This design comes from an exercise in tuning for small area and a short achievable clock period on the open sky130 flow, not from production work.
At most, simulation tests tie the RTL to the original design; equivalence was not proved.
Some runs may be left out. An edit can pass the tests and still lose a function that they never use.
The RTL of runs 1 to 5 was laid out without a check of its function.
No driver is modelled on the clock port, so clocking that relies on it looks cheaper here than on a real chip.

==> run.sh <==
#!/bin/bash
# synth_recipe.tcl (not shown) runs the flow's synth.tcl, then flattens the netlist and writes it again
# the make line also repeats each setting of config.mk as NAME=value (left out here)
make -C /OpenROAD-flow-scripts/flow DESIGN_CONFIG=/design/flow/config.mk WORK_HOME=/design/flow/orfs CLKGATE_MAP_FILE= SYNTH_SCRIPT=/design/flow/synth_recipe.tcl finish
==> config.mk <==
export PLATFORM = sky130hd
export DESIGN_NAME = booth_mul_top
export DESIGN_NICKNAME = booth_mul_top
export VERILOG_FILES = /design/flow/design.v
export SDC_FILE = /design/flow/constraint.sdc
export NUM_CORES = 4
export LEC_CHECK = 0
export ABC_AREA = 1
export CAP_MARGIN = 20
export CORE_MARGIN = 2
export CORE_UTILIZATION = 50
export SLEW_MARGIN = 80
export SYNTH_HIERARCHICAL = 1
export SYNTH_MINIMUM_KEEP_SIZE = 0
==> constraint.sdc <==
create_clock -name core_clock -period 12.2 [get_ports {clk}]
set_input_delay 2.4400 -clock core_clock [delete_from_list [all_inputs] [get_ports {clk}]]
set_output_delay 2.4400 -clock core_clock [all_outputs]
set_load 0.01 [all_outputs]
==> design.v <==
module booth_mul_top(clk, A, B, m, ov);
	input clk;
	input [15:0] A, B;
	output reg [30:0] m;
	output reg ov;
	reg [15:0] a_q, b_q;
	wire [30:0] m_w;
	wire ov_w;
	BoothMUL mul(.A(a_q), .B(b_q), .m(m_w), .ov(ov_w));
	always @(posedge clk) begin
		a_q <= A;
		b_q <= B;
		m <= m_w;
		ov <= ov_w;
	end
endmodule

module FA(a, b, c, cout, sum);
	input a, b, c;
	output cout, sum;
	assign {cout, sum} = a + b + c;
endmodule
module HA(a, b, cout, sum);
	input a, b;
	output cout, sum;
	assign {cout, sum} = a + b;
endmodule
module BoothMUL(A, B, m, ov);
	input [15:0] A, B;
	output [30:0] m;
	output ov;
	wire ci1;
	wire ci2;
	wire ci3;
	wire ci4;
	wire ci5;
	wire ci6;
	wire ci7;
	wire ci8;
	wire s9;
	wire c10;
	wire s11;
	wire c12;
	wire s13;
	wire c14;
	wire s15;
	wire c16;
	wire s17;
	wire c18;
	wire s19;
	wire c20;
	wire s21;
	wire c22;
	wire s23;
	wire c24;
	wire s25;
	wire c26;
	wire s27;
	wire c28;
	wire s29;
	wire c30;
	wire s31;
	wire c32;
	wire s33;
	wire c34;
	wire s35;
	wire c36;
	wire s37;
	wire c38;
	wire s39;
	wire c40;
	wire s41;
	wire c42;
	wire s43;
	wire c44;
	wire s45;
	wire c46;
	wire s47;
	wire c48;
	wire s49;
	wire c50;
	wire s51;
	wire c52;
	wire s53;
	wire c54;
	wire s55;
	wire c56;
	wire s57;
	wire c58;
	wire s59;
	wire c60;
	wire s61;
	wire c62;
	wire s63;
	wire c64;
	wire s65;
	wire c66;
	wire s67;
	wire c68;
	wire s69;
	wire c70;
	wire s71;
	wire c72;
	wire s73;
	wire c74;
	wire s75;
	wire c76;
	wire s77;
	wire c78;
	wire s79;
	wire c80;
	wire s81;
	wire c82;
	wire s83;
	wire c84;
	wire s85;
	wire c86;
	wire s87;
	wire c88;
	wire s89;
	wire c90;
	wire s91;
	wire c92;
	wire s93;
	wire c94;
	wire s95;
	wire c96;
	wire s97;
	wire c98;
	wire s99;
	wire c100;
	wire s101;
	wire c102;
	wire s103;
	wire c104;
	wire s105;
	wire c106;
	wire s107;
	wire c108;
	wire s109;
	wire c110;
	wire s111;
	wire c112;
	wire s113;
	wire c114;
	wire s115;
	wire c116;
	wire s117;
	wire c118;
	wire s119;
	wire c120;
	wire s121;
	wire c122;
	wire s123;
	wire c124;
	wire s125;
	wire c126;
	wire s127;
	wire c128;
	wire s129;
	wire c130;
	wire s131;
	wire c132;
	wire s133;
	wire c134;
	wire s135;
	wire c136;
	wire s137;
	wire c138;
	wire s139;
	wire c140;
	wire s141;
	wire c142;
	wire s143;
	wire c144;
	wire s145;
	wire c146;
	wire s147;
	wire c148;
	wire s149;
	wire c150;
	wire s151;
	wire c152;
	wire s153;
	wire c154;
	wire s155;
	wire c156;
	wire s157;
	wire c158;
	wire s159;
	wire c160;
	wire s161;
	wire c162;
	wire s163;
	wire c164;
	wire s165;
	wire c166;
	wire s167;
	wire c168;
	wire s169;
	wire c170;
	wire s171;
	wire c172;
	wire s173;
	wire c174;
	wire s175;
	wire c176;
	wire s177;
	wire c178;
	wire s179;
	wire c180;
	wire s181;
	wire c182;
	wire s183;
	wire c184;
	wire s185;
	wire c186;
	wire s187;
	wire c188;
	wire s189;
	wire c190;
	wire s191;
	wire c192;
	wire s193;
	wire c194;
	wire s195;
	wire c196;
	wire s197;
	wire c198;
	wire s199;
	wire c200;
	wire s201;
	wire c202;
	wire s203;
	wire c204;
	wire s205;
	wire c206;
	wire s207;
	wire c208;
	wire s209;
	wire c210;
	wire s211;
	wire c212;
	wire s213;
	wire c214;
	wire s215;
	wire c216;
	wire s217;
	wire c218;
	wire s219;
	wire c220;
	wire s221;
	wire c222;
	wire s223;
	wire c224;
	wire s225;
	wire c226;
	wire s227;
	wire c228;
	wire s229;
	wire c230;
	wire s231;
	wire c232;
	wire s233;
	wire c234;
	wire s235;
	wire c236;
	wire s237;
	wire c238;
	wire s239;
	wire c240;
	wire s241;
	wire c242;
	wire s243;
	wire c244;
	wire s245;
	wire c246;
	wire neg0 = B[1];
	wire one0 = B[0] ^ 1'b0;
	wire two0 = (B[1] & ~B[0] & ~1'b0) | (~B[1] & B[0] & 1'b0);
	wire pp0_0 = ((one0 & A[0]) | (two0 & 1'b0)) ^ neg0;
	wire pp0_1 = ((one0 & A[1]) | (two0 & A[0])) ^ neg0;
	wire pp0_2 = ((one0 & A[2]) | (two0 & A[1])) ^ neg0;
	wire pp0_3 = ((one0 & A[3]) | (two0 & A[2])) ^ neg0;
	wire pp0_4 = ((one0 & A[4]) | (two0 & A[3])) ^ neg0;
	wire pp0_5 = ((one0 & A[5]) | (two0 & A[4])) ^ neg0;
	wire pp0_6 = ((one0 & A[6]) | (two0 & A[5])) ^ neg0;
	wire pp0_7 = ((one0 & A[7]) | (two0 & A[6])) ^ neg0;
	wire pp0_8 = ((one0 & A[8]) | (two0 & A[7])) ^ neg0;
	wire pp0_9 = ((one0 & A[9]) | (two0 & A[8])) ^ neg0;
	wire pp0_10 = ((one0 & A[10]) | (two0 & A[9])) ^ neg0;
	wire pp0_11 = ((one0 & A[11]) | (two0 & A[10])) ^ neg0;
	wire pp0_12 = ((one0 & A[12]) | (two0 & A[11])) ^ neg0;
	wire pp0_13 = ((one0 & A[13]) | (two0 & A[12])) ^ neg0;
	wire pp0_14 = ((one0 & A[14]) | (two0 & A[13])) ^ neg0;
	wire pp0_15 = ((one0 & A[15]) | (two0 & A[14])) ^ neg0;
	wire pp0_16 = ~(((one0 & A[15]) | (two0 & A[15])) ^ neg0);
	wire neg1 = B[3];
	wire one1 = B[2] ^ B[1];
	wire two1 = (B[3] & ~B[2] & ~B[1]) | (~B[3] & B[2] & B[1]);
	wire pp1_0 = ((one1 & A[0]) | (two1 & 1'b0)) ^ neg1;
	wire pp1_1 = ((one1 & A[1]) | (two1 & A[0])) ^ neg1;
	wire pp1_2 = ((one1 & A[2]) | (two1 & A[1])) ^ neg1;
	wire pp1_3 = ((one1 & A[3]) | (two1 & A[2])) ^ neg1;
	wire pp1_4 = ((one1 & A[4]) | (two1 & A[3])) ^ neg1;
	wire pp1_5 = ((one1 & A[5]) | (two1 & A[4])) ^ neg1;
	wire pp1_6 = ((one1 & A[6]) | (two1 & A[5])) ^ neg1;
	wire pp1_7 = ((one1 & A[7]) | (two1 & A[6])) ^ neg1;
	wire pp1_8 = ((one1 & A[8]) | (two1 & A[7])) ^ neg1;
	wire pp1_9 = ((one1 & A[9]) | (two1 & A[8])) ^ neg1;
	wire pp1_10 = ((one1 & A[10]) | (two1 & A[9])) ^ neg1;
	wire pp1_11 = ((one1 & A[11]) | (two1 & A[10])) ^ neg1;
	wire pp1_12 = ((one1 & A[12]) | (two1 & A[11])) ^ neg1;
	wire pp1_13 = ((one1 & A[13]) | (two1 & A[12])) ^ neg1;
	wire pp1_14 = ((one1 & A[14]) | (two1 & A[13])) ^ neg1;
	wire pp1_15 = ((one1 & A[15]) | (two1 & A[14])) ^ neg1;
	wire pp1_16 = ~(((one1 & A[15]) | (two1 & A[15])) ^ neg1);
	wire neg2 = B[5];
	wire one2 = B[4] ^ B[3];
	wire two2 = (B[5] & ~B[4] & ~B[3]) | (~B[5] & B[4] & B[3]);
	wire pp2_0 = ((one2 & A[0]) | (two2 & 1'b0)) ^ neg2;
	wire pp2_1 = ((one2 & A[1]) | (two2 & A[0])) ^ neg2;
	wire pp2_2 = ((one2 & A[2]) | (two2 & A[1])) ^ neg2;
	wire pp2_3 = ((one2 & A[3]) | (two2 & A[2])) ^ neg2;
	wire pp2_4 = ((one2 & A[4]) | (two2 & A[3])) ^ neg2;
	wire pp2_5 = ((one2 & A[5]) | (two2 & A[4])) ^ neg2;
	wire pp2_6 = ((one2 & A[6]) | (two2 & A[5])) ^ neg2;
	wire pp2_7 = ((one2 & A[7]) | (two2 & A[6])) ^ neg2;
	wire pp2_8 = ((one2 & A[8]) | (two2 & A[7])) ^ neg2;
	wire pp2_9 = ((one2 & A[9]) | (two2 & A[8])) ^ neg2;
	wire pp2_10 = ((one2 & A[10]) | (two2 & A[9])) ^ neg2;
	wire pp2_11 = ((one2 & A[11]) | (two2 & A[10])) ^ neg2;
	wire pp2_12 = ((one2 & A[12]) | (two2 & A[11])) ^ neg2;
	wire pp2_13 = ((one2 & A[13]) | (two2 & A[12])) ^ neg2;
	wire pp2_14 = ((one2 & A[14]) | (two2 & A[13])) ^ neg2;
	wire pp2_15 = ((one2 & A[15]) | (two2 & A[14])) ^ neg2;
	wire pp2_16 = ~(((one2 & A[15]) | (two2 & A[15])) ^ neg2);
	wire neg3 = B[7];
	wire one3 = B[6] ^ B[5];
	wire two3 = (B[7] & ~B[6] & ~B[5]) | (~B[7] & B[6] & B[5]);
	wire pp3_0 = ((one3 & A[0]) | (two3 & 1'b0)) ^ neg3;
	wire pp3_1 = ((one3 & A[1]) | (two3 & A[0])) ^ neg3;
	wire pp3_2 = ((one3 & A[2]) | (two3 & A[1])) ^ neg3;
	wire pp3_3 = ((one3 & A[3]) | (two3 & A[2])) ^ neg3;
	wire pp3_4 = ((one3 & A[4]) | (two3 & A[3])) ^ neg3;
	wire pp3_5 = ((one3 & A[5]) | (two3 & A[4])) ^ neg3;
	wire pp3_6 = ((one3 & A[6]) | (two3 & A[5])) ^ neg3;
	wire pp3_7 = ((one3 & A[7]) | (two3 & A[6])) ^ neg3;
	wire pp3_8 = ((one3 & A[8]) | (two3 & A[7])) ^ neg3;
	wire pp3_9 = ((one3 & A[9]) | (two3 & A[8])) ^ neg3;
	wire pp3_10 = ((one3 & A[10]) | (two3 & A[9])) ^ neg3;
	wire pp3_11 = ((one3 & A[11]) | (two3 & A[10])) ^ neg3;
	wire pp3_12 = ((one3 & A[12]) | (two3 & A[11])) ^ neg3;
	wire pp3_13 = ((one3 & A[13]) | (two3 & A[12])) ^ neg3;
	wire pp3_14 = ((one3 & A[14]) | (two3 & A[13])) ^ neg3;
	wire pp3_15 = ((one3 & A[15]) | (two3 & A[14])) ^ neg3;
	wire pp3_16 = ~(((one3 & A[15]) | (two3 & A[15])) ^ neg3);
	wire neg4 = B[9];
	wire one4 = B[8] ^ B[7];
	wire two4 = (B[9] & ~B[8] & ~B[7]) | (~B[9] & B[8] & B[7]);
	wire pp4_0 = ((one4 & A[0]) | (two4 & 1'b0)) ^ neg4;
	wire pp4_1 = ((one4 & A[1]) | (two4 & A[0])) ^ neg4;
	wire pp4_2 = ((one4 & A[2]) | (two4 & A[1])) ^ neg4;
	wire pp4_3 = ((one4 & A[3]) | (two4 & A[2])) ^ neg4;
	wire pp4_4 = ((one4 & A[4]) | (two4 & A[3])) ^ neg4;
	wire pp4_5 = ((one4 & A[5]) | (two4 & A[4])) ^ neg4;
	wire pp4_6 = ((one4 & A[6]) | (two4 & A[5])) ^ neg4;
	wire pp4_7 = ((one4 & A[7]) | (two4 & A[6])) ^ neg4;
	wire pp4_8 = ((one4 & A[8]) | (two4 & A[7])) ^ neg4;
	wire pp4_9 = ((one4 & A[9]) | (two4 & A[8])) ^ neg4;
	wire pp4_10 = ((one4 & A[10]) | (two4 & A[9])) ^ neg4;
	wire pp4_11 = ((one4 & A[11]) | (two4 & A[10])) ^ neg4;
	wire pp4_12 = ((one4 & A[12]) | (two4 & A[11])) ^ neg4;
	wire pp4_13 = ((one4 & A[13]) | (two4 & A[12])) ^ neg4;
	wire pp4_14 = ((one4 & A[14]) | (two4 & A[13])) ^ neg4;
	wire pp4_15 = ((one4 & A[15]) | (two4 & A[14])) ^ neg4;
	wire pp4_16 = ~(((one4 & A[15]) | (two4 & A[15])) ^ neg4);
	wire neg5 = B[11];
	wire one5 = B[10] ^ B[9];
	wire two5 = (B[11] & ~B[10] & ~B[9]) | (~B[11] & B[10] & B[9]);
	wire pp5_0 = ((one5 & A[0]) | (two5 & 1'b0)) ^ neg5;
	wire pp5_1 = ((one5 & A[1]) | (two5 & A[0])) ^ neg5;
	wire pp5_2 = ((one5 & A[2]) | (two5 & A[1])) ^ neg5;
	wire pp5_3 = ((one5 & A[3]) | (two5 & A[2])) ^ neg5;
	wire pp5_4 = ((one5 & A[4]) | (two5 & A[3])) ^ neg5;
	wire pp5_5 = ((one5 & A[5]) | (two5 & A[4])) ^ neg5;
	wire pp5_6 = ((one5 & A[6]) | (two5 & A[5])) ^ neg5;
	wire pp5_7 = ((one5 & A[7]) | (two5 & A[6])) ^ neg5;
	wire pp5_8 = ((one5 & A[8]) | (two5 & A[7])) ^ neg5;
	wire pp5_9 = ((one5 & A[9]) | (two5 & A[8])) ^ neg5;
	wire pp5_10 = ((one5 & A[10]) | (two5 & A[9])) ^ neg5;
	wire pp5_11 = ((one5 & A[11]) | (two5 & A[10])) ^ neg5;
	wire pp5_12 = ((one5 & A[12]) | (two5 & A[11])) ^ neg5;
	wire pp5_13 = ((one5 & A[13]) | (two5 & A[12])) ^ neg5;
	wire pp5_14 = ((one5 & A[14]) | (two5 & A[13])) ^ neg5;
	wire pp5_15 = ((one5 & A[15]) | (two5 & A[14])) ^ neg5;
	wire pp5_16 = ~(((one5 & A[15]) | (two5 & A[15])) ^ neg5);
	wire neg6 = B[13];
	wire one6 = B[12] ^ B[11];
	wire two6 = (B[13] & ~B[12] & ~B[11]) | (~B[13] & B[12] & B[11]);
	wire pp6_0 = ((one6 & A[0]) | (two6 & 1'b0)) ^ neg6;
	wire pp6_1 = ((one6 & A[1]) | (two6 & A[0])) ^ neg6;
	wire pp6_2 = ((one6 & A[2]) | (two6 & A[1])) ^ neg6;
	wire pp6_3 = ((one6 & A[3]) | (two6 & A[2])) ^ neg6;
	wire pp6_4 = ((one6 & A[4]) | (two6 & A[3])) ^ neg6;
	wire pp6_5 = ((one6 & A[5]) | (two6 & A[4])) ^ neg6;
	wire pp6_6 = ((one6 & A[6]) | (two6 & A[5])) ^ neg6;
	wire pp6_7 = ((one6 & A[7]) | (two6 & A[6])) ^ neg6;
	wire pp6_8 = ((one6 & A[8]) | (two6 & A[7])) ^ neg6;
	wire pp6_9 = ((one6 & A[9]) | (two6 & A[8])) ^ neg6;
	wire pp6_10 = ((one6 & A[10]) | (two6 & A[9])) ^ neg6;
	wire pp6_11 = ((one6 & A[11]) | (two6 & A[10])) ^ neg6;
	wire pp6_12 = ((one6 & A[12]) | (two6 & A[11])) ^ neg6;
	wire pp6_13 = ((one6 & A[13]) | (two6 & A[12])) ^ neg6;
	wire pp6_14 = ((one6 & A[14]) | (two6 & A[13])) ^ neg6;
	wire pp6_15 = ((one6 & A[15]) | (two6 & A[14])) ^ neg6;
	wire pp6_16 = ~(((one6 & A[15]) | (two6 & A[15])) ^ neg6);
	wire neg7 = B[15];
	wire one7 = B[14] ^ B[13];
	wire two7 = (B[15] & ~B[14] & ~B[13]) | (~B[15] & B[14] & B[13]);
	wire pp7_0 = ((one7 & A[0]) | (two7 & 1'b0)) ^ neg7;
	wire pp7_1 = ((one7 & A[1]) | (two7 & A[0])) ^ neg7;
	wire pp7_2 = ((one7 & A[2]) | (two7 & A[1])) ^ neg7;
	wire pp7_3 = ((one7 & A[3]) | (two7 & A[2])) ^ neg7;
	wire pp7_4 = ((one7 & A[4]) | (two7 & A[3])) ^ neg7;
	wire pp7_5 = ((one7 & A[5]) | (two7 & A[4])) ^ neg7;
	wire pp7_6 = ((one7 & A[6]) | (two7 & A[5])) ^ neg7;
	wire pp7_7 = ((one7 & A[7]) | (two7 & A[6])) ^ neg7;
	wire pp7_8 = ((one7 & A[8]) | (two7 & A[7])) ^ neg7;
	wire pp7_9 = ((one7 & A[9]) | (two7 & A[8])) ^ neg7;
	wire pp7_10 = ((one7 & A[10]) | (two7 & A[9])) ^ neg7;
	wire pp7_11 = ((one7 & A[11]) | (two7 & A[10])) ^ neg7;
	wire pp7_12 = ((one7 & A[12]) | (two7 & A[11])) ^ neg7;
	wire pp7_13 = ((one7 & A[13]) | (two7 & A[12])) ^ neg7;
	wire pp7_14 = ((one7 & A[14]) | (two7 & A[13])) ^ neg7;
	wire pp7_15 = ((one7 & A[15]) | (two7 & A[14])) ^ neg7;
	wire pp7_16 = ~(((one7 & A[15]) | (two7 & A[15])) ^ neg7);
	assign ci1 = ~pp0_16;
	assign ci2 = ~pp1_15;
	assign ci3 = ~pp2_15;
	assign ci4 = ~pp3_15;
	assign ci5 = ~pp4_15;
	assign ci6 = ~pp5_15;
	assign ci7 = ~pp6_15;
	assign ci8 = ~pp7_15;
	HA ha10(.a(neg5), .b(pp0_10), .cout(c10), .sum(s9));
	HA ha12(.a(pp0_11), .b(pp1_9), .cout(c12), .sum(s11));
	FA fa14(.a(neg6), .b(pp0_12), .c(pp1_10), .cout(c14), .sum(s13));
	HA ha16(.a(pp2_8), .b(pp3_6), .cout(c16), .sum(s15));
	FA fa18(.a(pp0_13), .b(pp1_11), .c(pp2_9), .cout(c18), .sum(s17));
	HA ha20(.a(pp3_7), .b(pp4_5), .cout(c20), .sum(s19));
	FA fa22(.a(neg7), .b(pp0_14), .c(pp1_12), .cout(c22), .sum(s21));
	FA fa24(.a(pp2_10), .b(pp3_8), .c(pp4_6), .cout(c24), .sum(s23));
	HA ha26(.a(pp5_4), .b(pp6_2), .cout(c26), .sum(s25));
	FA fa28(.a(pp0_15), .b(pp1_13), .c(pp2_11), .cout(c28), .sum(s27));
	FA fa30(.a(pp3_9), .b(pp4_7), .c(pp5_5), .cout(c30), .sum(s29));
	HA ha32(.a(pp6_3), .b(pp7_1), .cout(c32), .sum(s31));
	FA fa34(.a(pp1_14), .b(pp2_12), .c(pp3_10), .cout(c34), .sum(s33));
	FA fa36(.a(pp4_8), .b(pp5_6), .c(pp6_4), .cout(c36), .sum(s35));
	HA ha38(.a(pp7_2), .b(ci1), .cout(c38), .sum(s37));
	FA fa40(.a(pp2_13), .b(pp3_11), .c(pp4_9), .cout(c40), .sum(s39));
	FA fa42(.a(pp5_7), .b(pp6_5), .c(pp7_3), .cout(c42), .sum(s41));
	HA ha44(.a(pp0_16), .b(ci2), .cout(c44), .sum(s43));
	FA fa46(.a(pp1_16), .b(pp2_14), .c(pp3_12), .cout(c46), .sum(s45));
	FA fa48(.a(pp4_10), .b(pp5_8), .c(pp6_6), .cout(c48), .sum(s47));
	HA ha50(.a(pp7_4), .b(pp1_15), .cout(c50), .sum(s49));
	FA fa52(.a(pp3_13), .b(pp4_11), .c(pp5_9), .cout(c52), .sum(s51));
	HA ha54(.a(pp6_7), .b(pp7_5), .cout(c54), .sum(s53));
	FA fa56(.a(pp2_16), .b(pp3_14), .c(pp4_12), .cout(c56), .sum(s55));
	HA ha58(.a(pp5_10), .b(pp6_8), .cout(c58), .sum(s57));
	HA ha60(.a(pp4_13), .b(pp5_11), .cout(c60), .sum(s59));
	HA ha62(.a(pp3_16), .b(pp4_14), .cout(c62), .sum(s61));
	HA ha64(.a(neg3), .b(pp0_6), .cout(c64), .sum(s63));
	HA ha66(.a(pp0_7), .b(pp1_5), .cout(c66), .sum(s65));
	FA fa68(.a(neg4), .b(pp0_8), .c(pp1_6), .cout(c68), .sum(s67));
	HA ha70(.a(pp2_4), .b(pp3_2), .cout(c70), .sum(s69));
	FA fa72(.a(pp0_9), .b(pp1_7), .c(pp2_5), .cout(c72), .sum(s71));
	HA ha74(.a(pp3_3), .b(pp4_1), .cout(c74), .sum(s73));
	FA fa76(.a(pp1_8), .b(pp2_6), .c(pp3_4), .cout(c76), .sum(s75));
	FA fa78(.a(pp4_2), .b(pp5_0), .c(s9), .cout(c78), .sum(s77));
	FA fa80(.a(pp2_7), .b(pp3_5), .c(pp4_3), .cout(c80), .sum(s79));
	FA fa82(.a(pp5_1), .b(c10), .c(s11), .cout(c82), .sum(s81));
	FA fa84(.a(pp4_4), .b(pp5_2), .c(pp6_0), .cout(c84), .sum(s83));
	FA fa86(.a(c12), .b(s15), .c(s13), .cout(c86), .sum(s85));
	FA fa88(.a(pp5_3), .b(pp6_1), .c(c16), .cout(c88), .sum(s87));
	FA fa90(.a(s19), .b(c14), .c(s17), .cout(c90), .sum(s89));
	FA fa92(.a(pp7_0), .b(c20), .c(s25), .cout(c92), .sum(s91));
	FA fa94(.a(c18), .b(s21), .c(s23), .cout(c94), .sum(s93));
	FA fa96(.a(c26), .b(s31), .c(c22), .cout(c96), .sum(s95));
	FA fa98(.a(c24), .b(s27), .c(s29), .cout(c98), .sum(s97));
	FA fa100(.a(c32), .b(c28), .c(c30), .cout(c100), .sum(s99));
	FA fa102(.a(s37), .b(s33), .c(s35), .cout(c102), .sum(s101));
	FA fa104(.a(c38), .b(c34), .c(c36), .cout(c104), .sum(s103));
	FA fa106(.a(s43), .b(s39), .c(s41), .cout(c106), .sum(s105));
	FA fa108(.a(c44), .b(s49), .c(c40), .cout(c108), .sum(s107));
	FA fa110(.a(c42), .b(s45), .c(s47), .cout(c110), .sum(s109));
	FA fa112(.a(ci3), .b(c50), .c(s53), .cout(c112), .sum(s111));
	FA fa114(.a(c46), .b(c48), .c(s51), .cout(c114), .sum(s113));
	FA fa116(.a(pp7_6), .b(pp2_15), .c(c54), .cout(c116), .sum(s115));
	FA fa118(.a(s57), .b(c52), .c(s55), .cout(c118), .sum(s117));
	FA fa120(.a(pp6_9), .b(pp7_7), .c(ci4), .cout(c120), .sum(s119));
	FA fa122(.a(c58), .b(s59), .c(c56), .cout(c122), .sum(s121));
	FA fa124(.a(pp5_12), .b(pp6_10), .c(pp7_8), .cout(c124), .sum(s123));
	FA fa126(.a(pp3_15), .b(c60), .c(s61), .cout(c126), .sum(s125));
	FA fa128(.a(pp5_13), .b(pp6_11), .c(pp7_9), .cout(c128), .sum(s127));
	HA ha130(.a(ci5), .b(c62), .cout(c130), .sum(s129));
	FA fa132(.a(pp4_16), .b(pp5_14), .c(pp6_12), .cout(c132), .sum(s131));
	HA ha134(.a(pp7_10), .b(pp4_15), .cout(c134), .sum(s133));
	HA ha136(.a(pp6_13), .b(pp7_11), .cout(c136), .sum(s135));
	HA ha138(.a(pp5_16), .b(pp6_14), .cout(c138), .sum(s137));
	HA ha140(.a(neg2), .b(pp0_4), .cout(c140), .sum(s139));
	HA ha142(.a(pp0_5), .b(pp1_3), .cout(c142), .sum(s141));
	FA fa144(.a(pp1_4), .b(pp2_2), .c(pp3_0), .cout(c144), .sum(s143));
	FA fa146(.a(pp2_3), .b(pp3_1), .c(c64), .cout(c146), .sum(s145));
	FA fa148(.a(pp4_0), .b(c66), .c(s69), .cout(c148), .sum(s147));
	FA fa150(.a(c70), .b(s73), .c(c68), .cout(c150), .sum(s149));
	FA fa152(.a(c74), .b(c72), .c(s75), .cout(c152), .sum(s151));
	FA fa154(.a(c76), .b(s79), .c(c78), .cout(c154), .sum(s153));
	FA fa156(.a(c80), .b(s83), .c(c82), .cout(c156), .sum(s155));
	FA fa158(.a(c84), .b(s87), .c(c86), .cout(c158), .sum(s157));
	FA fa160(.a(c88), .b(s91), .c(c90), .cout(c160), .sum(s159));
	FA fa162(.a(c92), .b(c94), .c(s95), .cout(c162), .sum(s161));
	FA fa164(.a(c96), .b(c98), .c(s99), .cout(c164), .sum(s163));
	FA fa166(.a(c100), .b(c102), .c(s103), .cout(c166), .sum(s165));
	FA fa168(.a(c104), .b(c106), .c(s107), .cout(c168), .sum(s167));
	FA fa170(.a(s111), .b(c108), .c(c110), .cout(c170), .sum(s169));
	FA fa172(.a(s115), .b(c112), .c(c114), .cout(c172), .sum(s171));
	FA fa174(.a(s119), .b(c116), .c(c118), .cout(c174), .sum(s173));
	FA fa176(.a(s123), .b(c120), .c(s125), .cout(c176), .sum(s175));
	FA fa178(.a(c124), .b(s127), .c(s129), .cout(c178), .sum(s177));
	FA fa180(.a(s133), .b(c128), .c(c130), .cout(c180), .sum(s179));
	FA fa182(.a(ci6), .b(c134), .c(s135), .cout(c182), .sum(s181));
	FA fa184(.a(pp7_12), .b(pp5_15), .c(c136), .cout(c184), .sum(s183));
	HA ha186(.a(pp7_13), .b(ci7), .cout(c186), .sum(s185));
	HA ha188(.a(pp6_16), .b(pp7_14), .cout(c188), .sum(s187));
	HA ha190(.a(neg1), .b(pp0_2), .cout(c190), .sum(s189));
	HA ha192(.a(pp0_3), .b(pp1_1), .cout(c192), .sum(s191));
	FA fa194(.a(pp1_2), .b(pp2_0), .c(s139), .cout(c194), .sum(s193));
	FA fa196(.a(pp2_1), .b(c140), .c(s141), .cout(c196), .sum(s195));
	FA fa198(.a(c142), .b(s63), .c(s143), .cout(c198), .sum(s197));
	FA fa200(.a(s65), .b(c144), .c(s145), .cout(c200), .sum(s199));
	FA fa202(.a(s67), .b(c146), .c(s147), .cout(c202), .sum(s201));
	FA fa204(.a(s71), .b(c148), .c(s149), .cout(c204), .sum(s203));
	FA fa206(.a(s77), .b(c150), .c(s151), .cout(c206), .sum(s205));
	FA fa208(.a(s81), .b(c152), .c(s153), .cout(c208), .sum(s207));
	FA fa210(.a(s85), .b(c154), .c(s155), .cout(c210), .sum(s209));
	FA fa212(.a(s89), .b(c156), .c(s157), .cout(c212), .sum(s211));
	FA fa214(.a(s93), .b(c158), .c(s159), .cout(c214), .sum(s213));
	FA fa216(.a(s97), .b(c160), .c(s161), .cout(c216), .sum(s215));
	FA fa218(.a(s101), .b(c162), .c(s163), .cout(c218), .sum(s217));
	FA fa220(.a(s105), .b(c164), .c(s165), .cout(c220), .sum(s219));
	FA fa222(.a(s109), .b(c166), .c(s167), .cout(c222), .sum(s221));
	FA fa224(.a(s113), .b(c168), .c(s169), .cout(c224), .sum(s223));
	FA fa226(.a(s117), .b(c170), .c(s171), .cout(c226), .sum(s225));
	FA fa228(.a(s121), .b(c172), .c(s173), .cout(c228), .sum(s227));
	FA fa230(.a(c122), .b(s175), .c(c174), .cout(c230), .sum(s229));
	FA fa232(.a(c126), .b(s177), .c(c176), .cout(c232), .sum(s231));
	FA fa234(.a(s131), .b(s179), .c(c178), .cout(c234), .sum(s233));
	FA fa236(.a(c132), .b(s181), .c(c180), .cout(c236), .sum(s235));
	FA fa238(.a(s137), .b(s183), .c(c182), .cout(c238), .sum(s237));
	FA fa240(.a(c138), .b(s185), .c(c184), .cout(c240), .sum(s239));
	FA fa242(.a(pp6_15), .b(c186), .c(s187), .cout(c242), .sum(s241));
	HA ha244(.a(ci8), .b(c188), .cout(c244), .sum(s243));
	HA ha246(.a(pp7_16), .b(pp7_15), .cout(c246), .sum(s245));
	wire [31:0] X = {1'b1, s245, s243, s241, s239, s237, s235, s233, s231, s229, c226, c224, c222, c220, c218, c216, c214, c212, c210, c208, c206, c204, c202, c200, c198, c196, c194, c192, c190, pp1_0, pp0_1, neg0};
	wire [31:0] Y = {c246, c244, c242, c240, c238, c236, c234, c232, c230, c228, s227, s225, s223, s221, s219, s217, s215, s213, s211, s209, s207, s205, s203, s201, s199, s197, s195, s193, s191, s189, 1'b0, pp0_0};
	wire [31:0] P;
	wire [31:0] g = X & Y;
	wire [31:0] p = X ^ Y;
	assign G247 = g[1] | (p[1] & g[0]);
	assign Pq248 = p[1] & p[0];
	assign G249 = g[3] | (p[3] & g[2]);
	assign Pq250 = p[3] & p[2];
	assign G251 = g[5] | (p[5] & g[4]);
	assign Pq252 = p[5] & p[4];
	assign G253 = g[7] | (p[7] & g[6]);
	assign Pq254 = p[7] & p[6];
	assign G255 = g[9] | (p[9] & g[8]);
	assign Pq256 = p[9] & p[8];
	assign G257 = g[11] | (p[11] & g[10]);
	assign Pq258 = p[11] & p[10];
	assign G259 = g[13] | (p[13] & g[12]);
	assign Pq260 = p[13] & p[12];
	assign G261 = g[15] | (p[15] & g[14]);
	assign Pq262 = p[15] & p[14];
	assign G263 = g[17] | (p[17] & g[16]);
	assign Pq264 = p[17] & p[16];
	assign G265 = g[19] | (p[19] & g[18]);
	assign Pq266 = p[19] & p[18];
	assign G267 = g[21] | (p[21] & g[20]);
	assign Pq268 = p[21] & p[20];
	assign G269 = g[23] | (p[23] & g[22]);
	assign Pq270 = p[23] & p[22];
	assign G271 = g[25] | (p[25] & g[24]);
	assign Pq272 = p[25] & p[24];
	assign G273 = g[27] | (p[27] & g[26]);
	assign Pq274 = p[27] & p[26];
	assign G275 = g[29] | (p[29] & g[28]);
	assign Pq276 = p[29] & p[28];
	assign G277 = g[31] | (p[31] & g[30]);
	assign Pq278 = p[31] & p[30];
	assign G279 = G249 | (Pq250 & G247);
	assign Pq280 = Pq250 & Pq248;
	assign G281 = G253 | (Pq254 & G251);
	assign Pq282 = Pq254 & Pq252;
	assign G283 = G257 | (Pq258 & G255);
	assign Pq284 = Pq258 & Pq256;
	assign G285 = G261 | (Pq262 & G259);
	assign Pq286 = Pq262 & Pq260;
	assign G287 = G265 | (Pq266 & G263);
	assign Pq288 = Pq266 & Pq264;
	assign G289 = G269 | (Pq270 & G267);
	assign Pq290 = Pq270 & Pq268;
	assign G291 = G273 | (Pq274 & G271);
	assign Pq292 = Pq274 & Pq272;
	assign G293 = G277 | (Pq278 & G275);
	assign Pq294 = Pq278 & Pq276;
	assign G295 = G281 | (Pq282 & G279);
	assign Pq296 = Pq282 & Pq280;
	assign G297 = G285 | (Pq286 & G283);
	assign Pq298 = Pq286 & Pq284;
	assign G299 = G289 | (Pq290 & G287);
	assign Pq300 = Pq290 & Pq288;
	assign G301 = G293 | (Pq294 & G291);
	assign Pq302 = Pq294 & Pq292;
	assign G303 = G297 | (Pq298 & G295);
	assign Pq304 = Pq298 & Pq296;
	assign G305 = G301 | (Pq302 & G299);
	assign Pq306 = Pq302 & Pq300;
	assign G307 = G305 | (Pq306 & G303);
	assign Pq308 = Pq306 & Pq304;
	assign G309 = G299 | (Pq300 & G303);
	assign Pq310 = Pq300 & Pq304;
	assign G311 = G283 | (Pq284 & G295);
	assign Pq312 = Pq284 & Pq296;
	assign G313 = G287 | (Pq288 & G303);
	assign Pq314 = Pq288 & Pq304;
	assign G315 = G291 | (Pq292 & G309);
	assign Pq316 = Pq292 & Pq310;
	assign G317 = G251 | (Pq252 & G279);
	assign Pq318 = Pq252 & Pq280;
	assign G319 = G255 | (Pq256 & G295);
	assign Pq320 = Pq256 & Pq296;
	assign G321 = G259 | (Pq260 & G311);
	assign Pq322 = Pq260 & Pq312;
	assign G323 = G263 | (Pq264 & G303);
	assign Pq324 = Pq264 & Pq304;
	assign G325 = G267 | (Pq268 & G313);
	assign Pq326 = Pq268 & Pq314;
	assign G327 = G271 | (Pq272 & G309);
	assign Pq328 = Pq272 & Pq310;
	assign G329 = G275 | (Pq276 & G315);
	assign Pq330 = Pq276 & Pq316;
	assign G331 = g[2] | (p[2] & G247);
	assign Pq332 = p[2] & Pq248;
	assign G333 = g[4] | (p[4] & G279);
	assign Pq334 = p[4] & Pq280;
	assign G335 = g[6] | (p[6] & G317);
	assign Pq336 = p[6] & Pq318;
	assign G337 = g[8] | (p[8] & G295);
	assign Pq338 = p[8] & Pq296;
	assign G339 = g[10] | (p[10] & G319);
	assign Pq340 = p[10] & Pq320;
	assign G341 = g[12] | (p[12] & G311);
	assign Pq342 = p[12] & Pq312;
	assign G343 = g[14] | (p[14] & G321);
	assign Pq344 = p[14] & Pq322;
	assign G345 = g[16] | (p[16] & G303);
	assign Pq346 = p[16] & Pq304;
	assign G347 = g[18] | (p[18] & G323);
	assign Pq348 = p[18] & Pq324;
	assign G349 = g[20] | (p[20] & G313);
	assign Pq350 = p[20] & Pq314;
	assign G351 = g[22] | (p[22] & G325);
	assign Pq352 = p[22] & Pq326;
	assign G353 = g[24] | (p[24] & G309);
	assign Pq354 = p[24] & Pq310;
	assign G355 = g[26] | (p[26] & G327);
	assign Pq356 = p[26] & Pq328;
	assign G357 = g[28] | (p[28] & G315);
	assign Pq358 = p[28] & Pq316;
	assign G359 = g[30] | (p[30] & G329);
	assign Pq360 = p[30] & Pq330;
	assign P[0] = p[0];
	assign P[1] = p[1] ^ g[0];
	assign P[2] = p[2] ^ G247;
	assign P[3] = p[3] ^ G331;
	assign P[4] = p[4] ^ G279;
	assign P[5] = p[5] ^ G333;
	assign P[6] = p[6] ^ G317;
	assign P[7] = p[7] ^ G335;
	assign P[8] = p[8] ^ G295;
	assign P[9] = p[9] ^ G337;
	assign P[10] = p[10] ^ G319;
	assign P[11] = p[11] ^ G339;
	assign P[12] = p[12] ^ G311;
	assign P[13] = p[13] ^ G341;
	assign P[14] = p[14] ^ G321;
	assign P[15] = p[15] ^ G343;
	assign P[16] = p[16] ^ G303;
	assign P[17] = p[17] ^ G345;
	assign P[18] = p[18] ^ G323;
	assign P[19] = p[19] ^ G347;
	assign P[20] = p[20] ^ G313;
	assign P[21] = p[21] ^ G349;
	assign P[22] = p[22] ^ G325;
	assign P[23] = p[23] ^ G351;
	assign P[24] = p[24] ^ G309;
	assign P[25] = p[25] ^ G353;
	assign P[26] = p[26] ^ G327;
	assign P[27] = p[27] ^ G355;
	assign P[28] = p[28] ^ G315;
	assign P[29] = p[29] ^ G357;
	assign P[30] = p[30] ^ G329;
	assign P[31] = p[31] ^ G359;
	assign m = P[30:0];
	assign ov = ~P[31];
endmodule
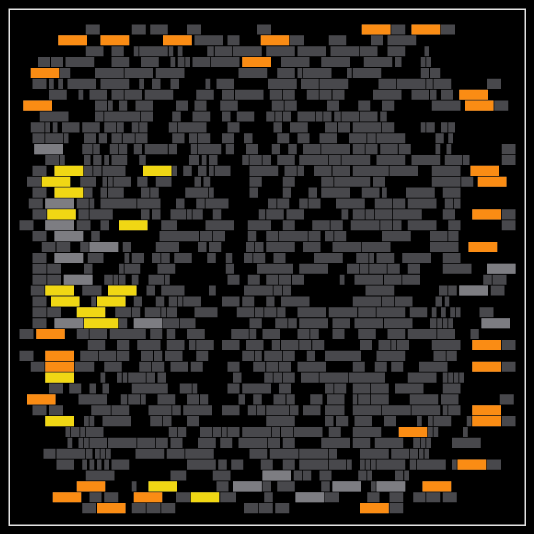
*Sequential cells colored by netlist name, run 1*
Scale: 4 px per um. Other sequential cells in the stronger gray, the rest of the logic in the fainter gray.
Key: orange = m [flops 31, where spread over the die]; yellow = b_q [flops 16]
Another 17 sequential cells are not colored.

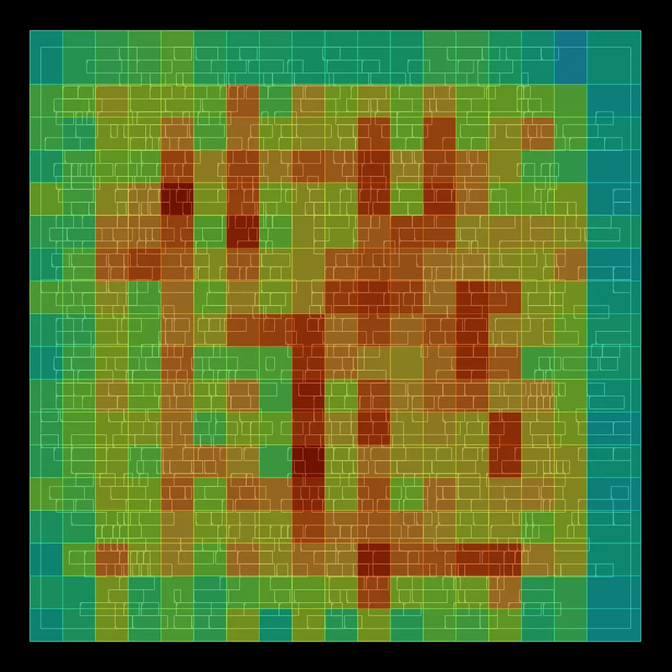
*Track usage over the die, run 1*
Final Core Density: 0.589
GRT busiest layer: met2

==> metrics.csv, run 1 <==
stage,metric,value,unit
setup_path,required time of the critical path,12.44,ns
worst_hold_path,Hold/Removal Path Class,flop to flop,
logic_synthesis,Netlist Area Pre-Place,7760,um2
logic_synthesis,Synth top cells by count,"136 x xor2_1, 105 x fa_1, 73 x o22ai_1, 64 x dfxtp_1, 61 x inv_1",
sta,final setup skew,0.0101,ns
grt,gr usage total,0.234,
clocking,worst skew pair latency,0.34,ns
grt,first-pass GRT wire length,30200,um
route,First-pass DRT Iterations,5,
setup_path,Worst Setup Path Type,flop to flop,
setup_path,CP Capture Point,m[30],
setup_path,CP max stage cell,fa_1,
die,I/O pin cnt,65,
logic_synthesis,post-synthesis adder-cell area fraction,0.366,
setup_path,instance count on the critical path,25,
logic_synthesis,post-synthesis xor/xnor area fraction,0.160,
sta,Setup WS post-layout,6.65,ns
sta,min Tclk post-route,5.55,ns
status,outcome,"complete, no violations",
grt,vias in the first global route,5809,
sta,fmax,180,MHz
worst_hold_path,WHS Endpoint,m[0],
die,Core Area,15200,um2
route,routed wire length per instance,18.8,um
logic_synthesis,top post-synthesis cells by area,"fa_1 27%, dfxtp_1 17%, xor2_1 15%, ha_1 9.5%, o22ai_2 7.4%",
logic_synthesis,Synth area leader,fa_1,
clocking,# Post-CTS Setup Buffers,0,
final_layout,fraction of area in registers,0.144,
route,routed vias,5534,
setup_path,CP Launch Point,b_q[3],
final_layout,Largest register FFs,31,
sta,RSZ-0062 raised after global routing,no,
sta,final hold vios,0,
clocking,H-tree level count,3,
route,post-DR vias/cell,5.64,
setup_path,Crit path buffers/inverters,6,
final_layout,fraction of area in multi-input gates,0.674,
logic_synthesis,Synth async-reset ratio,0,
grt,grt total ovfl,0,
route,top sig layer,met4,
clocking,clk sinks,64,
placement,Placer Congestion,0.876,
logic_synthesis,"Net Count, Synth",935,
route,met3 routed WL,1130,um
setup_path,FF-to-FF Start,b_q[3],
route,residual DRC count,0,
logic_synthesis,sequential area share after synthesis,0.165,
clocking,CTS tree,yes,
setup_path,reg2reg setup slack,6.65,ns
grt,met3 usage,0.0424,
logic_synthesis,Yosys cell types,33,
final_layout,Multi-input gate area,6030,um2
final_layout,Final non-clock buffer share,0.0914,
final_layout,Syn-to-layout area delta,15.3,%
setup_path,Critical Path Sink Type,flop,
sta,worst slew pin tran,0.294,ns
final_layout,"Buffers, non-clock",88,
die,Well-Tap Cells,188,
final_layout,layout cells sized above 1,0.211,
setup_path,R2R cell count,25,
logic_synthesis,synth warn,121,
setup_path,"delay-heaviest family, CP",adder cells,
grt,initial antenna violation count,0,
worst_hold_path,min-delay src,b_q[0],
final_layout,Seq Cell Count,64,
setup_path,Reg-to-Reg End,m[30],
final_layout,antenna cells,0,
clocking,clock buffer depth,2,
final_layout,most frequent cells in the layout,"128 x xor2_1, 105 x fa_1, 72 x o22ai_1, 64 x clkdlybuf4s50_1, 63 x dfxtp_1",
final_layout,clk cell area share,0.0316,
final_layout,Nets,985,
final_layout,register area,1280,um2
route,DR WL met2,8570,um
final_layout,design area,8950,um2
route,Starting DRT DRC Count,402,
final_layout,clkbuf count,10,
clocking,CTS root buffer,clkbuf_16,
logic_synthesis,post-synthesis mux area share,0,
worst_hold_path,Worst Hold Depth,3,
final_layout,multi-input gates,557,
clocking,# hold bufs at CTS,0,
route,M1 WL,8550,um
grt,met2 Usage GRT,0.370,
clocking,number of buffers created by CTS,9,
clocking,CTS resizes,0,
sta,hold_ws,0.650,ns
sta,final count of negative-setup-slack endpoints,0,
route,post-route ant nets,0,
logic_synthesis,largest family of logic cells by synthesized area,adder cells,
final_layout,largest class,multi-input gates,
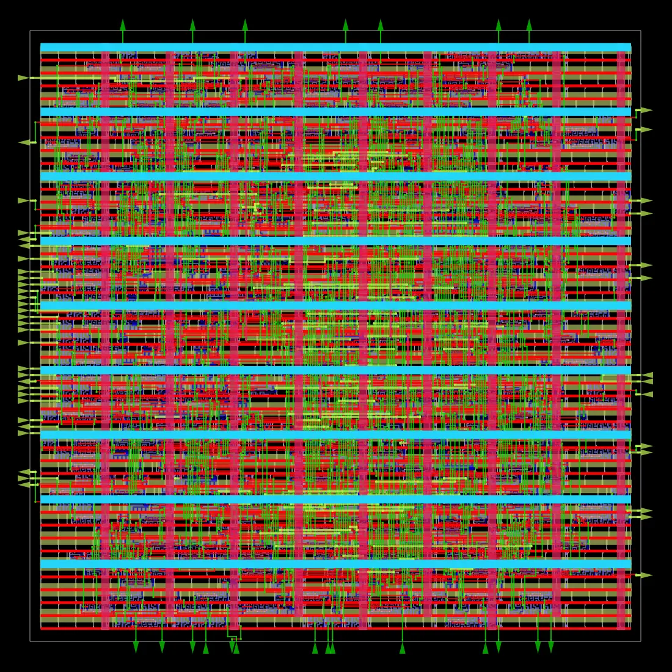
*Final layout, run 1*
die footprint: 16500 um2
Die Y: 129 um
Rows: 45
DIE WIDTH: 129 um
Post-Layout Cell Count: 981

--- run 2 (diff from run 1) ---
--- a/design.v
+++ b/design.v
@@ -570,148 +570,156 @@
 	assign G247 = g[1] | (p[1] & g[0]);
 	assign Pq248 = p[1] & p[0];
-	assign G249 = g[3] | (p[3] & g[2]);
-	assign Pq250 = p[3] & p[2];
-	assign G251 = g[5] | (p[5] & g[4]);
-	assign Pq252 = p[5] & p[4];
-	assign G253 = g[7] | (p[7] & g[6]);
-	assign Pq254 = p[7] & p[6];
-	assign G255 = g[9] | (p[9] & g[8]);
-	assign Pq256 = p[9] & p[8];
-	assign G257 = g[11] | (p[11] & g[10]);
-	assign Pq258 = p[11] & p[10];
-	assign G259 = g[13] | (p[13] & g[12]);
-	assign Pq260 = p[13] & p[12];
-	assign G261 = g[15] | (p[15] & g[14]);
-	assign Pq262 = p[15] & p[14];
-	assign G263 = g[17] | (p[17] & g[16]);
-	assign Pq264 = p[17] & p[16];
-	assign G265 = g[19] | (p[19] & g[18]);
-	assign Pq266 = p[19] & p[18];
-	assign G267 = g[21] | (p[21] & g[20]);
-	assign Pq268 = p[21] & p[20];
-	assign G269 = g[23] | (p[23] & g[22]);
-	assign Pq270 = p[23] & p[22];
-	assign G271 = g[25] | (p[25] & g[24]);
-	assign Pq272 = p[25] & p[24];
-	assign G273 = g[27] | (p[27] & g[26]);
-	assign Pq274 = p[27] & p[26];
-	assign G275 = g[29] | (p[29] & g[28]);
-	assign Pq276 = p[29] & p[28];
-	assign G277 = g[31] | (p[31] & g[30]);
-	assign Pq278 = p[31] & p[30];
-	assign G279 = G249 | (Pq250 & G247);
-	assign Pq280 = Pq250 & Pq248;
-	assign G281 = G253 | (Pq254 & G251);
-	assign Pq282 = Pq254 & Pq252;
-	assign G283 = G257 | (Pq258 & G255);
-	assign Pq284 = Pq258 & Pq256;
-	assign G285 = G261 | (Pq262 & G259);
-	assign Pq286 = Pq262 & Pq260;
-	assign G287 = G265 | (Pq266 & G263);
-	assign Pq288 = Pq266 & Pq264;
-	assign G289 = G269 | (Pq270 & G267);
-	assign Pq290 = Pq270 & Pq268;
-	assign G291 = G273 | (Pq274 & G271);
-	assign Pq292 = Pq274 & Pq272;
-	assign G293 = G277 | (Pq278 & G275);
-	assign Pq294 = Pq278 & Pq276;
-	assign G295 = G281 | (Pq282 & G279);
-	assign Pq296 = Pq282 & Pq280;
-	assign G297 = G285 | (Pq286 & G283);
-	assign Pq298 = Pq286 & Pq284;
-	assign G299 = G289 | (Pq290 & G287);
-	assign Pq300 = Pq290 & Pq288;
-	assign G301 = G293 | (Pq294 & G291);
-	assign Pq302 = Pq294 & Pq292;
-	assign G303 = G297 | (Pq298 & G295);
-	assign Pq304 = Pq298 & Pq296;
-	assign G305 = G301 | (Pq302 & G299);
-	assign Pq306 = Pq302 & Pq300;
-	assign G307 = G305 | (Pq306 & G303);
-	assign Pq308 = Pq306 & Pq304;
-	assign G309 = G299 | (Pq300 & G303);
-	assign Pq310 = Pq300 & Pq304;
-	assign G311 = G283 | (Pq284 & G295);
-	assign Pq312 = Pq284 & Pq296;
-	assign G313 = G287 | (Pq288 & G303);
-	assign Pq314 = Pq288 & Pq304;
-	assign G315 = G291 | (Pq292 & G309);
-	assign Pq316 = Pq292 & Pq310;
-	assign G317 = G251 | (Pq252 & G279);
-	assign Pq318 = Pq252 & Pq280;
-	assign G319 = G255 | (Pq256 & G295);
-	assign Pq320 = Pq256 & Pq296;
-	assign G321 = G259 | (Pq260 & G311);
-	assign Pq322 = Pq260 & Pq312;
-	assign G323 = G263 | (Pq264 & G303);
-	assign Pq324 = Pq264 & Pq304;
-	assign G325 = G267 | (Pq268 & G313);
-	assign Pq326 = Pq268 & Pq314;
-	assign G327 = G271 | (Pq272 & G309);
-	assign Pq328 = Pq272 & Pq310;
-	assign G329 = G275 | (Pq276 & G315);
-	assign Pq330 = Pq276 & Pq316;
-	assign G331 = g[2] | (p[2] & G247);
-	assign Pq332 = p[2] & Pq248;
-	assign G333 = g[4] | (p[4] & G279);
-	assign Pq334 = p[4] & Pq280;
-	assign G335 = g[6] | (p[6] & G317);
-	assign Pq336 = p[6] & Pq318;
-	assign G337 = g[8] | (p[8] & G295);
-	assign Pq338 = p[8] & Pq296;
-	assign G339 = g[10] | (p[10] & G319);
-	assign Pq340 = p[10] & Pq320;
-	assign G341 = g[12] | (p[12] & G311);
-	assign Pq342 = p[12] & Pq312;
-	assign G343 = g[14] | (p[14] & G321);
-	assign Pq344 = p[14] & Pq322;
-	assign G345 = g[16] | (p[16] & G303);
-	assign Pq346 = p[16] & Pq304;
-	assign G347 = g[18] | (p[18] & G323);
-	assign Pq348 = p[18] & Pq324;
-	assign G349 = g[20] | (p[20] & G313);
-	assign Pq350 = p[20] & Pq314;
-	assign G351 = g[22] | (p[22] & G325);
-	assign Pq352 = p[22] & Pq326;
-	assign G353 = g[24] | (p[24] & G309);
-	assign Pq354 = p[24] & Pq310;
-	assign G355 = g[26] | (p[26] & G327);
-	assign Pq356 = p[26] & Pq328;
-	assign G357 = g[28] | (p[28] & G315);
-	assign Pq358 = p[28] & Pq316;
-	assign G359 = g[30] | (p[30] & G329);
-	assign Pq360 = p[30] & Pq330;
+	assign G249 = g[2] | (p[2] & G247);
+	assign Pq250 = p[2] & Pq248;
+	assign G251 = g[3] | (p[3] & G249);
+	assign Pq252 = p[3] & Pq250;
+	assign G253 = g[4] | (p[4] & G251);
+	assign Pq254 = p[4] & Pq252;
+	assign G255 = g[5] | (p[5] & G253);
+	assign Pq256 = p[5] & Pq254;
+	assign G257 = g[6] | (p[6] & G255);
+	assign Pq258 = p[6] & Pq256;
+	assign G259 = g[7] | (p[7] & G257);
+	assign Pq260 = p[7] & Pq258;
+	assign G261 = g[8] | (p[8] & G259);
+	assign Pq262 = p[8] & Pq260;
+	assign G263 = g[10] | (p[10] & g[9]);
+	assign Pq264 = p[10] & p[9];
+	assign G265 = g[12] | (p[12] & g[11]);
+	assign Pq266 = p[12] & p[11];
+	assign G267 = g[14] | (p[14] & g[13]);
+	assign Pq268 = p[14] & p[13];
+	assign G269 = g[16] | (p[16] & g[15]);
+	assign Pq270 = p[16] & p[15];
+	assign G271 = g[18] | (p[18] & g[17]);
+	assign Pq272 = p[18] & p[17];
+	assign G273 = g[20] | (p[20] & g[19]);
+	assign Pq274 = p[20] & p[19];
+	assign G275 = g[22] | (p[22] & g[21]);
+	assign Pq276 = p[22] & p[21];
+	assign G277 = g[24] | (p[24] & g[23]);
+	assign Pq278 = p[24] & p[23];
+	assign G279 = g[26] | (p[26] & g[25]);
+	assign Pq280 = p[26] & p[25];
+	assign G281 = g[28] | (p[28] & g[27]);
+	assign Pq282 = p[28] & p[27];
+	assign G283 = g[30] | (p[30] & g[29]);
+	assign Pq284 = p[30] & p[29];
+	assign G285 = g[9] | (p[9] & G261);
+	assign Pq286 = p[9] & Pq262;
+	assign G287 = G263 | (Pq264 & G261);
+	assign Pq288 = Pq264 & Pq262;
+	assign G289 = g[13] | (p[13] & G265);
+	assign Pq290 = p[13] & Pq266;
+	assign G291 = G267 | (Pq268 & G265);
+	assign Pq292 = Pq268 & Pq266;
+	assign G293 = g[17] | (p[17] & G269);
+	assign Pq294 = p[17] & Pq270;
+	assign G295 = G271 | (Pq272 & G269);
+	assign Pq296 = Pq272 & Pq270;
+	assign G297 = g[21] | (p[21] & G273);
+	assign Pq298 = p[21] & Pq274;
+	assign G299 = G275 | (Pq276 & G273);
+	assign Pq300 = Pq276 & Pq274;
+	assign G301 = g[25] | (p[25] & G277);
+	assign Pq302 = p[25] & Pq278;
+	assign G303 = G279 | (Pq280 & G277);
+	assign Pq304 = Pq280 & Pq278;
+	assign G305 = g[29] | (p[29] & G281);
+	assign Pq306 = p[29] & Pq282;
+	assign G307 = G283 | (Pq284 & G281);
+	assign Pq308 = Pq284 & Pq282;
+	assign G309 = g[11] | (p[11] & G287);
+	assign Pq310 = p[11] & Pq288;
+	assign G311 = G265 | (Pq266 & G287);
+	assign Pq312 = Pq266 & Pq288;
+	assign G313 = G289 | (Pq290 & G287);
+	assign Pq314 = Pq290 & Pq288;
+	assign G315 = G291 | (Pq292 & G287);
+	assign Pq316 = Pq292 & Pq288;
+	assign G317 = g[19] | (p[19] & G295);
+	assign Pq318 = p[19] & Pq296;
+	assign G319 = G273 | (Pq274 & G295);
+	assign Pq320 = Pq274 & Pq296;
+	assign G321 = G297 | (Pq298 & G295);
+	assign Pq322 = Pq298 & Pq296;
+	assign G323 = G299 | (Pq300 & G295);
+	assign Pq324 = Pq300 & Pq296;
+	assign G325 = g[27] | (p[27] & G303);
+	assign Pq326 = p[27] & Pq304;
+	assign G327 = G281 | (Pq282 & G303);
+	assign Pq328 = Pq282 & Pq304;
+	assign G329 = G305 | (Pq306 & G303);
+	assign Pq330 = Pq306 & Pq304;
+	assign G331 = G307 | (Pq308 & G303);
+	assign Pq332 = Pq308 & Pq304;
+	assign G333 = g[15] | (p[15] & G315);
+	assign Pq334 = p[15] & Pq316;
+	assign G335 = G269 | (Pq270 & G315);
+	assign Pq336 = Pq270 & Pq316;
+	assign G337 = G293 | (Pq294 & G315);
+	assign Pq338 = Pq294 & Pq316;
+	assign G339 = G295 | (Pq296 & G315);
+	assign Pq340 = Pq296 & Pq316;
+	assign G341 = G317 | (Pq318 & G315);
+	assign Pq342 = Pq318 & Pq316;
+	assign G343 = G319 | (Pq320 & G315);
+	assign Pq344 = Pq320 & Pq316;
+	assign G345 = G321 | (Pq322 & G315);
+	assign Pq346 = Pq322 & Pq316;
+	assign G347 = G323 | (Pq324 & G315);
+	assign Pq348 = Pq324 & Pq316;
+	assign G349 = g[31] | (p[31] & G331);
+	assign Pq350 = p[31] & Pq332;
+	assign G351 = g[23] | (p[23] & G347);
+	assign Pq352 = p[23] & Pq348;
+	assign G353 = G277 | (Pq278 & G347);
+	assign Pq354 = Pq278 & Pq348;
+	assign G355 = G301 | (Pq302 & G347);
+	assign Pq356 = Pq302 & Pq348;
+	assign G357 = G303 | (Pq304 & G347);
+	assign Pq358 = Pq304 & Pq348;
+	assign G359 = G325 | (Pq326 & G347);
+	assign Pq360 = Pq326 & Pq348;
+	assign G361 = G327 | (Pq328 & G347);
+	assign Pq362 = Pq328 & Pq348;
+	assign G363 = G329 | (Pq330 & G347);
+	assign Pq364 = Pq330 & Pq348;
+	assign G365 = G331 | (Pq332 & G347);
+	assign Pq366 = Pq332 & Pq348;
+	assign G367 = G349 | (Pq350 & G347);
+	assign Pq368 = Pq350 & Pq348;
 	assign P[0] = p[0];
 	assign P[1] = p[1] ^ g[0];
 	assign P[2] = p[2] ^ G247;
-	assign P[3] = p[3] ^ G331;
-	assign P[4] = p[4] ^ G279;
-	assign P[5] = p[5] ^ G333;
-	assign P[6] = p[6] ^ G317;
-	assign P[7] = p[7] ^ G335;
-	assign P[8] = p[8] ^ G295;
-	assign P[9] = p[9] ^ G337;
-	assign P[10] = p[10] ^ G319;
-	assign P[11] = p[11] ^ G339;
-	assign P[12] = p[12] ^ G311;
-	assign P[13] = p[13] ^ G341;
-	assign P[14] = p[14] ^ G321;
-	assign P[15] = p[15] ^ G343;
-	assign P[16] = p[16] ^ G303;
-	assign P[17] = p[17] ^ G345;
-	assign P[18] = p[18] ^ G323;
-	assign P[19] = p[19] ^ G347;
-	assign P[20] = p[20] ^ G313;
-	assign P[21] = p[21] ^ G349;
-	assign P[22] = p[22] ^ G325;
-	assign P[23] = p[23] ^ G351;
-	assign P[24] = p[24] ^ G309;
+	assign P[3] = p[3] ^ G249;
+	assign P[4] = p[4] ^ G251;
+	assign P[5] = p[5] ^ G253;
+	assign P[6] = p[6] ^ G255;
+	assign P[7] = p[7] ^ G257;
+	assign P[8] = p[8] ^ G259;
+	assign P[9] = p[9] ^ G261;
+	assign P[10] = p[10] ^ G285;
+	assign P[11] = p[11] ^ G287;
+	assign P[12] = p[12] ^ G309;
+	assign P[13] = p[13] ^ G311;
+	assign P[14] = p[14] ^ G313;
+	assign P[15] = p[15] ^ G315;
+	assign P[16] = p[16] ^ G333;
+	assign P[17] = p[17] ^ G335;
+	assign P[18] = p[18] ^ G337;
+	assign P[19] = p[19] ^ G339;
+	assign P[20] = p[20] ^ G341;
+	assign P[21] = p[21] ^ G343;
+	assign P[22] = p[22] ^ G345;
+	assign P[23] = p[23] ^ G347;
+	assign P[24] = p[24] ^ G351;
 	assign P[25] = p[25] ^ G353;
-	assign P[26] = p[26] ^ G327;
-	assign P[27] = p[27] ^ G355;
-	assign P[28] = p[28] ^ G315;
-	assign P[29] = p[29] ^ G357;
-	assign P[30] = p[30] ^ G329;
-	assign P[31] = p[31] ^ G359;
+	assign P[26] = p[26] ^ G355;
+	assign P[27] = p[27] ^ G357;
+	assign P[28] = p[28] ^ G359;
+	assign P[29] = p[29] ^ G361;
+	assign P[30] = p[30] ^ G363;
+	assign P[31] = p[31] ^ G365;
 	assign m = P[30:0];
 	assign ov = ~P[31];
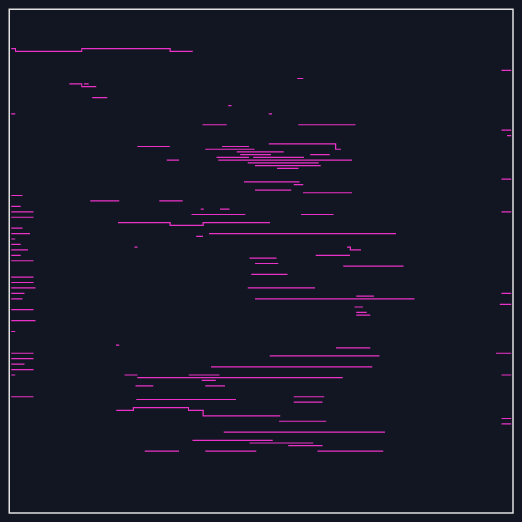
*The metal 3 layer, run 2*
Scale: 4 px per um.
The longest straight run is 51.1 um. The layer carries 1000 um of wire. The wires run mostly horizontal. 83 nets have wire on it. The layer holds 5.8% of the routed length.

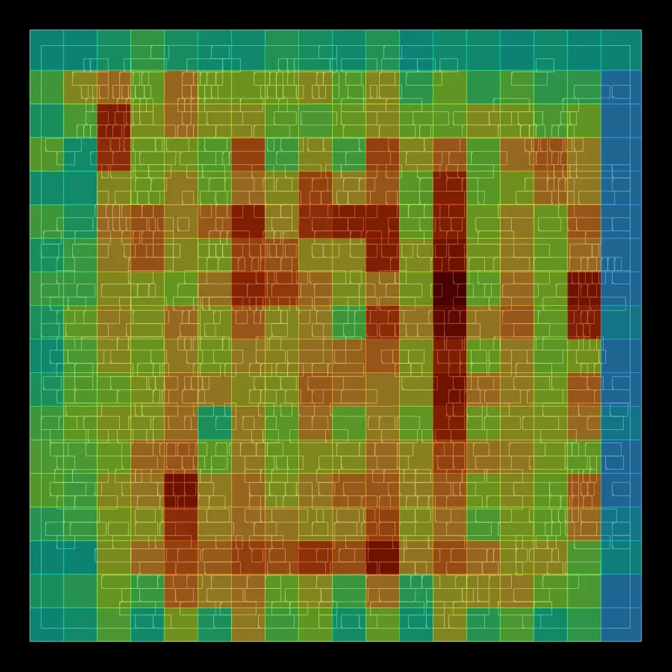
*Track usage over the die, run 2*
Final Core Density: 0.594
met1 GRT Util: 0.329
met3 usage: 0.0419
routed wire length per instance: 17.1 um

==> metrics.csv, run 2 <==
stage,metric,value,unit
setup_path,CP Capture Point,m[24],
logic_synthesis,largest family of logic cells by synthesized area,adder cells,
final_layout,Nets,1005,
setup_path,CP Launch Point,b_q[0],
setup_path,instance count on the critical path,22,
placement,Placer Congestion,0.855,
clocking,CTS root buffer,clkbuf_16,
grt,grt total ovfl,0,
grt,gr usage total,0.231,
setup_path,R2R cell count,22,
final_layout,clkbuf count,12,
final_layout,largest class,multi-input gates,
logic_synthesis,post-synthesis adder-cell area fraction,0.363,
logic_synthesis,top post-synthesis cells by area,"fa_1 27%, dfxtp_1 17%, xor2_1 16%, ha_1 9.0%, o22ai_1 9.0%",
clocking,H-tree level count,3,
clocking,CTS tree,yes,
clocking,# hold bufs at CTS,0,
sta,hold_ws,0.551,ns
route,DR WL met2,7980,um
final_layout,"Buffers, non-clock",72,
die,Core Area,14500,um2
logic_synthesis,Synth top cells by count,"135 x xor2_1, 106 x o22ai_1, 101 x fa_1, 97 x nand2_1, 64 x dfxtp_1",
status,outcome,"complete, no violations",
final_layout,Largest register FFs,31,
route,routed vias,5633,
final_layout,register area,1290,um2
logic_synthesis,post-synthesis mux area share,0,
route,residual DRC count,0,
die,DIE WIDTH,126,um
grt,vias in the first global route,5822,
worst_hold_path,min-delay src,b_q[1],
sta,final setup skew,0.00772,ns
final_layout,design area,8610,um2
sta,worst slew pin tran,0.276,ns
final_layout,most frequent cells in the layout,"129 x xor2_1, 105 x o22ai_1, 101 x fa_1, 90 x nand2_1, 64 x clkdlybuf4s50_1",
route,post-DR vias/cell,5.59,
setup_path,Crit path buffers/inverters,3,
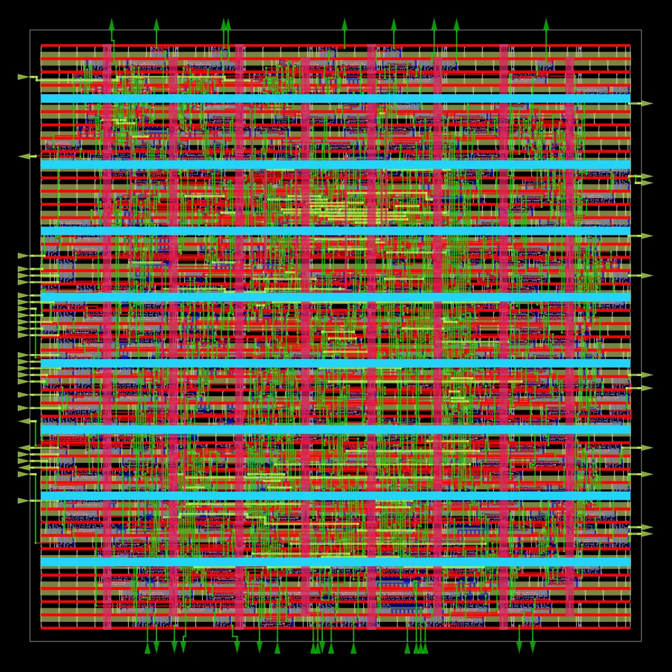
*Final layout, run 2*
Rows: 44
I/O pin cnt: 65
Routed Wire Length: 17200 um

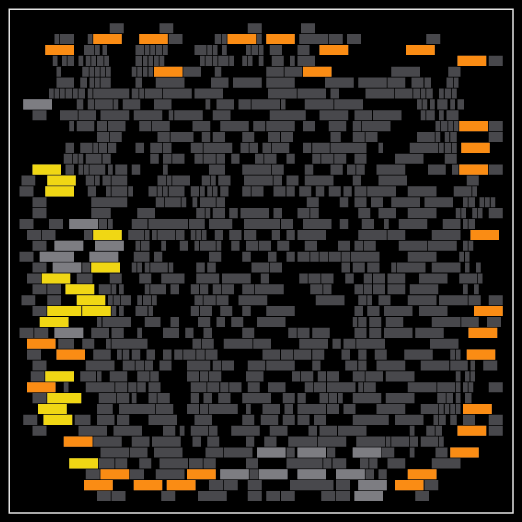
*Sequential cells colored by netlist name, run 2*
Scale: 4 px per um. Other sequential cells in the stronger gray, the rest of the logic in the fainter gray.
Key: yellow = b_q [flops 16]; orange = m [flops 31, where spread over the die]
Another 17 sequential cells are not colored.

--- run 3 (diff from run 2) ---
--- a/design.v
+++ b/design.v
@@ -570,156 +570,292 @@
 	assign G247 = g[1] | (p[1] & g[0]);
 	assign Pq248 = p[1] & p[0];
-	assign G249 = g[2] | (p[2] & G247);
-	assign Pq250 = p[2] & Pq248;
-	assign G251 = g[3] | (p[3] & G249);
-	assign Pq252 = p[3] & Pq250;
-	assign G253 = g[4] | (p[4] & G251);
-	assign Pq254 = p[4] & Pq252;
-	assign G255 = g[5] | (p[5] & G253);
-	assign Pq256 = p[5] & Pq254;
-	assign G257 = g[6] | (p[6] & G255);
-	assign Pq258 = p[6] & Pq256;
-	assign G259 = g[7] | (p[7] & G257);
-	assign Pq260 = p[7] & Pq258;
-	assign G261 = g[8] | (p[8] & G259);
-	assign Pq262 = p[8] & Pq260;
-	assign G263 = g[10] | (p[10] & g[9]);
-	assign Pq264 = p[10] & p[9];
-	assign G265 = g[12] | (p[12] & g[11]);
-	assign Pq266 = p[12] & p[11];
-	assign G267 = g[14] | (p[14] & g[13]);
-	assign Pq268 = p[14] & p[13];
-	assign G269 = g[16] | (p[16] & g[15]);
-	assign Pq270 = p[16] & p[15];
-	assign G271 = g[18] | (p[18] & g[17]);
-	assign Pq272 = p[18] & p[17];
-	assign G273 = g[20] | (p[20] & g[19]);
-	assign Pq274 = p[20] & p[19];
-	assign G275 = g[22] | (p[22] & g[21]);
-	assign Pq276 = p[22] & p[21];
-	assign G277 = g[24] | (p[24] & g[23]);
-	assign Pq278 = p[24] & p[23];
-	assign G279 = g[26] | (p[26] & g[25]);
-	assign Pq280 = p[26] & p[25];
-	assign G281 = g[28] | (p[28] & g[27]);
-	assign Pq282 = p[28] & p[27];
-	assign G283 = g[30] | (p[30] & g[29]);
-	assign Pq284 = p[30] & p[29];
-	assign G285 = g[9] | (p[9] & G261);
-	assign Pq286 = p[9] & Pq262;
-	assign G287 = G263 | (Pq264 & G261);
-	assign Pq288 = Pq264 & Pq262;
-	assign G289 = g[13] | (p[13] & G265);
-	assign Pq290 = p[13] & Pq266;
-	assign G291 = G267 | (Pq268 & G265);
-	assign Pq292 = Pq268 & Pq266;
-	assign G293 = g[17] | (p[17] & G269);
-	assign Pq294 = p[17] & Pq270;
-	assign G295 = G271 | (Pq272 & G269);
-	assign Pq296 = Pq272 & Pq270;
-	assign G297 = g[21] | (p[21] & G273);
-	assign Pq298 = p[21] & Pq274;
-	assign G299 = G275 | (Pq276 & G273);
-	assign Pq300 = Pq276 & Pq274;
-	assign G301 = g[25] | (p[25] & G277);
-	assign Pq302 = p[25] & Pq278;
-	assign G303 = G279 | (Pq280 & G277);
-	assign Pq304 = Pq280 & Pq278;
-	assign G305 = g[29] | (p[29] & G281);
-	assign Pq306 = p[29] & Pq282;
-	assign G307 = G283 | (Pq284 & G281);
-	assign Pq308 = Pq284 & Pq282;
-	assign G309 = g[11] | (p[11] & G287);
-	assign Pq310 = p[11] & Pq288;
-	assign G311 = G265 | (Pq266 & G287);
-	assign Pq312 = Pq266 & Pq288;
-	assign G313 = G289 | (Pq290 & G287);
-	assign Pq314 = Pq290 & Pq288;
-	assign G315 = G291 | (Pq292 & G287);
-	assign Pq316 = Pq292 & Pq288;
-	assign G317 = g[19] | (p[19] & G295);
-	assign Pq318 = p[19] & Pq296;
-	assign G319 = G273 | (Pq274 & G295);
-	assign Pq320 = Pq274 & Pq296;
-	assign G321 = G297 | (Pq298 & G295);
-	assign Pq322 = Pq298 & Pq296;
-	assign G323 = G299 | (Pq300 & G295);
-	assign Pq324 = Pq300 & Pq296;
-	assign G325 = g[27] | (p[27] & G303);
-	assign Pq326 = p[27] & Pq304;
-	assign G327 = G281 | (Pq282 & G303);
-	assign Pq328 = Pq282 & Pq304;
-	assign G329 = G305 | (Pq306 & G303);
-	assign Pq330 = Pq306 & Pq304;
-	assign G331 = G307 | (Pq308 & G303);
-	assign Pq332 = Pq308 & Pq304;
-	assign G333 = g[15] | (p[15] & G315);
-	assign Pq334 = p[15] & Pq316;
-	assign G335 = G269 | (Pq270 & G315);
-	assign Pq336 = Pq270 & Pq316;
-	assign G337 = G293 | (Pq294 & G315);
-	assign Pq338 = Pq294 & Pq316;
-	assign G339 = G295 | (Pq296 & G315);
-	assign Pq340 = Pq296 & Pq316;
-	assign G341 = G317 | (Pq318 & G315);
-	assign Pq342 = Pq318 & Pq316;
-	assign G343 = G319 | (Pq320 & G315);
-	assign Pq344 = Pq320 & Pq316;
-	assign G345 = G321 | (Pq322 & G315);
-	assign Pq346 = Pq322 & Pq316;
-	assign G347 = G323 | (Pq324 & G315);
-	assign Pq348 = Pq324 & Pq316;
-	assign G349 = g[31] | (p[31] & G331);
-	assign Pq350 = p[31] & Pq332;
-	assign G351 = g[23] | (p[23] & G347);
-	assign Pq352 = p[23] & Pq348;
-	assign G353 = G277 | (Pq278 & G347);
-	assign Pq354 = Pq278 & Pq348;
-	assign G355 = G301 | (Pq302 & G347);
-	assign Pq356 = Pq302 & Pq348;
-	assign G357 = G303 | (Pq304 & G347);
-	assign Pq358 = Pq304 & Pq348;
-	assign G359 = G325 | (Pq326 & G347);
-	assign Pq360 = Pq326 & Pq348;
-	assign G361 = G327 | (Pq328 & G347);
-	assign Pq362 = Pq328 & Pq348;
-	assign G363 = G329 | (Pq330 & G347);
-	assign Pq364 = Pq330 & Pq348;
-	assign G365 = G331 | (Pq332 & G347);
-	assign Pq366 = Pq332 & Pq348;
-	assign G367 = G349 | (Pq350 & G347);
-	assign Pq368 = Pq350 & Pq348;
+	assign G249 = g[2] | (p[2] & g[1]);
+	assign Pq250 = p[2] & p[1];
+	assign G251 = g[3] | (p[3] & g[2]);
+	assign Pq252 = p[3] & p[2];
+	assign G253 = g[4] | (p[4] & g[3]);
+	assign Pq254 = p[4] & p[3];
+	assign G255 = g[5] | (p[5] & g[4]);
+	assign Pq256 = p[5] & p[4];
+	assign G257 = g[6] | (p[6] & g[5]);
+	assign Pq258 = p[6] & p[5];
+	assign G259 = g[7] | (p[7] & g[6]);
+	assign Pq260 = p[7] & p[6];
+	assign G261 = g[8] | (p[8] & g[7]);
+	assign Pq262 = p[8] & p[7];
+	assign G263 = g[9] | (p[9] & g[8]);
+	assign Pq264 = p[9] & p[8];
+	assign G265 = g[10] | (p[10] & g[9]);
+	assign Pq266 = p[10] & p[9];
+	assign G267 = g[11] | (p[11] & g[10]);
+	assign Pq268 = p[11] & p[10];
+	assign G269 = g[12] | (p[12] & g[11]);
+	assign Pq270 = p[12] & p[11];
+	assign G271 = g[13] | (p[13] & g[12]);
+	assign Pq272 = p[13] & p[12];
+	assign G273 = g[14] | (p[14] & g[13]);
+	assign Pq274 = p[14] & p[13];
+	assign G275 = g[15] | (p[15] & g[14]);
+	assign Pq276 = p[15] & p[14];
+	assign G277 = g[16] | (p[16] & g[15]);
+	assign Pq278 = p[16] & p[15];
+	assign G279 = g[17] | (p[17] & g[16]);
+	assign Pq280 = p[17] & p[16];
+	assign G281 = g[18] | (p[18] & g[17]);
+	assign Pq282 = p[18] & p[17];
+	assign G283 = g[19] | (p[19] & g[18]);
+	assign Pq284 = p[19] & p[18];
+	assign G285 = g[20] | (p[20] & g[19]);
+	assign Pq286 = p[20] & p[19];
+	assign G287 = g[21] | (p[21] & g[20]);
+	assign Pq288 = p[21] & p[20];
+	assign G289 = g[22] | (p[22] & g[21]);
+	assign Pq290 = p[22] & p[21];
+	assign G291 = g[23] | (p[23] & g[22]);
+	assign Pq292 = p[23] & p[22];
+	assign G293 = g[24] | (p[24] & g[23]);
+	assign Pq294 = p[24] & p[23];
+	assign G295 = g[25] | (p[25] & g[24]);
+	assign Pq296 = p[25] & p[24];
+	assign G297 = g[26] | (p[26] & g[25]);
+	assign Pq298 = p[26] & p[25];
+	assign G299 = g[27] | (p[27] & g[26]);
+	assign Pq300 = p[27] & p[26];
+	assign G301 = g[28] | (p[28] & g[27]);
+	assign Pq302 = p[28] & p[27];
+	assign G303 = g[29] | (p[29] & g[28]);
+	assign Pq304 = p[29] & p[28];
+	assign G305 = g[30] | (p[30] & g[29]);
+	assign Pq306 = p[30] & p[29];
+	assign G307 = g[31] | (p[31] & g[30]);
+	assign Pq308 = p[31] & p[30];
+	assign G309 = G249 | (Pq250 & g[0]);
+	assign Pq310 = Pq250 & p[0];
+	assign G311 = G251 | (Pq252 & G247);
+	assign Pq312 = Pq252 & Pq248;
+	assign G313 = G253 | (Pq254 & G249);
+	assign Pq314 = Pq254 & Pq250;
+	assign G315 = G255 | (Pq256 & G251);
+	assign Pq316 = Pq256 & Pq252;
+	assign G317 = G257 | (Pq258 & G253);
+	assign Pq318 = Pq258 & Pq254;
+	assign G319 = G259 | (Pq260 & G255);
+	assign Pq320 = Pq260 & Pq256;
+	assign G321 = G261 | (Pq262 & G257);
+	assign Pq322 = Pq262 & Pq258;
+	assign G323 = G263 | (Pq264 & G259);
+	assign Pq324 = Pq264 & Pq260;
+	assign G325 = G265 | (Pq266 & G261);
+	assign Pq326 = Pq266 & Pq262;
+	assign G327 = G267 | (Pq268 & G263);
+	assign Pq328 = Pq268 & Pq264;
+	assign G329 = G269 | (Pq270 & G265);
+	assign Pq330 = Pq270 & Pq266;
+	assign G331 = G271 | (Pq272 & G267);
+	assign Pq332 = Pq272 & Pq268;
+	assign G333 = G273 | (Pq274 & G269);
+	assign Pq334 = Pq274 & Pq270;
+	assign G335 = G275 | (Pq276 & G271);
+	assign Pq336 = Pq276 & Pq272;
+	assign G337 = G277 | (Pq278 & G273);
+	assign Pq338 = Pq278 & Pq274;
+	assign G339 = G279 | (Pq280 & G275);
+	assign Pq340 = Pq280 & Pq276;
+	assign G341 = G281 | (Pq282 & G277);
+	assign Pq342 = Pq282 & Pq278;
+	assign G343 = G283 | (Pq284 & G279);
+	assign Pq344 = Pq284 & Pq280;
+	assign G345 = G285 | (Pq286 & G281);
+	assign Pq346 = Pq286 & Pq282;
+	assign G347 = G287 | (Pq288 & G283);
+	assign Pq348 = Pq288 & Pq284;
+	assign G349 = G289 | (Pq290 & G285);
+	assign Pq350 = Pq290 & Pq286;
+	assign G351 = G291 | (Pq292 & G287);
+	assign Pq352 = Pq292 & Pq288;
+	assign G353 = G293 | (Pq294 & G289);
+	assign Pq354 = Pq294 & Pq290;
+	assign G355 = G295 | (Pq296 & G291);
+	assign Pq356 = Pq296 & Pq292;
+	assign G357 = G297 | (Pq298 & G293);
+	assign Pq358 = Pq298 & Pq294;
+	assign G359 = G299 | (Pq300 & G295);
+	assign Pq360 = Pq300 & Pq296;
+	assign G361 = G301 | (Pq302 & G297);
+	assign Pq362 = Pq302 & Pq298;
+	assign G363 = G303 | (Pq304 & G299);
+	assign Pq364 = Pq304 & Pq300;
+	assign G365 = G305 | (Pq306 & G301);
+	assign Pq366 = Pq306 & Pq302;
+	assign G367 = G307 | (Pq308 & G303);
+	assign Pq368 = Pq308 & Pq304;
+	assign G369 = G313 | (Pq314 & g[0]);
+	assign Pq370 = Pq314 & p[0];
+	assign G371 = G315 | (Pq316 & G247);
+	assign Pq372 = Pq316 & Pq248;
+	assign G373 = G317 | (Pq318 & G309);
+	assign Pq374 = Pq318 & Pq310;
+	assign G375 = G319 | (Pq320 & G311);
+	assign Pq376 = Pq320 & Pq312;
+	assign G377 = G321 | (Pq322 & G313);
+	assign Pq378 = Pq322 & Pq314;
+	assign G379 = G323 | (Pq324 & G315);
+	assign Pq380 = Pq324 & Pq316;
+	assign G381 = G325 | (Pq326 & G317);
+	assign Pq382 = Pq326 & Pq318;
+	assign G383 = G327 | (Pq328 & G319);
+	assign Pq384 = Pq328 & Pq320;
+	assign G385 = G329 | (Pq330 & G321);
+	assign Pq386 = Pq330 & Pq322;
+	assign G387 = G331 | (Pq332 & G323);
+	assign Pq388 = Pq332 & Pq324;
+	assign G389 = G333 | (Pq334 & G325);
+	assign Pq390 = Pq334 & Pq326;
+	assign G391 = G335 | (Pq336 & G327);
+	assign Pq392 = Pq336 & Pq328;
+	assign G393 = G337 | (Pq338 & G329);
+	assign Pq394 = Pq338 & Pq330;
+	assign G395 = G339 | (Pq340 & G331);
+	assign Pq396 = Pq340 & Pq332;
+	assign G397 = G341 | (Pq342 & G333);
+	assign Pq398 = Pq342 & Pq334;
+	assign G399 = G343 | (Pq344 & G335);
+	assign Pq400 = Pq344 & Pq336;
+	assign G401 = G345 | (Pq346 & G337);
+	assign Pq402 = Pq346 & Pq338;
+	assign G403 = G347 | (Pq348 & G339);
+	assign Pq404 = Pq348 & Pq340;
+	assign G405 = G349 | (Pq350 & G341);
+	assign Pq406 = Pq350 & Pq342;
+	assign G407 = G351 | (Pq352 & G343);
+	assign Pq408 = Pq352 & Pq344;
+	assign G409 = G353 | (Pq354 & G345);
+	assign Pq410 = Pq354 & Pq346;
+	assign G411 = G355 | (Pq356 & G347);
+	assign Pq412 = Pq356 & Pq348;
+	assign G413 = G357 | (Pq358 & G349);
+	assign Pq414 = Pq358 & Pq350;
+	assign G415 = G359 | (Pq360 & G351);
+	assign Pq416 = Pq360 & Pq352;
+	assign G417 = G361 | (Pq362 & G353);
+	assign Pq418 = Pq362 & Pq354;
+	assign G419 = G363 | (Pq364 & G355);
+	assign Pq420 = Pq364 & Pq356;
+	assign G421 = G365 | (Pq366 & G357);
+	assign Pq422 = Pq366 & Pq358;
+	assign G423 = G367 | (Pq368 & G359);
+	assign Pq424 = Pq368 & Pq360;
+	assign G425 = G377 | (Pq378 & g[0]);
+	assign Pq426 = Pq378 & p[0];
+	assign G427 = G379 | (Pq380 & G247);
+	assign Pq428 = Pq380 & Pq248;
+	assign G429 = G381 | (Pq382 & G309);
+	assign Pq430 = Pq382 & Pq310;
+	assign G431 = G383 | (Pq384 & G311);
+	assign Pq432 = Pq384 & Pq312;
+	assign G433 = G385 | (Pq386 & G369);
+	assign Pq434 = Pq386 & Pq370;
+	assign G435 = G387 | (Pq388 & G371);
+	assign Pq436 = Pq388 & Pq372;
+	assign G437 = G389 | (Pq390 & G373);
+	assign Pq438 = Pq390 & Pq374;
+	assign G439 = G391 | (Pq392 & G375);
+	assign Pq440 = Pq392 & Pq376;
+	assign G441 = G393 | (Pq394 & G377);
+	assign Pq442 = Pq394 & Pq378;
+	assign G443 = G395 | (Pq396 & G379);
+	assign Pq444 = Pq396 & Pq380;
+	assign G445 = G397 | (Pq398 & G381);
+	assign Pq446 = Pq398 & Pq382;
+	assign G447 = G399 | (Pq400 & G383);
+	assign Pq448 = Pq400 & Pq384;
+	assign G449 = G401 | (Pq402 & G385);
+	assign Pq450 = Pq402 & Pq386;
+	assign G451 = G403 | (Pq404 & G387);
+	assign Pq452 = Pq404 & Pq388;
+	assign G453 = G405 | (Pq406 & G389);
+	assign Pq454 = Pq406 & Pq390;
+	assign G455 = G407 | (Pq408 & G391);
+	assign Pq456 = Pq408 & Pq392;
+	assign G457 = G409 | (Pq410 & G393);
+	assign Pq458 = Pq410 & Pq394;
+	assign G459 = G411 | (Pq412 & G395);
+	assign Pq460 = Pq412 & Pq396;
+	assign G461 = G413 | (Pq414 & G397);
+	assign Pq462 = Pq414 & Pq398;
+	assign G463 = G415 | (Pq416 & G399);
+	assign Pq464 = Pq416 & Pq400;
+	assign G465 = G417 | (Pq418 & G401);
+	assign Pq466 = Pq418 & Pq402;
+	assign G467 = G419 | (Pq420 & G403);
+	assign Pq468 = Pq420 & Pq404;
+	assign G469 = G421 | (Pq422 & G405);
+	assign Pq470 = Pq422 & Pq406;
+	assign G471 = G423 | (Pq424 & G407);
+	assign Pq472 = Pq424 & Pq408;
+	assign G473 = G441 | (Pq442 & g[0]);
+	assign Pq474 = Pq442 & p[0];
+	assign G475 = G443 | (Pq444 & G247);
+	assign Pq476 = Pq444 & Pq248;
+	assign G477 = G445 | (Pq446 & G309);
+	assign Pq478 = Pq446 & Pq310;
+	assign G479 = G447 | (Pq448 & G311);
+	assign Pq480 = Pq448 & Pq312;
+	assign G481 = G449 | (Pq450 & G369);
+	assign Pq482 = Pq450 & Pq370;
+	assign G483 = G451 | (Pq452 & G371);
+	assign Pq484 = Pq452 & Pq372;
+	assign G485 = G453 | (Pq454 & G373);
+	assign Pq486 = Pq454 & Pq374;
+	assign G487 = G455 | (Pq456 & G375);
+	assign Pq488 = Pq456 & Pq376;
+	assign G489 = G457 | (Pq458 & G425);
+	assign Pq490 = Pq458 & Pq426;
+	assign G491 = G459 | (Pq460 & G427);
+	assign Pq492 = Pq460 & Pq428;
+	assign G493 = G461 | (Pq462 & G429);
+	assign Pq494 = Pq462 & Pq430;
+	assign G495 = G463 | (Pq464 & G431);
+	assign Pq496 = Pq464 & Pq432;
+	assign G497 = G465 | (Pq466 & G433);
+	assign Pq498 = Pq466 & Pq434;
+	assign G499 = G467 | (Pq468 & G435);
+	assign Pq500 = Pq468 & Pq436;
+	assign G501 = G469 | (Pq470 & G437);
+	assign Pq502 = Pq470 & Pq438;
+	assign G503 = G471 | (Pq472 & G439);
+	assign Pq504 = Pq472 & Pq440;
 	assign P[0] = p[0];
 	assign P[1] = p[1] ^ g[0];
 	assign P[2] = p[2] ^ G247;
-	assign P[3] = p[3] ^ G249;
-	assign P[4] = p[4] ^ G251;
-	assign P[5] = p[5] ^ G253;
-	assign P[6] = p[6] ^ G255;
-	assign P[7] = p[7] ^ G257;
-	assign P[8] = p[8] ^ G259;
-	assign P[9] = p[9] ^ G261;
-	assign P[10] = p[10] ^ G285;
-	assign P[11] = p[11] ^ G287;
-	assign P[12] = p[12] ^ G309;
-	assign P[13] = p[13] ^ G311;
-	assign P[14] = p[14] ^ G313;
-	assign P[15] = p[15] ^ G315;
-	assign P[16] = p[16] ^ G333;
-	assign P[17] = p[17] ^ G335;
-	assign P[18] = p[18] ^ G337;
-	assign P[19] = p[19] ^ G339;
-	assign P[20] = p[20] ^ G341;
-	assign P[21] = p[21] ^ G343;
-	assign P[22] = p[22] ^ G345;
-	assign P[23] = p[23] ^ G347;
-	assign P[24] = p[24] ^ G351;
-	assign P[25] = p[25] ^ G353;
-	assign P[26] = p[26] ^ G355;
-	assign P[27] = p[27] ^ G357;
-	assign P[28] = p[28] ^ G359;
-	assign P[29] = p[29] ^ G361;
-	assign P[30] = p[30] ^ G363;
-	assign P[31] = p[31] ^ G365;
+	assign P[3] = p[3] ^ G309;
+	assign P[4] = p[4] ^ G311;
+	assign P[5] = p[5] ^ G369;
+	assign P[6] = p[6] ^ G371;
+	assign P[7] = p[7] ^ G373;
+	assign P[8] = p[8] ^ G375;
+	assign P[9] = p[9] ^ G425;
+	assign P[10] = p[10] ^ G427;
+	assign P[11] = p[11] ^ G429;
+	assign P[12] = p[12] ^ G431;
+	assign P[13] = p[13] ^ G433;
+	assign P[14] = p[14] ^ G435;
+	assign P[15] = p[15] ^ G437;
+	assign P[16] = p[16] ^ G439;
+	assign P[17] = p[17] ^ G473;
+	assign P[18] = p[18] ^ G475;
+	assign P[19] = p[19] ^ G477;
+	assign P[20] = p[20] ^ G479;
+	assign P[21] = p[21] ^ G481;
+	assign P[22] = p[22] ^ G483;
+	assign P[23] = p[23] ^ G485;
+	assign P[24] = p[24] ^ G487;
+	assign P[25] = p[25] ^ G489;
+	assign P[26] = p[26] ^ G491;
+	assign P[27] = p[27] ^ G493;
+	assign P[28] = p[28] ^ G495;
+	assign P[29] = p[29] ^ G497;
+	assign P[30] = p[30] ^ G499;
+	assign P[31] = p[31] ^ G501;
 	assign m = P[30:0];
 	assign ov = ~P[31];
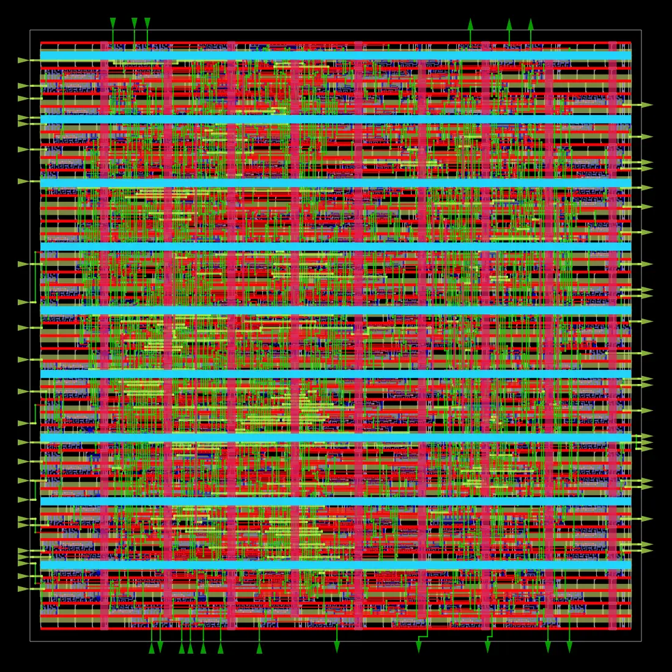
*Final layout, run 3*
Routed Wire Length: 21900 um
Final Core Density: 0.599
Die Y: 131 um
Post-Layout Cell Count: 1221
die footprint: 17100 um2

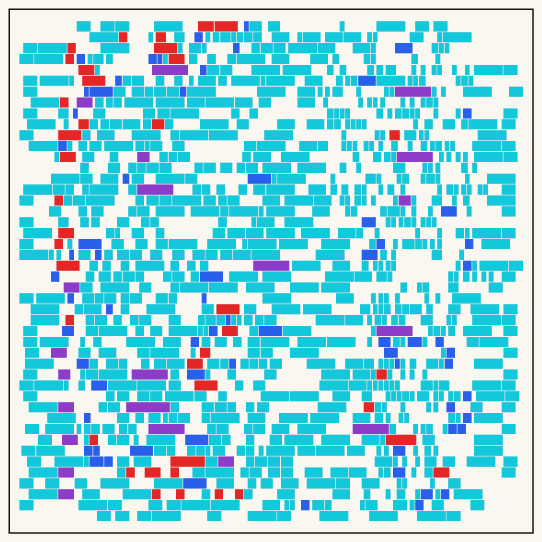
*Sizing map, run 3*
Scale: 4 px per um.
Key: purple = _6 and larger [cells 21, share 2.1%]; blue = _2 cells [cells 67, share 6.7%]; cyan = _0 and _1 cells [cells 878, share 87%]; red = _3 and _4 cells [cells 39, share 3.9%]

==> metrics.csv, run 3 <==
stage,metric,value,unit
sta,fmax,192,MHz
grt,met1 GRT Util,0.406,
final_layout,"Buffers, non-clock",84,
route,met3 routed WL,1440,um
logic_synthesis,post-synthesis compound-gate area fraction,0.154,
grt,vias in the first global route,6453,
final_layout,antenna cells,0,
worst_hold_path,Worst Hold Depth,3,
logic_synthesis,Yosys cell types,34,
final_layout,Largest register FFs,31,
die,Core Area,15800,um2
die,Well-Tap Cells,216,
clocking,worst skew pair latency,0.35,ns
die,DIE WIDTH,131,um
clocking,CTS tree,yes,
logic_synthesis,synth warn,265,
final_layout,clkbuf count,9,
setup_path,CP max stage cell,fa_1,
setup_path,Crit path buffers/inverters,4,
grt,first-pass GRT wire length,35300,um
logic_synthesis,Synth area leader,fa_1,
sta,RSZ-0062 raised after global routing,no,
final_layout,Fillers,1463,
setup_path,Critical Path Sink Type,flop,
route,residual DRC count,0,
final_layout,layout cells sized above 1,0.126,
final_layout,fraction of area in registers,0.136,
route,First-pass DRT Iterations,5,
setup_path,FF-to-FF Start,b_q[9],
grt,grt total ovfl,0,
grt,initial antenna violation count,0,
final_layout,most frequent cells in the layout,"136 x xor2_1, 134 x nand2_1, 118 x o22ai_1, 90 x fa_1, 64 x clkdlybuf4s50_1",
clocking,# hold bufs at CTS,0,
route,routed vias,6821,
logic_synthesis,Synth async-reset ratio,0,
logic_synthesis,sequential area share after synthesis,0.160,
clocking,clk sinks,64,
worst_hold_path,min-delay src,a_q[0],
die,Rows,46,
setup_path,Worst Setup Path Type,flop to flop,
placement,dpl ws,7.03,ns
die,I/O pin cnt,65,
sta,final hold vios,0,
status,outcome,"complete, no violations",
logic_synthesis,post-synthesis adder-cell area fraction,0.319,
sta,min Tclk post-route,5.22,ns
logic_synthesis,largest family of logic cells by synthesized area,adder cells,
logic_synthesis,"Net Count, Synth",1137,
route,post-route ant nets,0,
logic_synthesis,Synth top cells by count,"144 x xor2_1, 142 x nand2_1, 118 x o22ai_1, 90 x fa_1, 77 x inv_1",
setup_path,instance count on the critical path,20,
setup_path,required time of the critical path,12.46,ns
logic_synthesis,post-synthesis mux area share,0,
setup_path,"delay-heaviest family, CP",adder cells,
placement,Placer Congestion,0.924,
final_layout,design area,9450,um2
sta,worst slew pin tran,0.309,ns
clocking,clock buffer depth,2,
clocking,number of buffers created by CTS,9,
logic_synthesis,Netlist Area Pre-Place,8010,um2
final_layout,multi-input gates,755,
clocking,CTS root buffer,clkbuf_16,
logic_synthesis,top post-synthesis cells by area,"fa_1 22%, dfxtp_1 16%, xor2_1 16%, ha_1 9.4%, o22ai_1 9.2%",
sta,final count of negative-setup-slack endpoints,0,
grt,largest net degree at the start of global routing,23,
setup_path,R2R cell count,20,
clocking,# Post-CTS Setup Buffers,0,
final_layout,fraction of area in multi-input gates,0.680,
sta,final setup skew,0.00700,ns
setup_path,Reg-to-Reg End,m[20],
route,routed wire length per instance,18.0,um
route,Starting DRT DRC Count,658,
final_layout,Final non-clock buffer share,0.0845,
route,DR WL met2,9590,um
sta,hold_ws,0.638,ns
worst_hold_path,Hold/Removal Path Class,flop to flop,
final_layout,Multi-input gate area,6420,um2
logic_synthesis,post-synthesis xor/xnor area fraction,0.160,
final_layout,Syn-to-layout area delta,17.9,%
route,post-DR vias/cell,5.59,
route,top sig layer,met4,
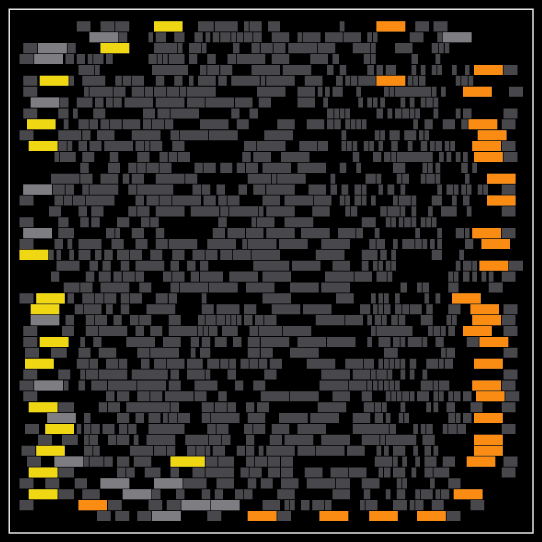
*Sequential cells colored by netlist name, run 3*
Scale: 4 px per um. Other sequential cells in the stronger gray, the rest of the logic in the fainter gray.
Key: yellow = b_q [flops 16]; orange = m [flops 31, where a vertical strip on the right]

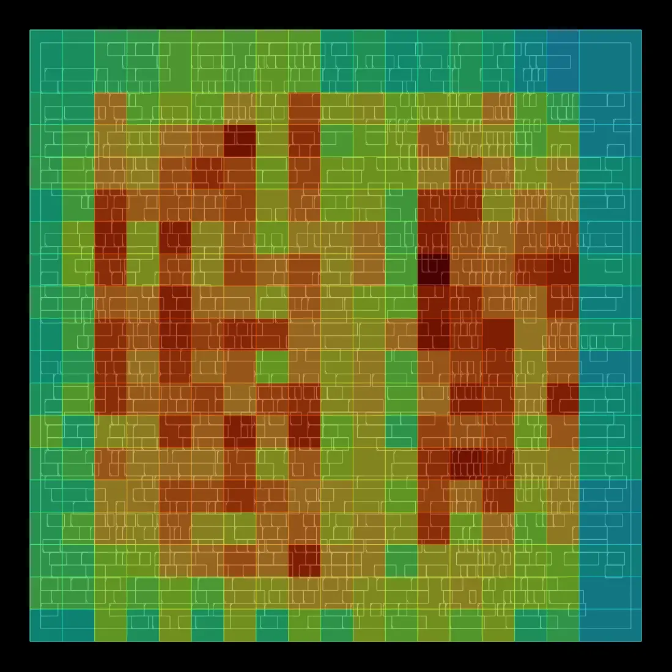
*Track usage over the die, run 3*
met3 usage: 0.0326
met2 Usage GRT: 0.410

--- run 4 (changed files replaced; the others as in run 3) ---
==> design.v <==
module booth_mul_top(clk, A, B, m, ov);
	input clk;
	input [15:0] A, B;
	output reg [30:0] m;
	output reg ov;
	reg [15:0] a_q, b_q;
	wire [30:0] m_w;
	wire ov_w;
	BoothMUL mul(.A(a_q), .B(b_q), .m(m_w), .ov(ov_w));
	always @(posedge clk) begin
		a_q <= A;
		b_q <= B;
		m <= m_w;
		ov <= ov_w;
	end
endmodule

module FA(a, b, c, cout, sum);
	input a, b, c;
	output cout, sum;
	assign {cout, sum} = a + b + c;
endmodule
module HA(a, b, cout, sum);
	input a, b;
	output cout, sum;
	assign {cout, sum} = a + b;
endmodule
module BoothMUL(A, B, m, ov);
	input [15:0] A, B;
	output [30:0] m;
	output ov;
	wire s1;
	wire c2;
	wire s3;
	wire c4;
	wire s5;
	wire c6;
	wire s7;
	wire c8;
	wire s9;
	wire c10;
	wire s11;
	wire c12;
	wire s13;
	wire c14;
	wire s15;
	wire c16;
	wire s17;
	wire c18;
	wire s19;
	wire c20;
	wire s21;
	wire c22;
	wire s23;
	wire c24;
	wire s25;
	wire c26;
	wire s27;
	wire c28;
	wire s29;
	wire c30;
	wire s31;
	wire c32;
	wire s33;
	wire c34;
	wire s35;
	wire c36;
	wire s37;
	wire c38;
	wire s39;
	wire c40;
	wire s41;
	wire c42;
	wire s43;
	wire c44;
	wire s45;
	wire c46;
	wire s47;
	wire c48;
	wire s49;
	wire c50;
	wire s51;
	wire c52;
	wire s53;
	wire c54;
	wire s55;
	wire c56;
	wire s57;
	wire c58;
	wire s59;
	wire c60;
	wire s61;
	wire c62;
	wire s63;
	wire c64;
	wire s65;
	wire c66;
	wire s67;
	wire c68;
	wire s69;
	wire c70;
	wire s71;
	wire c72;
	wire s73;
	wire c74;
	wire s75;
	wire c76;
	wire s77;
	wire c78;
	wire s79;
	wire c80;
	wire s81;
	wire c82;
	wire s83;
	wire c84;
	wire s85;
	wire c86;
	wire s87;
	wire c88;
	wire s89;
	wire c90;
	wire s91;
	wire c92;
	wire s93;
	wire c94;
	wire s95;
	wire c96;
	wire s97;
	wire c98;
	wire s99;
	wire c100;
	wire s101;
	wire c102;
	wire s103;
	wire c104;
	wire s105;
	wire c106;
	wire s107;
	wire c108;
	wire s109;
	wire c110;
	wire s111;
	wire c112;
	wire s113;
	wire c114;
	wire s115;
	wire c116;
	wire s117;
	wire c118;
	wire s119;
	wire c120;
	wire s121;
	wire c122;
	wire s123;
	wire c124;
	wire s125;
	wire c126;
	wire s127;
	wire c128;
	wire s129;
	wire c130;
	wire s131;
	wire c132;
	wire s133;
	wire c134;
	wire s135;
	wire c136;
	wire s137;
	wire c138;
	wire s139;
	wire c140;
	wire s141;
	wire c142;
	wire s143;
	wire c144;
	wire s145;
	wire c146;
	wire s147;
	wire c148;
	wire s149;
	wire c150;
	wire s151;
	wire c152;
	wire s153;
	wire c154;
	wire s155;
	wire c156;
	wire s157;
	wire c158;
	wire s159;
	wire c160;
	wire s161;
	wire c162;
	wire s163;
	wire c164;
	wire s165;
	wire c166;
	wire s167;
	wire c168;
	wire s169;
	wire c170;
	wire s171;
	wire c172;
	wire s173;
	wire c174;
	wire s175;
	wire c176;
	wire s177;
	wire c178;
	wire s179;
	wire c180;
	wire s181;
	wire c182;
	wire s183;
	wire c184;
	wire s185;
	wire c186;
	wire s187;
	wire c188;
	wire s189;
	wire c190;
	wire s191;
	wire c192;
	wire s193;
	wire c194;
	wire s195;
	wire c196;
	wire s197;
	wire c198;
	wire s199;
	wire c200;
	wire s201;
	wire c202;
	wire s203;
	wire c204;
	wire s205;
	wire c206;
	wire s207;
	wire c208;
	wire s209;
	wire c210;
	wire s211;
	wire c212;
	wire s213;
	wire c214;
	wire s215;
	wire c216;
	wire s217;
	wire c218;
	wire s219;
	wire c220;
	wire s221;
	wire c222;
	wire s223;
	wire c224;
	wire neg0 = B[1];
	wire one0 = B[0] ^ 1'b0;
	wire two0 = (B[1] & ~B[0] & ~1'b0) | (~B[1] & B[0] & 1'b0);
	wire pp0_0 = ((one0 & A[0]) | (two0 & 1'b0)) ^ neg0;
	wire pp0_1 = ((one0 & A[1]) | (two0 & A[0])) ^ neg0;
	wire pp0_2 = ((one0 & A[2]) | (two0 & A[1])) ^ neg0;
	wire pp0_3 = ((one0 & A[3]) | (two0 & A[2])) ^ neg0;
	wire pp0_4 = ((one0 & A[4]) | (two0 & A[3])) ^ neg0;
	wire pp0_5 = ((one0 & A[5]) | (two0 & A[4])) ^ neg0;
	wire pp0_6 = ((one0 & A[6]) | (two0 & A[5])) ^ neg0;
	wire pp0_7 = ((one0 & A[7]) | (two0 & A[6])) ^ neg0;
	wire pp0_8 = ((one0 & A[8]) | (two0 & A[7])) ^ neg0;
	wire pp0_9 = ((one0 & A[9]) | (two0 & A[8])) ^ neg0;
	wire pp0_10 = ((one0 & A[10]) | (two0 & A[9])) ^ neg0;
	wire pp0_11 = ((one0 & A[11]) | (two0 & A[10])) ^ neg0;
	wire pp0_12 = ((one0 & A[12]) | (two0 & A[11])) ^ neg0;
	wire pp0_13 = ((one0 & A[13]) | (two0 & A[12])) ^ neg0;
	wire pp0_14 = ((one0 & A[14]) | (two0 & A[13])) ^ neg0;
	wire pp0_15 = ((one0 & A[15]) | (two0 & A[14])) ^ neg0;
	wire pp0_16 = ~(((one0 & A[15]) | (two0 & A[15])) ^ neg0);
	wire neg1 = B[3];
	wire one1 = B[2] ^ B[1];
	wire two1 = (B[3] & ~B[2] & ~B[1]) | (~B[3] & B[2] & B[1]);
	wire pp1_0 = ((one1 & A[0]) | (two1 & 1'b0)) ^ neg1;
	wire pp1_1 = ((one1 & A[1]) | (two1 & A[0])) ^ neg1;
	wire pp1_2 = ((one1 & A[2]) | (two1 & A[1])) ^ neg1;
	wire pp1_3 = ((one1 & A[3]) | (two1 & A[2])) ^ neg1;
	wire pp1_4 = ((one1 & A[4]) | (two1 & A[3])) ^ neg1;
	wire pp1_5 = ((one1 & A[5]) | (two1 & A[4])) ^ neg1;
	wire pp1_6 = ((one1 & A[6]) | (two1 & A[5])) ^ neg1;
	wire pp1_7 = ((one1 & A[7]) | (two1 & A[6])) ^ neg1;
	wire pp1_8 = ((one1 & A[8]) | (two1 & A[7])) ^ neg1;
	wire pp1_9 = ((one1 & A[9]) | (two1 & A[8])) ^ neg1;
	wire pp1_10 = ((one1 & A[10]) | (two1 & A[9])) ^ neg1;
	wire pp1_11 = ((one1 & A[11]) | (two1 & A[10])) ^ neg1;
	wire pp1_12 = ((one1 & A[12]) | (two1 & A[11])) ^ neg1;
	wire pp1_13 = ((one1 & A[13]) | (two1 & A[12])) ^ neg1;
	wire pp1_14 = ((one1 & A[14]) | (two1 & A[13])) ^ neg1;
	wire pp1_15 = ((one1 & A[15]) | (two1 & A[14])) ^ neg1;
	wire pp1_16 = ~(((one1 & A[15]) | (two1 & A[15])) ^ neg1);
	wire neg2 = B[5];
	wire one2 = B[4] ^ B[3];
	wire two2 = (B[5] & ~B[4] & ~B[3]) | (~B[5] & B[4] & B[3]);
	wire pp2_0 = ((one2 & A[0]) | (two2 & 1'b0)) ^ neg2;
	wire pp2_1 = ((one2 & A[1]) | (two2 & A[0])) ^ neg2;
	wire pp2_2 = ((one2 & A[2]) | (two2 & A[1])) ^ neg2;
	wire pp2_3 = ((one2 & A[3]) | (two2 & A[2])) ^ neg2;
	wire pp2_4 = ((one2 & A[4]) | (two2 & A[3])) ^ neg2;
	wire pp2_5 = ((one2 & A[5]) | (two2 & A[4])) ^ neg2;
	wire pp2_6 = ((one2 & A[6]) | (two2 & A[5])) ^ neg2;
	wire pp2_7 = ((one2 & A[7]) | (two2 & A[6])) ^ neg2;
	wire pp2_8 = ((one2 & A[8]) | (two2 & A[7])) ^ neg2;
	wire pp2_9 = ((one2 & A[9]) | (two2 & A[8])) ^ neg2;
	wire pp2_10 = ((one2 & A[10]) | (two2 & A[9])) ^ neg2;
	wire pp2_11 = ((one2 & A[11]) | (two2 & A[10])) ^ neg2;
	wire pp2_12 = ((one2 & A[12]) | (two2 & A[11])) ^ neg2;
	wire pp2_13 = ((one2 & A[13]) | (two2 & A[12])) ^ neg2;
	wire pp2_14 = ((one2 & A[14]) | (two2 & A[13])) ^ neg2;
	wire pp2_15 = ((one2 & A[15]) | (two2 & A[14])) ^ neg2;
	wire pp2_16 = ~(((one2 & A[15]) | (two2 & A[15])) ^ neg2);
	wire neg3 = B[7];
	wire one3 = B[6] ^ B[5];
	wire two3 = (B[7] & ~B[6] & ~B[5]) | (~B[7] & B[6] & B[5]);
	wire pp3_0 = ((one3 & A[0]) | (two3 & 1'b0)) ^ neg3;
	wire pp3_1 = ((one3 & A[1]) | (two3 & A[0])) ^ neg3;
	wire pp3_2 = ((one3 & A[2]) | (two3 & A[1])) ^ neg3;
	wire pp3_3 = ((one3 & A[3]) | (two3 & A[2])) ^ neg3;
	wire pp3_4 = ((one3 & A[4]) | (two3 & A[3])) ^ neg3;
	wire pp3_5 = ((one3 & A[5]) | (two3 & A[4])) ^ neg3;
	wire pp3_6 = ((one3 & A[6]) | (two3 & A[5])) ^ neg3;
	wire pp3_7 = ((one3 & A[7]) | (two3 & A[6])) ^ neg3;
	wire pp3_8 = ((one3 & A[8]) | (two3 & A[7])) ^ neg3;
	wire pp3_9 = ((one3 & A[9]) | (two3 & A[8])) ^ neg3;
	wire pp3_10 = ((one3 & A[10]) | (two3 & A[9])) ^ neg3;
	wire pp3_11 = ((one3 & A[11]) | (two3 & A[10])) ^ neg3;
	wire pp3_12 = ((one3 & A[12]) | (two3 & A[11])) ^ neg3;
	wire pp3_13 = ((one3 & A[13]) | (two3 & A[12])) ^ neg3;
	wire pp3_14 = ((one3 & A[14]) | (two3 & A[13])) ^ neg3;
	wire pp3_15 = ((one3 & A[15]) | (two3 & A[14])) ^ neg3;
	wire pp3_16 = ~(((one3 & A[15]) | (two3 & A[15])) ^ neg3);
	wire neg4 = B[9];
	wire one4 = B[8] ^ B[7];
	wire two4 = (B[9] & ~B[8] & ~B[7]) | (~B[9] & B[8] & B[7]);
	wire pp4_0 = ((one4 & A[0]) | (two4 & 1'b0)) ^ neg4;
	wire pp4_1 = ((one4 & A[1]) | (two4 & A[0])) ^ neg4;
	wire pp4_2 = ((one4 & A[2]) | (two4 & A[1])) ^ neg4;
	wire pp4_3 = ((one4 & A[3]) | (two4 & A[2])) ^ neg4;
	wire pp4_4 = ((one4 & A[4]) | (two4 & A[3])) ^ neg4;
	wire pp4_5 = ((one4 & A[5]) | (two4 & A[4])) ^ neg4;
	wire pp4_6 = ((one4 & A[6]) | (two4 & A[5])) ^ neg4;
	wire pp4_7 = ((one4 & A[7]) | (two4 & A[6])) ^ neg4;
	wire pp4_8 = ((one4 & A[8]) | (two4 & A[7])) ^ neg4;
	wire pp4_9 = ((one4 & A[9]) | (two4 & A[8])) ^ neg4;
	wire pp4_10 = ((one4 & A[10]) | (two4 & A[9])) ^ neg4;
	wire pp4_11 = ((one4 & A[11]) | (two4 & A[10])) ^ neg4;
	wire pp4_12 = ((one4 & A[12]) | (two4 & A[11])) ^ neg4;
	wire pp4_13 = ((one4 & A[13]) | (two4 & A[12])) ^ neg4;
	wire pp4_14 = ((one4 & A[14]) | (two4 & A[13])) ^ neg4;
	wire pp4_15 = ((one4 & A[15]) | (two4 & A[14])) ^ neg4;
	wire pp4_16 = ~(((one4 & A[15]) | (two4 & A[15])) ^ neg4);
	wire neg5 = B[11];
	wire one5 = B[10] ^ B[9];
	wire two5 = (B[11] & ~B[10] & ~B[9]) | (~B[11] & B[10] & B[9]);
	wire pp5_0 = ((one5 & A[0]) | (two5 & 1'b0)) ^ neg5;
	wire pp5_1 = ((one5 & A[1]) | (two5 & A[0])) ^ neg5;
	wire pp5_2 = ((one5 & A[2]) | (two5 & A[1])) ^ neg5;
	wire pp5_3 = ((one5 & A[3]) | (two5 & A[2])) ^ neg5;
	wire pp5_4 = ((one5 & A[4]) | (two5 & A[3])) ^ neg5;
	wire pp5_5 = ((one5 & A[5]) | (two5 & A[4])) ^ neg5;
	wire pp5_6 = ((one5 & A[6]) | (two5 & A[5])) ^ neg5;
	wire pp5_7 = ((one5 & A[7]) | (two5 & A[6])) ^ neg5;
	wire pp5_8 = ((one5 & A[8]) | (two5 & A[7])) ^ neg5;
	wire pp5_9 = ((one5 & A[9]) | (two5 & A[8])) ^ neg5;
	wire pp5_10 = ((one5 & A[10]) | (two5 & A[9])) ^ neg5;
	wire pp5_11 = ((one5 & A[11]) | (two5 & A[10])) ^ neg5;
	wire pp5_12 = ((one5 & A[12]) | (two5 & A[11])) ^ neg5;
	wire pp5_13 = ((one5 & A[13]) | (two5 & A[12])) ^ neg5;
	wire pp5_14 = ((one5 & A[14]) | (two5 & A[13])) ^ neg5;
	wire pp5_15 = ((one5 & A[15]) | (two5 & A[14])) ^ neg5;
	wire pp5_16 = ~(((one5 & A[15]) | (two5 & A[15])) ^ neg5);
	wire neg6 = B[13];
	wire one6 = B[12] ^ B[11];
	wire two6 = (B[13] & ~B[12] & ~B[11]) | (~B[13] & B[12] & B[11]);
	wire pp6_0 = ((one6 & A[0]) | (two6 & 1'b0)) ^ neg6;
	wire pp6_1 = ((one6 & A[1]) | (two6 & A[0])) ^ neg6;
	wire pp6_2 = ((one6 & A[2]) | (two6 & A[1])) ^ neg6;
	wire pp6_3 = ((one6 & A[3]) | (two6 & A[2])) ^ neg6;
	wire pp6_4 = ((one6 & A[4]) | (two6 & A[3])) ^ neg6;
	wire pp6_5 = ((one6 & A[5]) | (two6 & A[4])) ^ neg6;
	wire pp6_6 = ((one6 & A[6]) | (two6 & A[5])) ^ neg6;
	wire pp6_7 = ((one6 & A[7]) | (two6 & A[6])) ^ neg6;
	wire pp6_8 = ((one6 & A[8]) | (two6 & A[7])) ^ neg6;
	wire pp6_9 = ((one6 & A[9]) | (two6 & A[8])) ^ neg6;
	wire pp6_10 = ((one6 & A[10]) | (two6 & A[9])) ^ neg6;
	wire pp6_11 = ((one6 & A[11]) | (two6 & A[10])) ^ neg6;
	wire pp6_12 = ((one6 & A[12]) | (two6 & A[11])) ^ neg6;
	wire pp6_13 = ((one6 & A[13]) | (two6 & A[12])) ^ neg6;
	wire pp6_14 = ((one6 & A[14]) | (two6 & A[13])) ^ neg6;
	wire pp6_15 = ((one6 & A[15]) | (two6 & A[14])) ^ neg6;
	wire pp6_16 = ~(((one6 & A[15]) | (two6 & A[15])) ^ neg6);
	wire neg7 = B[15];
	wire one7 = B[14] ^ B[13];
	wire two7 = (B[15] & ~B[14] & ~B[13]) | (~B[15] & B[14] & B[13]);
	wire pp7_0 = ((one7 & A[0]) | (two7 & 1'b0)) ^ neg7;
	wire pp7_1 = ((one7 & A[1]) | (two7 & A[0])) ^ neg7;
	wire pp7_2 = ((one7 & A[2]) | (two7 & A[1])) ^ neg7;
	wire pp7_3 = ((one7 & A[3]) | (two7 & A[2])) ^ neg7;
	wire pp7_4 = ((one7 & A[4]) | (two7 & A[3])) ^ neg7;
	wire pp7_5 = ((one7 & A[5]) | (two7 & A[4])) ^ neg7;
	wire pp7_6 = ((one7 & A[6]) | (two7 & A[5])) ^ neg7;
	wire pp7_7 = ((one7 & A[7]) | (two7 & A[6])) ^ neg7;
	wire pp7_8 = ((one7 & A[8]) | (two7 & A[7])) ^ neg7;
	wire pp7_9 = ((one7 & A[9]) | (two7 & A[8])) ^ neg7;
	wire pp7_10 = ((one7 & A[10]) | (two7 & A[9])) ^ neg7;
	wire pp7_11 = ((one7 & A[11]) | (two7 & A[10])) ^ neg7;
	wire pp7_12 = ((one7 & A[12]) | (two7 & A[11])) ^ neg7;
	wire pp7_13 = ((one7 & A[13]) | (two7 & A[12])) ^ neg7;
	wire pp7_14 = ((one7 & A[14]) | (two7 & A[13])) ^ neg7;
	wire pp7_15 = ((one7 & A[15]) | (two7 & A[14])) ^ neg7;
	wire pp7_16 = ~(((one7 & A[15]) | (two7 & A[15])) ^ neg7);
	HA ha2(.a(neg5), .b(pp0_10), .cout(c2), .sum(s1));
	HA ha4(.a(pp0_11), .b(pp1_9), .cout(c4), .sum(s3));
	FA fa6(.a(neg6), .b(pp0_12), .c(pp1_10), .cout(c6), .sum(s5));
	HA ha8(.a(pp2_8), .b(pp3_6), .cout(c8), .sum(s7));
	FA fa10(.a(pp0_13), .b(pp1_11), .c(pp2_9), .cout(c10), .sum(s9));
	HA ha12(.a(pp3_7), .b(pp4_5), .cout(c12), .sum(s11));
	FA fa14(.a(neg7), .b(pp0_14), .c(pp1_12), .cout(c14), .sum(s13));
	FA fa16(.a(pp2_10), .b(pp3_8), .c(pp4_6), .cout(c16), .sum(s15));
	HA ha18(.a(pp5_4), .b(pp6_2), .cout(c18), .sum(s17));
	FA fa20(.a(pp0_15), .b(pp1_13), .c(pp2_11), .cout(c20), .sum(s19));
	FA fa22(.a(pp3_9), .b(pp4_7), .c(pp5_5), .cout(c22), .sum(s21));
	HA ha24(.a(pp6_3), .b(pp7_1), .cout(c24), .sum(s23));
	assign s25 = ~(pp0_16 ^ pp1_14);
	assign c26 = pp0_16 | pp1_14;
	FA fa28(.a(pp2_12), .b(pp3_10), .c(pp4_8), .cout(c28), .sum(s27));
	FA fa30(.a(pp5_6), .b(pp6_4), .c(pp7_2), .cout(c30), .sum(s29));
	assign s31 = ~(pp1_15 ^ pp2_13);
	assign c32 = pp1_15 | pp2_13;
	FA fa34(.a(pp3_11), .b(pp4_9), .c(pp5_7), .cout(c34), .sum(s33));
	HA ha36(.a(pp6_5), .b(pp7_3), .cout(c36), .sum(s35));
	FA fa38(.a(pp1_16), .b(pp2_14), .c(pp3_12), .cout(c38), .sum(s37));
	FA fa40(.a(pp4_10), .b(pp5_8), .c(pp6_6), .cout(c40), .sum(s39));
	assign s41 = ~(pp2_15 ^ pp3_13);
	assign c42 = pp2_15 | pp3_13;
	HA ha44(.a(pp4_11), .b(pp5_9), .cout(c44), .sum(s43));
	FA fa46(.a(pp2_16), .b(pp3_14), .c(pp4_12), .cout(c46), .sum(s45));
	assign s47 = ~pp3_15;
	assign c48 = pp3_15;
	HA ha50(.a(neg3), .b(pp0_6), .cout(c50), .sum(s49));
	HA ha52(.a(pp0_7), .b(pp1_5), .cout(c52), .sum(s51));
	FA fa54(.a(neg4), .b(pp0_8), .c(pp1_6), .cout(c54), .sum(s53));
	HA ha56(.a(pp2_4), .b(pp3_2), .cout(c56), .sum(s55));
	FA fa58(.a(pp0_9), .b(pp1_7), .c(pp2_5), .cout(c58), .sum(s57));
	HA ha60(.a(pp3_3), .b(pp4_1), .cout(c60), .sum(s59));
	FA fa62(.a(pp1_8), .b(pp2_6), .c(pp3_4), .cout(c62), .sum(s61));
	FA fa64(.a(pp4_2), .b(pp5_0), .c(s1), .cout(c64), .sum(s63));
	FA fa66(.a(pp2_7), .b(pp3_5), .c(pp4_3), .cout(c66), .sum(s65));
	FA fa68(.a(pp5_1), .b(c2), .c(s3), .cout(c68), .sum(s67));
	FA fa70(.a(pp4_4), .b(pp5_2), .c(pp6_0), .cout(c70), .sum(s69));
	FA fa72(.a(c4), .b(s7), .c(s5), .cout(c72), .sum(s71));
	FA fa74(.a(pp5_3), .b(pp6_1), .c(c8), .cout(c74), .sum(s73));
	FA fa76(.a(s11), .b(c6), .c(s9), .cout(c76), .sum(s75));
	FA fa78(.a(pp7_0), .b(c12), .c(s17), .cout(c78), .sum(s77));
	FA fa80(.a(c10), .b(s13), .c(s15), .cout(c80), .sum(s79));
	FA fa82(.a(c18), .b(s23), .c(c14), .cout(c82), .sum(s81));
	FA fa84(.a(c16), .b(s19), .c(s21), .cout(c84), .sum(s83));
	FA fa86(.a(c24), .b(c20), .c(c22), .cout(c86), .sum(s85));
	FA fa88(.a(s25), .b(s27), .c(s29), .cout(c88), .sum(s87));
	FA fa90(.a(s35), .b(c26), .c(c28), .cout(c90), .sum(s89));
	FA fa92(.a(c30), .b(s31), .c(s33), .cout(c92), .sum(s91));
	FA fa94(.a(pp7_4), .b(c36), .c(c32), .cout(c94), .sum(s93));
	FA fa96(.a(c34), .b(s37), .c(s39), .cout(c96), .sum(s95));
	FA fa98(.a(pp6_7), .b(pp7_5), .c(s43), .cout(c98), .sum(s97));
	FA fa100(.a(c38), .b(c40), .c(s41), .cout(c100), .sum(s99));
	FA fa102(.a(pp5_10), .b(pp6_8), .c(pp7_6), .cout(c102), .sum(s101));
	FA fa104(.a(c44), .b(c42), .c(s45), .cout(c104), .sum(s103));
	FA fa106(.a(pp4_13), .b(pp5_11), .c(pp6_9), .cout(c106), .sum(s105));
	FA fa108(.a(pp7_7), .b(s47), .c(c46), .cout(c108), .sum(s107));
	FA fa110(.a(pp3_16), .b(pp4_14), .c(pp5_12), .cout(c110), .sum(s109));
	FA fa112(.a(pp6_10), .b(pp7_8), .c(c48), .cout(c112), .sum(s111));
	assign s113 = ~(pp4_15 ^ pp5_13);
	assign c114 = pp4_15 | pp5_13;
	HA ha116(.a(pp6_11), .b(pp7_9), .cout(c116), .sum(s115));
	FA fa118(.a(pp4_16), .b(pp5_14), .c(pp6_12), .cout(c118), .sum(s117));
	assign s119 = ~pp5_15;
	assign c120 = pp5_15;
	HA ha122(.a(neg2), .b(pp0_4), .cout(c122), .sum(s121));
	HA ha124(.a(pp0_5), .b(pp1_3), .cout(c124), .sum(s123));
	FA fa126(.a(pp1_4), .b(pp2_2), .c(pp3_0), .cout(c126), .sum(s125));
	FA fa128(.a(pp2_3), .b(pp3_1), .c(c50), .cout(c128), .sum(s127));
	FA fa130(.a(pp4_0), .b(c52), .c(s55), .cout(c130), .sum(s129));
	FA fa132(.a(c56), .b(s59), .c(c54), .cout(c132), .sum(s131));
	FA fa134(.a(c60), .b(c58), .c(s61), .cout(c134), .sum(s133));
	FA fa136(.a(c62), .b(s65), .c(c64), .cout(c136), .sum(s135));
	FA fa138(.a(c66), .b(s69), .c(c68), .cout(c138), .sum(s137));
	FA fa140(.a(c70), .b(s73), .c(c72), .cout(c140), .sum(s139));
	FA fa142(.a(c74), .b(s77), .c(c76), .cout(c142), .sum(s141));
	FA fa144(.a(c78), .b(c80), .c(s81), .cout(c144), .sum(s143));
	FA fa146(.a(c82), .b(c84), .c(s85), .cout(c146), .sum(s145));
	FA fa148(.a(c86), .b(c88), .c(s89), .cout(c148), .sum(s147));
	FA fa150(.a(c90), .b(c92), .c(s93), .cout(c150), .sum(s149));
	FA fa152(.a(s97), .b(c94), .c(c96), .cout(c152), .sum(s151));
	FA fa154(.a(s101), .b(c98), .c(c100), .cout(c154), .sum(s153));
	FA fa156(.a(c102), .b(s105), .c(c104), .cout(c156), .sum(s155));
	FA fa158(.a(c106), .b(s109), .c(s111), .cout(c158), .sum(s157));
	FA fa160(.a(s115), .b(c110), .c(s113), .cout(c160), .sum(s159));
	FA fa162(.a(pp7_10), .b(c116), .c(c114), .cout(c162), .sum(s161));
	FA fa164(.a(pp6_13), .b(pp7_11), .c(s119), .cout(c164), .sum(s163));
	FA fa166(.a(pp5_16), .b(pp6_14), .c(pp7_12), .cout(c166), .sum(s165));
	assign s167 = ~pp6_15;
	assign c168 = pp6_15;
	HA ha170(.a(neg1), .b(pp0_2), .cout(c170), .sum(s169));
	HA ha172(.a(pp0_3), .b(pp1_1), .cout(c172), .sum(s171));
	FA fa174(.a(pp1_2), .b(pp2_0), .c(s121), .cout(c174), .sum(s173));
	FA fa176(.a(pp2_1), .b(c122), .c(s123), .cout(c176), .sum(s175));
	FA fa178(.a(c124), .b(s49), .c(s125), .cout(c178), .sum(s177));
	FA fa180(.a(s51), .b(c126), .c(s127), .cout(c180), .sum(s179));
	FA fa182(.a(s53), .b(c128), .c(s129), .cout(c182), .sum(s181));
	FA fa184(.a(s57), .b(c130), .c(s131), .cout(c184), .sum(s183));
	FA fa186(.a(s63), .b(c132), .c(s133), .cout(c186), .sum(s185));
	FA fa188(.a(s67), .b(c134), .c(s135), .cout(c188), .sum(s187));
	FA fa190(.a(s71), .b(c136), .c(s137), .cout(c190), .sum(s189));
	FA fa192(.a(s75), .b(c138), .c(s139), .cout(c192), .sum(s191));
	FA fa194(.a(s79), .b(c140), .c(s141), .cout(c194), .sum(s193));
	FA fa196(.a(s83), .b(c142), .c(s143), .cout(c196), .sum(s195));
	FA fa198(.a(s87), .b(c144), .c(s145), .cout(c198), .sum(s197));
	FA fa200(.a(s91), .b(c146), .c(s147), .cout(c200), .sum(s199));
	FA fa202(.a(s95), .b(c148), .c(s149), .cout(c202), .sum(s201));
	FA fa204(.a(s99), .b(c150), .c(s151), .cout(c204), .sum(s203));
	FA fa206(.a(s103), .b(c152), .c(s153), .cout(c206), .sum(s205));
	FA fa208(.a(s107), .b(c154), .c(s155), .cout(c208), .sum(s207));
	FA fa210(.a(c108), .b(s157), .c(c156), .cout(c210), .sum(s209));
	FA fa212(.a(c112), .b(s159), .c(c158), .cout(c212), .sum(s211));
	FA fa214(.a(s117), .b(c160), .c(s161), .cout(c214), .sum(s213));
	FA fa216(.a(c118), .b(s163), .c(c162), .cout(c216), .sum(s215));
	FA fa218(.a(c120), .b(s165), .c(c164), .cout(c218), .sum(s217));
	FA fa220(.a(pp7_13), .b(s167), .c(c166), .cout(c220), .sum(s219));
	FA fa222(.a(pp6_16), .b(pp7_14), .c(c168), .cout(c222), .sum(s221));
	assign s223 = ~pp7_15;
	assign c224 = pp7_15;
	wire [31:0] X = {1'b1, pp7_16, s223, s221, s219, s217, c214, s213, s211, s209, c206, c204, c202, c200, c198, c196, c194, c192, c190, c188, c186, c184, c182, c180, c178, c176, c174, c172, c170, pp1_0, pp0_1, neg0};
	wire [31:0] Y = {1'b0, c224, c222, c220, c218, c216, s215, c212, c210, c208, s207, s205, s203, s201, s199, s197, s195, s193, s191, s189, s187, s185, s183, s181, s179, s177, s175, s173, s171, s169, 1'b0, pp0_0};
	wire [31:0] P;
	wire [31:0] g = X & Y;
	wire [31:0] p = X ^ Y;
	assign G225 = g[1] | (p[1] & g[0]);
	assign Pq226 = p[1] & p[0];
	assign G227 = g[3] | (p[3] & g[2]);
	assign Pq228 = p[3] & p[2];
	assign G229 = g[5] | (p[5] & g[4]);
	assign Pq230 = p[5] & p[4];
	assign G231 = g[7] | (p[7] & g[6]);
	assign Pq232 = p[7] & p[6];
	assign G233 = g[9] | (p[9] & g[8]);
	assign Pq234 = p[9] & p[8];
	assign G235 = g[11] | (p[11] & g[10]);
	assign Pq236 = p[11] & p[10];
	assign G237 = g[13] | (p[13] & g[12]);
	assign Pq238 = p[13] & p[12];
	assign G239 = g[15] | (p[15] & g[14]);
	assign Pq240 = p[15] & p[14];
	assign G241 = g[17] | (p[17] & g[16]);
	assign Pq242 = p[17] & p[16];
	assign G243 = g[19] | (p[19] & g[18]);
	assign Pq244 = p[19] & p[18];
	assign G245 = g[21] | (p[21] & g[20]);
	assign Pq246 = p[21] & p[20];
	assign G247 = g[23] | (p[23] & g[22]);
	assign Pq248 = p[23] & p[22];
	assign G249 = g[25] | (p[25] & g[24]);
	assign Pq250 = p[25] & p[24];
	assign G251 = g[27] | (p[27] & g[26]);
	assign Pq252 = p[27] & p[26];
	assign G253 = g[29] | (p[29] & g[28]);
	assign Pq254 = p[29] & p[28];
	assign G255 = g[31] | (p[31] & g[30]);
	assign Pq256 = p[31] & p[30];
	assign G257 = g[2] | (p[2] & G225);
	assign Pq258 = p[2] & Pq226;
	assign G259 = G227 | (Pq228 & G225);
	assign Pq260 = Pq228 & Pq226;
	assign G261 = g[6] | (p[6] & G229);
	assign Pq262 = p[6] & Pq230;
	assign G263 = G231 | (Pq232 & G229);
	assign Pq264 = Pq232 & Pq230;
	assign G265 = g[10] | (p[10] & G233);
	assign Pq266 = p[10] & Pq234;
	assign G267 = G235 | (Pq236 & G233);
	assign Pq268 = Pq236 & Pq234;
	assign G269 = g[14] | (p[14] & G237);
	assign Pq270 = p[14] & Pq238;
	assign G271 = G239 | (Pq240 & G237);
	assign Pq272 = Pq240 & Pq238;
	assign G273 = g[18] | (p[18] & G241);
	assign Pq274 = p[18] & Pq242;
	assign G275 = G243 | (Pq244 & G241);
	assign Pq276 = Pq244 & Pq242;
	assign G277 = g[22] | (p[22] & G245);
	assign Pq278 = p[22] & Pq246;
	assign G279 = G247 | (Pq248 & G245);
	assign Pq280 = Pq248 & Pq246;
	assign G281 = g[26] | (p[26] & G249);
	assign Pq282 = p[26] & Pq250;
	assign G283 = G251 | (Pq252 & G249);
	assign Pq284 = Pq252 & Pq250;
	assign G285 = g[30] | (p[30] & G253);
	assign Pq286 = p[30] & Pq254;
	assign G287 = G255 | (Pq256 & G253);
	assign Pq288 = Pq256 & Pq254;
	assign G289 = g[4] | (p[4] & G259);
	assign Pq290 = p[4] & Pq260;
	assign G291 = G229 | (Pq230 & G259);
	assign Pq292 = Pq230 & Pq260;
	assign G293 = G261 | (Pq262 & G259);
	assign Pq294 = Pq262 & Pq260;
	assign G295 = G263 | (Pq264 & G259);
	assign Pq296 = Pq264 & Pq260;
	assign G297 = g[12] | (p[12] & G267);
	assign Pq298 = p[12] & Pq268;
	assign G299 = G237 | (Pq238 & G267);
	assign Pq300 = Pq238 & Pq268;
	assign G301 = G269 | (Pq270 & G267);
	assign Pq302 = Pq270 & Pq268;
	assign G303 = G271 | (Pq272 & G267);
	assign Pq304 = Pq272 & Pq268;
	assign G305 = g[20] | (p[20] & G275);
	assign Pq306 = p[20] & Pq276;
	assign G307 = G245 | (Pq246 & G275);
	assign Pq308 = Pq246 & Pq276;
	assign G309 = G277 | (Pq278 & G275);
	assign Pq310 = Pq278 & Pq276;
	assign G311 = G279 | (Pq280 & G275);
	assign Pq312 = Pq280 & Pq276;
	assign G313 = g[28] | (p[28] & G283);
	assign Pq314 = p[28] & Pq284;
	assign G315 = G253 | (Pq254 & G283);
	assign Pq316 = Pq254 & Pq284;
	assign G317 = G285 | (Pq286 & G283);
	assign Pq318 = Pq286 & Pq284;
	assign G319 = G287 | (Pq288 & G283);
	assign Pq320 = Pq288 & Pq284;
	assign G321 = g[8] | (p[8] & G295);
	assign Pq322 = p[8] & Pq296;
	assign G323 = G233 | (Pq234 & G295);
	assign Pq324 = Pq234 & Pq296;
	assign G325 = G265 | (Pq266 & G295);
	assign Pq326 = Pq266 & Pq296;
	assign G327 = G267 | (Pq268 & G295);
	assign Pq328 = Pq268 & Pq296;
	assign G329 = G297 | (Pq298 & G295);
	assign Pq330 = Pq298 & Pq296;
	assign G331 = G299 | (Pq300 & G295);
	assign Pq332 = Pq300 & Pq296;
	assign G333 = G301 | (Pq302 & G295);
	assign Pq334 = Pq302 & Pq296;
	assign G335 = G303 | (Pq304 & G295);
	assign Pq336 = Pq304 & Pq296;
	assign G337 = g[24] | (p[24] & G311);
	assign Pq338 = p[24] & Pq312;
	assign G339 = G249 | (Pq250 & G311);
	assign Pq340 = Pq250 & Pq312;
	assign G341 = G281 | (Pq282 & G311);
	assign Pq342 = Pq282 & Pq312;
	assign G343 = G283 | (Pq284 & G311);
	assign Pq344 = Pq284 & Pq312;
	assign G345 = G313 | (Pq314 & G311);
	assign Pq346 = Pq314 & Pq312;
	assign G347 = G315 | (Pq316 & G311);
	assign Pq348 = Pq316 & Pq312;
	assign G349 = G317 | (Pq318 & G311);
	assign Pq350 = Pq318 & Pq312;
	assign G351 = G319 | (Pq320 & G311);
	assign Pq352 = Pq320 & Pq312;
	assign G353 = g[16] | (p[16] & G335);
	assign Pq354 = p[16] & Pq336;
	assign G355 = G241 | (Pq242 & G335);
	assign Pq356 = Pq242 & Pq336;
	assign G357 = G273 | (Pq274 & G335);
	assign Pq358 = Pq274 & Pq336;
	assign G359 = G275 | (Pq276 & G335);
	assign Pq360 = Pq276 & Pq336;
	assign G361 = G305 | (Pq306 & G335);
	assign Pq362 = Pq306 & Pq336;
	assign G363 = G307 | (Pq308 & G335);
	assign Pq364 = Pq308 & Pq336;
	assign G365 = G309 | (Pq310 & G335);
	assign Pq366 = Pq310 & Pq336;
	assign G367 = G311 | (Pq312 & G335);
	assign Pq368 = Pq312 & Pq336;
	assign G369 = G337 | (Pq338 & G335);
	assign Pq370 = Pq338 & Pq336;
	assign G371 = G339 | (Pq340 & G335);
	assign Pq372 = Pq340 & Pq336;
	assign G373 = G341 | (Pq342 & G335);
	assign Pq374 = Pq342 & Pq336;
	assign G375 = G343 | (Pq344 & G335);
	assign Pq376 = Pq344 & Pq336;
	assign G377 = G345 | (Pq346 & G335);
	assign Pq378 = Pq346 & Pq336;
	assign G379 = G347 | (Pq348 & G335);
	assign Pq380 = Pq348 & Pq336;
	assign G381 = G349 | (Pq350 & G335);
	assign Pq382 = Pq350 & Pq336;
	assign G383 = G351 | (Pq352 & G335);
	assign Pq384 = Pq352 & Pq336;
	assign P[0] = p[0];
	assign P[1] = p[1] ^ g[0];
	assign P[2] = p[2] ^ G225;
	assign P[3] = p[3] ^ G257;
	assign P[4] = p[4] ^ G259;
	assign P[5] = p[5] ^ G289;
	assign P[6] = p[6] ^ G291;
	assign P[7] = p[7] ^ G293;
	assign P[8] = p[8] ^ G295;
	assign P[9] = p[9] ^ G321;
	assign P[10] = p[10] ^ G323;
	assign P[11] = p[11] ^ G325;
	assign P[12] = p[12] ^ G327;
	assign P[13] = p[13] ^ G329;
	assign P[14] = p[14] ^ G331;
	assign P[15] = p[15] ^ G333;
	assign P[16] = p[16] ^ G335;
	assign P[17] = p[17] ^ G353;
	assign P[18] = p[18] ^ G355;
	assign P[19] = p[19] ^ G357;
	assign P[20] = p[20] ^ G359;
	assign P[21] = p[21] ^ G361;
	assign P[22] = p[22] ^ G363;
	assign P[23] = p[23] ^ G365;
	assign P[24] = p[24] ^ G367;
	assign P[25] = p[25] ^ G369;
	assign P[26] = p[26] ^ G371;
	assign P[27] = p[27] ^ G373;
	assign P[28] = p[28] ^ G375;
	assign P[29] = p[29] ^ G377;
	assign P[30] = p[30] ^ G379;
	assign P[31] = p[31] ^ G381;
	assign m = P[30:0];
	assign ov = ~P[31];
endmodule
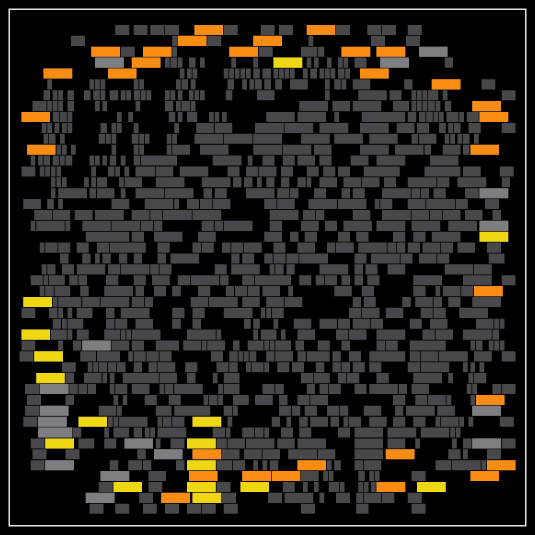
*Sequential cells colored by netlist name, run 4*
Scale: 4 px per um. Other sequential cells in the stronger gray, the rest of the logic in the fainter gray.
Key: orange = m [flops 31, where spread over the die]; yellow = b_q [flops 16]

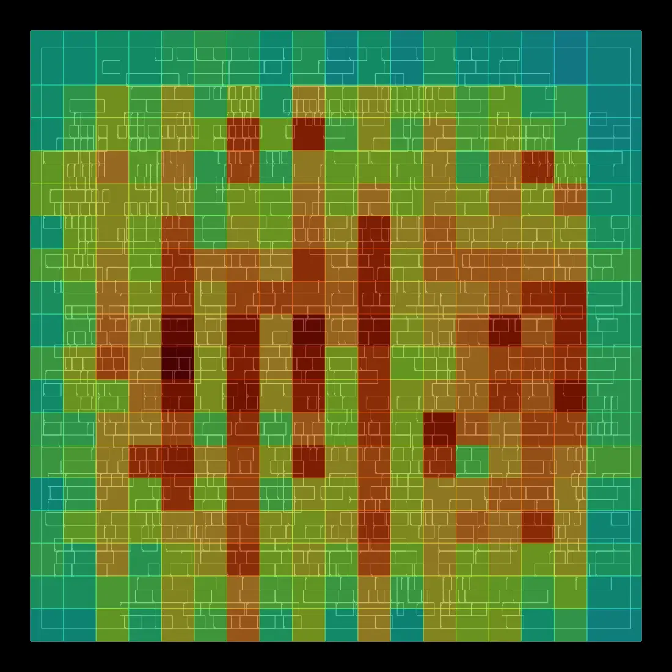
*Track usage over the die, run 4*
Final Core Density: 0.590
met2 Usage GRT: 0.430
met3 usage: 0.0374
routed wire length per instance: 17.4 um
met1 GRT Util: 0.289

==> metrics.csv, run 4 <==
stage,metric,value,unit
worst_hold_path,Hold/Removal Path Class,flop to flop,
route,post-route ant nets,0,
final_layout,Seq Cell Count,64,
logic_synthesis,post-synthesis adder-cell area fraction,0.318,
grt,grt total ovfl,0,
die,Rows,45,
logic_synthesis,post-synthesis xor/xnor area fraction,0.155,
final_layout,Largest register FFs,31,
logic_synthesis,Yosys cell types,30,
logic_synthesis,post-synthesis compound-gate area fraction,0.159,
setup_path,FF-to-FF Start,b_q[5],
sta,RSZ-0062 raised after global routing,no,
setup_path,instance count on the critical path,21,
worst_hold_path,min-delay src,a_q[0],
clocking,CTS tree,yes,
die,Core Area,15200,um2
final_layout,layout cells sized above 1,0.135,
final_layout,Syn-to-layout area delta,15.2,%
grt,gr usage total,0.242,
setup_path,Critical Path Sink Type,flop,
route,routed vias,6169,
sta,final setup skew,0.00946,ns
final_layout,Post-Layout Cell Count,1090,
final_layout,fraction of area in registers,0.143,
clocking,CTS root buffer,clkbuf_16,
setup_path,required time of the critical path,12.44,ns
logic_synthesis,Synth top cells by count,"143 x nand2_1, 134 x xor2_1, 91 x fa_1, 84 x inv_1, 77 x o22ai_1",
clocking,number of buffers created by CTS,9,
route,First-pass DRT Iterations,4,
route,DR WL met2,9730,um
sta,final hold vios,0,
route,top sig layer,met4,
final_layout,register area,1280,um2
status,outcome,"complete, no violations",
clocking,clk sinks,64,
setup_path,CP max stage cell,fa_1,
setup_path,CP Launch Point,b_q[5],
logic_synthesis,largest family of logic cells by synthesized area,adder cells,
logic_synthesis,Netlist Area Pre-Place,7780,um2
grt,first-pass GRT wire length,31400,um
final_layout,clkbuf count,11,
logic_synthesis,Synth async-reset ratio,0,
final_layout,antenna cells,0,
grt,GRT busiest layer,met2,
sta,min Tclk post-route,4.89,ns
final_layout,clk cell area share,0.0362,
placement,dpl ws,7.33,ns
setup_path,"delay-heaviest family, CP",adder cells,
clocking,worst skew pair latency,0.35,ns
logic_synthesis,synth warn,167,
final_layout,most frequent cells in the layout,"134 x nand2_1, 130 x xor2_1, 91 x fa_1, 77 x o22ai_1, 68 x inv_1",
die,Well-Tap Cells,188,
die,DIE WIDTH,129,um
logic_synthesis,"Net Count, Synth",1038,
logic_synthesis,Synth area leader,fa_1,
die,I/O pin cnt,65,
sta,hold_ws,0.701,ns
logic_synthesis,post-synthesis mux area share,0,
grt,largest net degree at the start of global routing,22,
final_layout,Multi-input gate area,6020,um2
logic_synthesis,sequential area share after synthesis,0.165,
grt,initial antenna violation count,0,
grt,vias in the first global route,6337,
setup_path,Worst Setup Path Type,flop to flop,
setup_path,Reg-to-Reg End,m[28],
sta,final count of negative-setup-slack endpoints,0,
logic_synthesis,register bit total from synthesis,64,
final_layout,Fillers,1346,
route,M1 WL,7910,um
route,residual DRC count,0,
clocking,CTS resizes,0,
setup_path,Crit path buffers/inverters,2,
final_layout,multi-input gates,663,
clocking,# hold bufs at CTS,0,
placement,Placer Congestion,0.879,
sta,fmax,205,MHz
final_layout,largest class,multi-input gates,
route,post-DR vias/cell,5.66,
worst_hold_path,Worst Hold Depth,3,
route,met3 routed WL,674,um
final_layout,fraction of area in multi-input gates,0.672,
sta,worst slew pin tran,0.298,ns
clocking,clock buffer depth,2,
final_layout,Nets,1073,
setup_path,CP Capture Point,m[28],
die,die footprint,16600,um2
worst_hold_path,WHS Endpoint,m[0],
setup_path,R2R cell count,21,
setup_path,reg2reg setup slack,7.31,ns
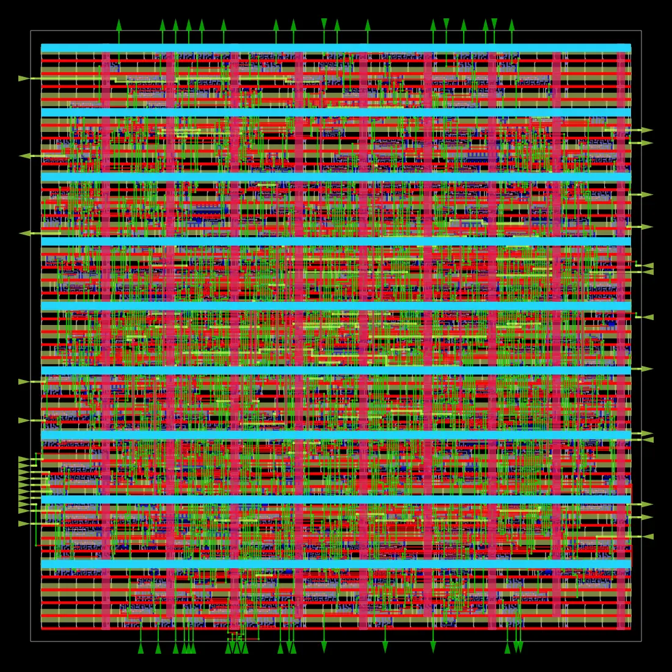
*Final layout, run 4*
Routed Wire Length: 19000 um
Die Y: 129 um

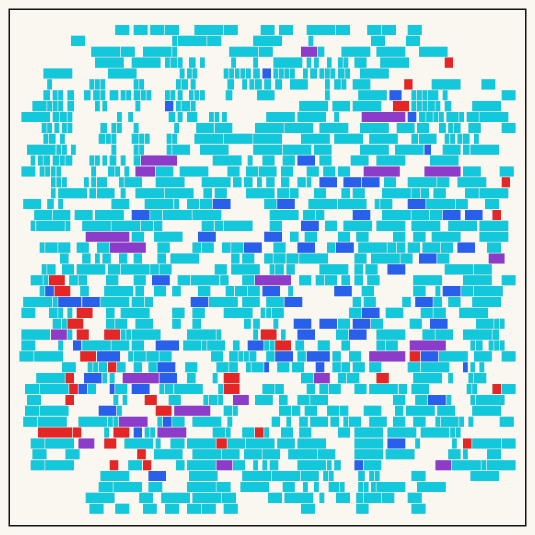
*Sizing map, run 4*
Scale: 4 px per um.
Setup WS post-layout: 7.31 ns
design area: 8960 um2
Buffers, non-clock: 73

--- run 5 (diff from run 4) ---
==> flow/run.sh (new file) <==
#!/bin/bash
# The standard layout (standard.sh, unchanged synthesis), except that the
# port buffers inserted at placement use sky130_fd_sc_hd__buf_1 instead of the
# resizer's default choice (clkdlybuf4s50_1). Every port still gets a buffer.
export BUFFER_PORTS_ARGS="-buffer_cell sky130_fd_sc_hd__buf_1"
bash standard.sh > standard.log 2>&1
==> standard.sh (new file) <==
#!/bin/bash
# synth_recipe.tcl (not shown) runs the flow's synth.tcl, then flattens the netlist and writes it again
# the make line also repeats each setting of config.mk as NAME=value (left out here)
make -C /OpenROAD-flow-scripts/flow DESIGN_CONFIG=/design/flow/config.mk WORK_HOME=/design/flow/orfs CLKGATE_MAP_FILE= SYNTH_SCRIPT=/design/flow/synth_recipe.tcl "${@:-finish}"
removed: run.sh
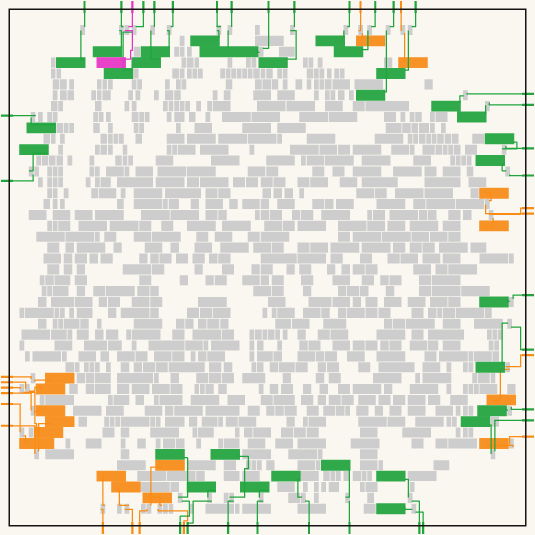
*Port wiring, run 5*
Scale: 4 px per um.
Key: green = m [bits 31, direction output, edge 13 top, 8 bottom, 8 right, 2 left, end cells 31, buffers 31, wire 406 um]; magenta = ov [bits 1, direction output, edge top, end cells 1, buffers 1, wire 15.6 um]; orange = A [bits 16, direction input, edge 6 left, 4 bottom, 4 right, 2 top, end cells 16, buffers 16, wire 220 um]

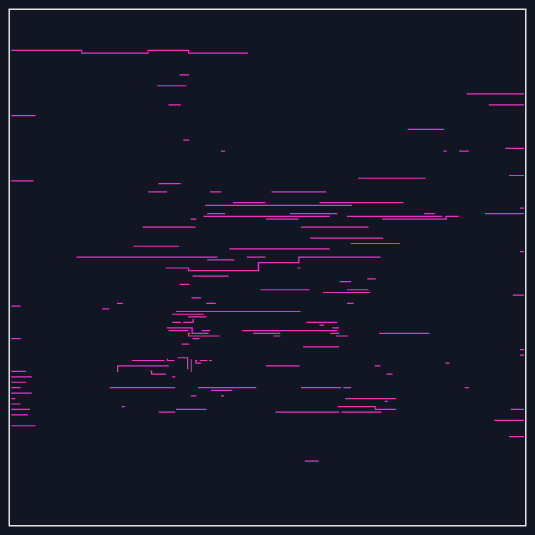
*The metal 3 layer, run 5*
Scale: 4 px per um.
The longest straight run is 36.3 um. The wires run mostly horizontal.

==> metrics.csv, run 5 <==
stage,metric,value,unit
clocking,# hold bufs at CTS,0,
logic_synthesis,post-synthesis xor/xnor area fraction,0.155,
sta,min Tclk post-route,4.91,ns
setup_path,R2R cell count,19,
worst_hold_path,min-delay src,b_q[1],
clocking,# Post-CTS Setup Buffers,0,
route,routed wire length per instance,17.5,um
grt,met2 Usage GRT,0.430,
status,outcome,"complete, no violations",
grt,largest net degree at the start of global routing,22,
grt,first-pass GRT wire length,31700,um
grt,gr usage total,0.245,
setup_path,Reg-to-Reg End,m[17],
die,I/O pin cnt,65,
logic_synthesis,post-synthesis mux area share,0,
logic_synthesis,post-synthesis compound-gate area fraction,0.159,
die,Die Y,129,um
clocking,CTS tree,yes,
logic_synthesis,Netlist Area Pre-Place,7780,um2
route,met3 routed WL,963,um
final_layout,multi-input gates,663,
die,Rows,45,
setup_path,reg2reg setup slack,7.29,ns
sta,final setup skew,0.0148,ns
final_layout,fraction of area in multi-input gates,0.703,
logic_synthesis,register bit total from synthesis,64,
setup_path,Worst Setup Path Type,flop to flop,
logic_synthesis,synth warn,167,
worst_hold_path,Hold/Removal Path Class,flop to flop,
worst_hold_path,Worst Hold Depth,1,
final_layout,layout cells sized above 1,0.143,
grt,initial antenna violation count,0,
setup_path,CP max stage cell,fa_1,
setup_path,Critical Path Sink Type,flop,
final_layout,clk cell area share,0.0356,
logic_synthesis,post-synthesis adder-cell area fraction,0.318,
logic_synthesis,largest family of logic cells by synthesized area,adder cells,
final_layout,antenna cells,0,
sta,final count of negative-setup-slack endpoints,0,
setup_path,instance count on the critical path,19,
final_layout,Largest register FFs,31,
setup_path,"delay-heaviest family, CP",adder cells,
final_layout,clkbuf count,10,
clocking,clock buffer depth,2,
route,M1 WL,7660,um
logic_synthesis,Synth async-reset ratio,0,
die,DIE WIDTH,129,um
grt,grt total ovfl,0,
final_layout,largest class,multi-input gates,
logic_synthesis,top post-synthesis cells by area,"fa_1 23%, dfxtp_1 16%, xor2_1 15%, ha_1 8.4%, nand2_1 6.9%",
worst_hold_path,WHS Endpoint,m[0],
sta,worst slew pin tran,0.290,ns
route,residual DRC count,0,
logic_synthesis,"Net Count, Synth",1038,
grt,met3 usage,0.0441,
die,Core Area,15200,um2
route,First-pass DRT Iterations,6,
grt,vias in the first global route,6250,
setup_path,CP Capture Point,m[17],
final_layout,Fillers,1386,
logic_synthesis,Synth top cells by count,"143 x nand2_1, 134 x xor2_1, 91 x fa_1, 84 x inv_1, 77 x o22ai_1",
route,Starting DRT DRC Count,386,
final_layout,Multi-input gate area,6060,um2
sta,RSZ-0062 raised after global routing,no,
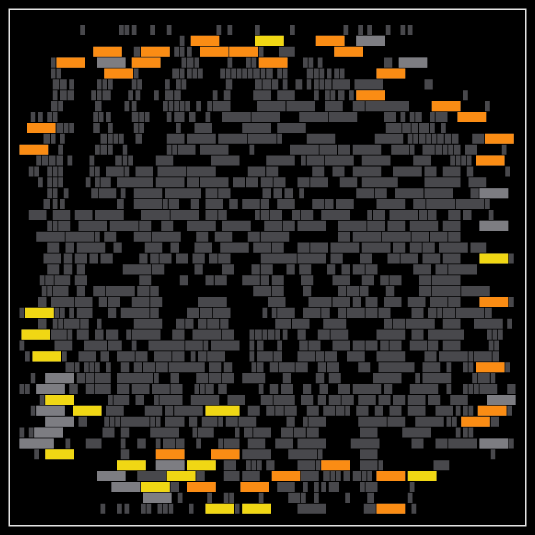
*Sequential cells colored by netlist name, run 5*
Scale: 4 px per um. Other sequential cells in the stronger gray, the rest of the logic in the fainter gray.
Key: orange = m [flops 31, where spread over the die]; yellow = b_q [flops 16]

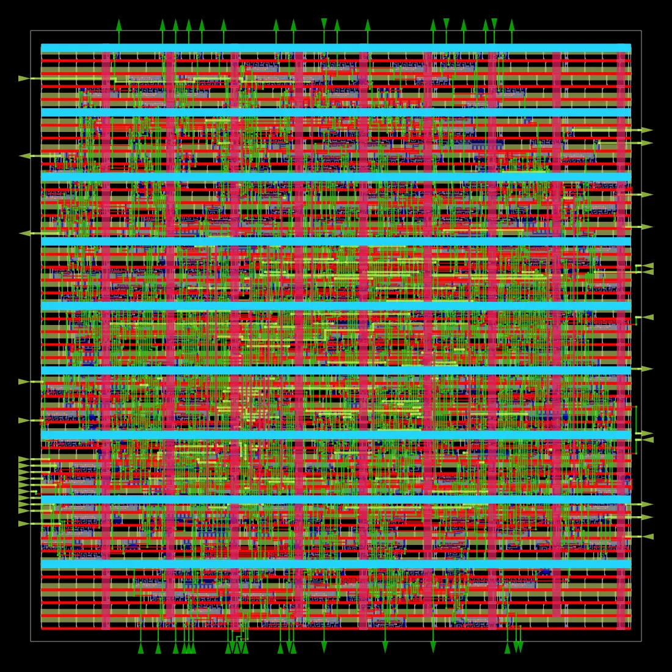
*Final layout, run 5*
Routed Wire Length: 19100 um
die footprint: 16600 um2
Final Core Density: 0.567
design area: 8620 um2

--- run 6 (diff from run 5) ---
--- a/design.v
+++ b/design.v
@@ -537,6 +537,39 @@
 	wire [31:0] Y = {1'b0, c224, c222, c220, c218, c216, s215, c212, c210, c208, s207, s205, s203, s201, s199, s197, s195, s193, s191, s189, s187, s185, s183, s181, s179, s177, s175, s173, s171, s169, 1'b0, pp0_0};
 	wire [31:0] P;
-	wire [31:0] g = X & Y;
-	wire [31:0] p = X ^ Y;
+	wire [31:0] g, p;
+	HA pg0(.a(X[0]), .b(Y[0]), .cout(g[0]), .sum(p[0]));
+	assign g[1] = 1'b0;
+	assign p[1] = pp0_1;
+	HA pg2(.a(X[2]), .b(Y[2]), .cout(g[2]), .sum(p[2]));
+	HA pg3(.a(X[3]), .b(Y[3]), .cout(g[3]), .sum(p[3]));
+	HA pg4(.a(X[4]), .b(Y[4]), .cout(g[4]), .sum(p[4]));
+	HA pg5(.a(X[5]), .b(Y[5]), .cout(g[5]), .sum(p[5]));
+	HA pg6(.a(X[6]), .b(Y[6]), .cout(g[6]), .sum(p[6]));
+	HA pg7(.a(X[7]), .b(Y[7]), .cout(g[7]), .sum(p[7]));
+	HA pg8(.a(X[8]), .b(Y[8]), .cout(g[8]), .sum(p[8]));
+	HA pg9(.a(X[9]), .b(Y[9]), .cout(g[9]), .sum(p[9]));
+	HA pg10(.a(X[10]), .b(Y[10]), .cout(g[10]), .sum(p[10]));
+	HA pg11(.a(X[11]), .b(Y[11]), .cout(g[11]), .sum(p[11]));
+	HA pg12(.a(X[12]), .b(Y[12]), .cout(g[12]), .sum(p[12]));
+	HA pg13(.a(X[13]), .b(Y[13]), .cout(g[13]), .sum(p[13]));
+	HA pg14(.a(X[14]), .b(Y[14]), .cout(g[14]), .sum(p[14]));
+	HA pg15(.a(X[15]), .b(Y[15]), .cout(g[15]), .sum(p[15]));
+	HA pg16(.a(X[16]), .b(Y[16]), .cout(g[16]), .sum(p[16]));
+	HA pg17(.a(X[17]), .b(Y[17]), .cout(g[17]), .sum(p[17]));
+	HA pg18(.a(X[18]), .b(Y[18]), .cout(g[18]), .sum(p[18]));
+	HA pg19(.a(X[19]), .b(Y[19]), .cout(g[19]), .sum(p[19]));
+	HA pg20(.a(X[20]), .b(Y[20]), .cout(g[20]), .sum(p[20]));
+	HA pg21(.a(X[21]), .b(Y[21]), .cout(g[21]), .sum(p[21]));
+	HA pg22(.a(X[22]), .b(Y[22]), .cout(g[22]), .sum(p[22]));
+	HA pg23(.a(X[23]), .b(Y[23]), .cout(g[23]), .sum(p[23]));
+	HA pg24(.a(X[24]), .b(Y[24]), .cout(g[24]), .sum(p[24]));
+	HA pg25(.a(X[25]), .b(Y[25]), .cout(g[25]), .sum(p[25]));
+	HA pg26(.a(X[26]), .b(Y[26]), .cout(g[26]), .sum(p[26]));
+	HA pg27(.a(X[27]), .b(Y[27]), .cout(g[27]), .sum(p[27]));
+	HA pg28(.a(X[28]), .b(Y[28]), .cout(g[28]), .sum(p[28]));
+	HA pg29(.a(X[29]), .b(Y[29]), .cout(g[29]), .sum(p[29]));
+	HA pg30(.a(X[30]), .b(Y[30]), .cout(g[30]), .sum(p[30]));
+	assign g[31] = 1'b0;
+	assign p[31] = ~1'b0;
 	assign G225 = g[1] | (p[1] & g[0]);
 	assign Pq226 = p[1] & p[0];
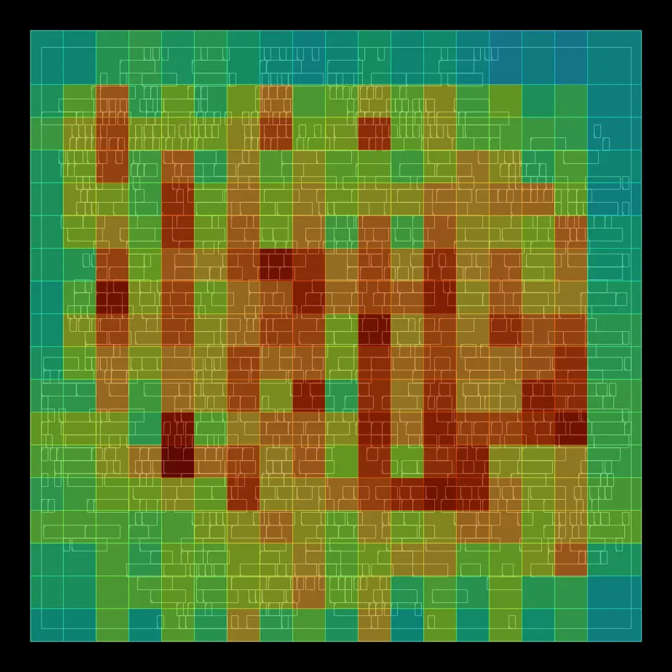
*Track usage over the die, run 6*
met2 Usage GRT: 0.391
routed wire length per instance: 16.7 um
met3 usage: 0.0416
Final Core Density: 0.561
met1 GRT Util: 0.296

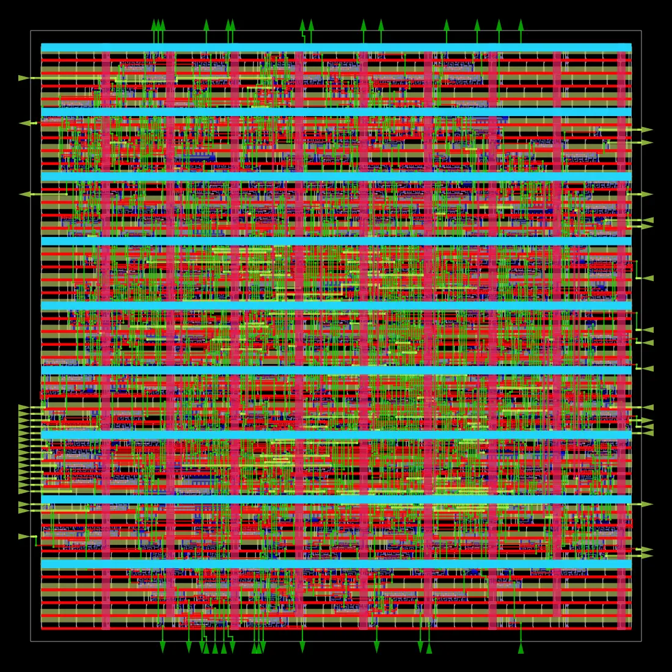
*Final layout, run 6*
Post-Layout Cell Count: 1092
Die Y: 129 um

==> metrics.csv, run 6 <==
stage,metric,value,unit
status,outcome,"complete, no violations",
setup_path,reg2reg setup slack,7.29,ns
clocking,clk sinks,64,
final_layout,Largest register FFs,31,
die,I/O pin cnt,65,
setup_path,Crit path buffers/inverters,2,
route,First-pass DRT Iterations,7,
logic_synthesis,post-synthesis mux area share,0,
setup_path,CP max stage cell,fa_1,
grt,initial antenna violation count,0,
clocking,CTS tree,yes,
final_layout,design area,8530,um2
clocking,CTS root buffer,clkbuf_16,
final_layout,most frequent cells in the layout,"138 x nand2_1, 127 x xor2_1, 87 x fa_1, 77 x o22ai_1, 66 x inv_1",
final_layout,multi-input gates,669,
route,DR WL met2,8720,um
clocking,worst skew pair latency,0.35,ns
die,Core Area,15200,um2
grt,vias in the first global route,6267,
logic_synthesis,Synth async-reset ratio,0,
die,die footprint,16600,um2
setup_path,CP Launch Point,b_q[1],
route,residual DRC count,0,
logic_synthesis,synth warn,167,
clocking,# Post-CTS Setup Buffers,0,
placement,Placer Congestion,0.903,
final_layout,antenna cells,0,
final_layout,"Buffers, non-clock",72,
logic_synthesis,top post-synthesis cells by area,"fa_1 22%, dfxtp_1 16%, xor2_1 15%, ha_1 9.0%, nand2_1 6.9%",
logic_synthesis,largest family of logic cells by synthesized area,adder cells,
grt,gr usage total,0.233,
sta,final hold vios,0,
route,post-DR vias/cell,5.63,
route,M1 WL,7880,um
grt,grt total ovfl,0,
route,Routed Wire Length,18200,um
clocking,CTS resizes,0,
setup_path,Critical Path Sink Type,flop,
final_layout,fraction of area in registers,0.152,
setup_path,"delay-heaviest family, CP",adder cells,
logic_synthesis,Netlist Area Pre-Place,7770,um2
sta,Setup WS post-layout,7.29,ns
final_layout,register area,1290,um2
route,met3 routed WL,916,um
logic_synthesis,post-synthesis xor/xnor area fraction,0.154,
clocking,# hold bufs at CTS,0,
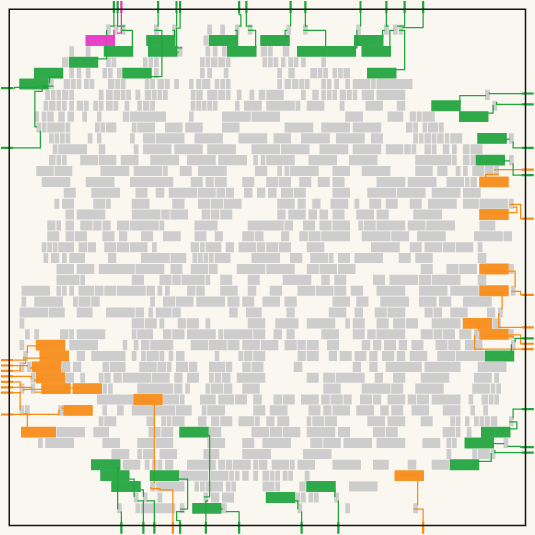
*Port wiring, run 6*
Scale: 4 px per um.
Key: green = m [bits 31, direction output, edge 13 top, 8 bottom, 8 right, 2 left, end cells 31, buffers 31, wire 365 um]; orange = A [bits 16, direction input, edge 8 left, 6 right, 2 bottom, end cells 16, buffers 16, wire 240 um]; magenta = ov [bits 1, direction output, edge top, end cells 1, buffers 1, wire 7.90 um]

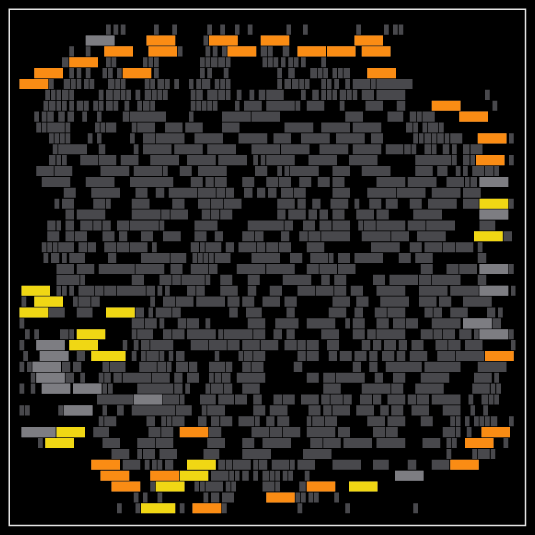
*Sequential cells colored by netlist name, run 6*
Scale: 4 px per um. Other sequential cells in the stronger gray, the rest of the logic in the fainter gray.
Key: yellow = b_q [flops 16]; orange = m [flops 31, where spread over the die]

--- run 7 (diff from run 6) ---
==> flow/run.sh (replaced) <==
#!/bin/bash
# The standard layout (standard.sh, unchanged synthesis) with two changes:
# - the port buffers use sky130_fd_sc_hd__buf_1 (every port still gets one);
# - after clock tree synthesis, flow/skew.tcl delays the clock of the output
#   registers m and ov by a short chain of clock delay cells (useful skew for
#   the register-to-register path through the multiplier).
export BUFFER_PORTS_ARGS="-buffer_cell sky130_fd_sc_hd__buf_1"
export POST_CTS_TCL="$PWD/flow/skew.tcl"
export SKEW_CELLS="$(cat flow/skew_cells.txt)"
bash standard.sh > standard.log 2>&1
==> flow/skew.tcl (new file) <==
# POST_CTS_TCL hook: delay the clock of the output registers (m, ov) so that
# the long register-to-register path through the multiplier (a_q/b_q -> m)
# gets more time. The output ports, which m and ov drive, lose the same time
# (they have plenty). Every cell in the chain is a plain clock buffer or
# delay cell; the registers themselves are untouched.
set cells [split $::env(SKEW_CELLS) ","]
set block [ord::get_db_block]
set_propagated_clock [all_clocks]
set groups [dict create]
foreach inst [$block getInsts] {
  if {[regexp {^(m\[[0-9]+\]|ov)\$_DFF} [$inst getName]]} {
    set net [[$inst findITerm CLK] getNet]
    dict lappend groups [$net getName] "[$inst getName]/CLK"
  }
}
set k 0
dict for {netname pins} $groups {
  puts "skew: net $netname drives [llength $pins] output registers"
  set cur $netname
  foreach cell $cells {
    set bname "skew_buf_$k"
    set nname "skew_net_$k"
    incr k
    insert_buffer -buffer_cell $cell -net $cur -load_pins [get_pins $pins] -buffer_name $bname -net_name $nname
    set cur $nname
  }
}
detailed_placement
check_placement -verbose
estimate_parasitics -placement
report_clock_skew
report_checks -path_delay max -digits 3
report_checks -path_delay min -digits 3
==> flow/skew_cells.txt (new file) <==
sky130_fd_sc_hd__clkdlybuf4s50_1,sky130_fd_sc_hd__clkdlybuf4s25_1,sky130_fd_sc_hd__clkbuf_2
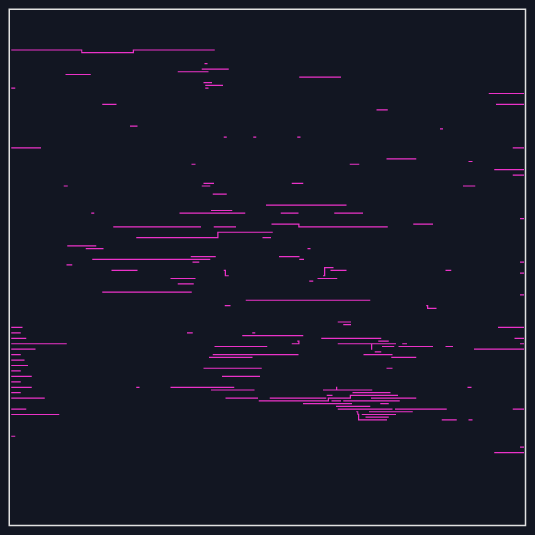
*The metal 3 layer, run 7*
Scale: 4 px per um.
routed vias: 6209
met3 usage: 0.0424

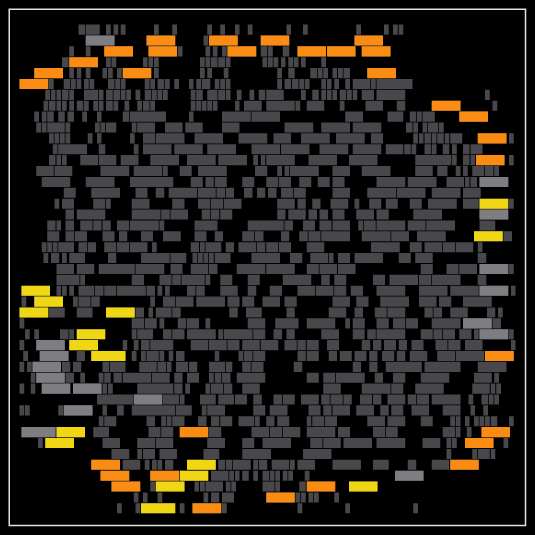
*Sequential cells colored by netlist name, run 7*
Scale: 4 px per um. Other sequential cells in the stronger gray, the rest of the logic in the fainter gray.
Key: orange = m [flops 31, where spread over the die]; yellow = b_q [flops 16]
Another 17 sequential cells are not colored.

==> metrics.csv, run 7 <==
stage,metric,value,unit
status,outcome,"complete, no violations",
logic_synthesis,Synth top cells by count,"143 x nand2_1, 132 x xor2_1, 87 x fa_1, 82 x inv_1, 77 x o22ai_1",
job,max-cap violation count,0,
route,M1 WL,7860,um
logic_synthesis,post-synthesis mux area share,0,
sta,RSZ-0062 raised after global routing,no,
setup_path,R2R cell count,21,
final_layout,layout cells sized above 1,0.133,
final_layout,Post-Layout Cell Count,1095,
setup_path,Worst Setup Path Type,flop to flop,
worst_hold_path,Hold/Removal Path Class,flop to flop,
route,First-pass DRT Iterations,5,
grt,vias in the first global route,6287,
sta,final setup skew,0.833,ns
clocking,clk sinks,64,
grt,met2 Usage GRT,0.391,
sta,final count of negative-setup-slack endpoints,0,
final_layout,Largest register FFs,31,
route,Starting DRT DRC Count,409,
grt,first-pass GRT wire length,30500,um
sta,hold_ws,0.134,ns
die,Rows,45,
final_layout,most frequent cells in the layout,"138 x nand2_1, 127 x xor2_1, 87 x fa_1, 77 x o22ai_1, 66 x inv_1",
setup_path,Critical Path Sink Type,flop,
die,DIE WIDTH,129,um
logic_synthesis,Post-synth EDFFs,0,
logic_synthesis,Netlist Area Pre-Place,7770,um2
logic_synthesis,Yosys cell types,29,
route,Routed Wire Length,18300,um
setup_path,CP Launch Point,b_q[5],
route,met3 routed WL,934,um
setup_path,Crit path buffers/inverters,1,
placement,Placer Congestion,0.903,
logic_synthesis,Synth async-reset ratio,0,
final_layout,fraction of area in multi-input gates,0.701,
setup_path,instance count on the critical path,21,
route,top sig layer,met4,
grt,largest net degree at the start of global routing,22,
sta,fmax,203,MHz
die,Core Area,15200,um2
clocking,worst skew pair latency,1.17,ns
route,residual DRC count,0,
placement,dpl ws,7.35,ns
grt,GRT busiest layer,met2,
setup_path,CP Capture Point,m[30],
final_layout,Multi-input gate area,5990,um2
sta,worst slew pin tran,0.308,ns
worst_hold_path,WHS Endpoint,ov,
final_layout,largest class,multi-input gates,
final_layout,antenna cells,0,
logic_synthesis,post-synthesis adder-cell area fraction,0.314,
grt,met1 GRT Util,0.296,
logic_synthesis,sequential area share after synthesis,0.165,
clocking,clock slew seen by the registers of the worst setup and hold paths,0.06,ns
final_layout,fraction of area in registers,0.151,
setup_path,FF-to-FF Start,b_q[5],
route,post-DR vias/cell,5.67,
logic_synthesis,largest family of logic cells by synthesized area,adder cells,
route,routed wire length per instance,16.7,um
grt,gr usage total,0.234,
final_layout,Seq Cell Count,64,
logic_synthesis,Synth area leader,fa_1,
logic_synthesis,synth warn,167,
setup_path,CP max stage cell,fa_1,
logic_synthesis,"Net Count, Synth",1042,
logic_synthesis,post-synthesis xor/xnor area fraction,0.154,
route,post-route ant nets,0,
setup_path,reg2reg setup slack,7.28,ns
sta,final hold vios,0,
die,Die Y,129,um
grt,initial antenna violation count,0,
setup_path,required time of the critical path,12.45,ns
final_layout,multi-input gates,669,
die,Well-Tap Cells,188,
final_layout,register area,1290,um2
final_layout,Final Core Density,0.563,
die,die footprint,16600,um2
grt,grt total ovfl,0,
die,I/O pin cnt,65,
final_layout,Nets,1078,
worst_hold_path,Worst Hold Depth,4,
sta,min Tclk post-route,4.92,ns
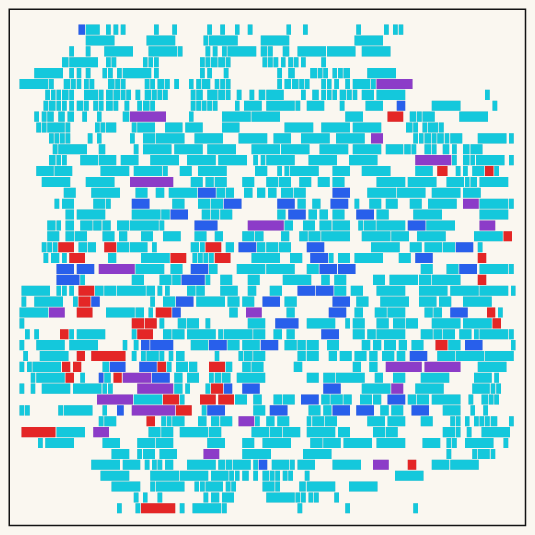
*Sizing map, run 7*
Scale: 4 px per um.
Syn-to-layout area delta: 10.1%
design area: 8550 um2
Setup WS post-layout: 7.28 ns

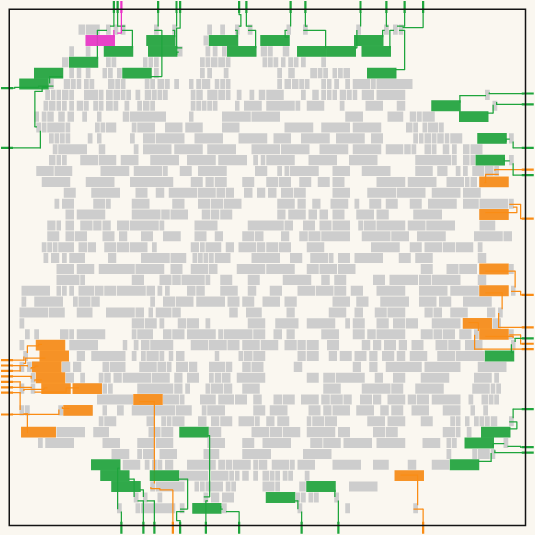
*Port wiring, run 7*
Scale: 4 px per um.
Key: magenta = ov [bits 1, direction output, edge top, end cells 1, buffers 1, wire 7.90 um]; green = m [bits 31, direction output, edge 13 top, 8 bottom, 8 right, 2 left, end cells 31, buffers 31, wire 365 um]; orange = A [bits 16, direction input, edge 8 left, 6 right, 2 bottom, end cells 16, buffers 16, wire 240 um]

--- run 8 (diff from run 7) ---
==> flow/skew_cells.txt (replaced) <==
sky130_fd_sc_hd__clkdlybuf4s50_1,sky130_fd_sc_hd__clkbuf_2
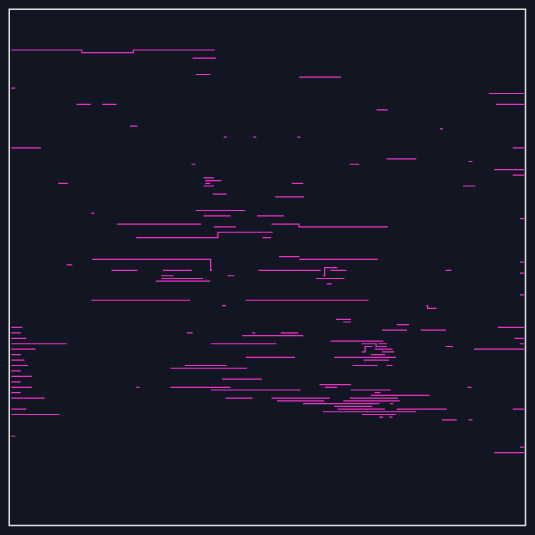
*The metal 3 layer, run 8*
Scale: 4 px per um.
The layer holds 5.3% of the routed length. The wires run mostly horizontal. The longest straight run is 30.4 um. 97 nets have wire on it. The layer carries 964 um of wire.

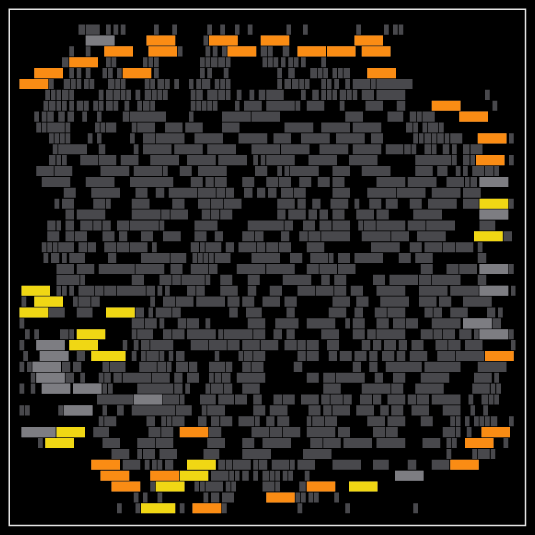
*Sequential cells colored by netlist name, run 8*
Scale: 4 px per um. Other sequential cells in the stronger gray, the rest of the logic in the fainter gray.
Key: orange = m [flops 31, where spread over the die]; yellow = b_q [flops 16]
Another 17 sequential cells are not colored.

==> metrics.csv, run 8 <==
stage,metric,value,unit
die,Die Y,129,um
clocking,CTS tree,yes,
setup_path,reg2reg setup slack,7.29,ns
status,outcome,"complete, no violations",
setup_path,Worst Setup Path Type,flop to flop,
logic_synthesis,Post-synth EDFFs,0,
final_layout,largest class,multi-input gates,
route,DR WL met2,8800,um
logic_synthesis,Yosys cell types,29,
route,M1 WL,7840,um
grt,grt total ovfl,0,
setup_path,"delay-heaviest family, CP",adder cells,
die,die footprint,16600,um2
setup_path,Reg-to-Reg End,m[30],
die,Well-Tap Cells,188,
final_layout,Nets,1077,
sta,worst slew pin tran,0.300,ns
logic_synthesis,Synth async-reset ratio,0,
grt,met2 Usage GRT,0.391,
route,top sig layer,met4,
setup_path,Critical Path Sink Type,flop,
final_layout,multi-input gates,669,
logic_synthesis,synth warn,167,
route,Starting DRT DRC Count,452,
logic_synthesis,sequential area share after synthesis,0.165,
setup_path,Crit path buffers/inverters,1,
sta,final count of negative-setup-slack endpoints,0,
logic_synthesis,post-synthesis xor/xnor area fraction,0.154,
setup_path,CP Launch Point,b_q[5],
final_layout,Largest register FFs,31,
grt,initial antenna violation count,0,
setup_path,FF-to-FF Start,b_q[5],
final_layout,Multi-input gate area,5990,um2
worst_hold_path,WHS Endpoint,ov,
clocking,worst skew pair latency,0.91,ns
final_layout,fraction of area in registers,0.151,
final_layout,Post-Layout Cell Count,1094,
clocking,clk sinks,64,
sta,fmax,204,MHz
final_layout,register area,1290,um2
logic_synthesis,"Net Count, Synth",1042,
sta,hold_ws,0.396,ns
worst_hold_path,Worst Hold Depth,4,
setup_path,required time of the critical path,12.45,ns
grt,gr usage total,0.234,
sta,min Tclk post-route,4.91,ns
placement,Placer Congestion,0.903,
route,routed vias,6180,
setup_path,R2R cell count,21,
grt,met1 GRT Util,0.296,
route,post-DR vias/cell,5.65,
route,Routed Wire Length,18300,um
placement,dpl ws,7.35,ns
clocking,clock slew seen by the registers of the worst setup and hold paths,0.06,ns
final_layout,Seq Cell Count,64,
setup_path,instance count on the critical path,21,
die,Core Area,15200,um2
logic_synthesis,Synth top cells by count,"143 x nand2_1, 132 x xor2_1, 87 x fa_1, 82 x inv_1, 77 x o22ai_1",
final_layout,antenna cells,0,
logic_synthesis,Synth area leader,fa_1,
die,DIE WIDTH,129,um
grt,vias in the first global route,6276,
final_layout,Fillers,1411,
route,post-route ant nets,0,
logic_synthesis,post-synthesis compound-gate area fraction,0.157,
logic_synthesis,top post-synthesis cells by area,"fa_1 22%, dfxtp_1 16%, xor2_1 15%, ha_1 9.0%, nand2_1 6.9%",
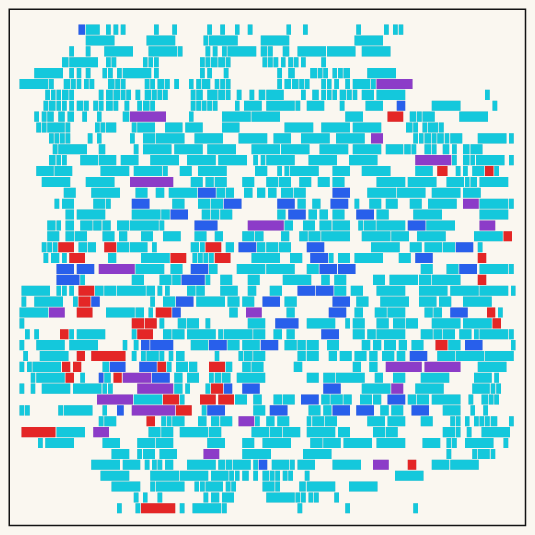
*Sizing map, run 8*
Scale: 4 px per um.
Key: purple = _6 and larger [cells 22, share 2.4%]; red = _3 and _4 cells [cells 40, share 4.4%]; cyan = _0 and _1 cells [cells 785, share 87%]; blue = _2 cells [cells 59, share 6.5%]

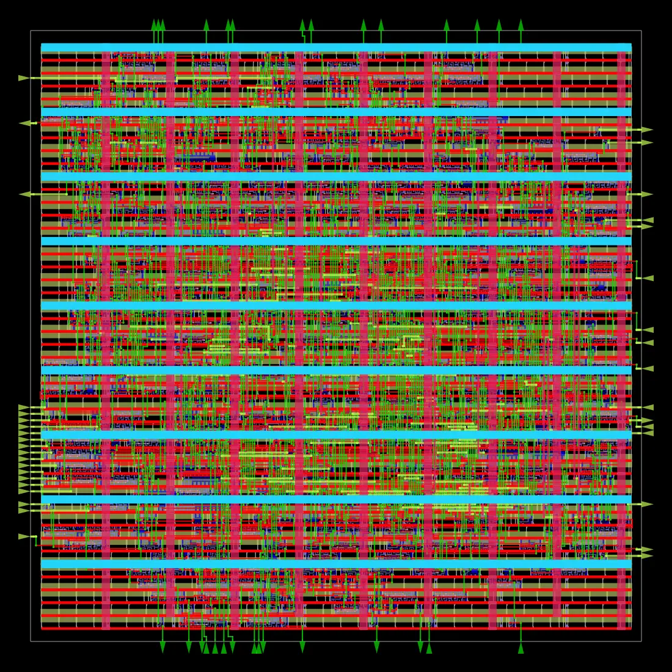
*Final layout, run 8*
Rows: 45
Final Core Density: 0.562

--- run 9 (diff from run 8) ---
==> flow/skew.tcl (replaced) <==
# POST_CTS_TCL hook: delay the clock of the output registers (m, ov) so that
# the long register-to-register path through the multiplier (a_q/b_q -> m)
# gets more time. The output ports, which m and ov drive, lose the same time
# (they have plenty). Every cell added is a clock buffer or delay cell on the
# clock net; the registers themselves are untouched.
set cells [split $::env(SKEW_CELLS) ","]
set_propagated_clock [all_clocks]
set groups [dict create]
foreach c [all_registers -cells] {
  set name [get_full_name $c]
  if {[regexp {^(m\[[0-9]+\]|ov)\$} $name]} {
    set pin [get_pins -of_objects $c -filter "direction==input"]
    foreach p $pin {
      if {[get_property $p lib_pin_name] eq "CLK"} {
        set net [get_full_name [get_nets -of_objects $p]]
        dict lappend groups $net [get_full_name $p]
      }
    }
  }
}
set k 0
dict for {netname pins} $groups {
  puts "skew: net $netname drives [llength $pins] output registers"
  set cur $netname
  foreach cell $cells {
    insert_buffer -buffer_cell $cell -net [get_nets $cur] -load_pins [get_pins $pins] -buffer_name "skew_buf_$k"
    incr k
    set cur [get_full_name [get_nets -of_objects [get_pins [lindex $pins 0]]]]
  }
}
detailed_placement
check_placement -verbose
estimate_parasitics -placement
report_clock_skew
report_checks -path_delay max -digits 3
report_checks -path_delay min -digits 3
==> flow/skew_cells.txt (replaced) <==
sky130_fd_sc_hd__clkdlybuf4s50_1,sky130_fd_sc_hd__clkdlybuf4s50_1,sky130_fd_sc_hd__clkbuf_4
--- a/config.mk
+++ b/config.mk
@@ -10,4 +10,5 @@
 export CORE_MARGIN = 2
 export CORE_UTILIZATION = 50
+export HOLD_SLACK_MARGIN = 0.1
 export SLEW_MARGIN = 80
 export SYNTH_HIERARCHICAL = 1
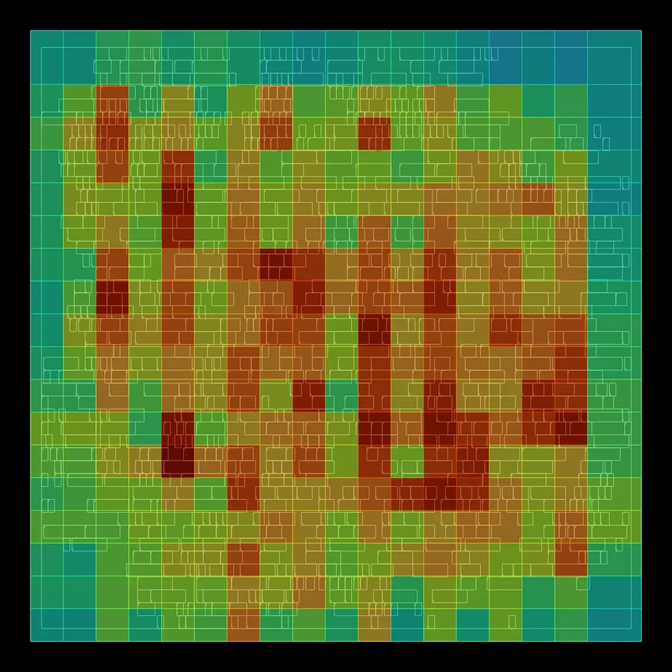
*Track usage over the die, run 9*
met1 GRT Util: 0.296
routed wire length per instance: 16.6 um
met2 Usage GRT: 0.397
gr usage total: 0.239

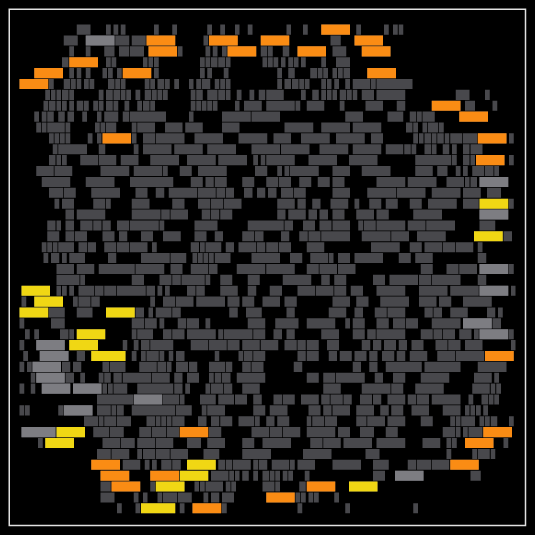
*Sequential cells colored by netlist name, run 9*
Scale: 4 px per um. Other sequential cells in the stronger gray, the rest of the logic in the fainter gray.
Key: orange = m [flops 31, where spread over the die]; yellow = b_q [flops 16]
Another 17 sequential cells are not colored.

==> metrics.csv, run 9 <==
stage,metric,value,unit
setup_path,R2R cell count,21,
logic_synthesis,synth warn,167,
setup_path,reg2reg setup slack,7.87,ns
placement,dpl ws,7.35,ns
sta,Setup WS post-layout,7.84,ns
die,DIE WIDTH,129,um
status,outcome,"complete, no violations",
route,top sig layer,met4,
die,Core Area,15200,um2
setup_path,"delay-heaviest family, CP",flip-flops,
setup_path,Crit path buffers/inverters,1,
route,met3 routed WL,949,um
final_layout,layout cells sized above 1,0.136,
setup_path,Critical Path Sink Type,output port,
logic_synthesis,Yosys cell types,29,
sta,final count of negative-setup-slack endpoints,0,
setup_path,required time of the critical path,9.76,ns
logic_synthesis,Synth top cells by count,"143 x nand2_1, 132 x xor2_1, 87 x fa_1, 82 x inv_1, 77 x o22ai_1",
die,I/O pin cnt,65,
clocking,CTS tree,yes,
job,max-cap violation count,0,
route,routed vias,6365,
clocking,clk sinks,64,
sta,RSZ-0062 raised after global routing,no,
worst_hold_path,Hold/Removal Path Class,flop to flop,
route,post-route ant nets,0,
sta,final setup skew,1.11,ns
worst_hold_path,min-delay src,a_q[14],
sta,fmax,229,MHz
placement,Placer Congestion,0.903,
final_layout,fraction of area in multi-input gates,0.673,
logic_synthesis,top post-synthesis cells by area,"fa_1 22%, dfxtp_1 16%, xor2_1 15%, ha_1 9.0%, nand2_1 6.9%",
sta,worst slew pin tran,0.298,ns
setup_path,Worst Setup Path Type,flop to output port,
logic_synthesis,register bit total from synthesis,64,
logic_synthesis,Synth async-reset ratio,0,
logic_synthesis,Netlist Area Pre-Place,7770,um2
setup_path,CP Capture Point,m[29],
grt,GRT busiest layer,met2,
logic_synthesis,Synth area leader,fa_1,
grt,met3 usage,0.0470,
logic_synthesis,Post-synth EDFFs,0,
setup_path,Reg-to-Reg End,m[17],
worst_hold_path,Worst Hold Depth,7,
logic_synthesis,largest family of logic cells by synthesized area,adder cells,
route,post-DR vias/cell,5.63,
final_layout,register area,1290,um2
grt,initial antenna violation count,0,
setup_path,CP max stage cell,dfxtp_1,
grt,largest net degree at the start of global routing,22,
final_layout,Fillers,1371,
logic_synthesis,post-synthesis compound-gate area fraction,0.157,
final_layout,Post-Layout Cell Count,1131,
route,Starting DRT DRC Count,448,
grt,vias in the first global route,6529,
route,First-pass DRT Iterations,5,
final_layout,largest class,multi-input gates,
route,M1 WL,7980,um
final_layout,antenna cells,0,
final_layout,Final Core Density,0.585,
final_layout,most frequent cells in the layout,"138 x nand2_1, 127 x xor2_1, 87 x fa_1, 77 x o22ai_1, 66 x inv_1",
final_layout,Syn-to-layout area delta,14.5,%
worst_hold_path,WHS Endpoint,m[30],
final_layout,design area,8900,um2
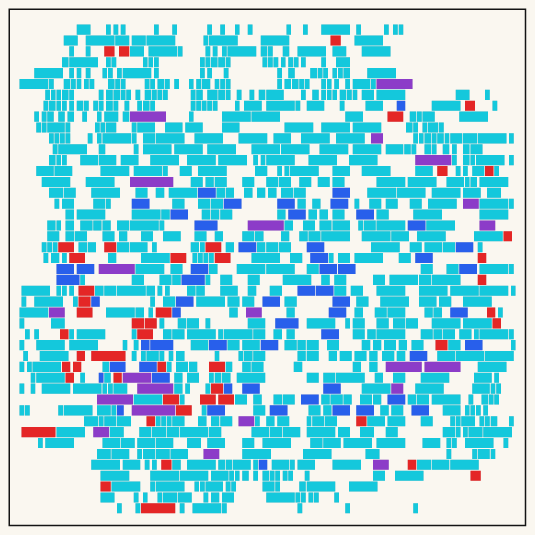
*Sizing map, run 9*
Scale: 4 px per um.
Key: cyan = _0 and _1 cells [cells 815, share 86%]; blue = _2 cells [cells 58, share 6.2%]; purple = _6 and larger [cells 22, share 2.3%]; red = _3 and _4 cells [cells 48, share 5.1%]

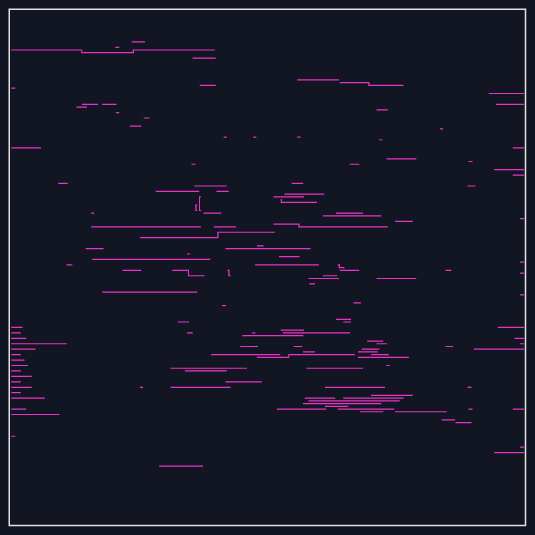
*The metal 3 layer, run 9*
Scale: 4 px per um.
The layer holds 5.1% of the routed length. The longest straight run is 29.2 um. The wires run mostly horizontal. 94 nets have wire on it. The layer carries 950 um of wire.

--- run 10 (diff from run 9) ---
==> flow/skew_cells.txt (replaced) <==
sky130_fd_sc_hd__clkdlybuf4s50_1,sky130_fd_sc_hd__clkdlybuf4s25_1,sky130_fd_sc_hd__clkbuf_4
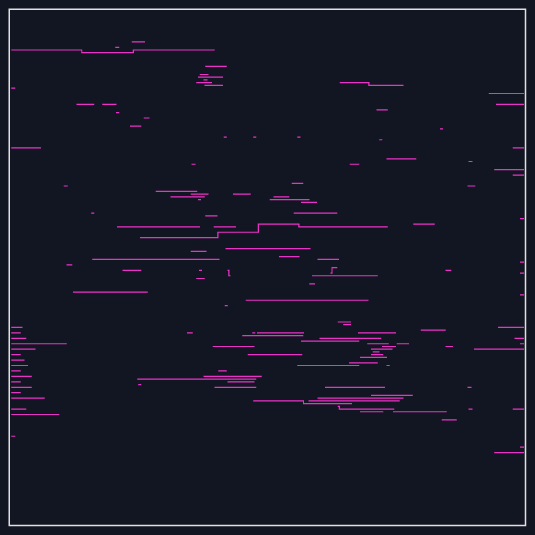
*The metal 3 layer, run 10*
Scale: 4 px per um.
The layer carries 914 um of wire. The layer holds 4.9% of the routed length. 95 nets have wire on it. The wires run mostly horizontal.

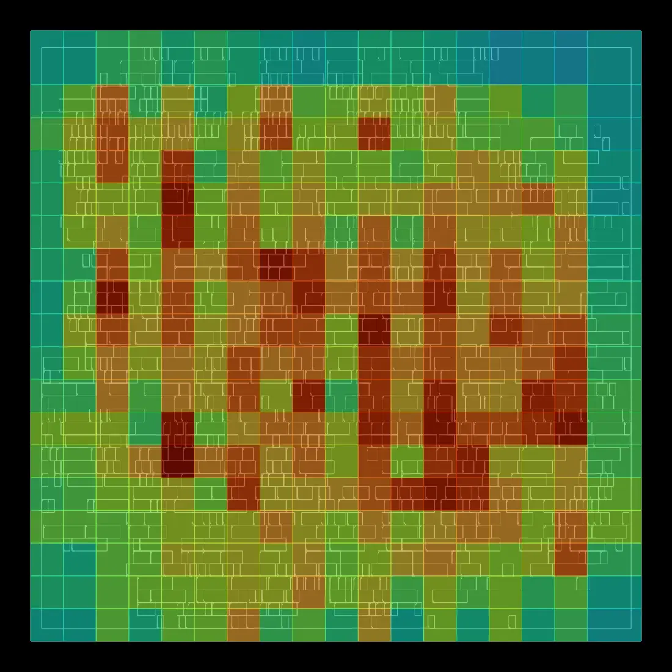
*Track usage over the die, run 10*
met3 usage: 0.0470
Final Core Density: 0.579
routed wire length per instance: 16.7 um

==> metrics.csv, run 10 <==
stage,metric,value,unit
status,outcome,"complete, no violations",
sta,worst slew pin tran,0.303,ns
setup_path,CP Launch Point,b_q[1],
final_layout,most frequent cells in the layout,"138 x nand2_1, 127 x xor2_1, 87 x fa_1, 77 x o22ai_1, 66 x inv_1",
logic_synthesis,post-synthesis mux area share,0,
die,I/O pin cnt,65,
setup_path,"delay-heaviest family, CP",adder cells,
logic_synthesis,post-synthesis xor/xnor area fraction,0.154,
sta,Setup WS post-layout,7.64,ns
logic_synthesis,Post-synth EDFFs,0,
sta,final hold vios,0,
final_layout,fraction of area in registers,0.147,
logic_synthesis,largest family of logic cells by synthesized area,adder cells,
route,First-pass DRT Iterations,5,
logic_synthesis,Synth area leader,fa_1,
clocking,clk sinks,64,
sta,hold_ws,0.0726,ns
setup_path,Worst Setup Path Type,flop to flop,
route,residual DRC count,0,
final_layout,Syn-to-layout area delta,13.2,%
route,DR WL met2,9030,um
job,max-cap violation count,0,
setup_path,reg2reg setup slack,7.64,ns
final_layout,Seq Cell Count,64,
final_layout,largest class,multi-input gates,
route,M1 WL,8010,um
logic_synthesis,synth warn,167,
worst_hold_path,WHS Endpoint,m[3],
placement,dpl ws,7.35,ns
setup_path,CP Capture Point,m[17],
logic_synthesis,top post-synthesis cells by area,"fa_1 22%, dfxtp_1 16%, xor2_1 15%, ha_1 9.0%, nand2_1 6.9%",
worst_hold_path,Worst Hold Depth,4,
placement,Placer Congestion,0.903,
logic_synthesis,Synth async-reset ratio,0,
logic_synthesis,post-synthesis compound-gate area fraction,0.157,
final_layout,Multi-input gate area,5990,um2
grt,gr usage total,0.239,
grt,GRT busiest layer,met2,
die,Well-Tap Cells,188,
logic_synthesis,register bit total from synthesis,64,
final_layout,register area,1290,um2
setup_path,Crit path buffers/inverters,3,
setup_path,Critical Path Sink Type,flop,
grt,grt total ovfl,0,
final_layout,layout cells sized above 1,0.137,
logic_synthesis,Netlist Area Pre-Place,7770,um2
die,Rows,45,
final_layout,Post-Layout Cell Count,1121,
route,routed vias,6291,
setup_path,FF-to-FF Start,b_q[1],
route,Routed Wire Length,18700,um
sta,RSZ-0062 raised after global routing,no,
grt,first-pass GRT wire length,31100,um
final_layout,Nets,1104,
setup_path,Reg-to-Reg End,m[17],
final_layout,antenna cells,0,
setup_path,R2R cell count,21,
setup_path,instance count on the critical path,21,
clocking,clock slew seen by the registers of the worst setup and hold paths,0.07,ns
route,met3 routed WL,913,um
route,post-DR vias/cell,5.61,
clocking,CTS tree,yes,
logic_synthesis,Synth top cells by count,"143 x nand2_1, 132 x xor2_1, 87 x fa_1, 82 x inv_1, 77 x o22ai_1",
logic_synthesis,sequential area share after synthesis,0.165,
die,Core Area,15200,um2
logic_synthesis,Yosys cell types,29,
setup_path,required time of the critical path,13.33,ns
logic_synthesis,"Net Count, Synth",1042,
route,top sig layer,met4,
setup_path,CP max stage cell,dlygate4sd3_1,
sta,fmax,219,MHz
final_layout,multi-input gates,669,
worst_hold_path,Hold/Removal Path Class,flop to flop,
sta,final setup skew,0.886,ns
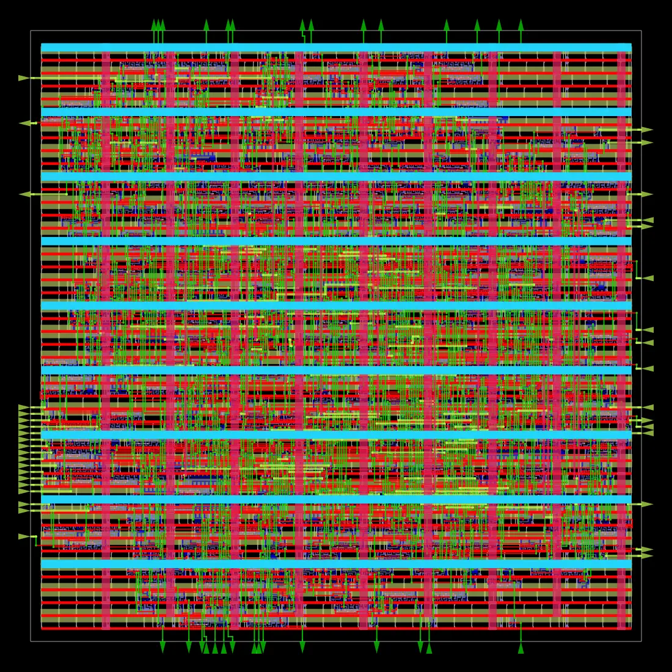
*Final layout, run 10*
die footprint: 16600 um2
design area: 8800 um2

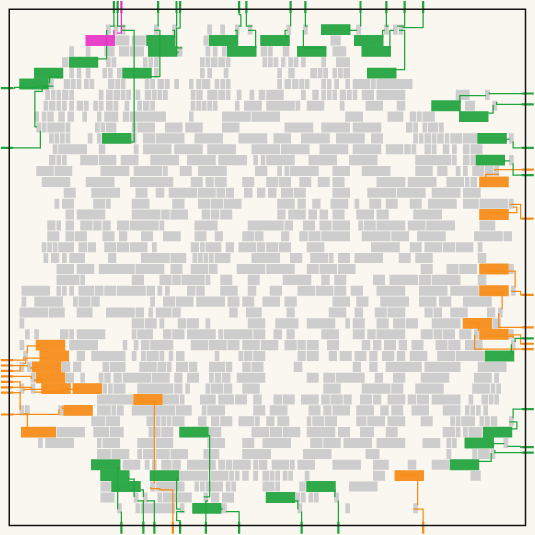
*Port wiring, run 10*
Scale: 4 px per um.
Key: magenta = ov [bits 1, direction output, edge top, end cells 1, buffers 1, wire 7.90 um]; green = m [bits 31, direction output, edge 13 top, 8 bottom, 8 right, 2 left, end cells 31, buffers 31, wire 384 um]; orange = A [bits 16, direction input, edge 8 left, 6 right, 2 bottom, end cells 16, buffers 16, wire 240 um]

--- run 11 (diff from run 10) ---
==> flow/run.sh (replaced) <==
#!/bin/bash
# The standard layout (standard.sh, unchanged synthesis) with two changes:
# - the port buffers use sky130_fd_sc_hd__buf_1 (every port still gets one);
# - after clock tree synthesis, flow/skew.tcl delays the clock of the output
#   registers m and ov whose data paths are long, by a short chain of clock
#   delay cells (useful skew for the register-to-register path through the
#   multiplier). flow/skew_cells.txt: line 1 the chain's cells, line 2 the
#   setup slack (ns) below which a register is delayed, line 3 the hold slack
#   (ns) a register must have to be delayed.
export BUFFER_PORTS_ARGS="-buffer_cell sky130_fd_sc_hd__buf_1"
export POST_CTS_TCL="$PWD/flow/skew.tcl"
export SKEW_CELLS="$(sed -n 1p flow/skew_cells.txt)"
export SKEW_MAX_SLACK="$(sed -n 2p flow/skew_cells.txt)"
export SKEW_MIN_HOLD="$(sed -n 3p flow/skew_cells.txt)"
bash standard.sh > standard.log 2>&1
--- a/flow/skew.tcl
+++ b/flow/skew.tcl
@@ -6,8 +6,17 @@
 set cells [split $::env(SKEW_CELLS) ","]
 set_propagated_clock [all_clocks]
+estimate_parasitics -placement
+# Only the output registers whose data path is long (setup slack below
+# SKEW_MAX_SLACK) are delayed, and only when their shortest path leaves room
+# (hold slack above SKEW_MIN_HOLD).
 set groups [dict create]
 foreach c [all_registers -cells] {
   set name [get_full_name $c]
   if {[regexp {^(m\[[0-9]+\]|ov)\$} $name]} {
+    set d [get_pins $name/D]
+    set smax [get_property $d slack_max]
+    set smin [get_property $d slack_min]
+    puts "skew: $name setup slack $smax hold slack $smin"
+    if {$smax >= $::env(SKEW_MAX_SLACK) || $smin <= $::env(SKEW_MIN_HOLD)} { continue }
     set pin [get_pins -of_objects $c -filter "direction==input"]
     foreach p $pin {
==> flow/skew_cells.txt (replaced) <==
sky130_fd_sc_hd__clkdlybuf4s50_1,sky130_fd_sc_hd__clkbuf_4
8.3
0.8
--- a/config.mk
+++ b/config.mk
@@ -10,5 +10,5 @@
 export CORE_MARGIN = 2
 export CORE_UTILIZATION = 50
-export HOLD_SLACK_MARGIN = 0.1
+export HOLD_SLACK_MARGIN = 0.05
 export SLEW_MARGIN = 80
 export SYNTH_HIERARCHICAL = 1
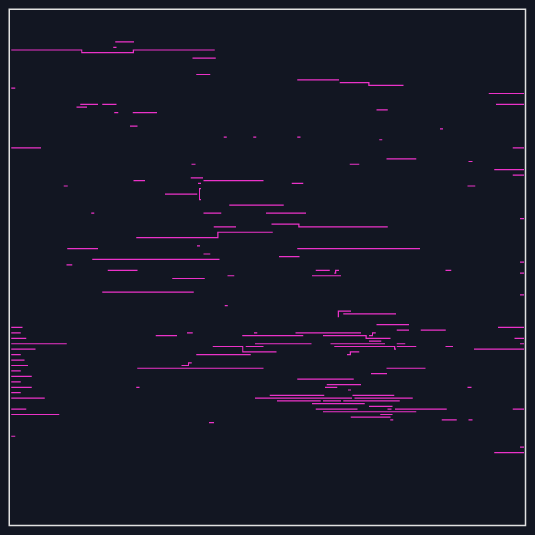
*The metal 3 layer, run 11*
Scale: 4 px per um.
Routed Wire Length: 18400 um
met3 usage: 0.0441

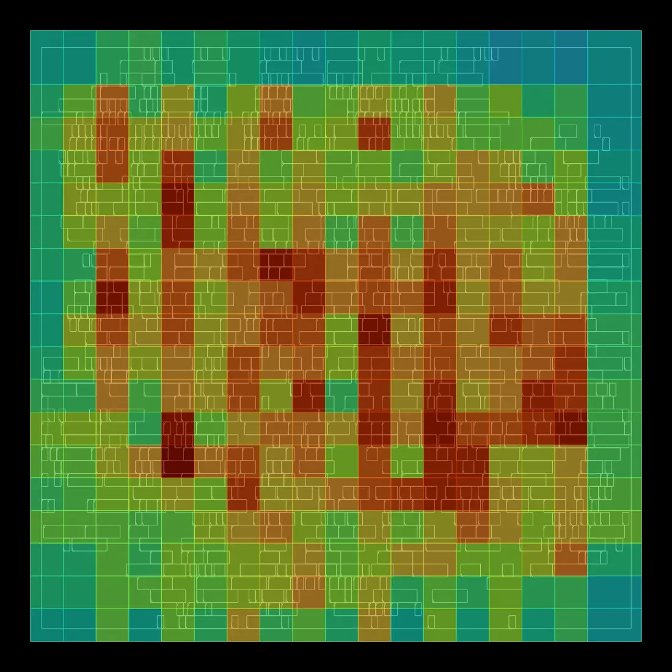
*Track usage over the die, run 11*
gr usage total: 0.235
met2 Usage GRT: 0.391

==> metrics.csv, run 11 <==
stage,metric,value,unit
setup_path,Crit path buffers/inverters,1,
final_layout,fraction of area in registers,0.150,
route,top sig layer,met4,
clocking,CTS tree,yes,
final_layout,antenna cells,0,
route,routed vias,6218,
logic_synthesis,top post-synthesis cells by area,"fa_1 22%, dfxtp_1 16%, xor2_1 15%, ha_1 9.0%, nand2_1 6.9%",
setup_path,CP Capture Point,m[30],
final_layout,Largest register FFs,31,
logic_synthesis,Synth async-reset ratio,0,
clocking,clk sinks,64,
logic_synthesis,register bit total from synthesis,64,
route,residual DRC count,0,
route,post-DR vias/cell,5.65,
clocking,clock slew seen by the registers of the worst setup and hold paths,0.10,ns
final_layout,Seq Cell Count,64,
grt,GRT busiest layer,met2,
sta,final setup skew,0.634,ns
final_layout,Fillers,1406,
logic_synthesis,Netlist Area Pre-Place,7770,um2
sta,min Tclk post-route,4.29,ns
logic_synthesis,largest family of logic cells by synthesized area,adder cells,
logic_synthesis,"Net Count, Synth",1042,
setup_path,CP max stage cell,fa_1,
grt,largest net degree at the start of global routing,22,
setup_path,reg2reg setup slack,7.91,ns
grt,met1 GRT Util,0.295,
die,Rows,45,
setup_path,required time of the critical path,13.07,ns
logic_synthesis,post-synthesis area per instance,8.97,um2
route,post-route ant nets,0,
logic_synthesis,Synth top cells by count,"143 x nand2_1, 132 x xor2_1, 87 x fa_1, 82 x inv_1, 77 x o22ai_1",
sta,hold_ws,0.331,ns
final_layout,Syn-to-layout area delta,10.7,%
setup_path,R2R cell count,21,
logic_synthesis,sequential area share after synthesis,0.165,
final_layout,largest class,multi-input gates,
setup_path,CP Launch Point,b_q[5],
route,M1 WL,7860,um
grt,grt total ovfl,0,
die,I/O pin cnt,65,
job,max-cap violation count,0,
logic_synthesis,Yosys cell types,29,
sta,final count of negative-setup-slack endpoints,0,
final_layout,fraction of area in multi-input gates,0.697,
logic_synthesis,post-synthesis adder-cell area fraction,0.314,
sta,Setup WS post-layout,7.91,ns
final_layout,Final Core Density,0.566,
route,Starting DRT DRC Count,434,
route,DR WL met2,8770,um
logic_synthesis,post-synthesis compound-gate area fraction,0.157,
logic_synthesis,post-synthesis xor/xnor area fraction,0.154,
route,routed wire length per instance,16.7,um
worst_hold_path,min-delay src,a_q[15],
worst_hold_path,WHS Endpoint,ov,
status,outcome,"complete, no violations",
final_layout,Multi-input gate area,5990,um2
setup_path,FF-to-FF Start,b_q[5],
grt,first-pass GRT wire length,30600,um
logic_synthesis,synth warn,167,
sta,fmax,233,MHz
logic_synthesis,post-synthesis mux area share,0,
die,Core Area,15200,um2
grt,vias in the first global route,6335,
route,met3 routed WL,959,um
die,die footprint,16600,um2
worst_hold_path,Hold/Removal Path Class,flop to flop,
final_layout,multi-input gates,669,
sta,RSZ-0062 raised after global routing,no,
clocking,worst skew pair latency,0.97,ns
die,Well-Tap Cells,188,
setup_path,"delay-heaviest family, CP",adder cells,
final_layout,most frequent cells in the layout,"138 x nand2_1, 127 x xor2_1, 87 x fa_1, 77 x o22ai_1, 66 x inv_1",
final_layout,Nets,1083,
setup_path,Reg-to-Reg End,m[30],
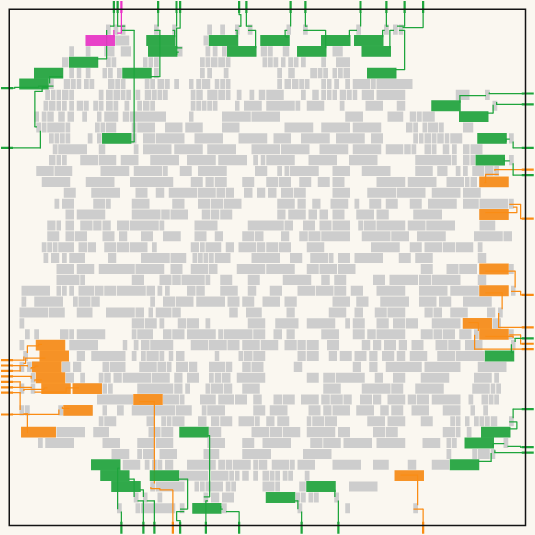
*Port wiring, run 11*
Scale: 4 px per um.
Key: green = m [bits 31, direction output, edge 13 top, 8 bottom, 8 right, 2 left, end cells 31, buffers 31, wire 388 um]; magenta = ov [bits 1, direction output, edge top, end cells 1, buffers 1, wire 7.90 um]; orange = A [bits 16, direction input, edge 8 left, 6 right, 2 bottom, end cells 16, buffers 16, wire 240 um]

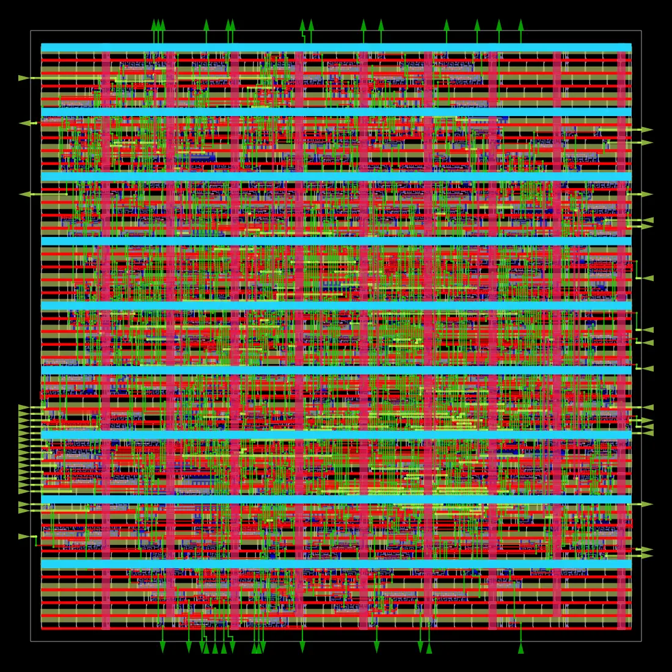
*Final layout, run 11*
DIE WIDTH: 129 um
design area: 8600 um2
Post-Layout Cell Count: 1100

--- run 12 (diff from run 11) ---
==> flow/skew_cells.txt (replaced) <==
sky130_fd_sc_hd__clkdlybuf4s50_1,sky130_fd_sc_hd__clkdlybuf4s25_1,sky130_fd_sc_hd__clkbuf_4
8.3
1.0
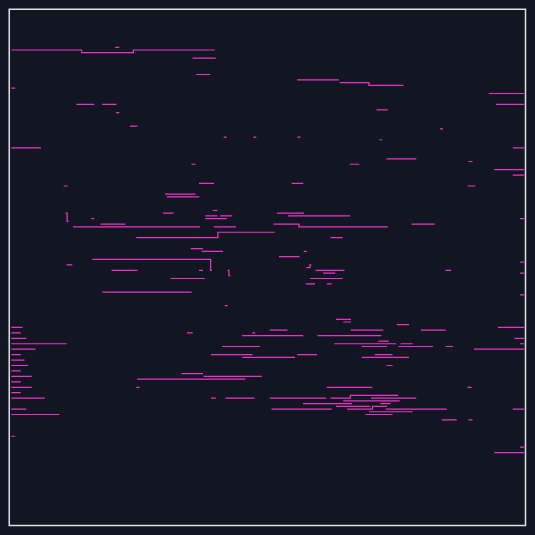
*The metal 3 layer, run 12*
Scale: 4 px per um.
The wires run mostly horizontal. The longest straight run is 31.5 um. 99 nets have wire on it. The layer carries 896 um of wire.

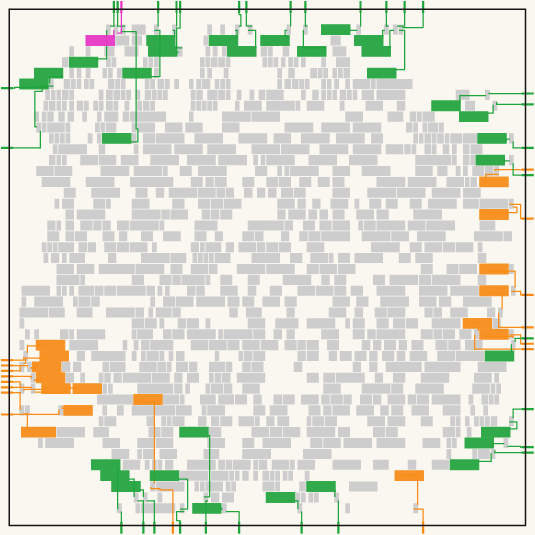
*Port wiring, run 12*
Scale: 4 px per um.
Key: orange = A [bits 16, direction input, edge 8 left, 6 right, 2 bottom, end cells 16, buffers 16, wire 240 um]; green = m [bits 31, direction output, edge 13 top, 8 bottom, 8 right, 2 left, end cells 31, buffers 31, wire 389 um]; magenta = ov [bits 1, direction output, edge top, end cells 1, buffers 1, wire 7.90 um]

==> metrics.csv, run 12 <==
stage,metric,value,unit
logic_synthesis,post-synthesis xor/xnor area fraction,0.154,
final_layout,Final Core Density,0.568,
logic_synthesis,register bit total from synthesis,64,
logic_synthesis,synth warn,167,
route,residual DRC count,0,
grt,met2 Usage GRT,0.392,
route,post-route ant nets,0,
route,top sig layer,met4,
final_layout,most frequent cells in the layout,"138 x nand2_1, 127 x xor2_1, 87 x fa_1, 77 x o22ai_1, 66 x inv_1",
route,M1 WL,8030,um
sta,final setup skew,0.884,ns
worst_hold_path,Worst Hold Depth,4,
logic_synthesis,Synth area leader,fa_1,
die,DIE WIDTH,129,um
clocking,CTS tree,yes,
logic_synthesis,post-synthesis mux area share,0,
die,Core Area,15200,um2
route,routed vias,6241,
die,I/O pin cnt,65,
die,die footprint,16600,um2
route,Routed Wire Length,18400,um
sta,RSZ-0062 raised after global routing,no,
setup_path,R2R cell count,21,
grt,gr usage total,0.235,
grt,GRT busiest layer,met2,
final_layout,Post-Layout Cell Count,1104,
logic_synthesis,Synth async-reset ratio,0,
job,max-cap violation count,0,
setup_path,required time of the critical path,12.42,ns
setup_path,Crit path buffers/inverters,2,
setup_path,"delay-heaviest family, CP",adder cells,
grt,met3 usage,0.0441,
route,met3 routed WL,895,um
sta,final hold vios,0,
route,post-DR vias/cell,5.65,
final_layout,layout cells sized above 1,0.135,
worst_hold_path,Hold/Removal Path Class,flop to flop,
sta,Setup WS post-layout,7.36,ns
logic_synthesis,Synth top cells by count,"143 x nand2_1, 132 x xor2_1, 87 x fa_1, 82 x inv_1, 77 x o22ai_1",
setup_path,Reg-to-Reg End,ov,
grt,vias in the first global route,6361,
die,Well-Tap Cells,188,
grt,initial antenna violation count,0,
grt,met1 GRT Util,0.296,
setup_path,Critical Path Sink Type,flop,
grt,first-pass GRT wire length,30600,um
clocking,clk sinks,64,
clocking,worst skew pair latency,1.22,ns
final_layout,fraction of area in multi-input gates,0.694,
setup_path,CP max stage cell,fa_1,
clocking,clock slew seen by the registers of the worst setup and hold paths,0.09,ns
final_layout,multi-input gates,669,
route,First-pass DRT Iterations,5,
logic_synthesis,largest family of logic cells by synthesized area,adder cells,
final_layout,antenna cells,0,
sta,final count of negative-setup-slack endpoints,0,
final_layout,largest class,multi-input gates,
route,DR WL met2,8770,um
final_layout,Seq Cell Count,64,
logic_synthesis,top post-synthesis cells by area,"fa_1 22%, dfxtp_1 16%, xor2_1 15%, ha_1 9.0%, nand2_1 6.9%",
final_layout,register area,1290,um2
worst_hold_path,min-delay src,a_q[15],
status,outcome,"complete, no violations",
sta,hold_ws,0.190,ns
final_layout,fraction of area in registers,0.150,
final_layout,Nets,1087,
grt,largest net degree at the start of global routing,22,
logic_synthesis,"Net Count, Synth",1042,
setup_path,FF-to-FF Start,b_q[5],
logic_synthesis,post-synthesis area per instance,8.97,um2
setup_path,Worst Setup Path Type,flop to flop,
final_layout,Largest register FFs,31,
route,routed wire length per instance,16.7,um
setup_path,CP Capture Point,ov,
setup_path,reg2reg setup slack,7.36,ns
route,Starting DRT DRC Count,411,
grt,grt total ovfl,0,
sta,worst slew pin tran,0.306,ns
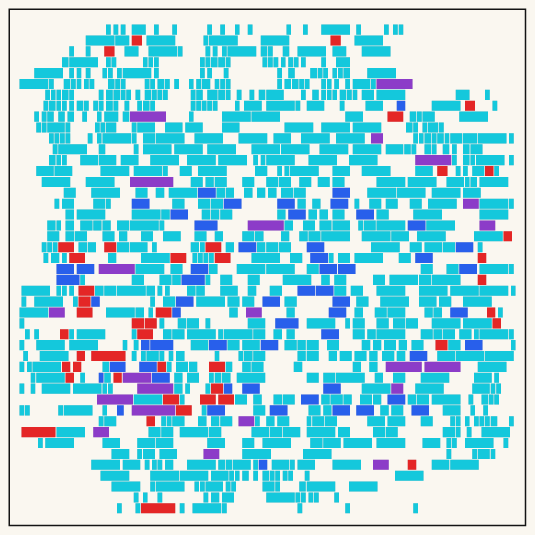
*Sizing map, run 12*
Scale: 4 px per um.
design area: 8640 um2
Syn-to-layout area delta: 11.2%

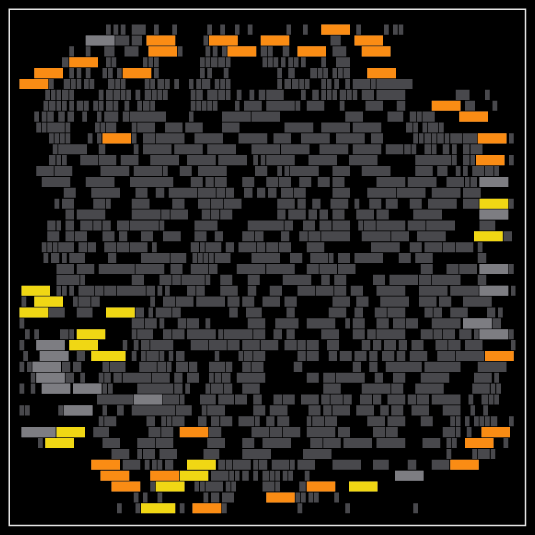
*Sequential cells colored by netlist name, run 12*
Scale: 4 px per um. Other sequential cells in the stronger gray, the rest of the logic in the fainter gray.
Key: yellow = b_q [flops 16]; orange = m [flops 31, where spread over the die]
Another 17 sequential cells are not colored.

--- run 13 (diff from run 12) ---
==> flow/run.sh (replaced) <==
#!/bin/bash
# The standard layout (standard.sh, unchanged synthesis) with two changes:
# - the port buffers use sky130_fd_sc_hd__buf_1 (every port still gets one);
# - after clock tree synthesis, flow/skew.tcl delays the clock of the output
#   registers m and ov whose data paths are long, by a short chain of clock
#   delay cells (useful skew for the register-to-register path through the
#   multiplier); flow/skew_cells.txt sets the chains.
export BUFFER_PORTS_ARGS="-buffer_cell sky130_fd_sc_hd__buf_1"
export POST_CTS_TCL="$PWD/flow/skew.tcl"
export SKEW_FILE="$PWD/flow/skew_cells.txt"
bash standard.sh > standard.log 2>&1
==> flow/skew.tcl (replaced) <==
set f [open $::env(SKEW_FILE)]
set lines [split [string trim [read $f]] "\n"]
close $f
set max_slack [lindex $lines 0]
set tiers [lrange $lines 1 end]
set_propagated_clock [all_clocks]
estimate_parasitics -placement
set groups [dict create]
foreach c [all_registers -cells] {
  set name [get_full_name $c]
  if {![regexp {^(m\[[0-9]+\]|ov)\$} $name]} { continue }
  set d [get_pins $name/D]
  set smax [get_property $d slack_max]
  set smin [get_property $d slack_min]
  set tier -1
  if {$smax < $max_slack} {
    for {set t 0} {$t < [llength $tiers]} {incr t} {
      if {$smin > [lindex [lindex $tiers $t] 0]} { set tier $t; break }
    }
  }
  puts "skew: $name setup slack $smax hold slack $smin tier $tier"
  if {$tier < 0} { continue }
  set net [get_full_name [get_nets -of_objects [get_pins $name/CLK]]]
  dict lappend groups "$net $tier" "$name/CLK"
}
set k 0
dict for {key pins} $groups {
  lassign $key netname tier
  puts "skew: net $netname tier $tier drives [llength $pins] output registers"
  set cur $netname
  foreach cell [split [lindex [lindex $tiers $tier] 1] ","] {
    insert_buffer -buffer_cell $cell -net [get_nets $cur] -load_pins [get_pins $pins] -buffer_name "skew_buf_$k"
    incr k
    set cur [get_full_name [get_nets -of_objects [get_pins [lindex $pins 0]]]]
  }
}
detailed_placement
check_placement -verbose
estimate_parasitics -placement
report_clock_skew
report_checks -path_delay max -digits 3
report_checks -path_delay min -digits 3
==> flow/skew_cells.txt (replaced) <==
8.3
1.0 sky130_fd_sc_hd__clkdlybuf4s50_1,sky130_fd_sc_hd__clkdlybuf4s18_1,sky130_fd_sc_hd__clkbuf_4
0.8 sky130_fd_sc_hd__clkdlybuf4s50_1,sky130_fd_sc_hd__clkbuf_4
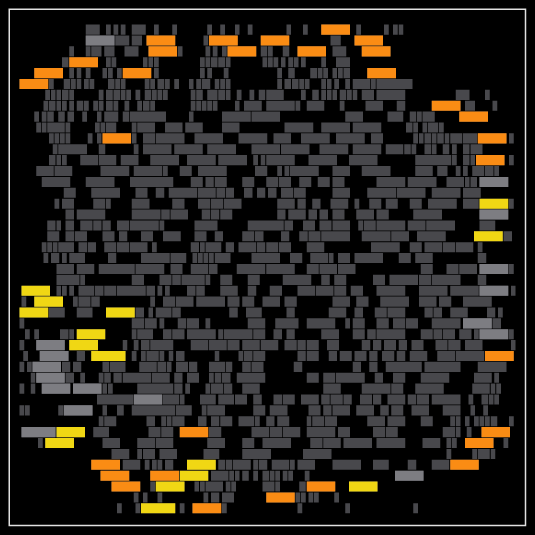
*Sequential cells colored by netlist name, run 13*
Scale: 4 px per um. Other sequential cells in the stronger gray, the rest of the logic in the fainter gray.
Key: orange = m [flops 31, where spread over the die]; yellow = b_q [flops 16]
Another 17 sequential cells are not colored.

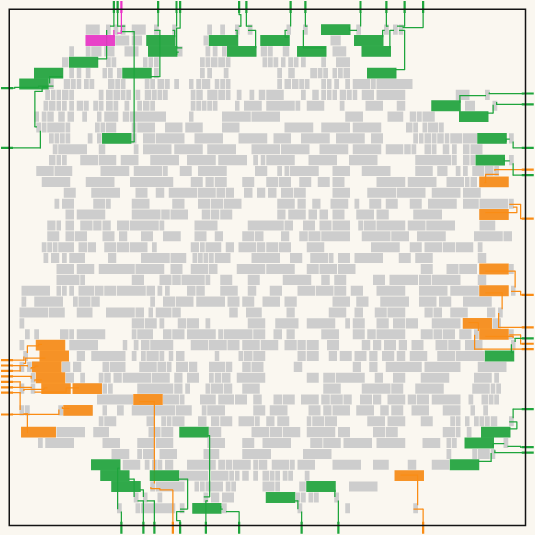
*Port wiring, run 13*
Scale: 4 px per um.
Key: green = m [bits 31, direction output, edge 13 top, 8 bottom, 8 right, 2 left, end cells 31, buffers 31, wire 387 um]; magenta = ov [bits 1, direction output, edge top, end cells 1, buffers 1, wire 7.90 um]; orange = A [bits 16, direction input, edge 8 left, 6 right, 2 bottom, end cells 16, buffers 16, wire 240 um]

==> metrics.csv, run 13 <==
stage,metric,value,unit
final_layout,fraction of area in multi-input gates,0.692,
logic_synthesis,post-synthesis area per instance,8.97,um2
sta,final setup skew,0.828,ns
final_layout,fraction of area in registers,0.149,
sta,Setup WS post-layout,7.93,ns
die,die footprint,16600,um2
setup_path,Critical Path Sink Type,flop,
sta,hold_ws,0.239,ns
worst_hold_path,Worst Hold Depth,4,
grt,first-pass GRT wire length,30700,um
logic_synthesis,"Net Count, Synth",1042,
clocking,clock slew seen by the registers of the worst setup and hold paths,0.09,ns
logic_synthesis,post-synthesis xor/xnor area fraction,0.154,
final_layout,Fillers,1405,
setup_path,instance count on the critical path,21,
final_layout,Seq Cell Count,64,
job,max-cap violation count,0,
setup_path,Crit path buffers/inverters,2,
final_layout,multi-input gates,669,
final_layout,Largest register FFs,31,
logic_synthesis,Synth top cells by count,"143 x nand2_1, 132 x xor2_1, 87 x fa_1, 82 x inv_1, 77 x o22ai_1",
logic_synthesis,Yosys cell types,29,
status,outcome,"complete, no violations",
setup_path,FF-to-FF Start,b_q[5],
final_layout,Final Core Density,0.569,
grt,gr usage total,0.235,
route,top sig layer,met4,
die,Die Y,129,um
setup_path,Worst Setup Path Type,flop to flop,
setup_path,Reg-to-Reg End,ov,
setup_path,CP Launch Point,b_q[5],
route,post-route ant nets,0,
logic_synthesis,largest family of logic cells by synthesized area,adder cells,
final_layout,register area,1290,um2
final_layout,layout cells sized above 1,0.136,
die,Well-Tap Cells,188,
route,M1 WL,7990,um
logic_synthesis,register bit total from synthesis,64,
logic_synthesis,Synth async-reset ratio,0,
grt,met2 Usage GRT,0.391,
route,Starting DRT DRC Count,418,
final_layout,Multi-input gate area,5990,um2
final_layout,Syn-to-layout area delta,11.4,%
route,routed vias,6244,
route,met3 routed WL,893,um
die,Rows,45,
final_layout,largest class,multi-input gates,
sta,final count of negative-setup-slack endpoints,0,
setup_path,reg2reg setup slack,7.93,ns
setup_path,required time of the critical path,13.00,ns
logic_synthesis,Synth area leader,fa_1,
worst_hold_path,Hold/Removal Path Class,flop to flop,
setup_path,"delay-heaviest family, CP",adder cells,
logic_synthesis,post-synthesis mux area share,0,
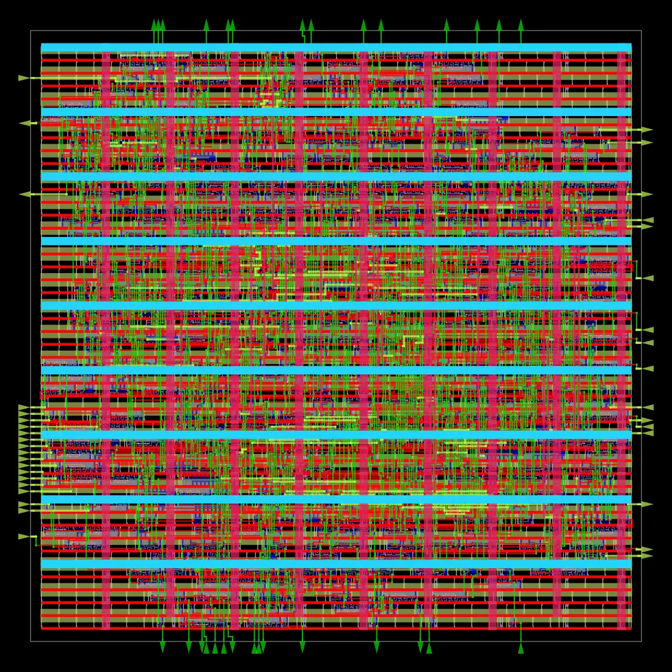
*Final layout, run 13*
design area: 8660 um2
Routed Wire Length: 18500 um
Post-Layout Cell Count: 1106

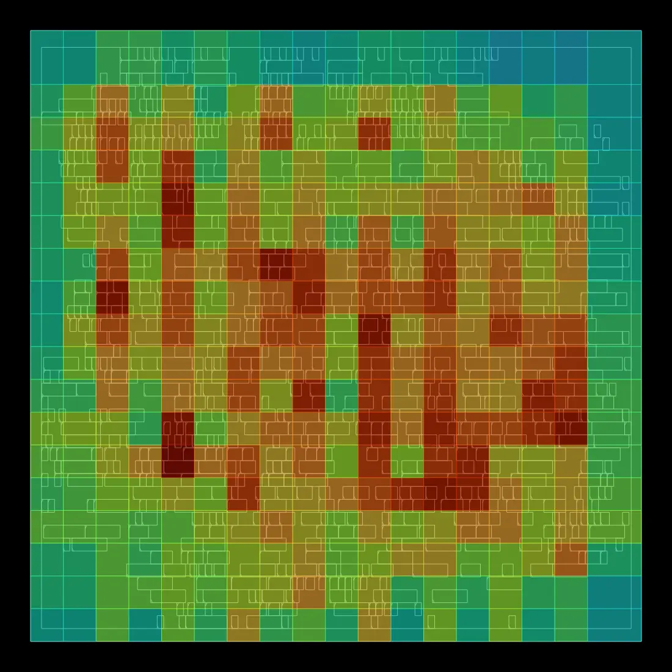
*Track usage over the die, run 13*
met1 GRT Util: 0.295
routed wire length per instance: 16.7 um

--- run 14 (diff from run 13) ---
==> flow/skew_cells.txt (replaced) <==
8.3
1.1 sky130_fd_sc_hd__clkdlybuf4s50_1,sky130_fd_sc_hd__clkdlybuf4s25_1,sky130_fd_sc_hd__clkbuf_4
0.8 sky130_fd_sc_hd__clkdlybuf4s50_1,sky130_fd_sc_hd__clkbuf_4
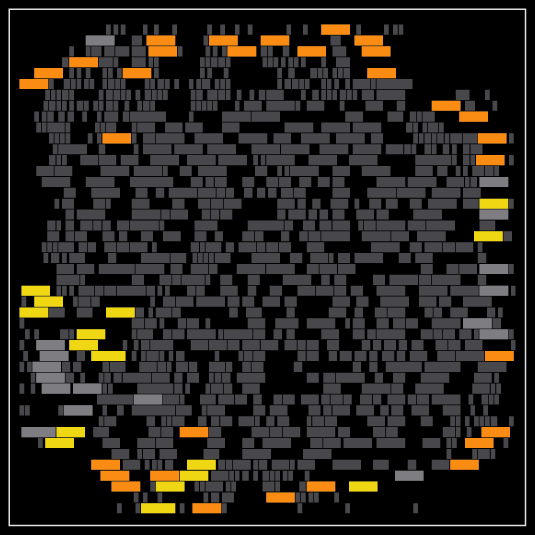
*Sequential cells colored by netlist name, run 14*
Scale: 4 px per um. Other sequential cells in the stronger gray, the rest of the logic in the fainter gray.
register area: 1290 um2

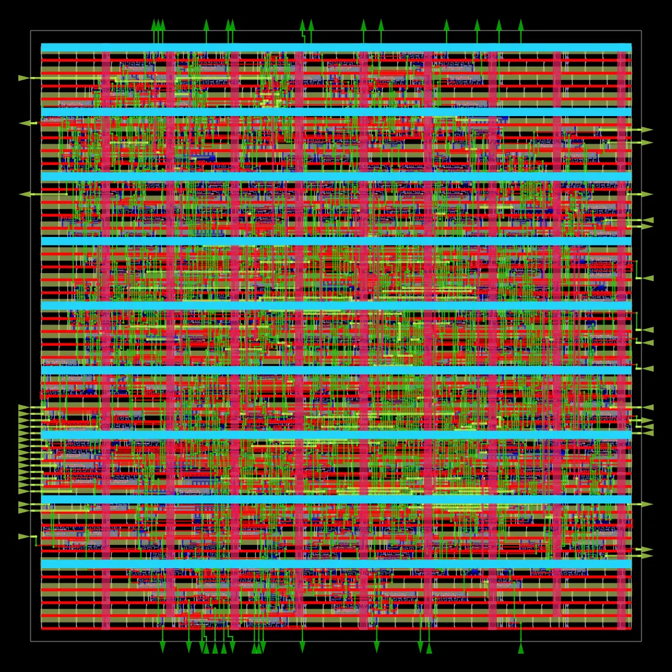
*Final layout, run 14*
Final Core Density: 0.569
Routed Wire Length: 18500 um

==> metrics.csv, run 14 <==
stage,metric,value,unit
logic_synthesis,post-synthesis mux area share,0,
grt,initial antenna violation count,0,
route,DR WL met2,8710,um
route,Starting DRT DRC Count,447,
route,First-pass DRT Iterations,5,
route,met3 routed WL,949,um
route,routed vias,6220,
final_layout,Nets,1089,
grt,first-pass GRT wire length,30700,um
worst_hold_path,Worst Hold Depth,5,
final_layout,layout cells sized above 1,0.136,
final_layout,Fillers,1400,
clocking,clk sinks,64,
final_layout,Post-Layout Cell Count,1106,
grt,GRT busiest layer,met2,
final_layout,Largest register FFs,31,
route,residual DRC count,0,
final_layout,largest class,multi-input gates,
logic_synthesis,largest family of logic cells by synthesized area,adder cells,
worst_hold_path,Hold/Removal Path Class,flop to flop,
route,top sig layer,met4,
logic_synthesis,register bit total from synthesis,64,
setup_path,instance count on the critical path,21,
setup_path,required time of the critical path,13.01,ns
logic_synthesis,post-synthesis area per instance,8.97,um2
final_layout,antenna cells,0,
grt,gr usage total,0.236,
setup_path,Crit path buffers/inverters,1,
die,I/O pin cnt,65,
final_layout,fraction of area in multi-input gates,0.692,
logic_synthesis,Netlist Area Pre-Place,7770,um2
setup_path,Critical Path Sink Type,flop,
sta,final hold vios,0,
worst_hold_path,WHS Endpoint,m[29],
sta,hold_ws,0.363,ns
die,Well-Tap Cells,188,
status,outcome,"complete, no violations",
setup_path,R2R cell count,21,
logic_synthesis,synth warn,167,
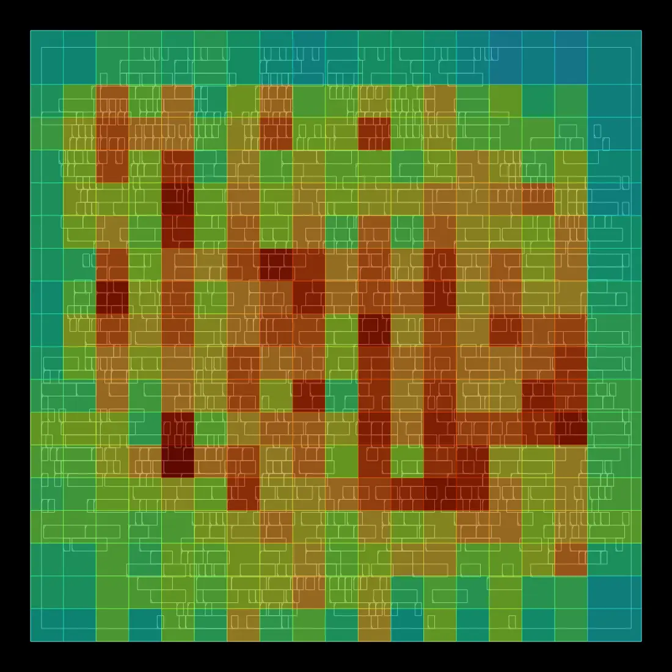
*Track usage over the die, run 14*
met2 Usage GRT: 0.392
routed wire length per instance: 16.7 um
met3 usage: 0.0449

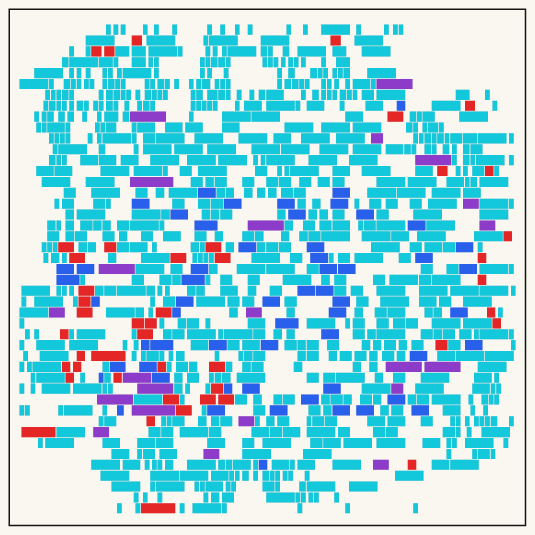
*Sizing map, run 14*
Scale: 4 px per um.
Syn-to-layout area delta: 11.4%
Setup WS post-layout: 7.86 ns

--- run 15 (diff from run 14) ---
==> flow/skew_cells.txt (replaced) <==
8.3
0.9 sky130_fd_sc_hd__clkdlybuf4s50_1,sky130_fd_sc_hd__clkdlybuf4s18_1,sky130_fd_sc_hd__clkbuf_4
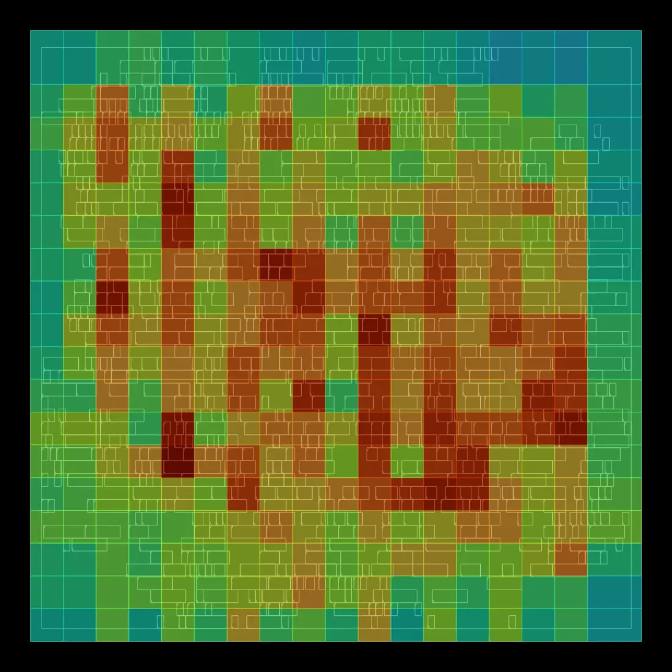
*Track usage over the die, run 15*
met2 Usage GRT: 0.391
met3 usage: 0.0445

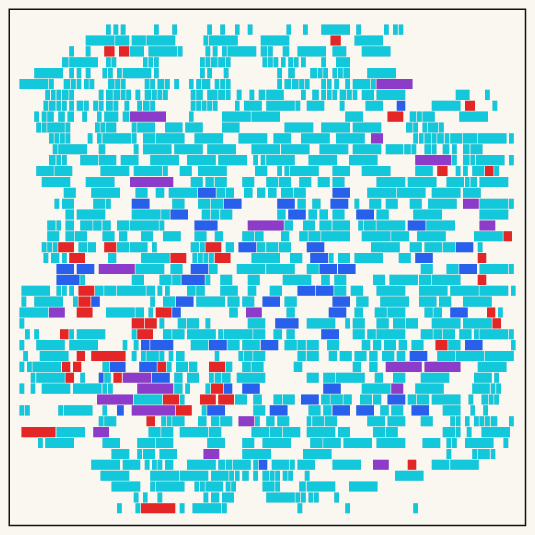
*Sizing map, run 15*
Scale: 4 px per um.
Setup WS post-layout: 8.08 ns
design area: 8640 um2

==> metrics.csv, run 15 <==
stage,metric,value,unit
grt,vias in the first global route,6377,
route,post-route ant nets,0,
final_layout,Fillers,1403,
die,DIE WIDTH,129,um
grt,met1 GRT Util,0.295,
final_layout,largest class,multi-input gates,
final_layout,Post-Layout Cell Count,1104,
grt,grt total ovfl,0,
sta,min Tclk post-route,4.12,ns
final_layout,multi-input gates,669,
logic_synthesis,top post-synthesis cells by area,"fa_1 22%, dfxtp_1 16%, xor2_1 15%, ha_1 9.0%, nand2_1 6.9%",
worst_hold_path,min-delay src,a_q[15],
logic_synthesis,post-synthesis mux area share,0,
route,DR WL met2,8760,um
setup_path,instance count on the critical path,20,
sta,hold_ws,0.135,ns
logic_synthesis,post-synthesis compound-gate area fraction,0.157,
final_layout,layout cells sized above 1,0.135,
setup_path,required time of the critical path,13.27,ns
die,Core Area,15200,um2
setup_path,CP Capture Point,m[17],
job,max-cap violation count,0,
final_layout,fraction of area in multi-input gates,0.694,
final_layout,fraction of area in registers,0.150,
die,I/O pin cnt,65,
setup_path,Crit path buffers/inverters,2,
route,Starting DRT DRC Count,491,
route,post-DR vias/cell,5.64,
setup_path,reg2reg setup slack,8.08,ns
route,M1 WL,7910,um
route,met3 routed WL,925,um
route,residual DRC count,0,
final_layout,antenna cells,0,
logic_synthesis,register bit total from synthesis,64,
placement,Placed Area,8140,um2
clocking,clk sinks,64,
grt,first-pass GRT wire length,30600,um
logic_synthesis,Synth async-reset ratio,0,
setup_path,CP Launch Point,b_q[1],
sta,final count of negative-setup-slack endpoints,0,
final_layout,Multi-input gate area,5990,um2
route,top sig layer,met4,
worst_hold_path,Worst Hold Depth,4,
setup_path,CP max stage cell,fa_1,
logic_synthesis,sequential area share after synthesis,0.165,
status,outcome,"complete, no violations",
setup_path,"delay-heaviest family, CP",adder cells,
final_layout,Largest register FFs,31,
die,Rows,45,
grt,GRT busiest layer,met2,
sta,final setup skew,0.827,ns
setup_path,FF-to-FF Start,b_q[1],
logic_synthesis,Synth top cells by count,"143 x nand2_1, 132 x xor2_1, 87 x fa_1, 82 x inv_1, 77 x o22ai_1",
sta,RSZ-0062 raised after global routing,no,
sta,final hold vios,0,
final_layout,register area,1290,um2
route,Routed Wire Length,18400,um
die,die footprint,16600,um2
sta,worst slew pin tran,0.301,ns
grt,gr usage total,0.235,
logic_synthesis,post-synthesis xor/xnor area fraction,0.154,
clocking,clock slew seen by the registers of the worst setup and hold paths,0.10,ns
final_layout,most frequent cells in the layout,"138 x nand2_1, 127 x xor2_1, 87 x fa_1, 77 x o22ai_1, 66 x inv_1",
final_layout,Syn-to-layout area delta,11.2,%
route,routed vias,6227,
logic_synthesis,Post-synth EDFFs,0,
logic_synthesis,Netlist Area Pre-Place,7770,um2
grt,initial antenna violation count,0,
placement,dpl ws,7.35,ns
logic_synthesis,Yosys cell types,29,
final_layout,Nets,1087,
die,Die Y,129,um
logic_synthesis,Synth area leader,fa_1,
setup_path,Reg-to-Reg End,m[17],
grt,largest net degree at the start of global routing,22,
placement,Placer Congestion,0.903,
setup_path,Worst Setup Path Type,flop to flop,
route,First-pass DRT Iterations,5,
route,routed wire length per instance,16.7,um
logic_synthesis,post-synthesis area per instance,8.97,um2
die,Well-Tap Cells,188,
worst_hold_path,Hold/Removal Path Class,flop to flop,
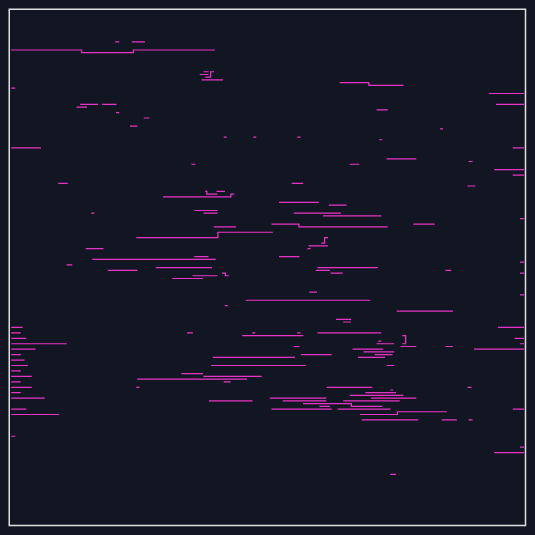
*The metal 3 layer, run 15*
Scale: 4 px per um.
The layer holds 5.0% of the routed length. The layer carries 926 um of wire. 99 nets have wire on it. The longest straight run is 30.8 um. The wires run mostly horizontal.

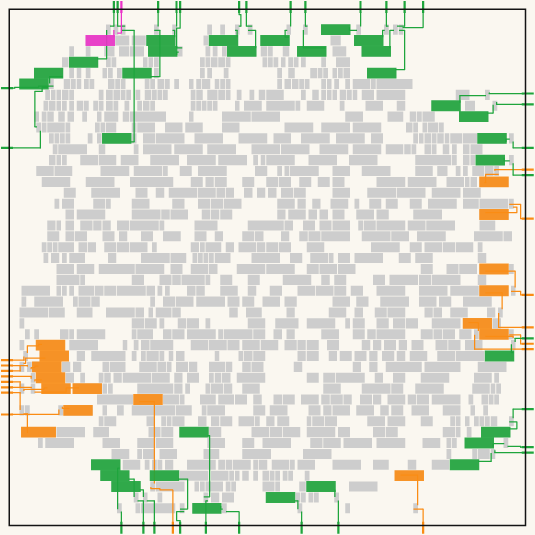
*Port wiring, run 15*
Scale: 4 px per um.
Key: orange = A [bits 16, direction input, edge 8 left, 6 right, 2 bottom, end cells 16, buffers 16, wire 240 um]; magenta = ov [bits 1, direction output, edge top, end cells 1, buffers 1, wire 7.90 um]; green = m [bits 31, direction output, edge 13 top, 8 bottom, 8 right, 2 left, end cells 31, buffers 31, wire 387 um]

--- run 16 (diff from run 15) ---
==> flow/skew_cells.txt (replaced) <==
8.3
0.9 sky130_fd_sc_hd__clkdlybuf4s50_1,sky130_fd_sc_hd__clkdlybuf4s25_1,sky130_fd_sc_hd__clkbuf_4
--- a/config.mk
+++ b/config.mk
@@ -10,4 +10,5 @@
 export CORE_MARGIN = 2
 export CORE_UTILIZATION = 50
+export CTS_BUF_LIST = sky130_fd_sc_hd__clkbuf_8
 export HOLD_SLACK_MARGIN = 0.05
 export SLEW_MARGIN = 80
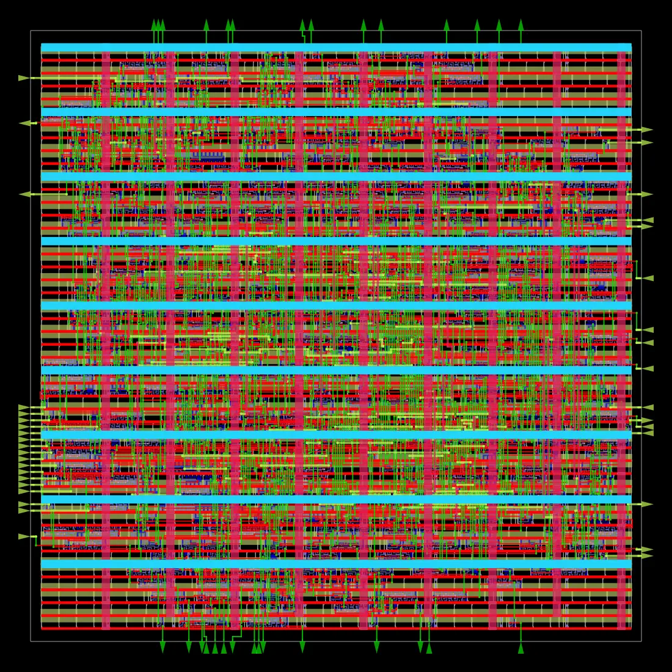
*Final layout, run 16*
design area: 8540 um2
Final Core Density: 0.562
Routed Wire Length: 18400 um
Post-Layout Cell Count: 1104

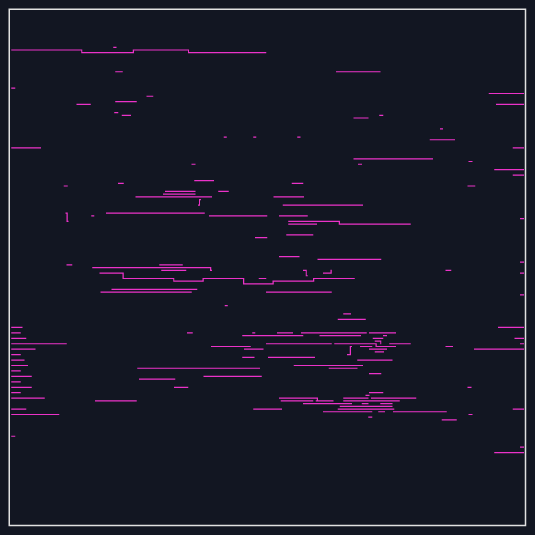
*The metal 3 layer, run 16*
Scale: 4 px per um.
The wires run mostly horizontal. The layer carries 1030 um of wire. 100 nets have wire on it. The layer holds 5.6% of the routed length.

==> metrics.csv, run 16 <==
stage,metric,value,unit
placement,dpl ws,7.35,ns
final_layout,most frequent cells in the layout,"138 x nand2_1, 127 x xor2_1, 87 x fa_1, 77 x o22ai_1, 66 x inv_1",
placement,Placed Area,8140,um2
sta,hold_ws,0.106,ns
logic_synthesis,register bit total from synthesis,64,
final_layout,largest class,multi-input gates,
sta,fmax,240,MHz
logic_synthesis,post-synthesis xor/xnor area fraction,0.154,
setup_path,required time of the critical path,9.76,ns
die,DIE WIDTH,129,um
worst_hold_path,Hold/Removal Path Class,flop to flop,
route,M1 WL,7870,um
final_layout,Seq Cell Count,64,
worst_hold_path,Worst Hold Depth,4,
sta,final count of negative-setup-slack endpoints,0,
logic_synthesis,Synth async-reset ratio,0,
grt,largest net degree at the start of global routing,22,
route,residual DRC count,0,
grt,initial antenna violation count,0,
logic_synthesis,Synth top cells by count,"143 x nand2_1, 132 x xor2_1, 87 x fa_1, 82 x inv_1, 77 x o22ai_1",
route,routed vias,6256,
sta,final setup skew,0.898,ns
route,met3 routed WL,1030,um
die,Die Y,129,um
setup_path,Crit path buffers/inverters,1,
setup_path,R2R cell count,21,
setup_path,CP Launch Point,m[27],
sta,Setup WS post-layout,8.03,ns
logic_synthesis,"Net Count, Synth",1042,
final_layout,multi-input gates,669,
route,top sig layer,met4,
final_layout,antenna cells,0,
route,DR WL met2,8770,um
logic_synthesis,synth warn,167,
final_layout,Nets,1087,
setup_path,CP Capture Point,m[27],
logic_synthesis,post-synthesis area per instance,8.97,um2
final_layout,layout cells sized above 1,0.135,
route,Starting DRT DRC Count,474,
sta,worst slew pin tran,0.295,ns
setup_path,Worst Setup Path Type,flop to output port,
clocking,worst skew pair latency,1.25,ns
setup_path,instance count on the critical path,1,
final_layout,fraction of area in multi-input gates,0.702,
logic_synthesis,largest family of logic cells by synthesized area,adder cells,
job,max-cap violation count,0,
route,post-DR vias/cell,5.67,
placement,Inst Count DP,1076,
setup_path,reg2reg setup slack,8.12,ns
final_layout,register area,1290,um2
die,Well-Tap Cells,188,
sta,final hold vios,0,
grt,vias in the first global route,6359,
logic_synthesis,Netlist Area Pre-Place,7770,um2
placement,Placer Congestion,0.903,
status,outcome,"complete, no violations",
setup_path,Critical Path Sink Type,output port,
final_layout,Syn-to-layout area delta,9.87,%
worst_hold_path,min-delay src,a_q[15],
grt,first-pass GRT wire length,30500,um
final_layout,Fillers,1422,
clocking,clock slew seen by the registers of the worst setup and hold paths,0.10,ns
setup_path,CP max stage cell,dfxtp_1,
setup_path,"delay-heaviest family, CP",flip-flops,
die,Rows,45,
logic_synthesis,Post-synth EDFFs,0,
setup_path,FF-to-FF Start,b_q[5],
grt,GRT busiest layer,met2,
final_layout,fraction of area in registers,0.151,
die,die footprint,16600,um2
logic_synthesis,post-synthesis mux area share,0,
die,I/O pin cnt,65,
final_layout,Multi-input gate area,5990,um2
route,post-route ant nets,0,
logic_synthesis,Yosys cell types,29,
sta,RSZ-0062 raised after global routing,no,
grt,grt total ovfl,0,
final_layout,Largest register FFs,31,
logic_synthesis,Synth area leader,fa_1,
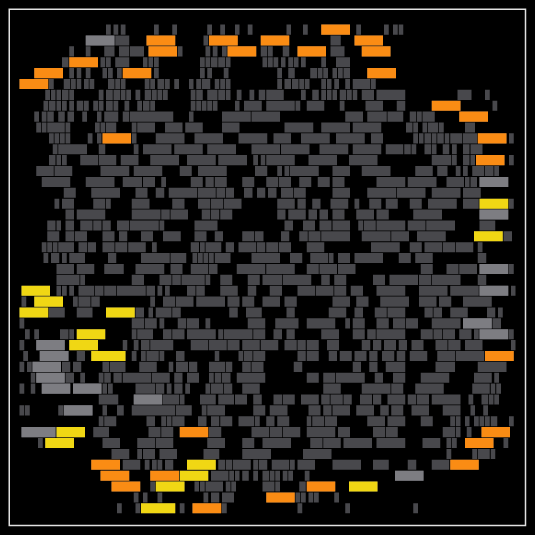
*Sequential cells colored by netlist name, run 16*
Scale: 4 px per um. Other sequential cells in the stronger gray, the rest of the logic in the fainter gray.
Key: orange = m [flops 31, where spread over the die]; yellow = b_q [flops 16]

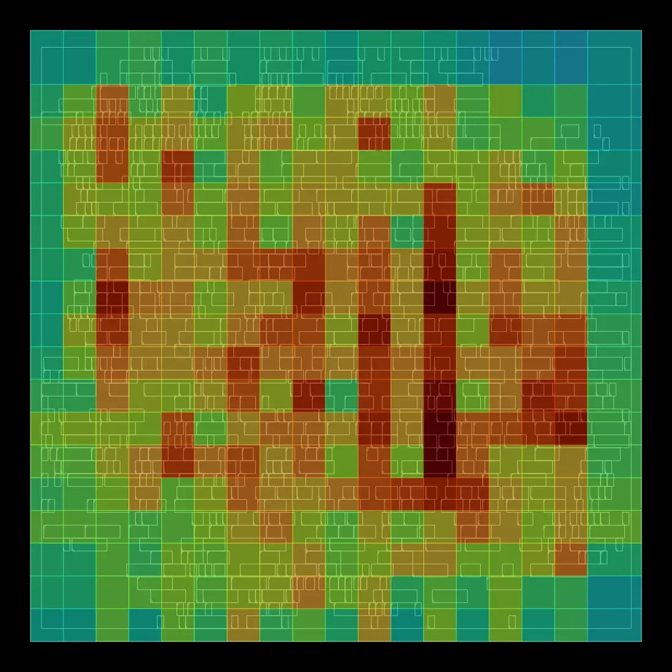
*Track usage over the die, run 16*
routed wire length per instance: 16.7 um
met2 Usage GRT: 0.388
met3 usage: 0.0491
met1 GRT Util: 0.295
gr usage total: 0.235

--- run 17 (diff from run 16) ---
--- a/config.mk
+++ b/config.mk
@@ -10,7 +10,6 @@
 export CORE_MARGIN = 2
 export CORE_UTILIZATION = 50
-export CTS_BUF_LIST = sky130_fd_sc_hd__clkbuf_8
 export HOLD_SLACK_MARGIN = 0.05
-export SLEW_MARGIN = 80
+export SLEW_MARGIN = 60
 export SYNTH_HIERARCHICAL = 1
 export SYNTH_MINIMUM_KEEP_SIZE = 0
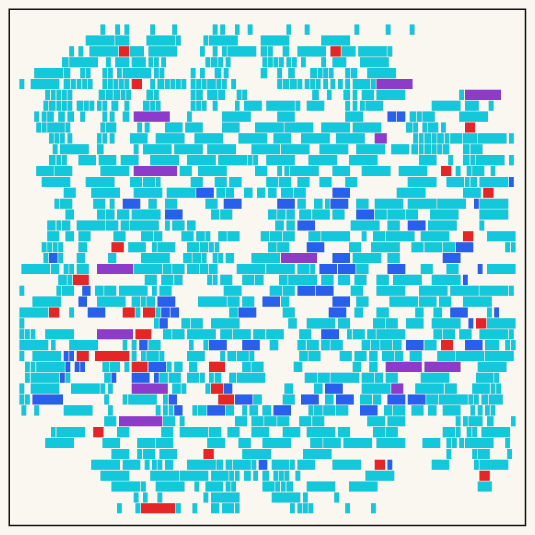
*Sizing map, run 17*
Scale: 4 px per um.
Key: blue = _2 cells [cells 71, share 7.7%]; red = _3 and _4 cells [cells 26, share 2.8%]; purple = _6 and larger [cells 13, share 1.4%]; cyan = _0 and _1 cells [cells 810, share 88%]

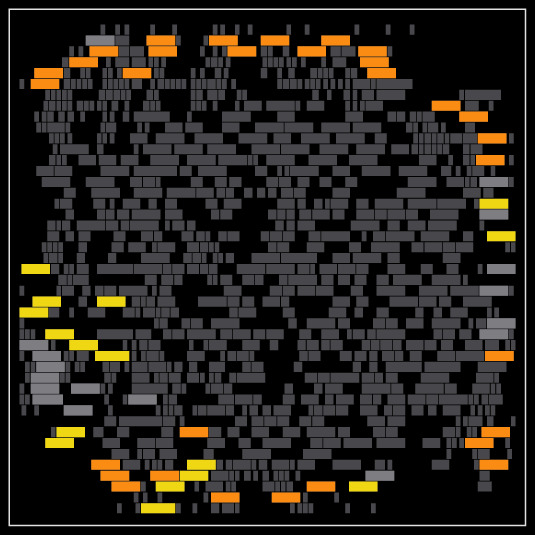
*Sequential cells colored by netlist name, run 17*
Scale: 4 px per um. Other sequential cells in the stronger gray, the rest of the logic in the fainter gray.
Key: orange = m [flops 31, where spread over the die]; yellow = b_q [flops 16]
Another 17 sequential cells are not colored.

==> metrics.csv, run 17 <==
stage,metric,value,unit
grt,met1 GRT Util,0.296,
placement,Placed Area,7980,um2
die,Rows,45,
logic_synthesis,register bit total from synthesis,64,
route,routed wire length per instance,16.8,um
route,DR WL met2,9000,um
setup_path,instance count on the critical path,18,
worst_hold_path,WHS Endpoint,ov,
route,residual DRC count,0,
logic_synthesis,post-synthesis mux area share,0,
route,First-pass DRT Iterations,5,
placement,Placer Congestion,0.903,
setup_path,Worst Setup Path Type,flop to flop,
setup_path,Crit path buffers/inverters,2,
grt,initial antenna violation count,0,
status,outcome,"complete, no violations",
sta,hold_ws,0.112,ns
setup_path,reg2reg setup slack,7.88,ns
clocking,worst skew pair latency,1.23,ns
grt,grt total ovfl,0,
grt,largest net degree at the start of global routing,22,
sta,min Tclk post-route,4.32,ns
logic_synthesis,Yosys cell types,29,
setup_path,FF-to-FF Start,b_q[0],
sta,worst slew pin tran,0.554,ns
logic_synthesis,Post-synth EDFFs,0,
final_layout,register area,1290,um2
grt,met2 Usage GRT,0.395,
logic_synthesis,Netlist Area Pre-Place,7770,um2
final_layout,Largest register FFs,31,
logic_synthesis,post-synthesis compound-gate area fraction,0.157,
sta,final hold vios,0,
grt,GRT busiest layer,met2,
final_layout,Syn-to-layout area delta,9.13,%
worst_hold_path,min-delay src,b_q[14],
route,Starting DRT DRC Count,493,
final_layout,layout cells sized above 1,0.120,
final_layout,fraction of area in multi-input gates,0.692,
clocking,CTS tree,yes,
route,met3 routed WL,1060,um
setup_path,Reg-to-Reg End,m[17],
sta,final count of negative-setup-slack endpoints,0,
placement,Inst Count DP,1074,
sta,final setup skew,0.896,ns
logic_synthesis,largest family of logic cells by synthesized area,adder cells,
route,M1 WL,7970,um
worst_hold_path,Worst Hold Depth,6,
final_layout,Nets,1091,
clocking,clock slew seen by the registers of the worst setup and hold paths,0.09,ns
logic_synthesis,sequential area share after synthesis,0.165,
final_layout,most frequent cells in the layout,"142 x nand2_1, 132 x xor2_1, 87 x fa_1, 77 x o22ai_1, 67 x inv_1",
worst_hold_path,Hold/Removal Path Class,flop to flop,
setup_path,CP Launch Point,b_q[0],
clocking,clk sinks,64,
die,Core Area,15200,um2
grt,first-pass GRT wire length,30600,um
setup_path,CP Capture Point,m[17],
logic_synthesis,Synth area leader,fa_1,
route,post-route ant nets,0,
setup_path,required time of the critical path,13.34,ns
final_layout,Multi-input gate area,5860,um2
route,top sig layer,met4,
logic_synthesis,post-synthesis adder-cell area fraction,0.314,
logic_synthesis,post-synthesis xor/xnor area fraction,0.154,
die,Well-Tap Cells,188,
grt,vias in the first global route,6350,
sta,Setup WS post-layout,7.88,ns
die,die footprint,16600,um2
die,I/O pin cnt,65,
die,DIE WIDTH,129,um
placement,dpl ws,7.10,ns
setup_path,Critical Path Sink Type,flop,
sta,RSZ-0062 raised after global routing,no,
logic_synthesis,Synth async-reset ratio,0,
grt,gr usage total,0.238,
setup_path,CP max stage cell,fa_1,
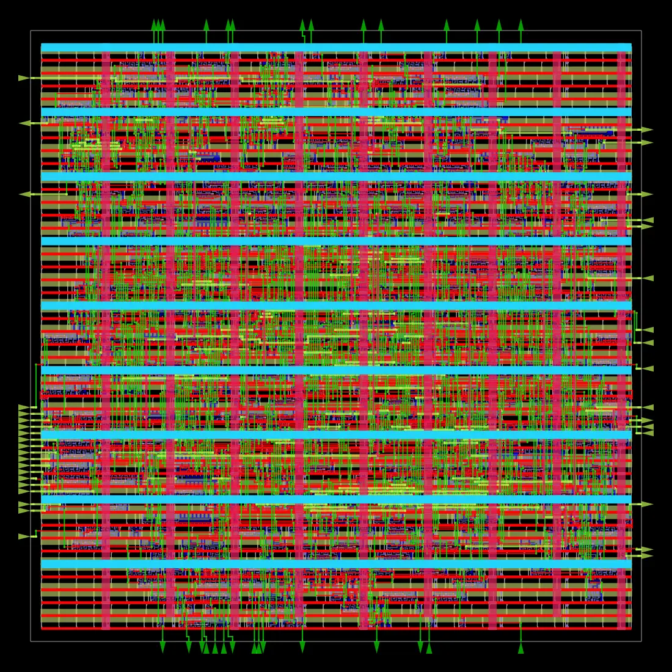
*Final layout, run 17*
Post-Layout Cell Count: 1108
design area: 8480 um2
Routed Wire Length: 18600 um
Final Core Density: 0.558

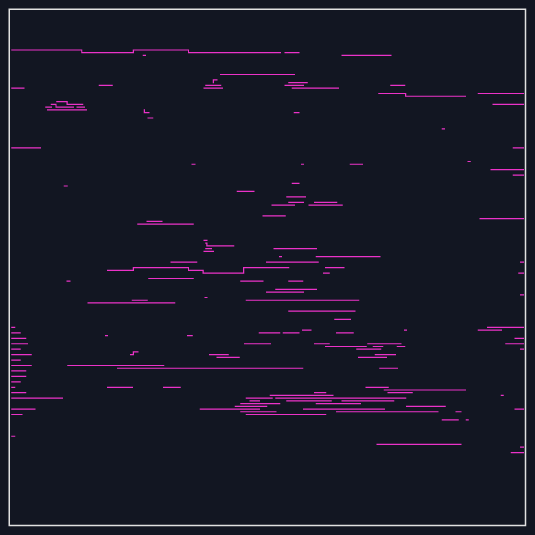
*The metal 3 layer, run 17*
Scale: 4 px per um.
met3 usage: 0.0507
routed vias: 6298

--- run 18 (diff from run 17) ---
--- a/config.mk
+++ b/config.mk
@@ -11,5 +11,5 @@
 export CORE_UTILIZATION = 50
 export HOLD_SLACK_MARGIN = 0.05
-export SLEW_MARGIN = 60
+export SLEW_MARGIN = 70
 export SYNTH_HIERARCHICAL = 1
 export SYNTH_MINIMUM_KEEP_SIZE = 0
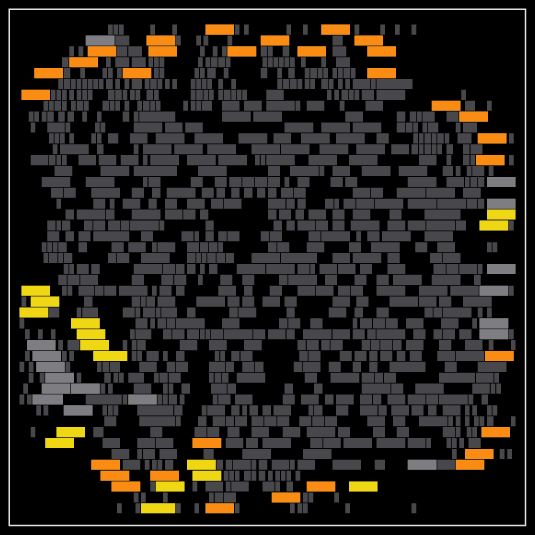
*Sequential cells colored by netlist name, run 18*
Scale: 4 px per um. Other sequential cells in the stronger gray, the rest of the logic in the fainter gray.
Final Core Density: 0.555
register area: 1290 um2
fraction of area in registers: 0.153

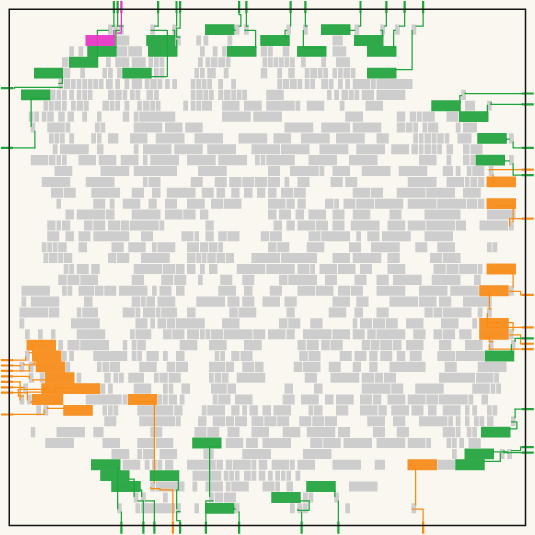
*Port wiring, run 18*
Scale: 4 px per um.
Key: green = m [bits 31, direction output, edge 13 top, 8 bottom, 8 right, 2 left, end cells 31, buffers 31, wire 350 um]; orange = A [bits 16, direction input, edge 8 left, 6 right, 2 bottom, end cells 16, buffers 16, wire 230 um]; magenta = ov [bits 1, direction output, edge top, end cells 1, buffers 1, wire 7.90 um]

==> metrics.csv, run 18 <==
stage,metric,value,unit
final_layout,most frequent cells in the layout,"138 x nand2_1, 132 x xor2_1, 87 x fa_1, 77 x o22ai_1, 66 x inv_1",
setup_path,instance count on the critical path,20,
setup_path,FF-to-FF Start,b_q[1],
setup_path,Critical Path Sink Type,flop,
worst_hold_path,Worst Hold Depth,4,
worst_hold_path,WHS Endpoint,ov,
grt,met3 usage,0.0457,
logic_synthesis,post-synthesis compound-gate area fraction,0.157,
route,First-pass DRT Iterations,5,
clocking,CTS tree,yes,
placement,dpl ws,7.28,ns
clocking,clk sinks,64,
final_layout,layout cells sized above 1,0.125,
die,Die Y,129,um
die,die footprint,16600,um2
setup_path,Crit path buffers/inverters,2,
die,Well-Tap Cells,188,
logic_synthesis,Synth top cells by count,"143 x nand2_1, 132 x xor2_1, 87 x fa_1, 82 x inv_1, 77 x o22ai_1",
grt,met2 Usage GRT,0.393,
final_layout,Seq Cell Count,64,
final_layout,Nets,1085,
final_layout,antenna cells,0,
final_layout,Syn-to-layout area delta,8.66,%
placement,Inst Count DP,1074,
setup_path,R2R cell count,20,
grt,vias in the first global route,6331,
route,Starting DRT DRC Count,366,
logic_synthesis,post-synthesis xor/xnor area fraction,0.154,
die,Rows,45,
route,post-DR vias/cell,5.64,
final_layout,largest class,multi-input gates,
final_layout,Largest register FFs,31,
die,I/O pin cnt,65,
logic_synthesis,sequential area share after synthesis,0.165,
die,Core Area,15200,um2
final_layout,multi-input gates,669,
route,met3 routed WL,996,um
die,DIE WIDTH,129,um
status,outcome,"complete, no violations",
logic_synthesis,Post-synth EDFFs,0,
route,DR WL met2,8750,um
route,routed vias,6219,
sta,final setup skew,0.875,ns
logic_synthesis,post-synthesis area per instance,8.97,um2
route,M1 WL,8140,um
worst_hold_path,min-delay src,a_q[15],
setup_path,CP Launch Point,b_q[1],
sta,fmax,240,MHz
logic_synthesis,Yosys cell types,29,
logic_synthesis,post-synthesis mux area share,0,
sta,final hold vios,0,
grt,first-pass GRT wire length,30500,um
grt,GRT busiest layer,met2,
placement,Placed Area,8000,um2
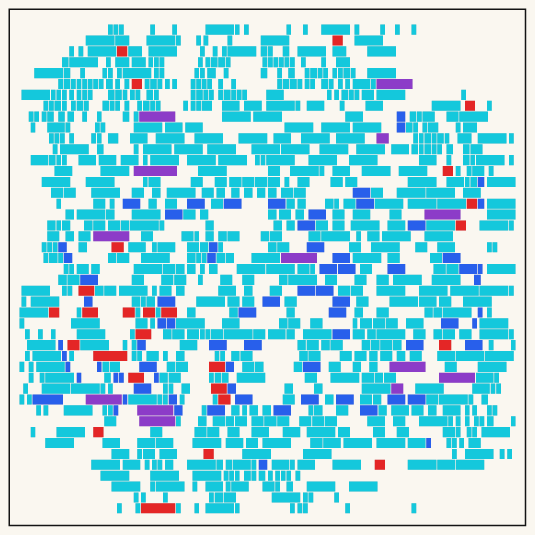
*Sizing map, run 18*
Scale: 4 px per um.
Setup WS post-layout: 8.04 ns
design area: 8440 um2

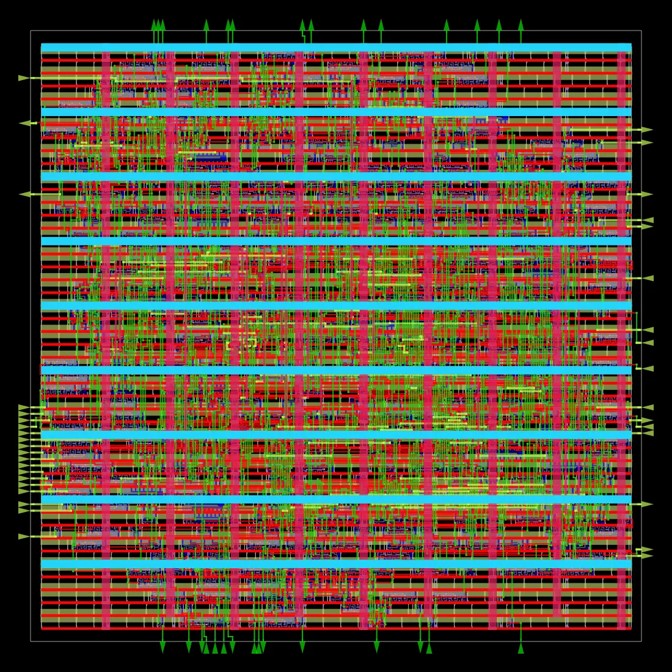
*Final layout, run 18*
Post-Layout Cell Count: 1102
Routed Wire Length: 18600 um

--- run 19 (diff from run 18) ---
--- a/config.mk
+++ b/config.mk
@@ -10,4 +10,5 @@
 export CORE_MARGIN = 2
 export CORE_UTILIZATION = 50
+export CTS_BUF_LIST = sky130_fd_sc_hd__clkbuf_8
 export HOLD_SLACK_MARGIN = 0.05
 export SLEW_MARGIN = 70
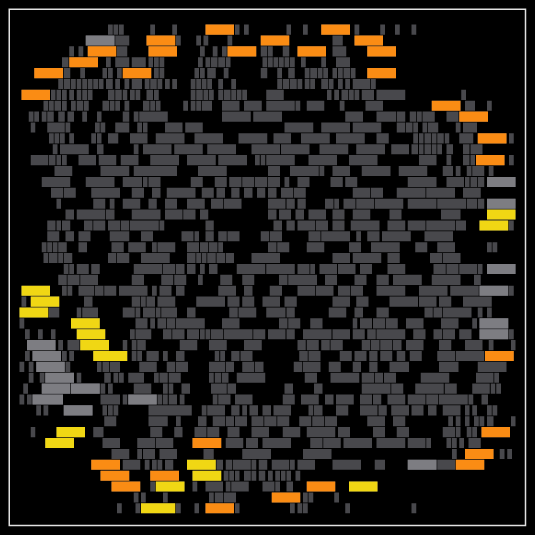
*Sequential cells colored by netlist name, run 19*
Scale: 4 px per um. Other sequential cells in the stronger gray, the rest of the logic in the fainter gray.
Key: orange = m [flops 31, where spread over the die]; yellow = b_q [flops 16]
Another 17 sequential cells are not colored.

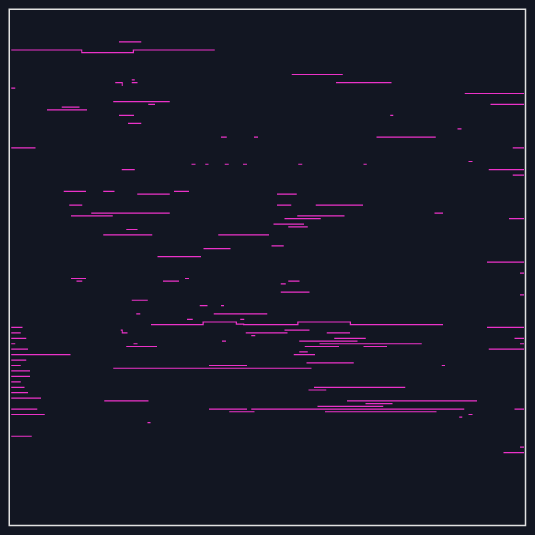
*The metal 3 layer, run 19*
Scale: 4 px per um.
met3 usage: 0.0503
routed vias: 6184
Routed Wire Length: 18500 um

==> metrics.csv, run 19 <==
stage,metric,value,unit
final_layout,multi-input gates,669,
worst_hold_path,min-delay src,a_q[15],
sta,RSZ-0062 raised after global routing,no,
sta,final hold vios,0,
logic_synthesis,register bit total from synthesis,64,
route,Starting DRT DRC Count,351,
route,First-pass DRT Iterations,5,
placement,Placer Congestion,0.903,
worst_hold_path,Hold/Removal Path Class,flop to flop,
final_layout,fraction of area in multi-input gates,0.705,
sta,final setup skew,0.957,ns
grt,vias in the first global route,6361,
sta,min Tclk post-route,4.23,ns
logic_synthesis,post-synthesis adder-cell area fraction,0.314,
route,met3 routed WL,934,um
logic_synthesis,Netlist Area Pre-Place,7770,um2
die,DIE WIDTH,129,um
die,Well-Tap Cells,188,
final_layout,Largest register FFs,31,
grt,first-pass GRT wire length,30500,um
grt,initial antenna violation count,0,
logic_synthesis,post-synthesis mux area share,0,
final_layout,Nets,1085,
setup_path,Critical Path Sink Type,output port,
setup_path,CP Capture Point,m[29],
setup_path,instance count on the critical path,1,
setup_path,Worst Setup Path Type,flop to output port,
die,Die Y,129,um
sta,fmax,236,MHz
logic_synthesis,sequential area share after synthesis,0.165,
final_layout,Fillers,1417,
sta,hold_ws,0.0247,ns
grt,largest net degree at the start of global routing,22,
final_layout,Final Core Density,0.549,
status,outcome,"complete, no violations",
sta,final count of negative-setup-slack endpoints,0,
route,M1 WL,8030,um
setup_path,CP Launch Point,m[29],
clocking,worst skew pair latency,1.32,ns
setup_path,R2R cell count,20,
route,DR WL met2,8700,um
grt,met2 Usage GRT,0.386,
route,post-route ant nets,0,
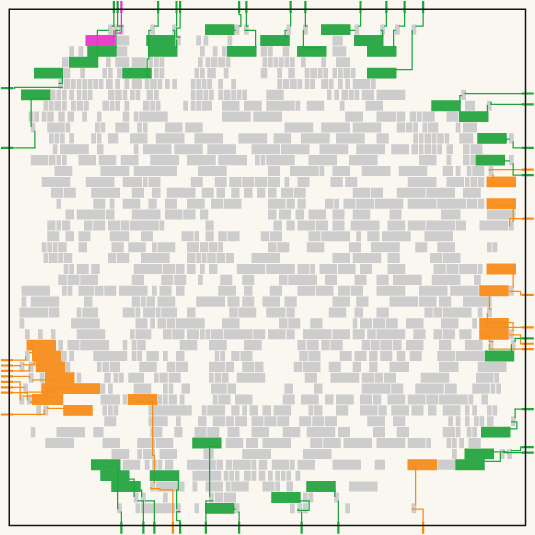
*Port wiring, run 19*
Scale: 4 px per um.
Key: magenta = ov [bits 1, direction output, edge top, end cells 1, buffers 1, wire 7.90 um]; orange = A [bits 16, direction input, edge 8 left, 6 right, 2 bottom, end cells 16, buffers 16, wire 227 um]; green = m [bits 31, direction output, edge 13 top, 8 bottom, 8 right, 2 left, end cells 31, buffers 31, wire 343 um]

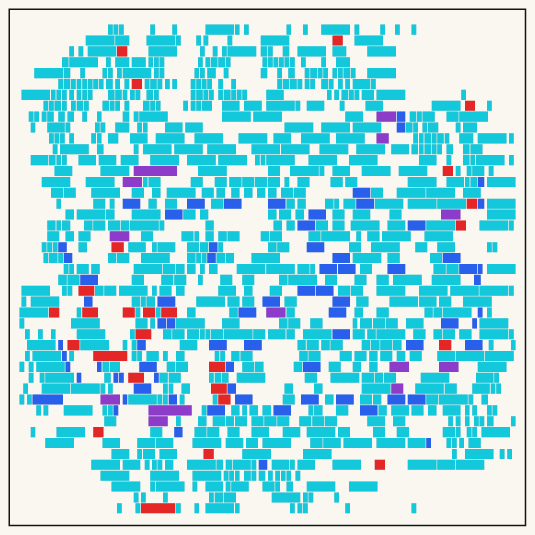
*Sizing map, run 19*
Scale: 4 px per um.
Syn-to-layout area delta: 7.42%
Setup WS post-layout: 7.97 ns
design area: 8350 um2

separate check: timing with driven ports:
The results above use ideal ports. As a check the final layouts listed here were re-extracted and re-timed, cells and wires unchanged.
Step 1: set_driving_cell puts a clkbuf_16 on clk and a buf_2 on each other input, an assumption about the parent block.
Step 2, shift: input delay + t, output delay - t, t = (earliest + latest rising clock arrival at the registers) / 2. This alone moves slack from input paths to output paths.
Slacks: no drivers / after step 1 / after step 2; pairs: no drivers / after step 1.
| run | t (ns) | setup WS [ns] | latest minus earliest clock arrival (ns) | pins driven straight from the clock port |
|---|---|---|---|---|
| run 1 | 0.383 | 6.652 / 6.652 / 6.652 | 0.010 / 0.010 | 1 |
| run 2 | 0.382 | 6.607 / 6.607 / 6.607 | 0.008 / 0.008 | 1 |
| run 3 | 0.394 | 6.983 / 6.983 / 6.983 | 0.007 / 0.007 | 1 |
| run 4 | 0.384 | 7.313 / 7.313 / 7.313 | 0.010 / 0.010 | 1 |
| run 5 | 0.383 | 7.285 / 7.285 / 7.285 | 0.015 / 0.015 | 1 |
| run 6 | 0.382 | 7.293 / 7.293 / 7.293 | 0.008 / 0.008 | 1 |
| run 7 | 0.795 | 7.277 / 7.277 / 7.277 | 0.833 / 0.833 | 1 |
| run 8 | 0.663 | 7.291 / 7.291 / 7.291 | 0.571 / 0.571 | 1 |
| run 9 | 0.929 | 7.837 / 7.798 / 7.869 | 1.111 / 1.110 | 1 |
| run 10 | 0.818 | 7.643 / 7.643 / 7.643 | 0.886 / 0.885 | 1 |
| run 11 | 0.692 | 7.911 / 7.911 / 7.911 | 0.635 / 0.634 | 1 |
| run 12 | 0.811 | 7.362 / 7.362 / 7.362 | 0.891 / 0.891 | 1 |
| run 13 | 0.787 | 7.933 / 7.933 / 7.933 | 0.828 / 0.828 | 1 |
| run 14 | 0.813 | 7.856 / 7.856 / 7.856 | 0.878 / 0.878 | 1 |
| run 15 | 0.788 | 8.084 / 8.079 / 8.084 | 0.827 / 0.827 | 1 |
| run 16 | 0.844 | 8.033 / 7.995 / 8.124 | 0.898 / 0.898 | 1 |
| run 17 | 0.827 | 7.877 / 7.877 / 7.877 | 0.896 / 0.896 | 1 |
| run 18 | 0.817 | 8.036 / 8.033 / 8.036 | 0.874 / 0.874 | 1 |
| run 19 | 0.880 | 7.968 / 7.929 / 8.020 | 0.958 / 0.957 | 1 |
In 13 of these runs the clock reaches the registers at very different times; t lies between them, and the last value is a rough guide only.
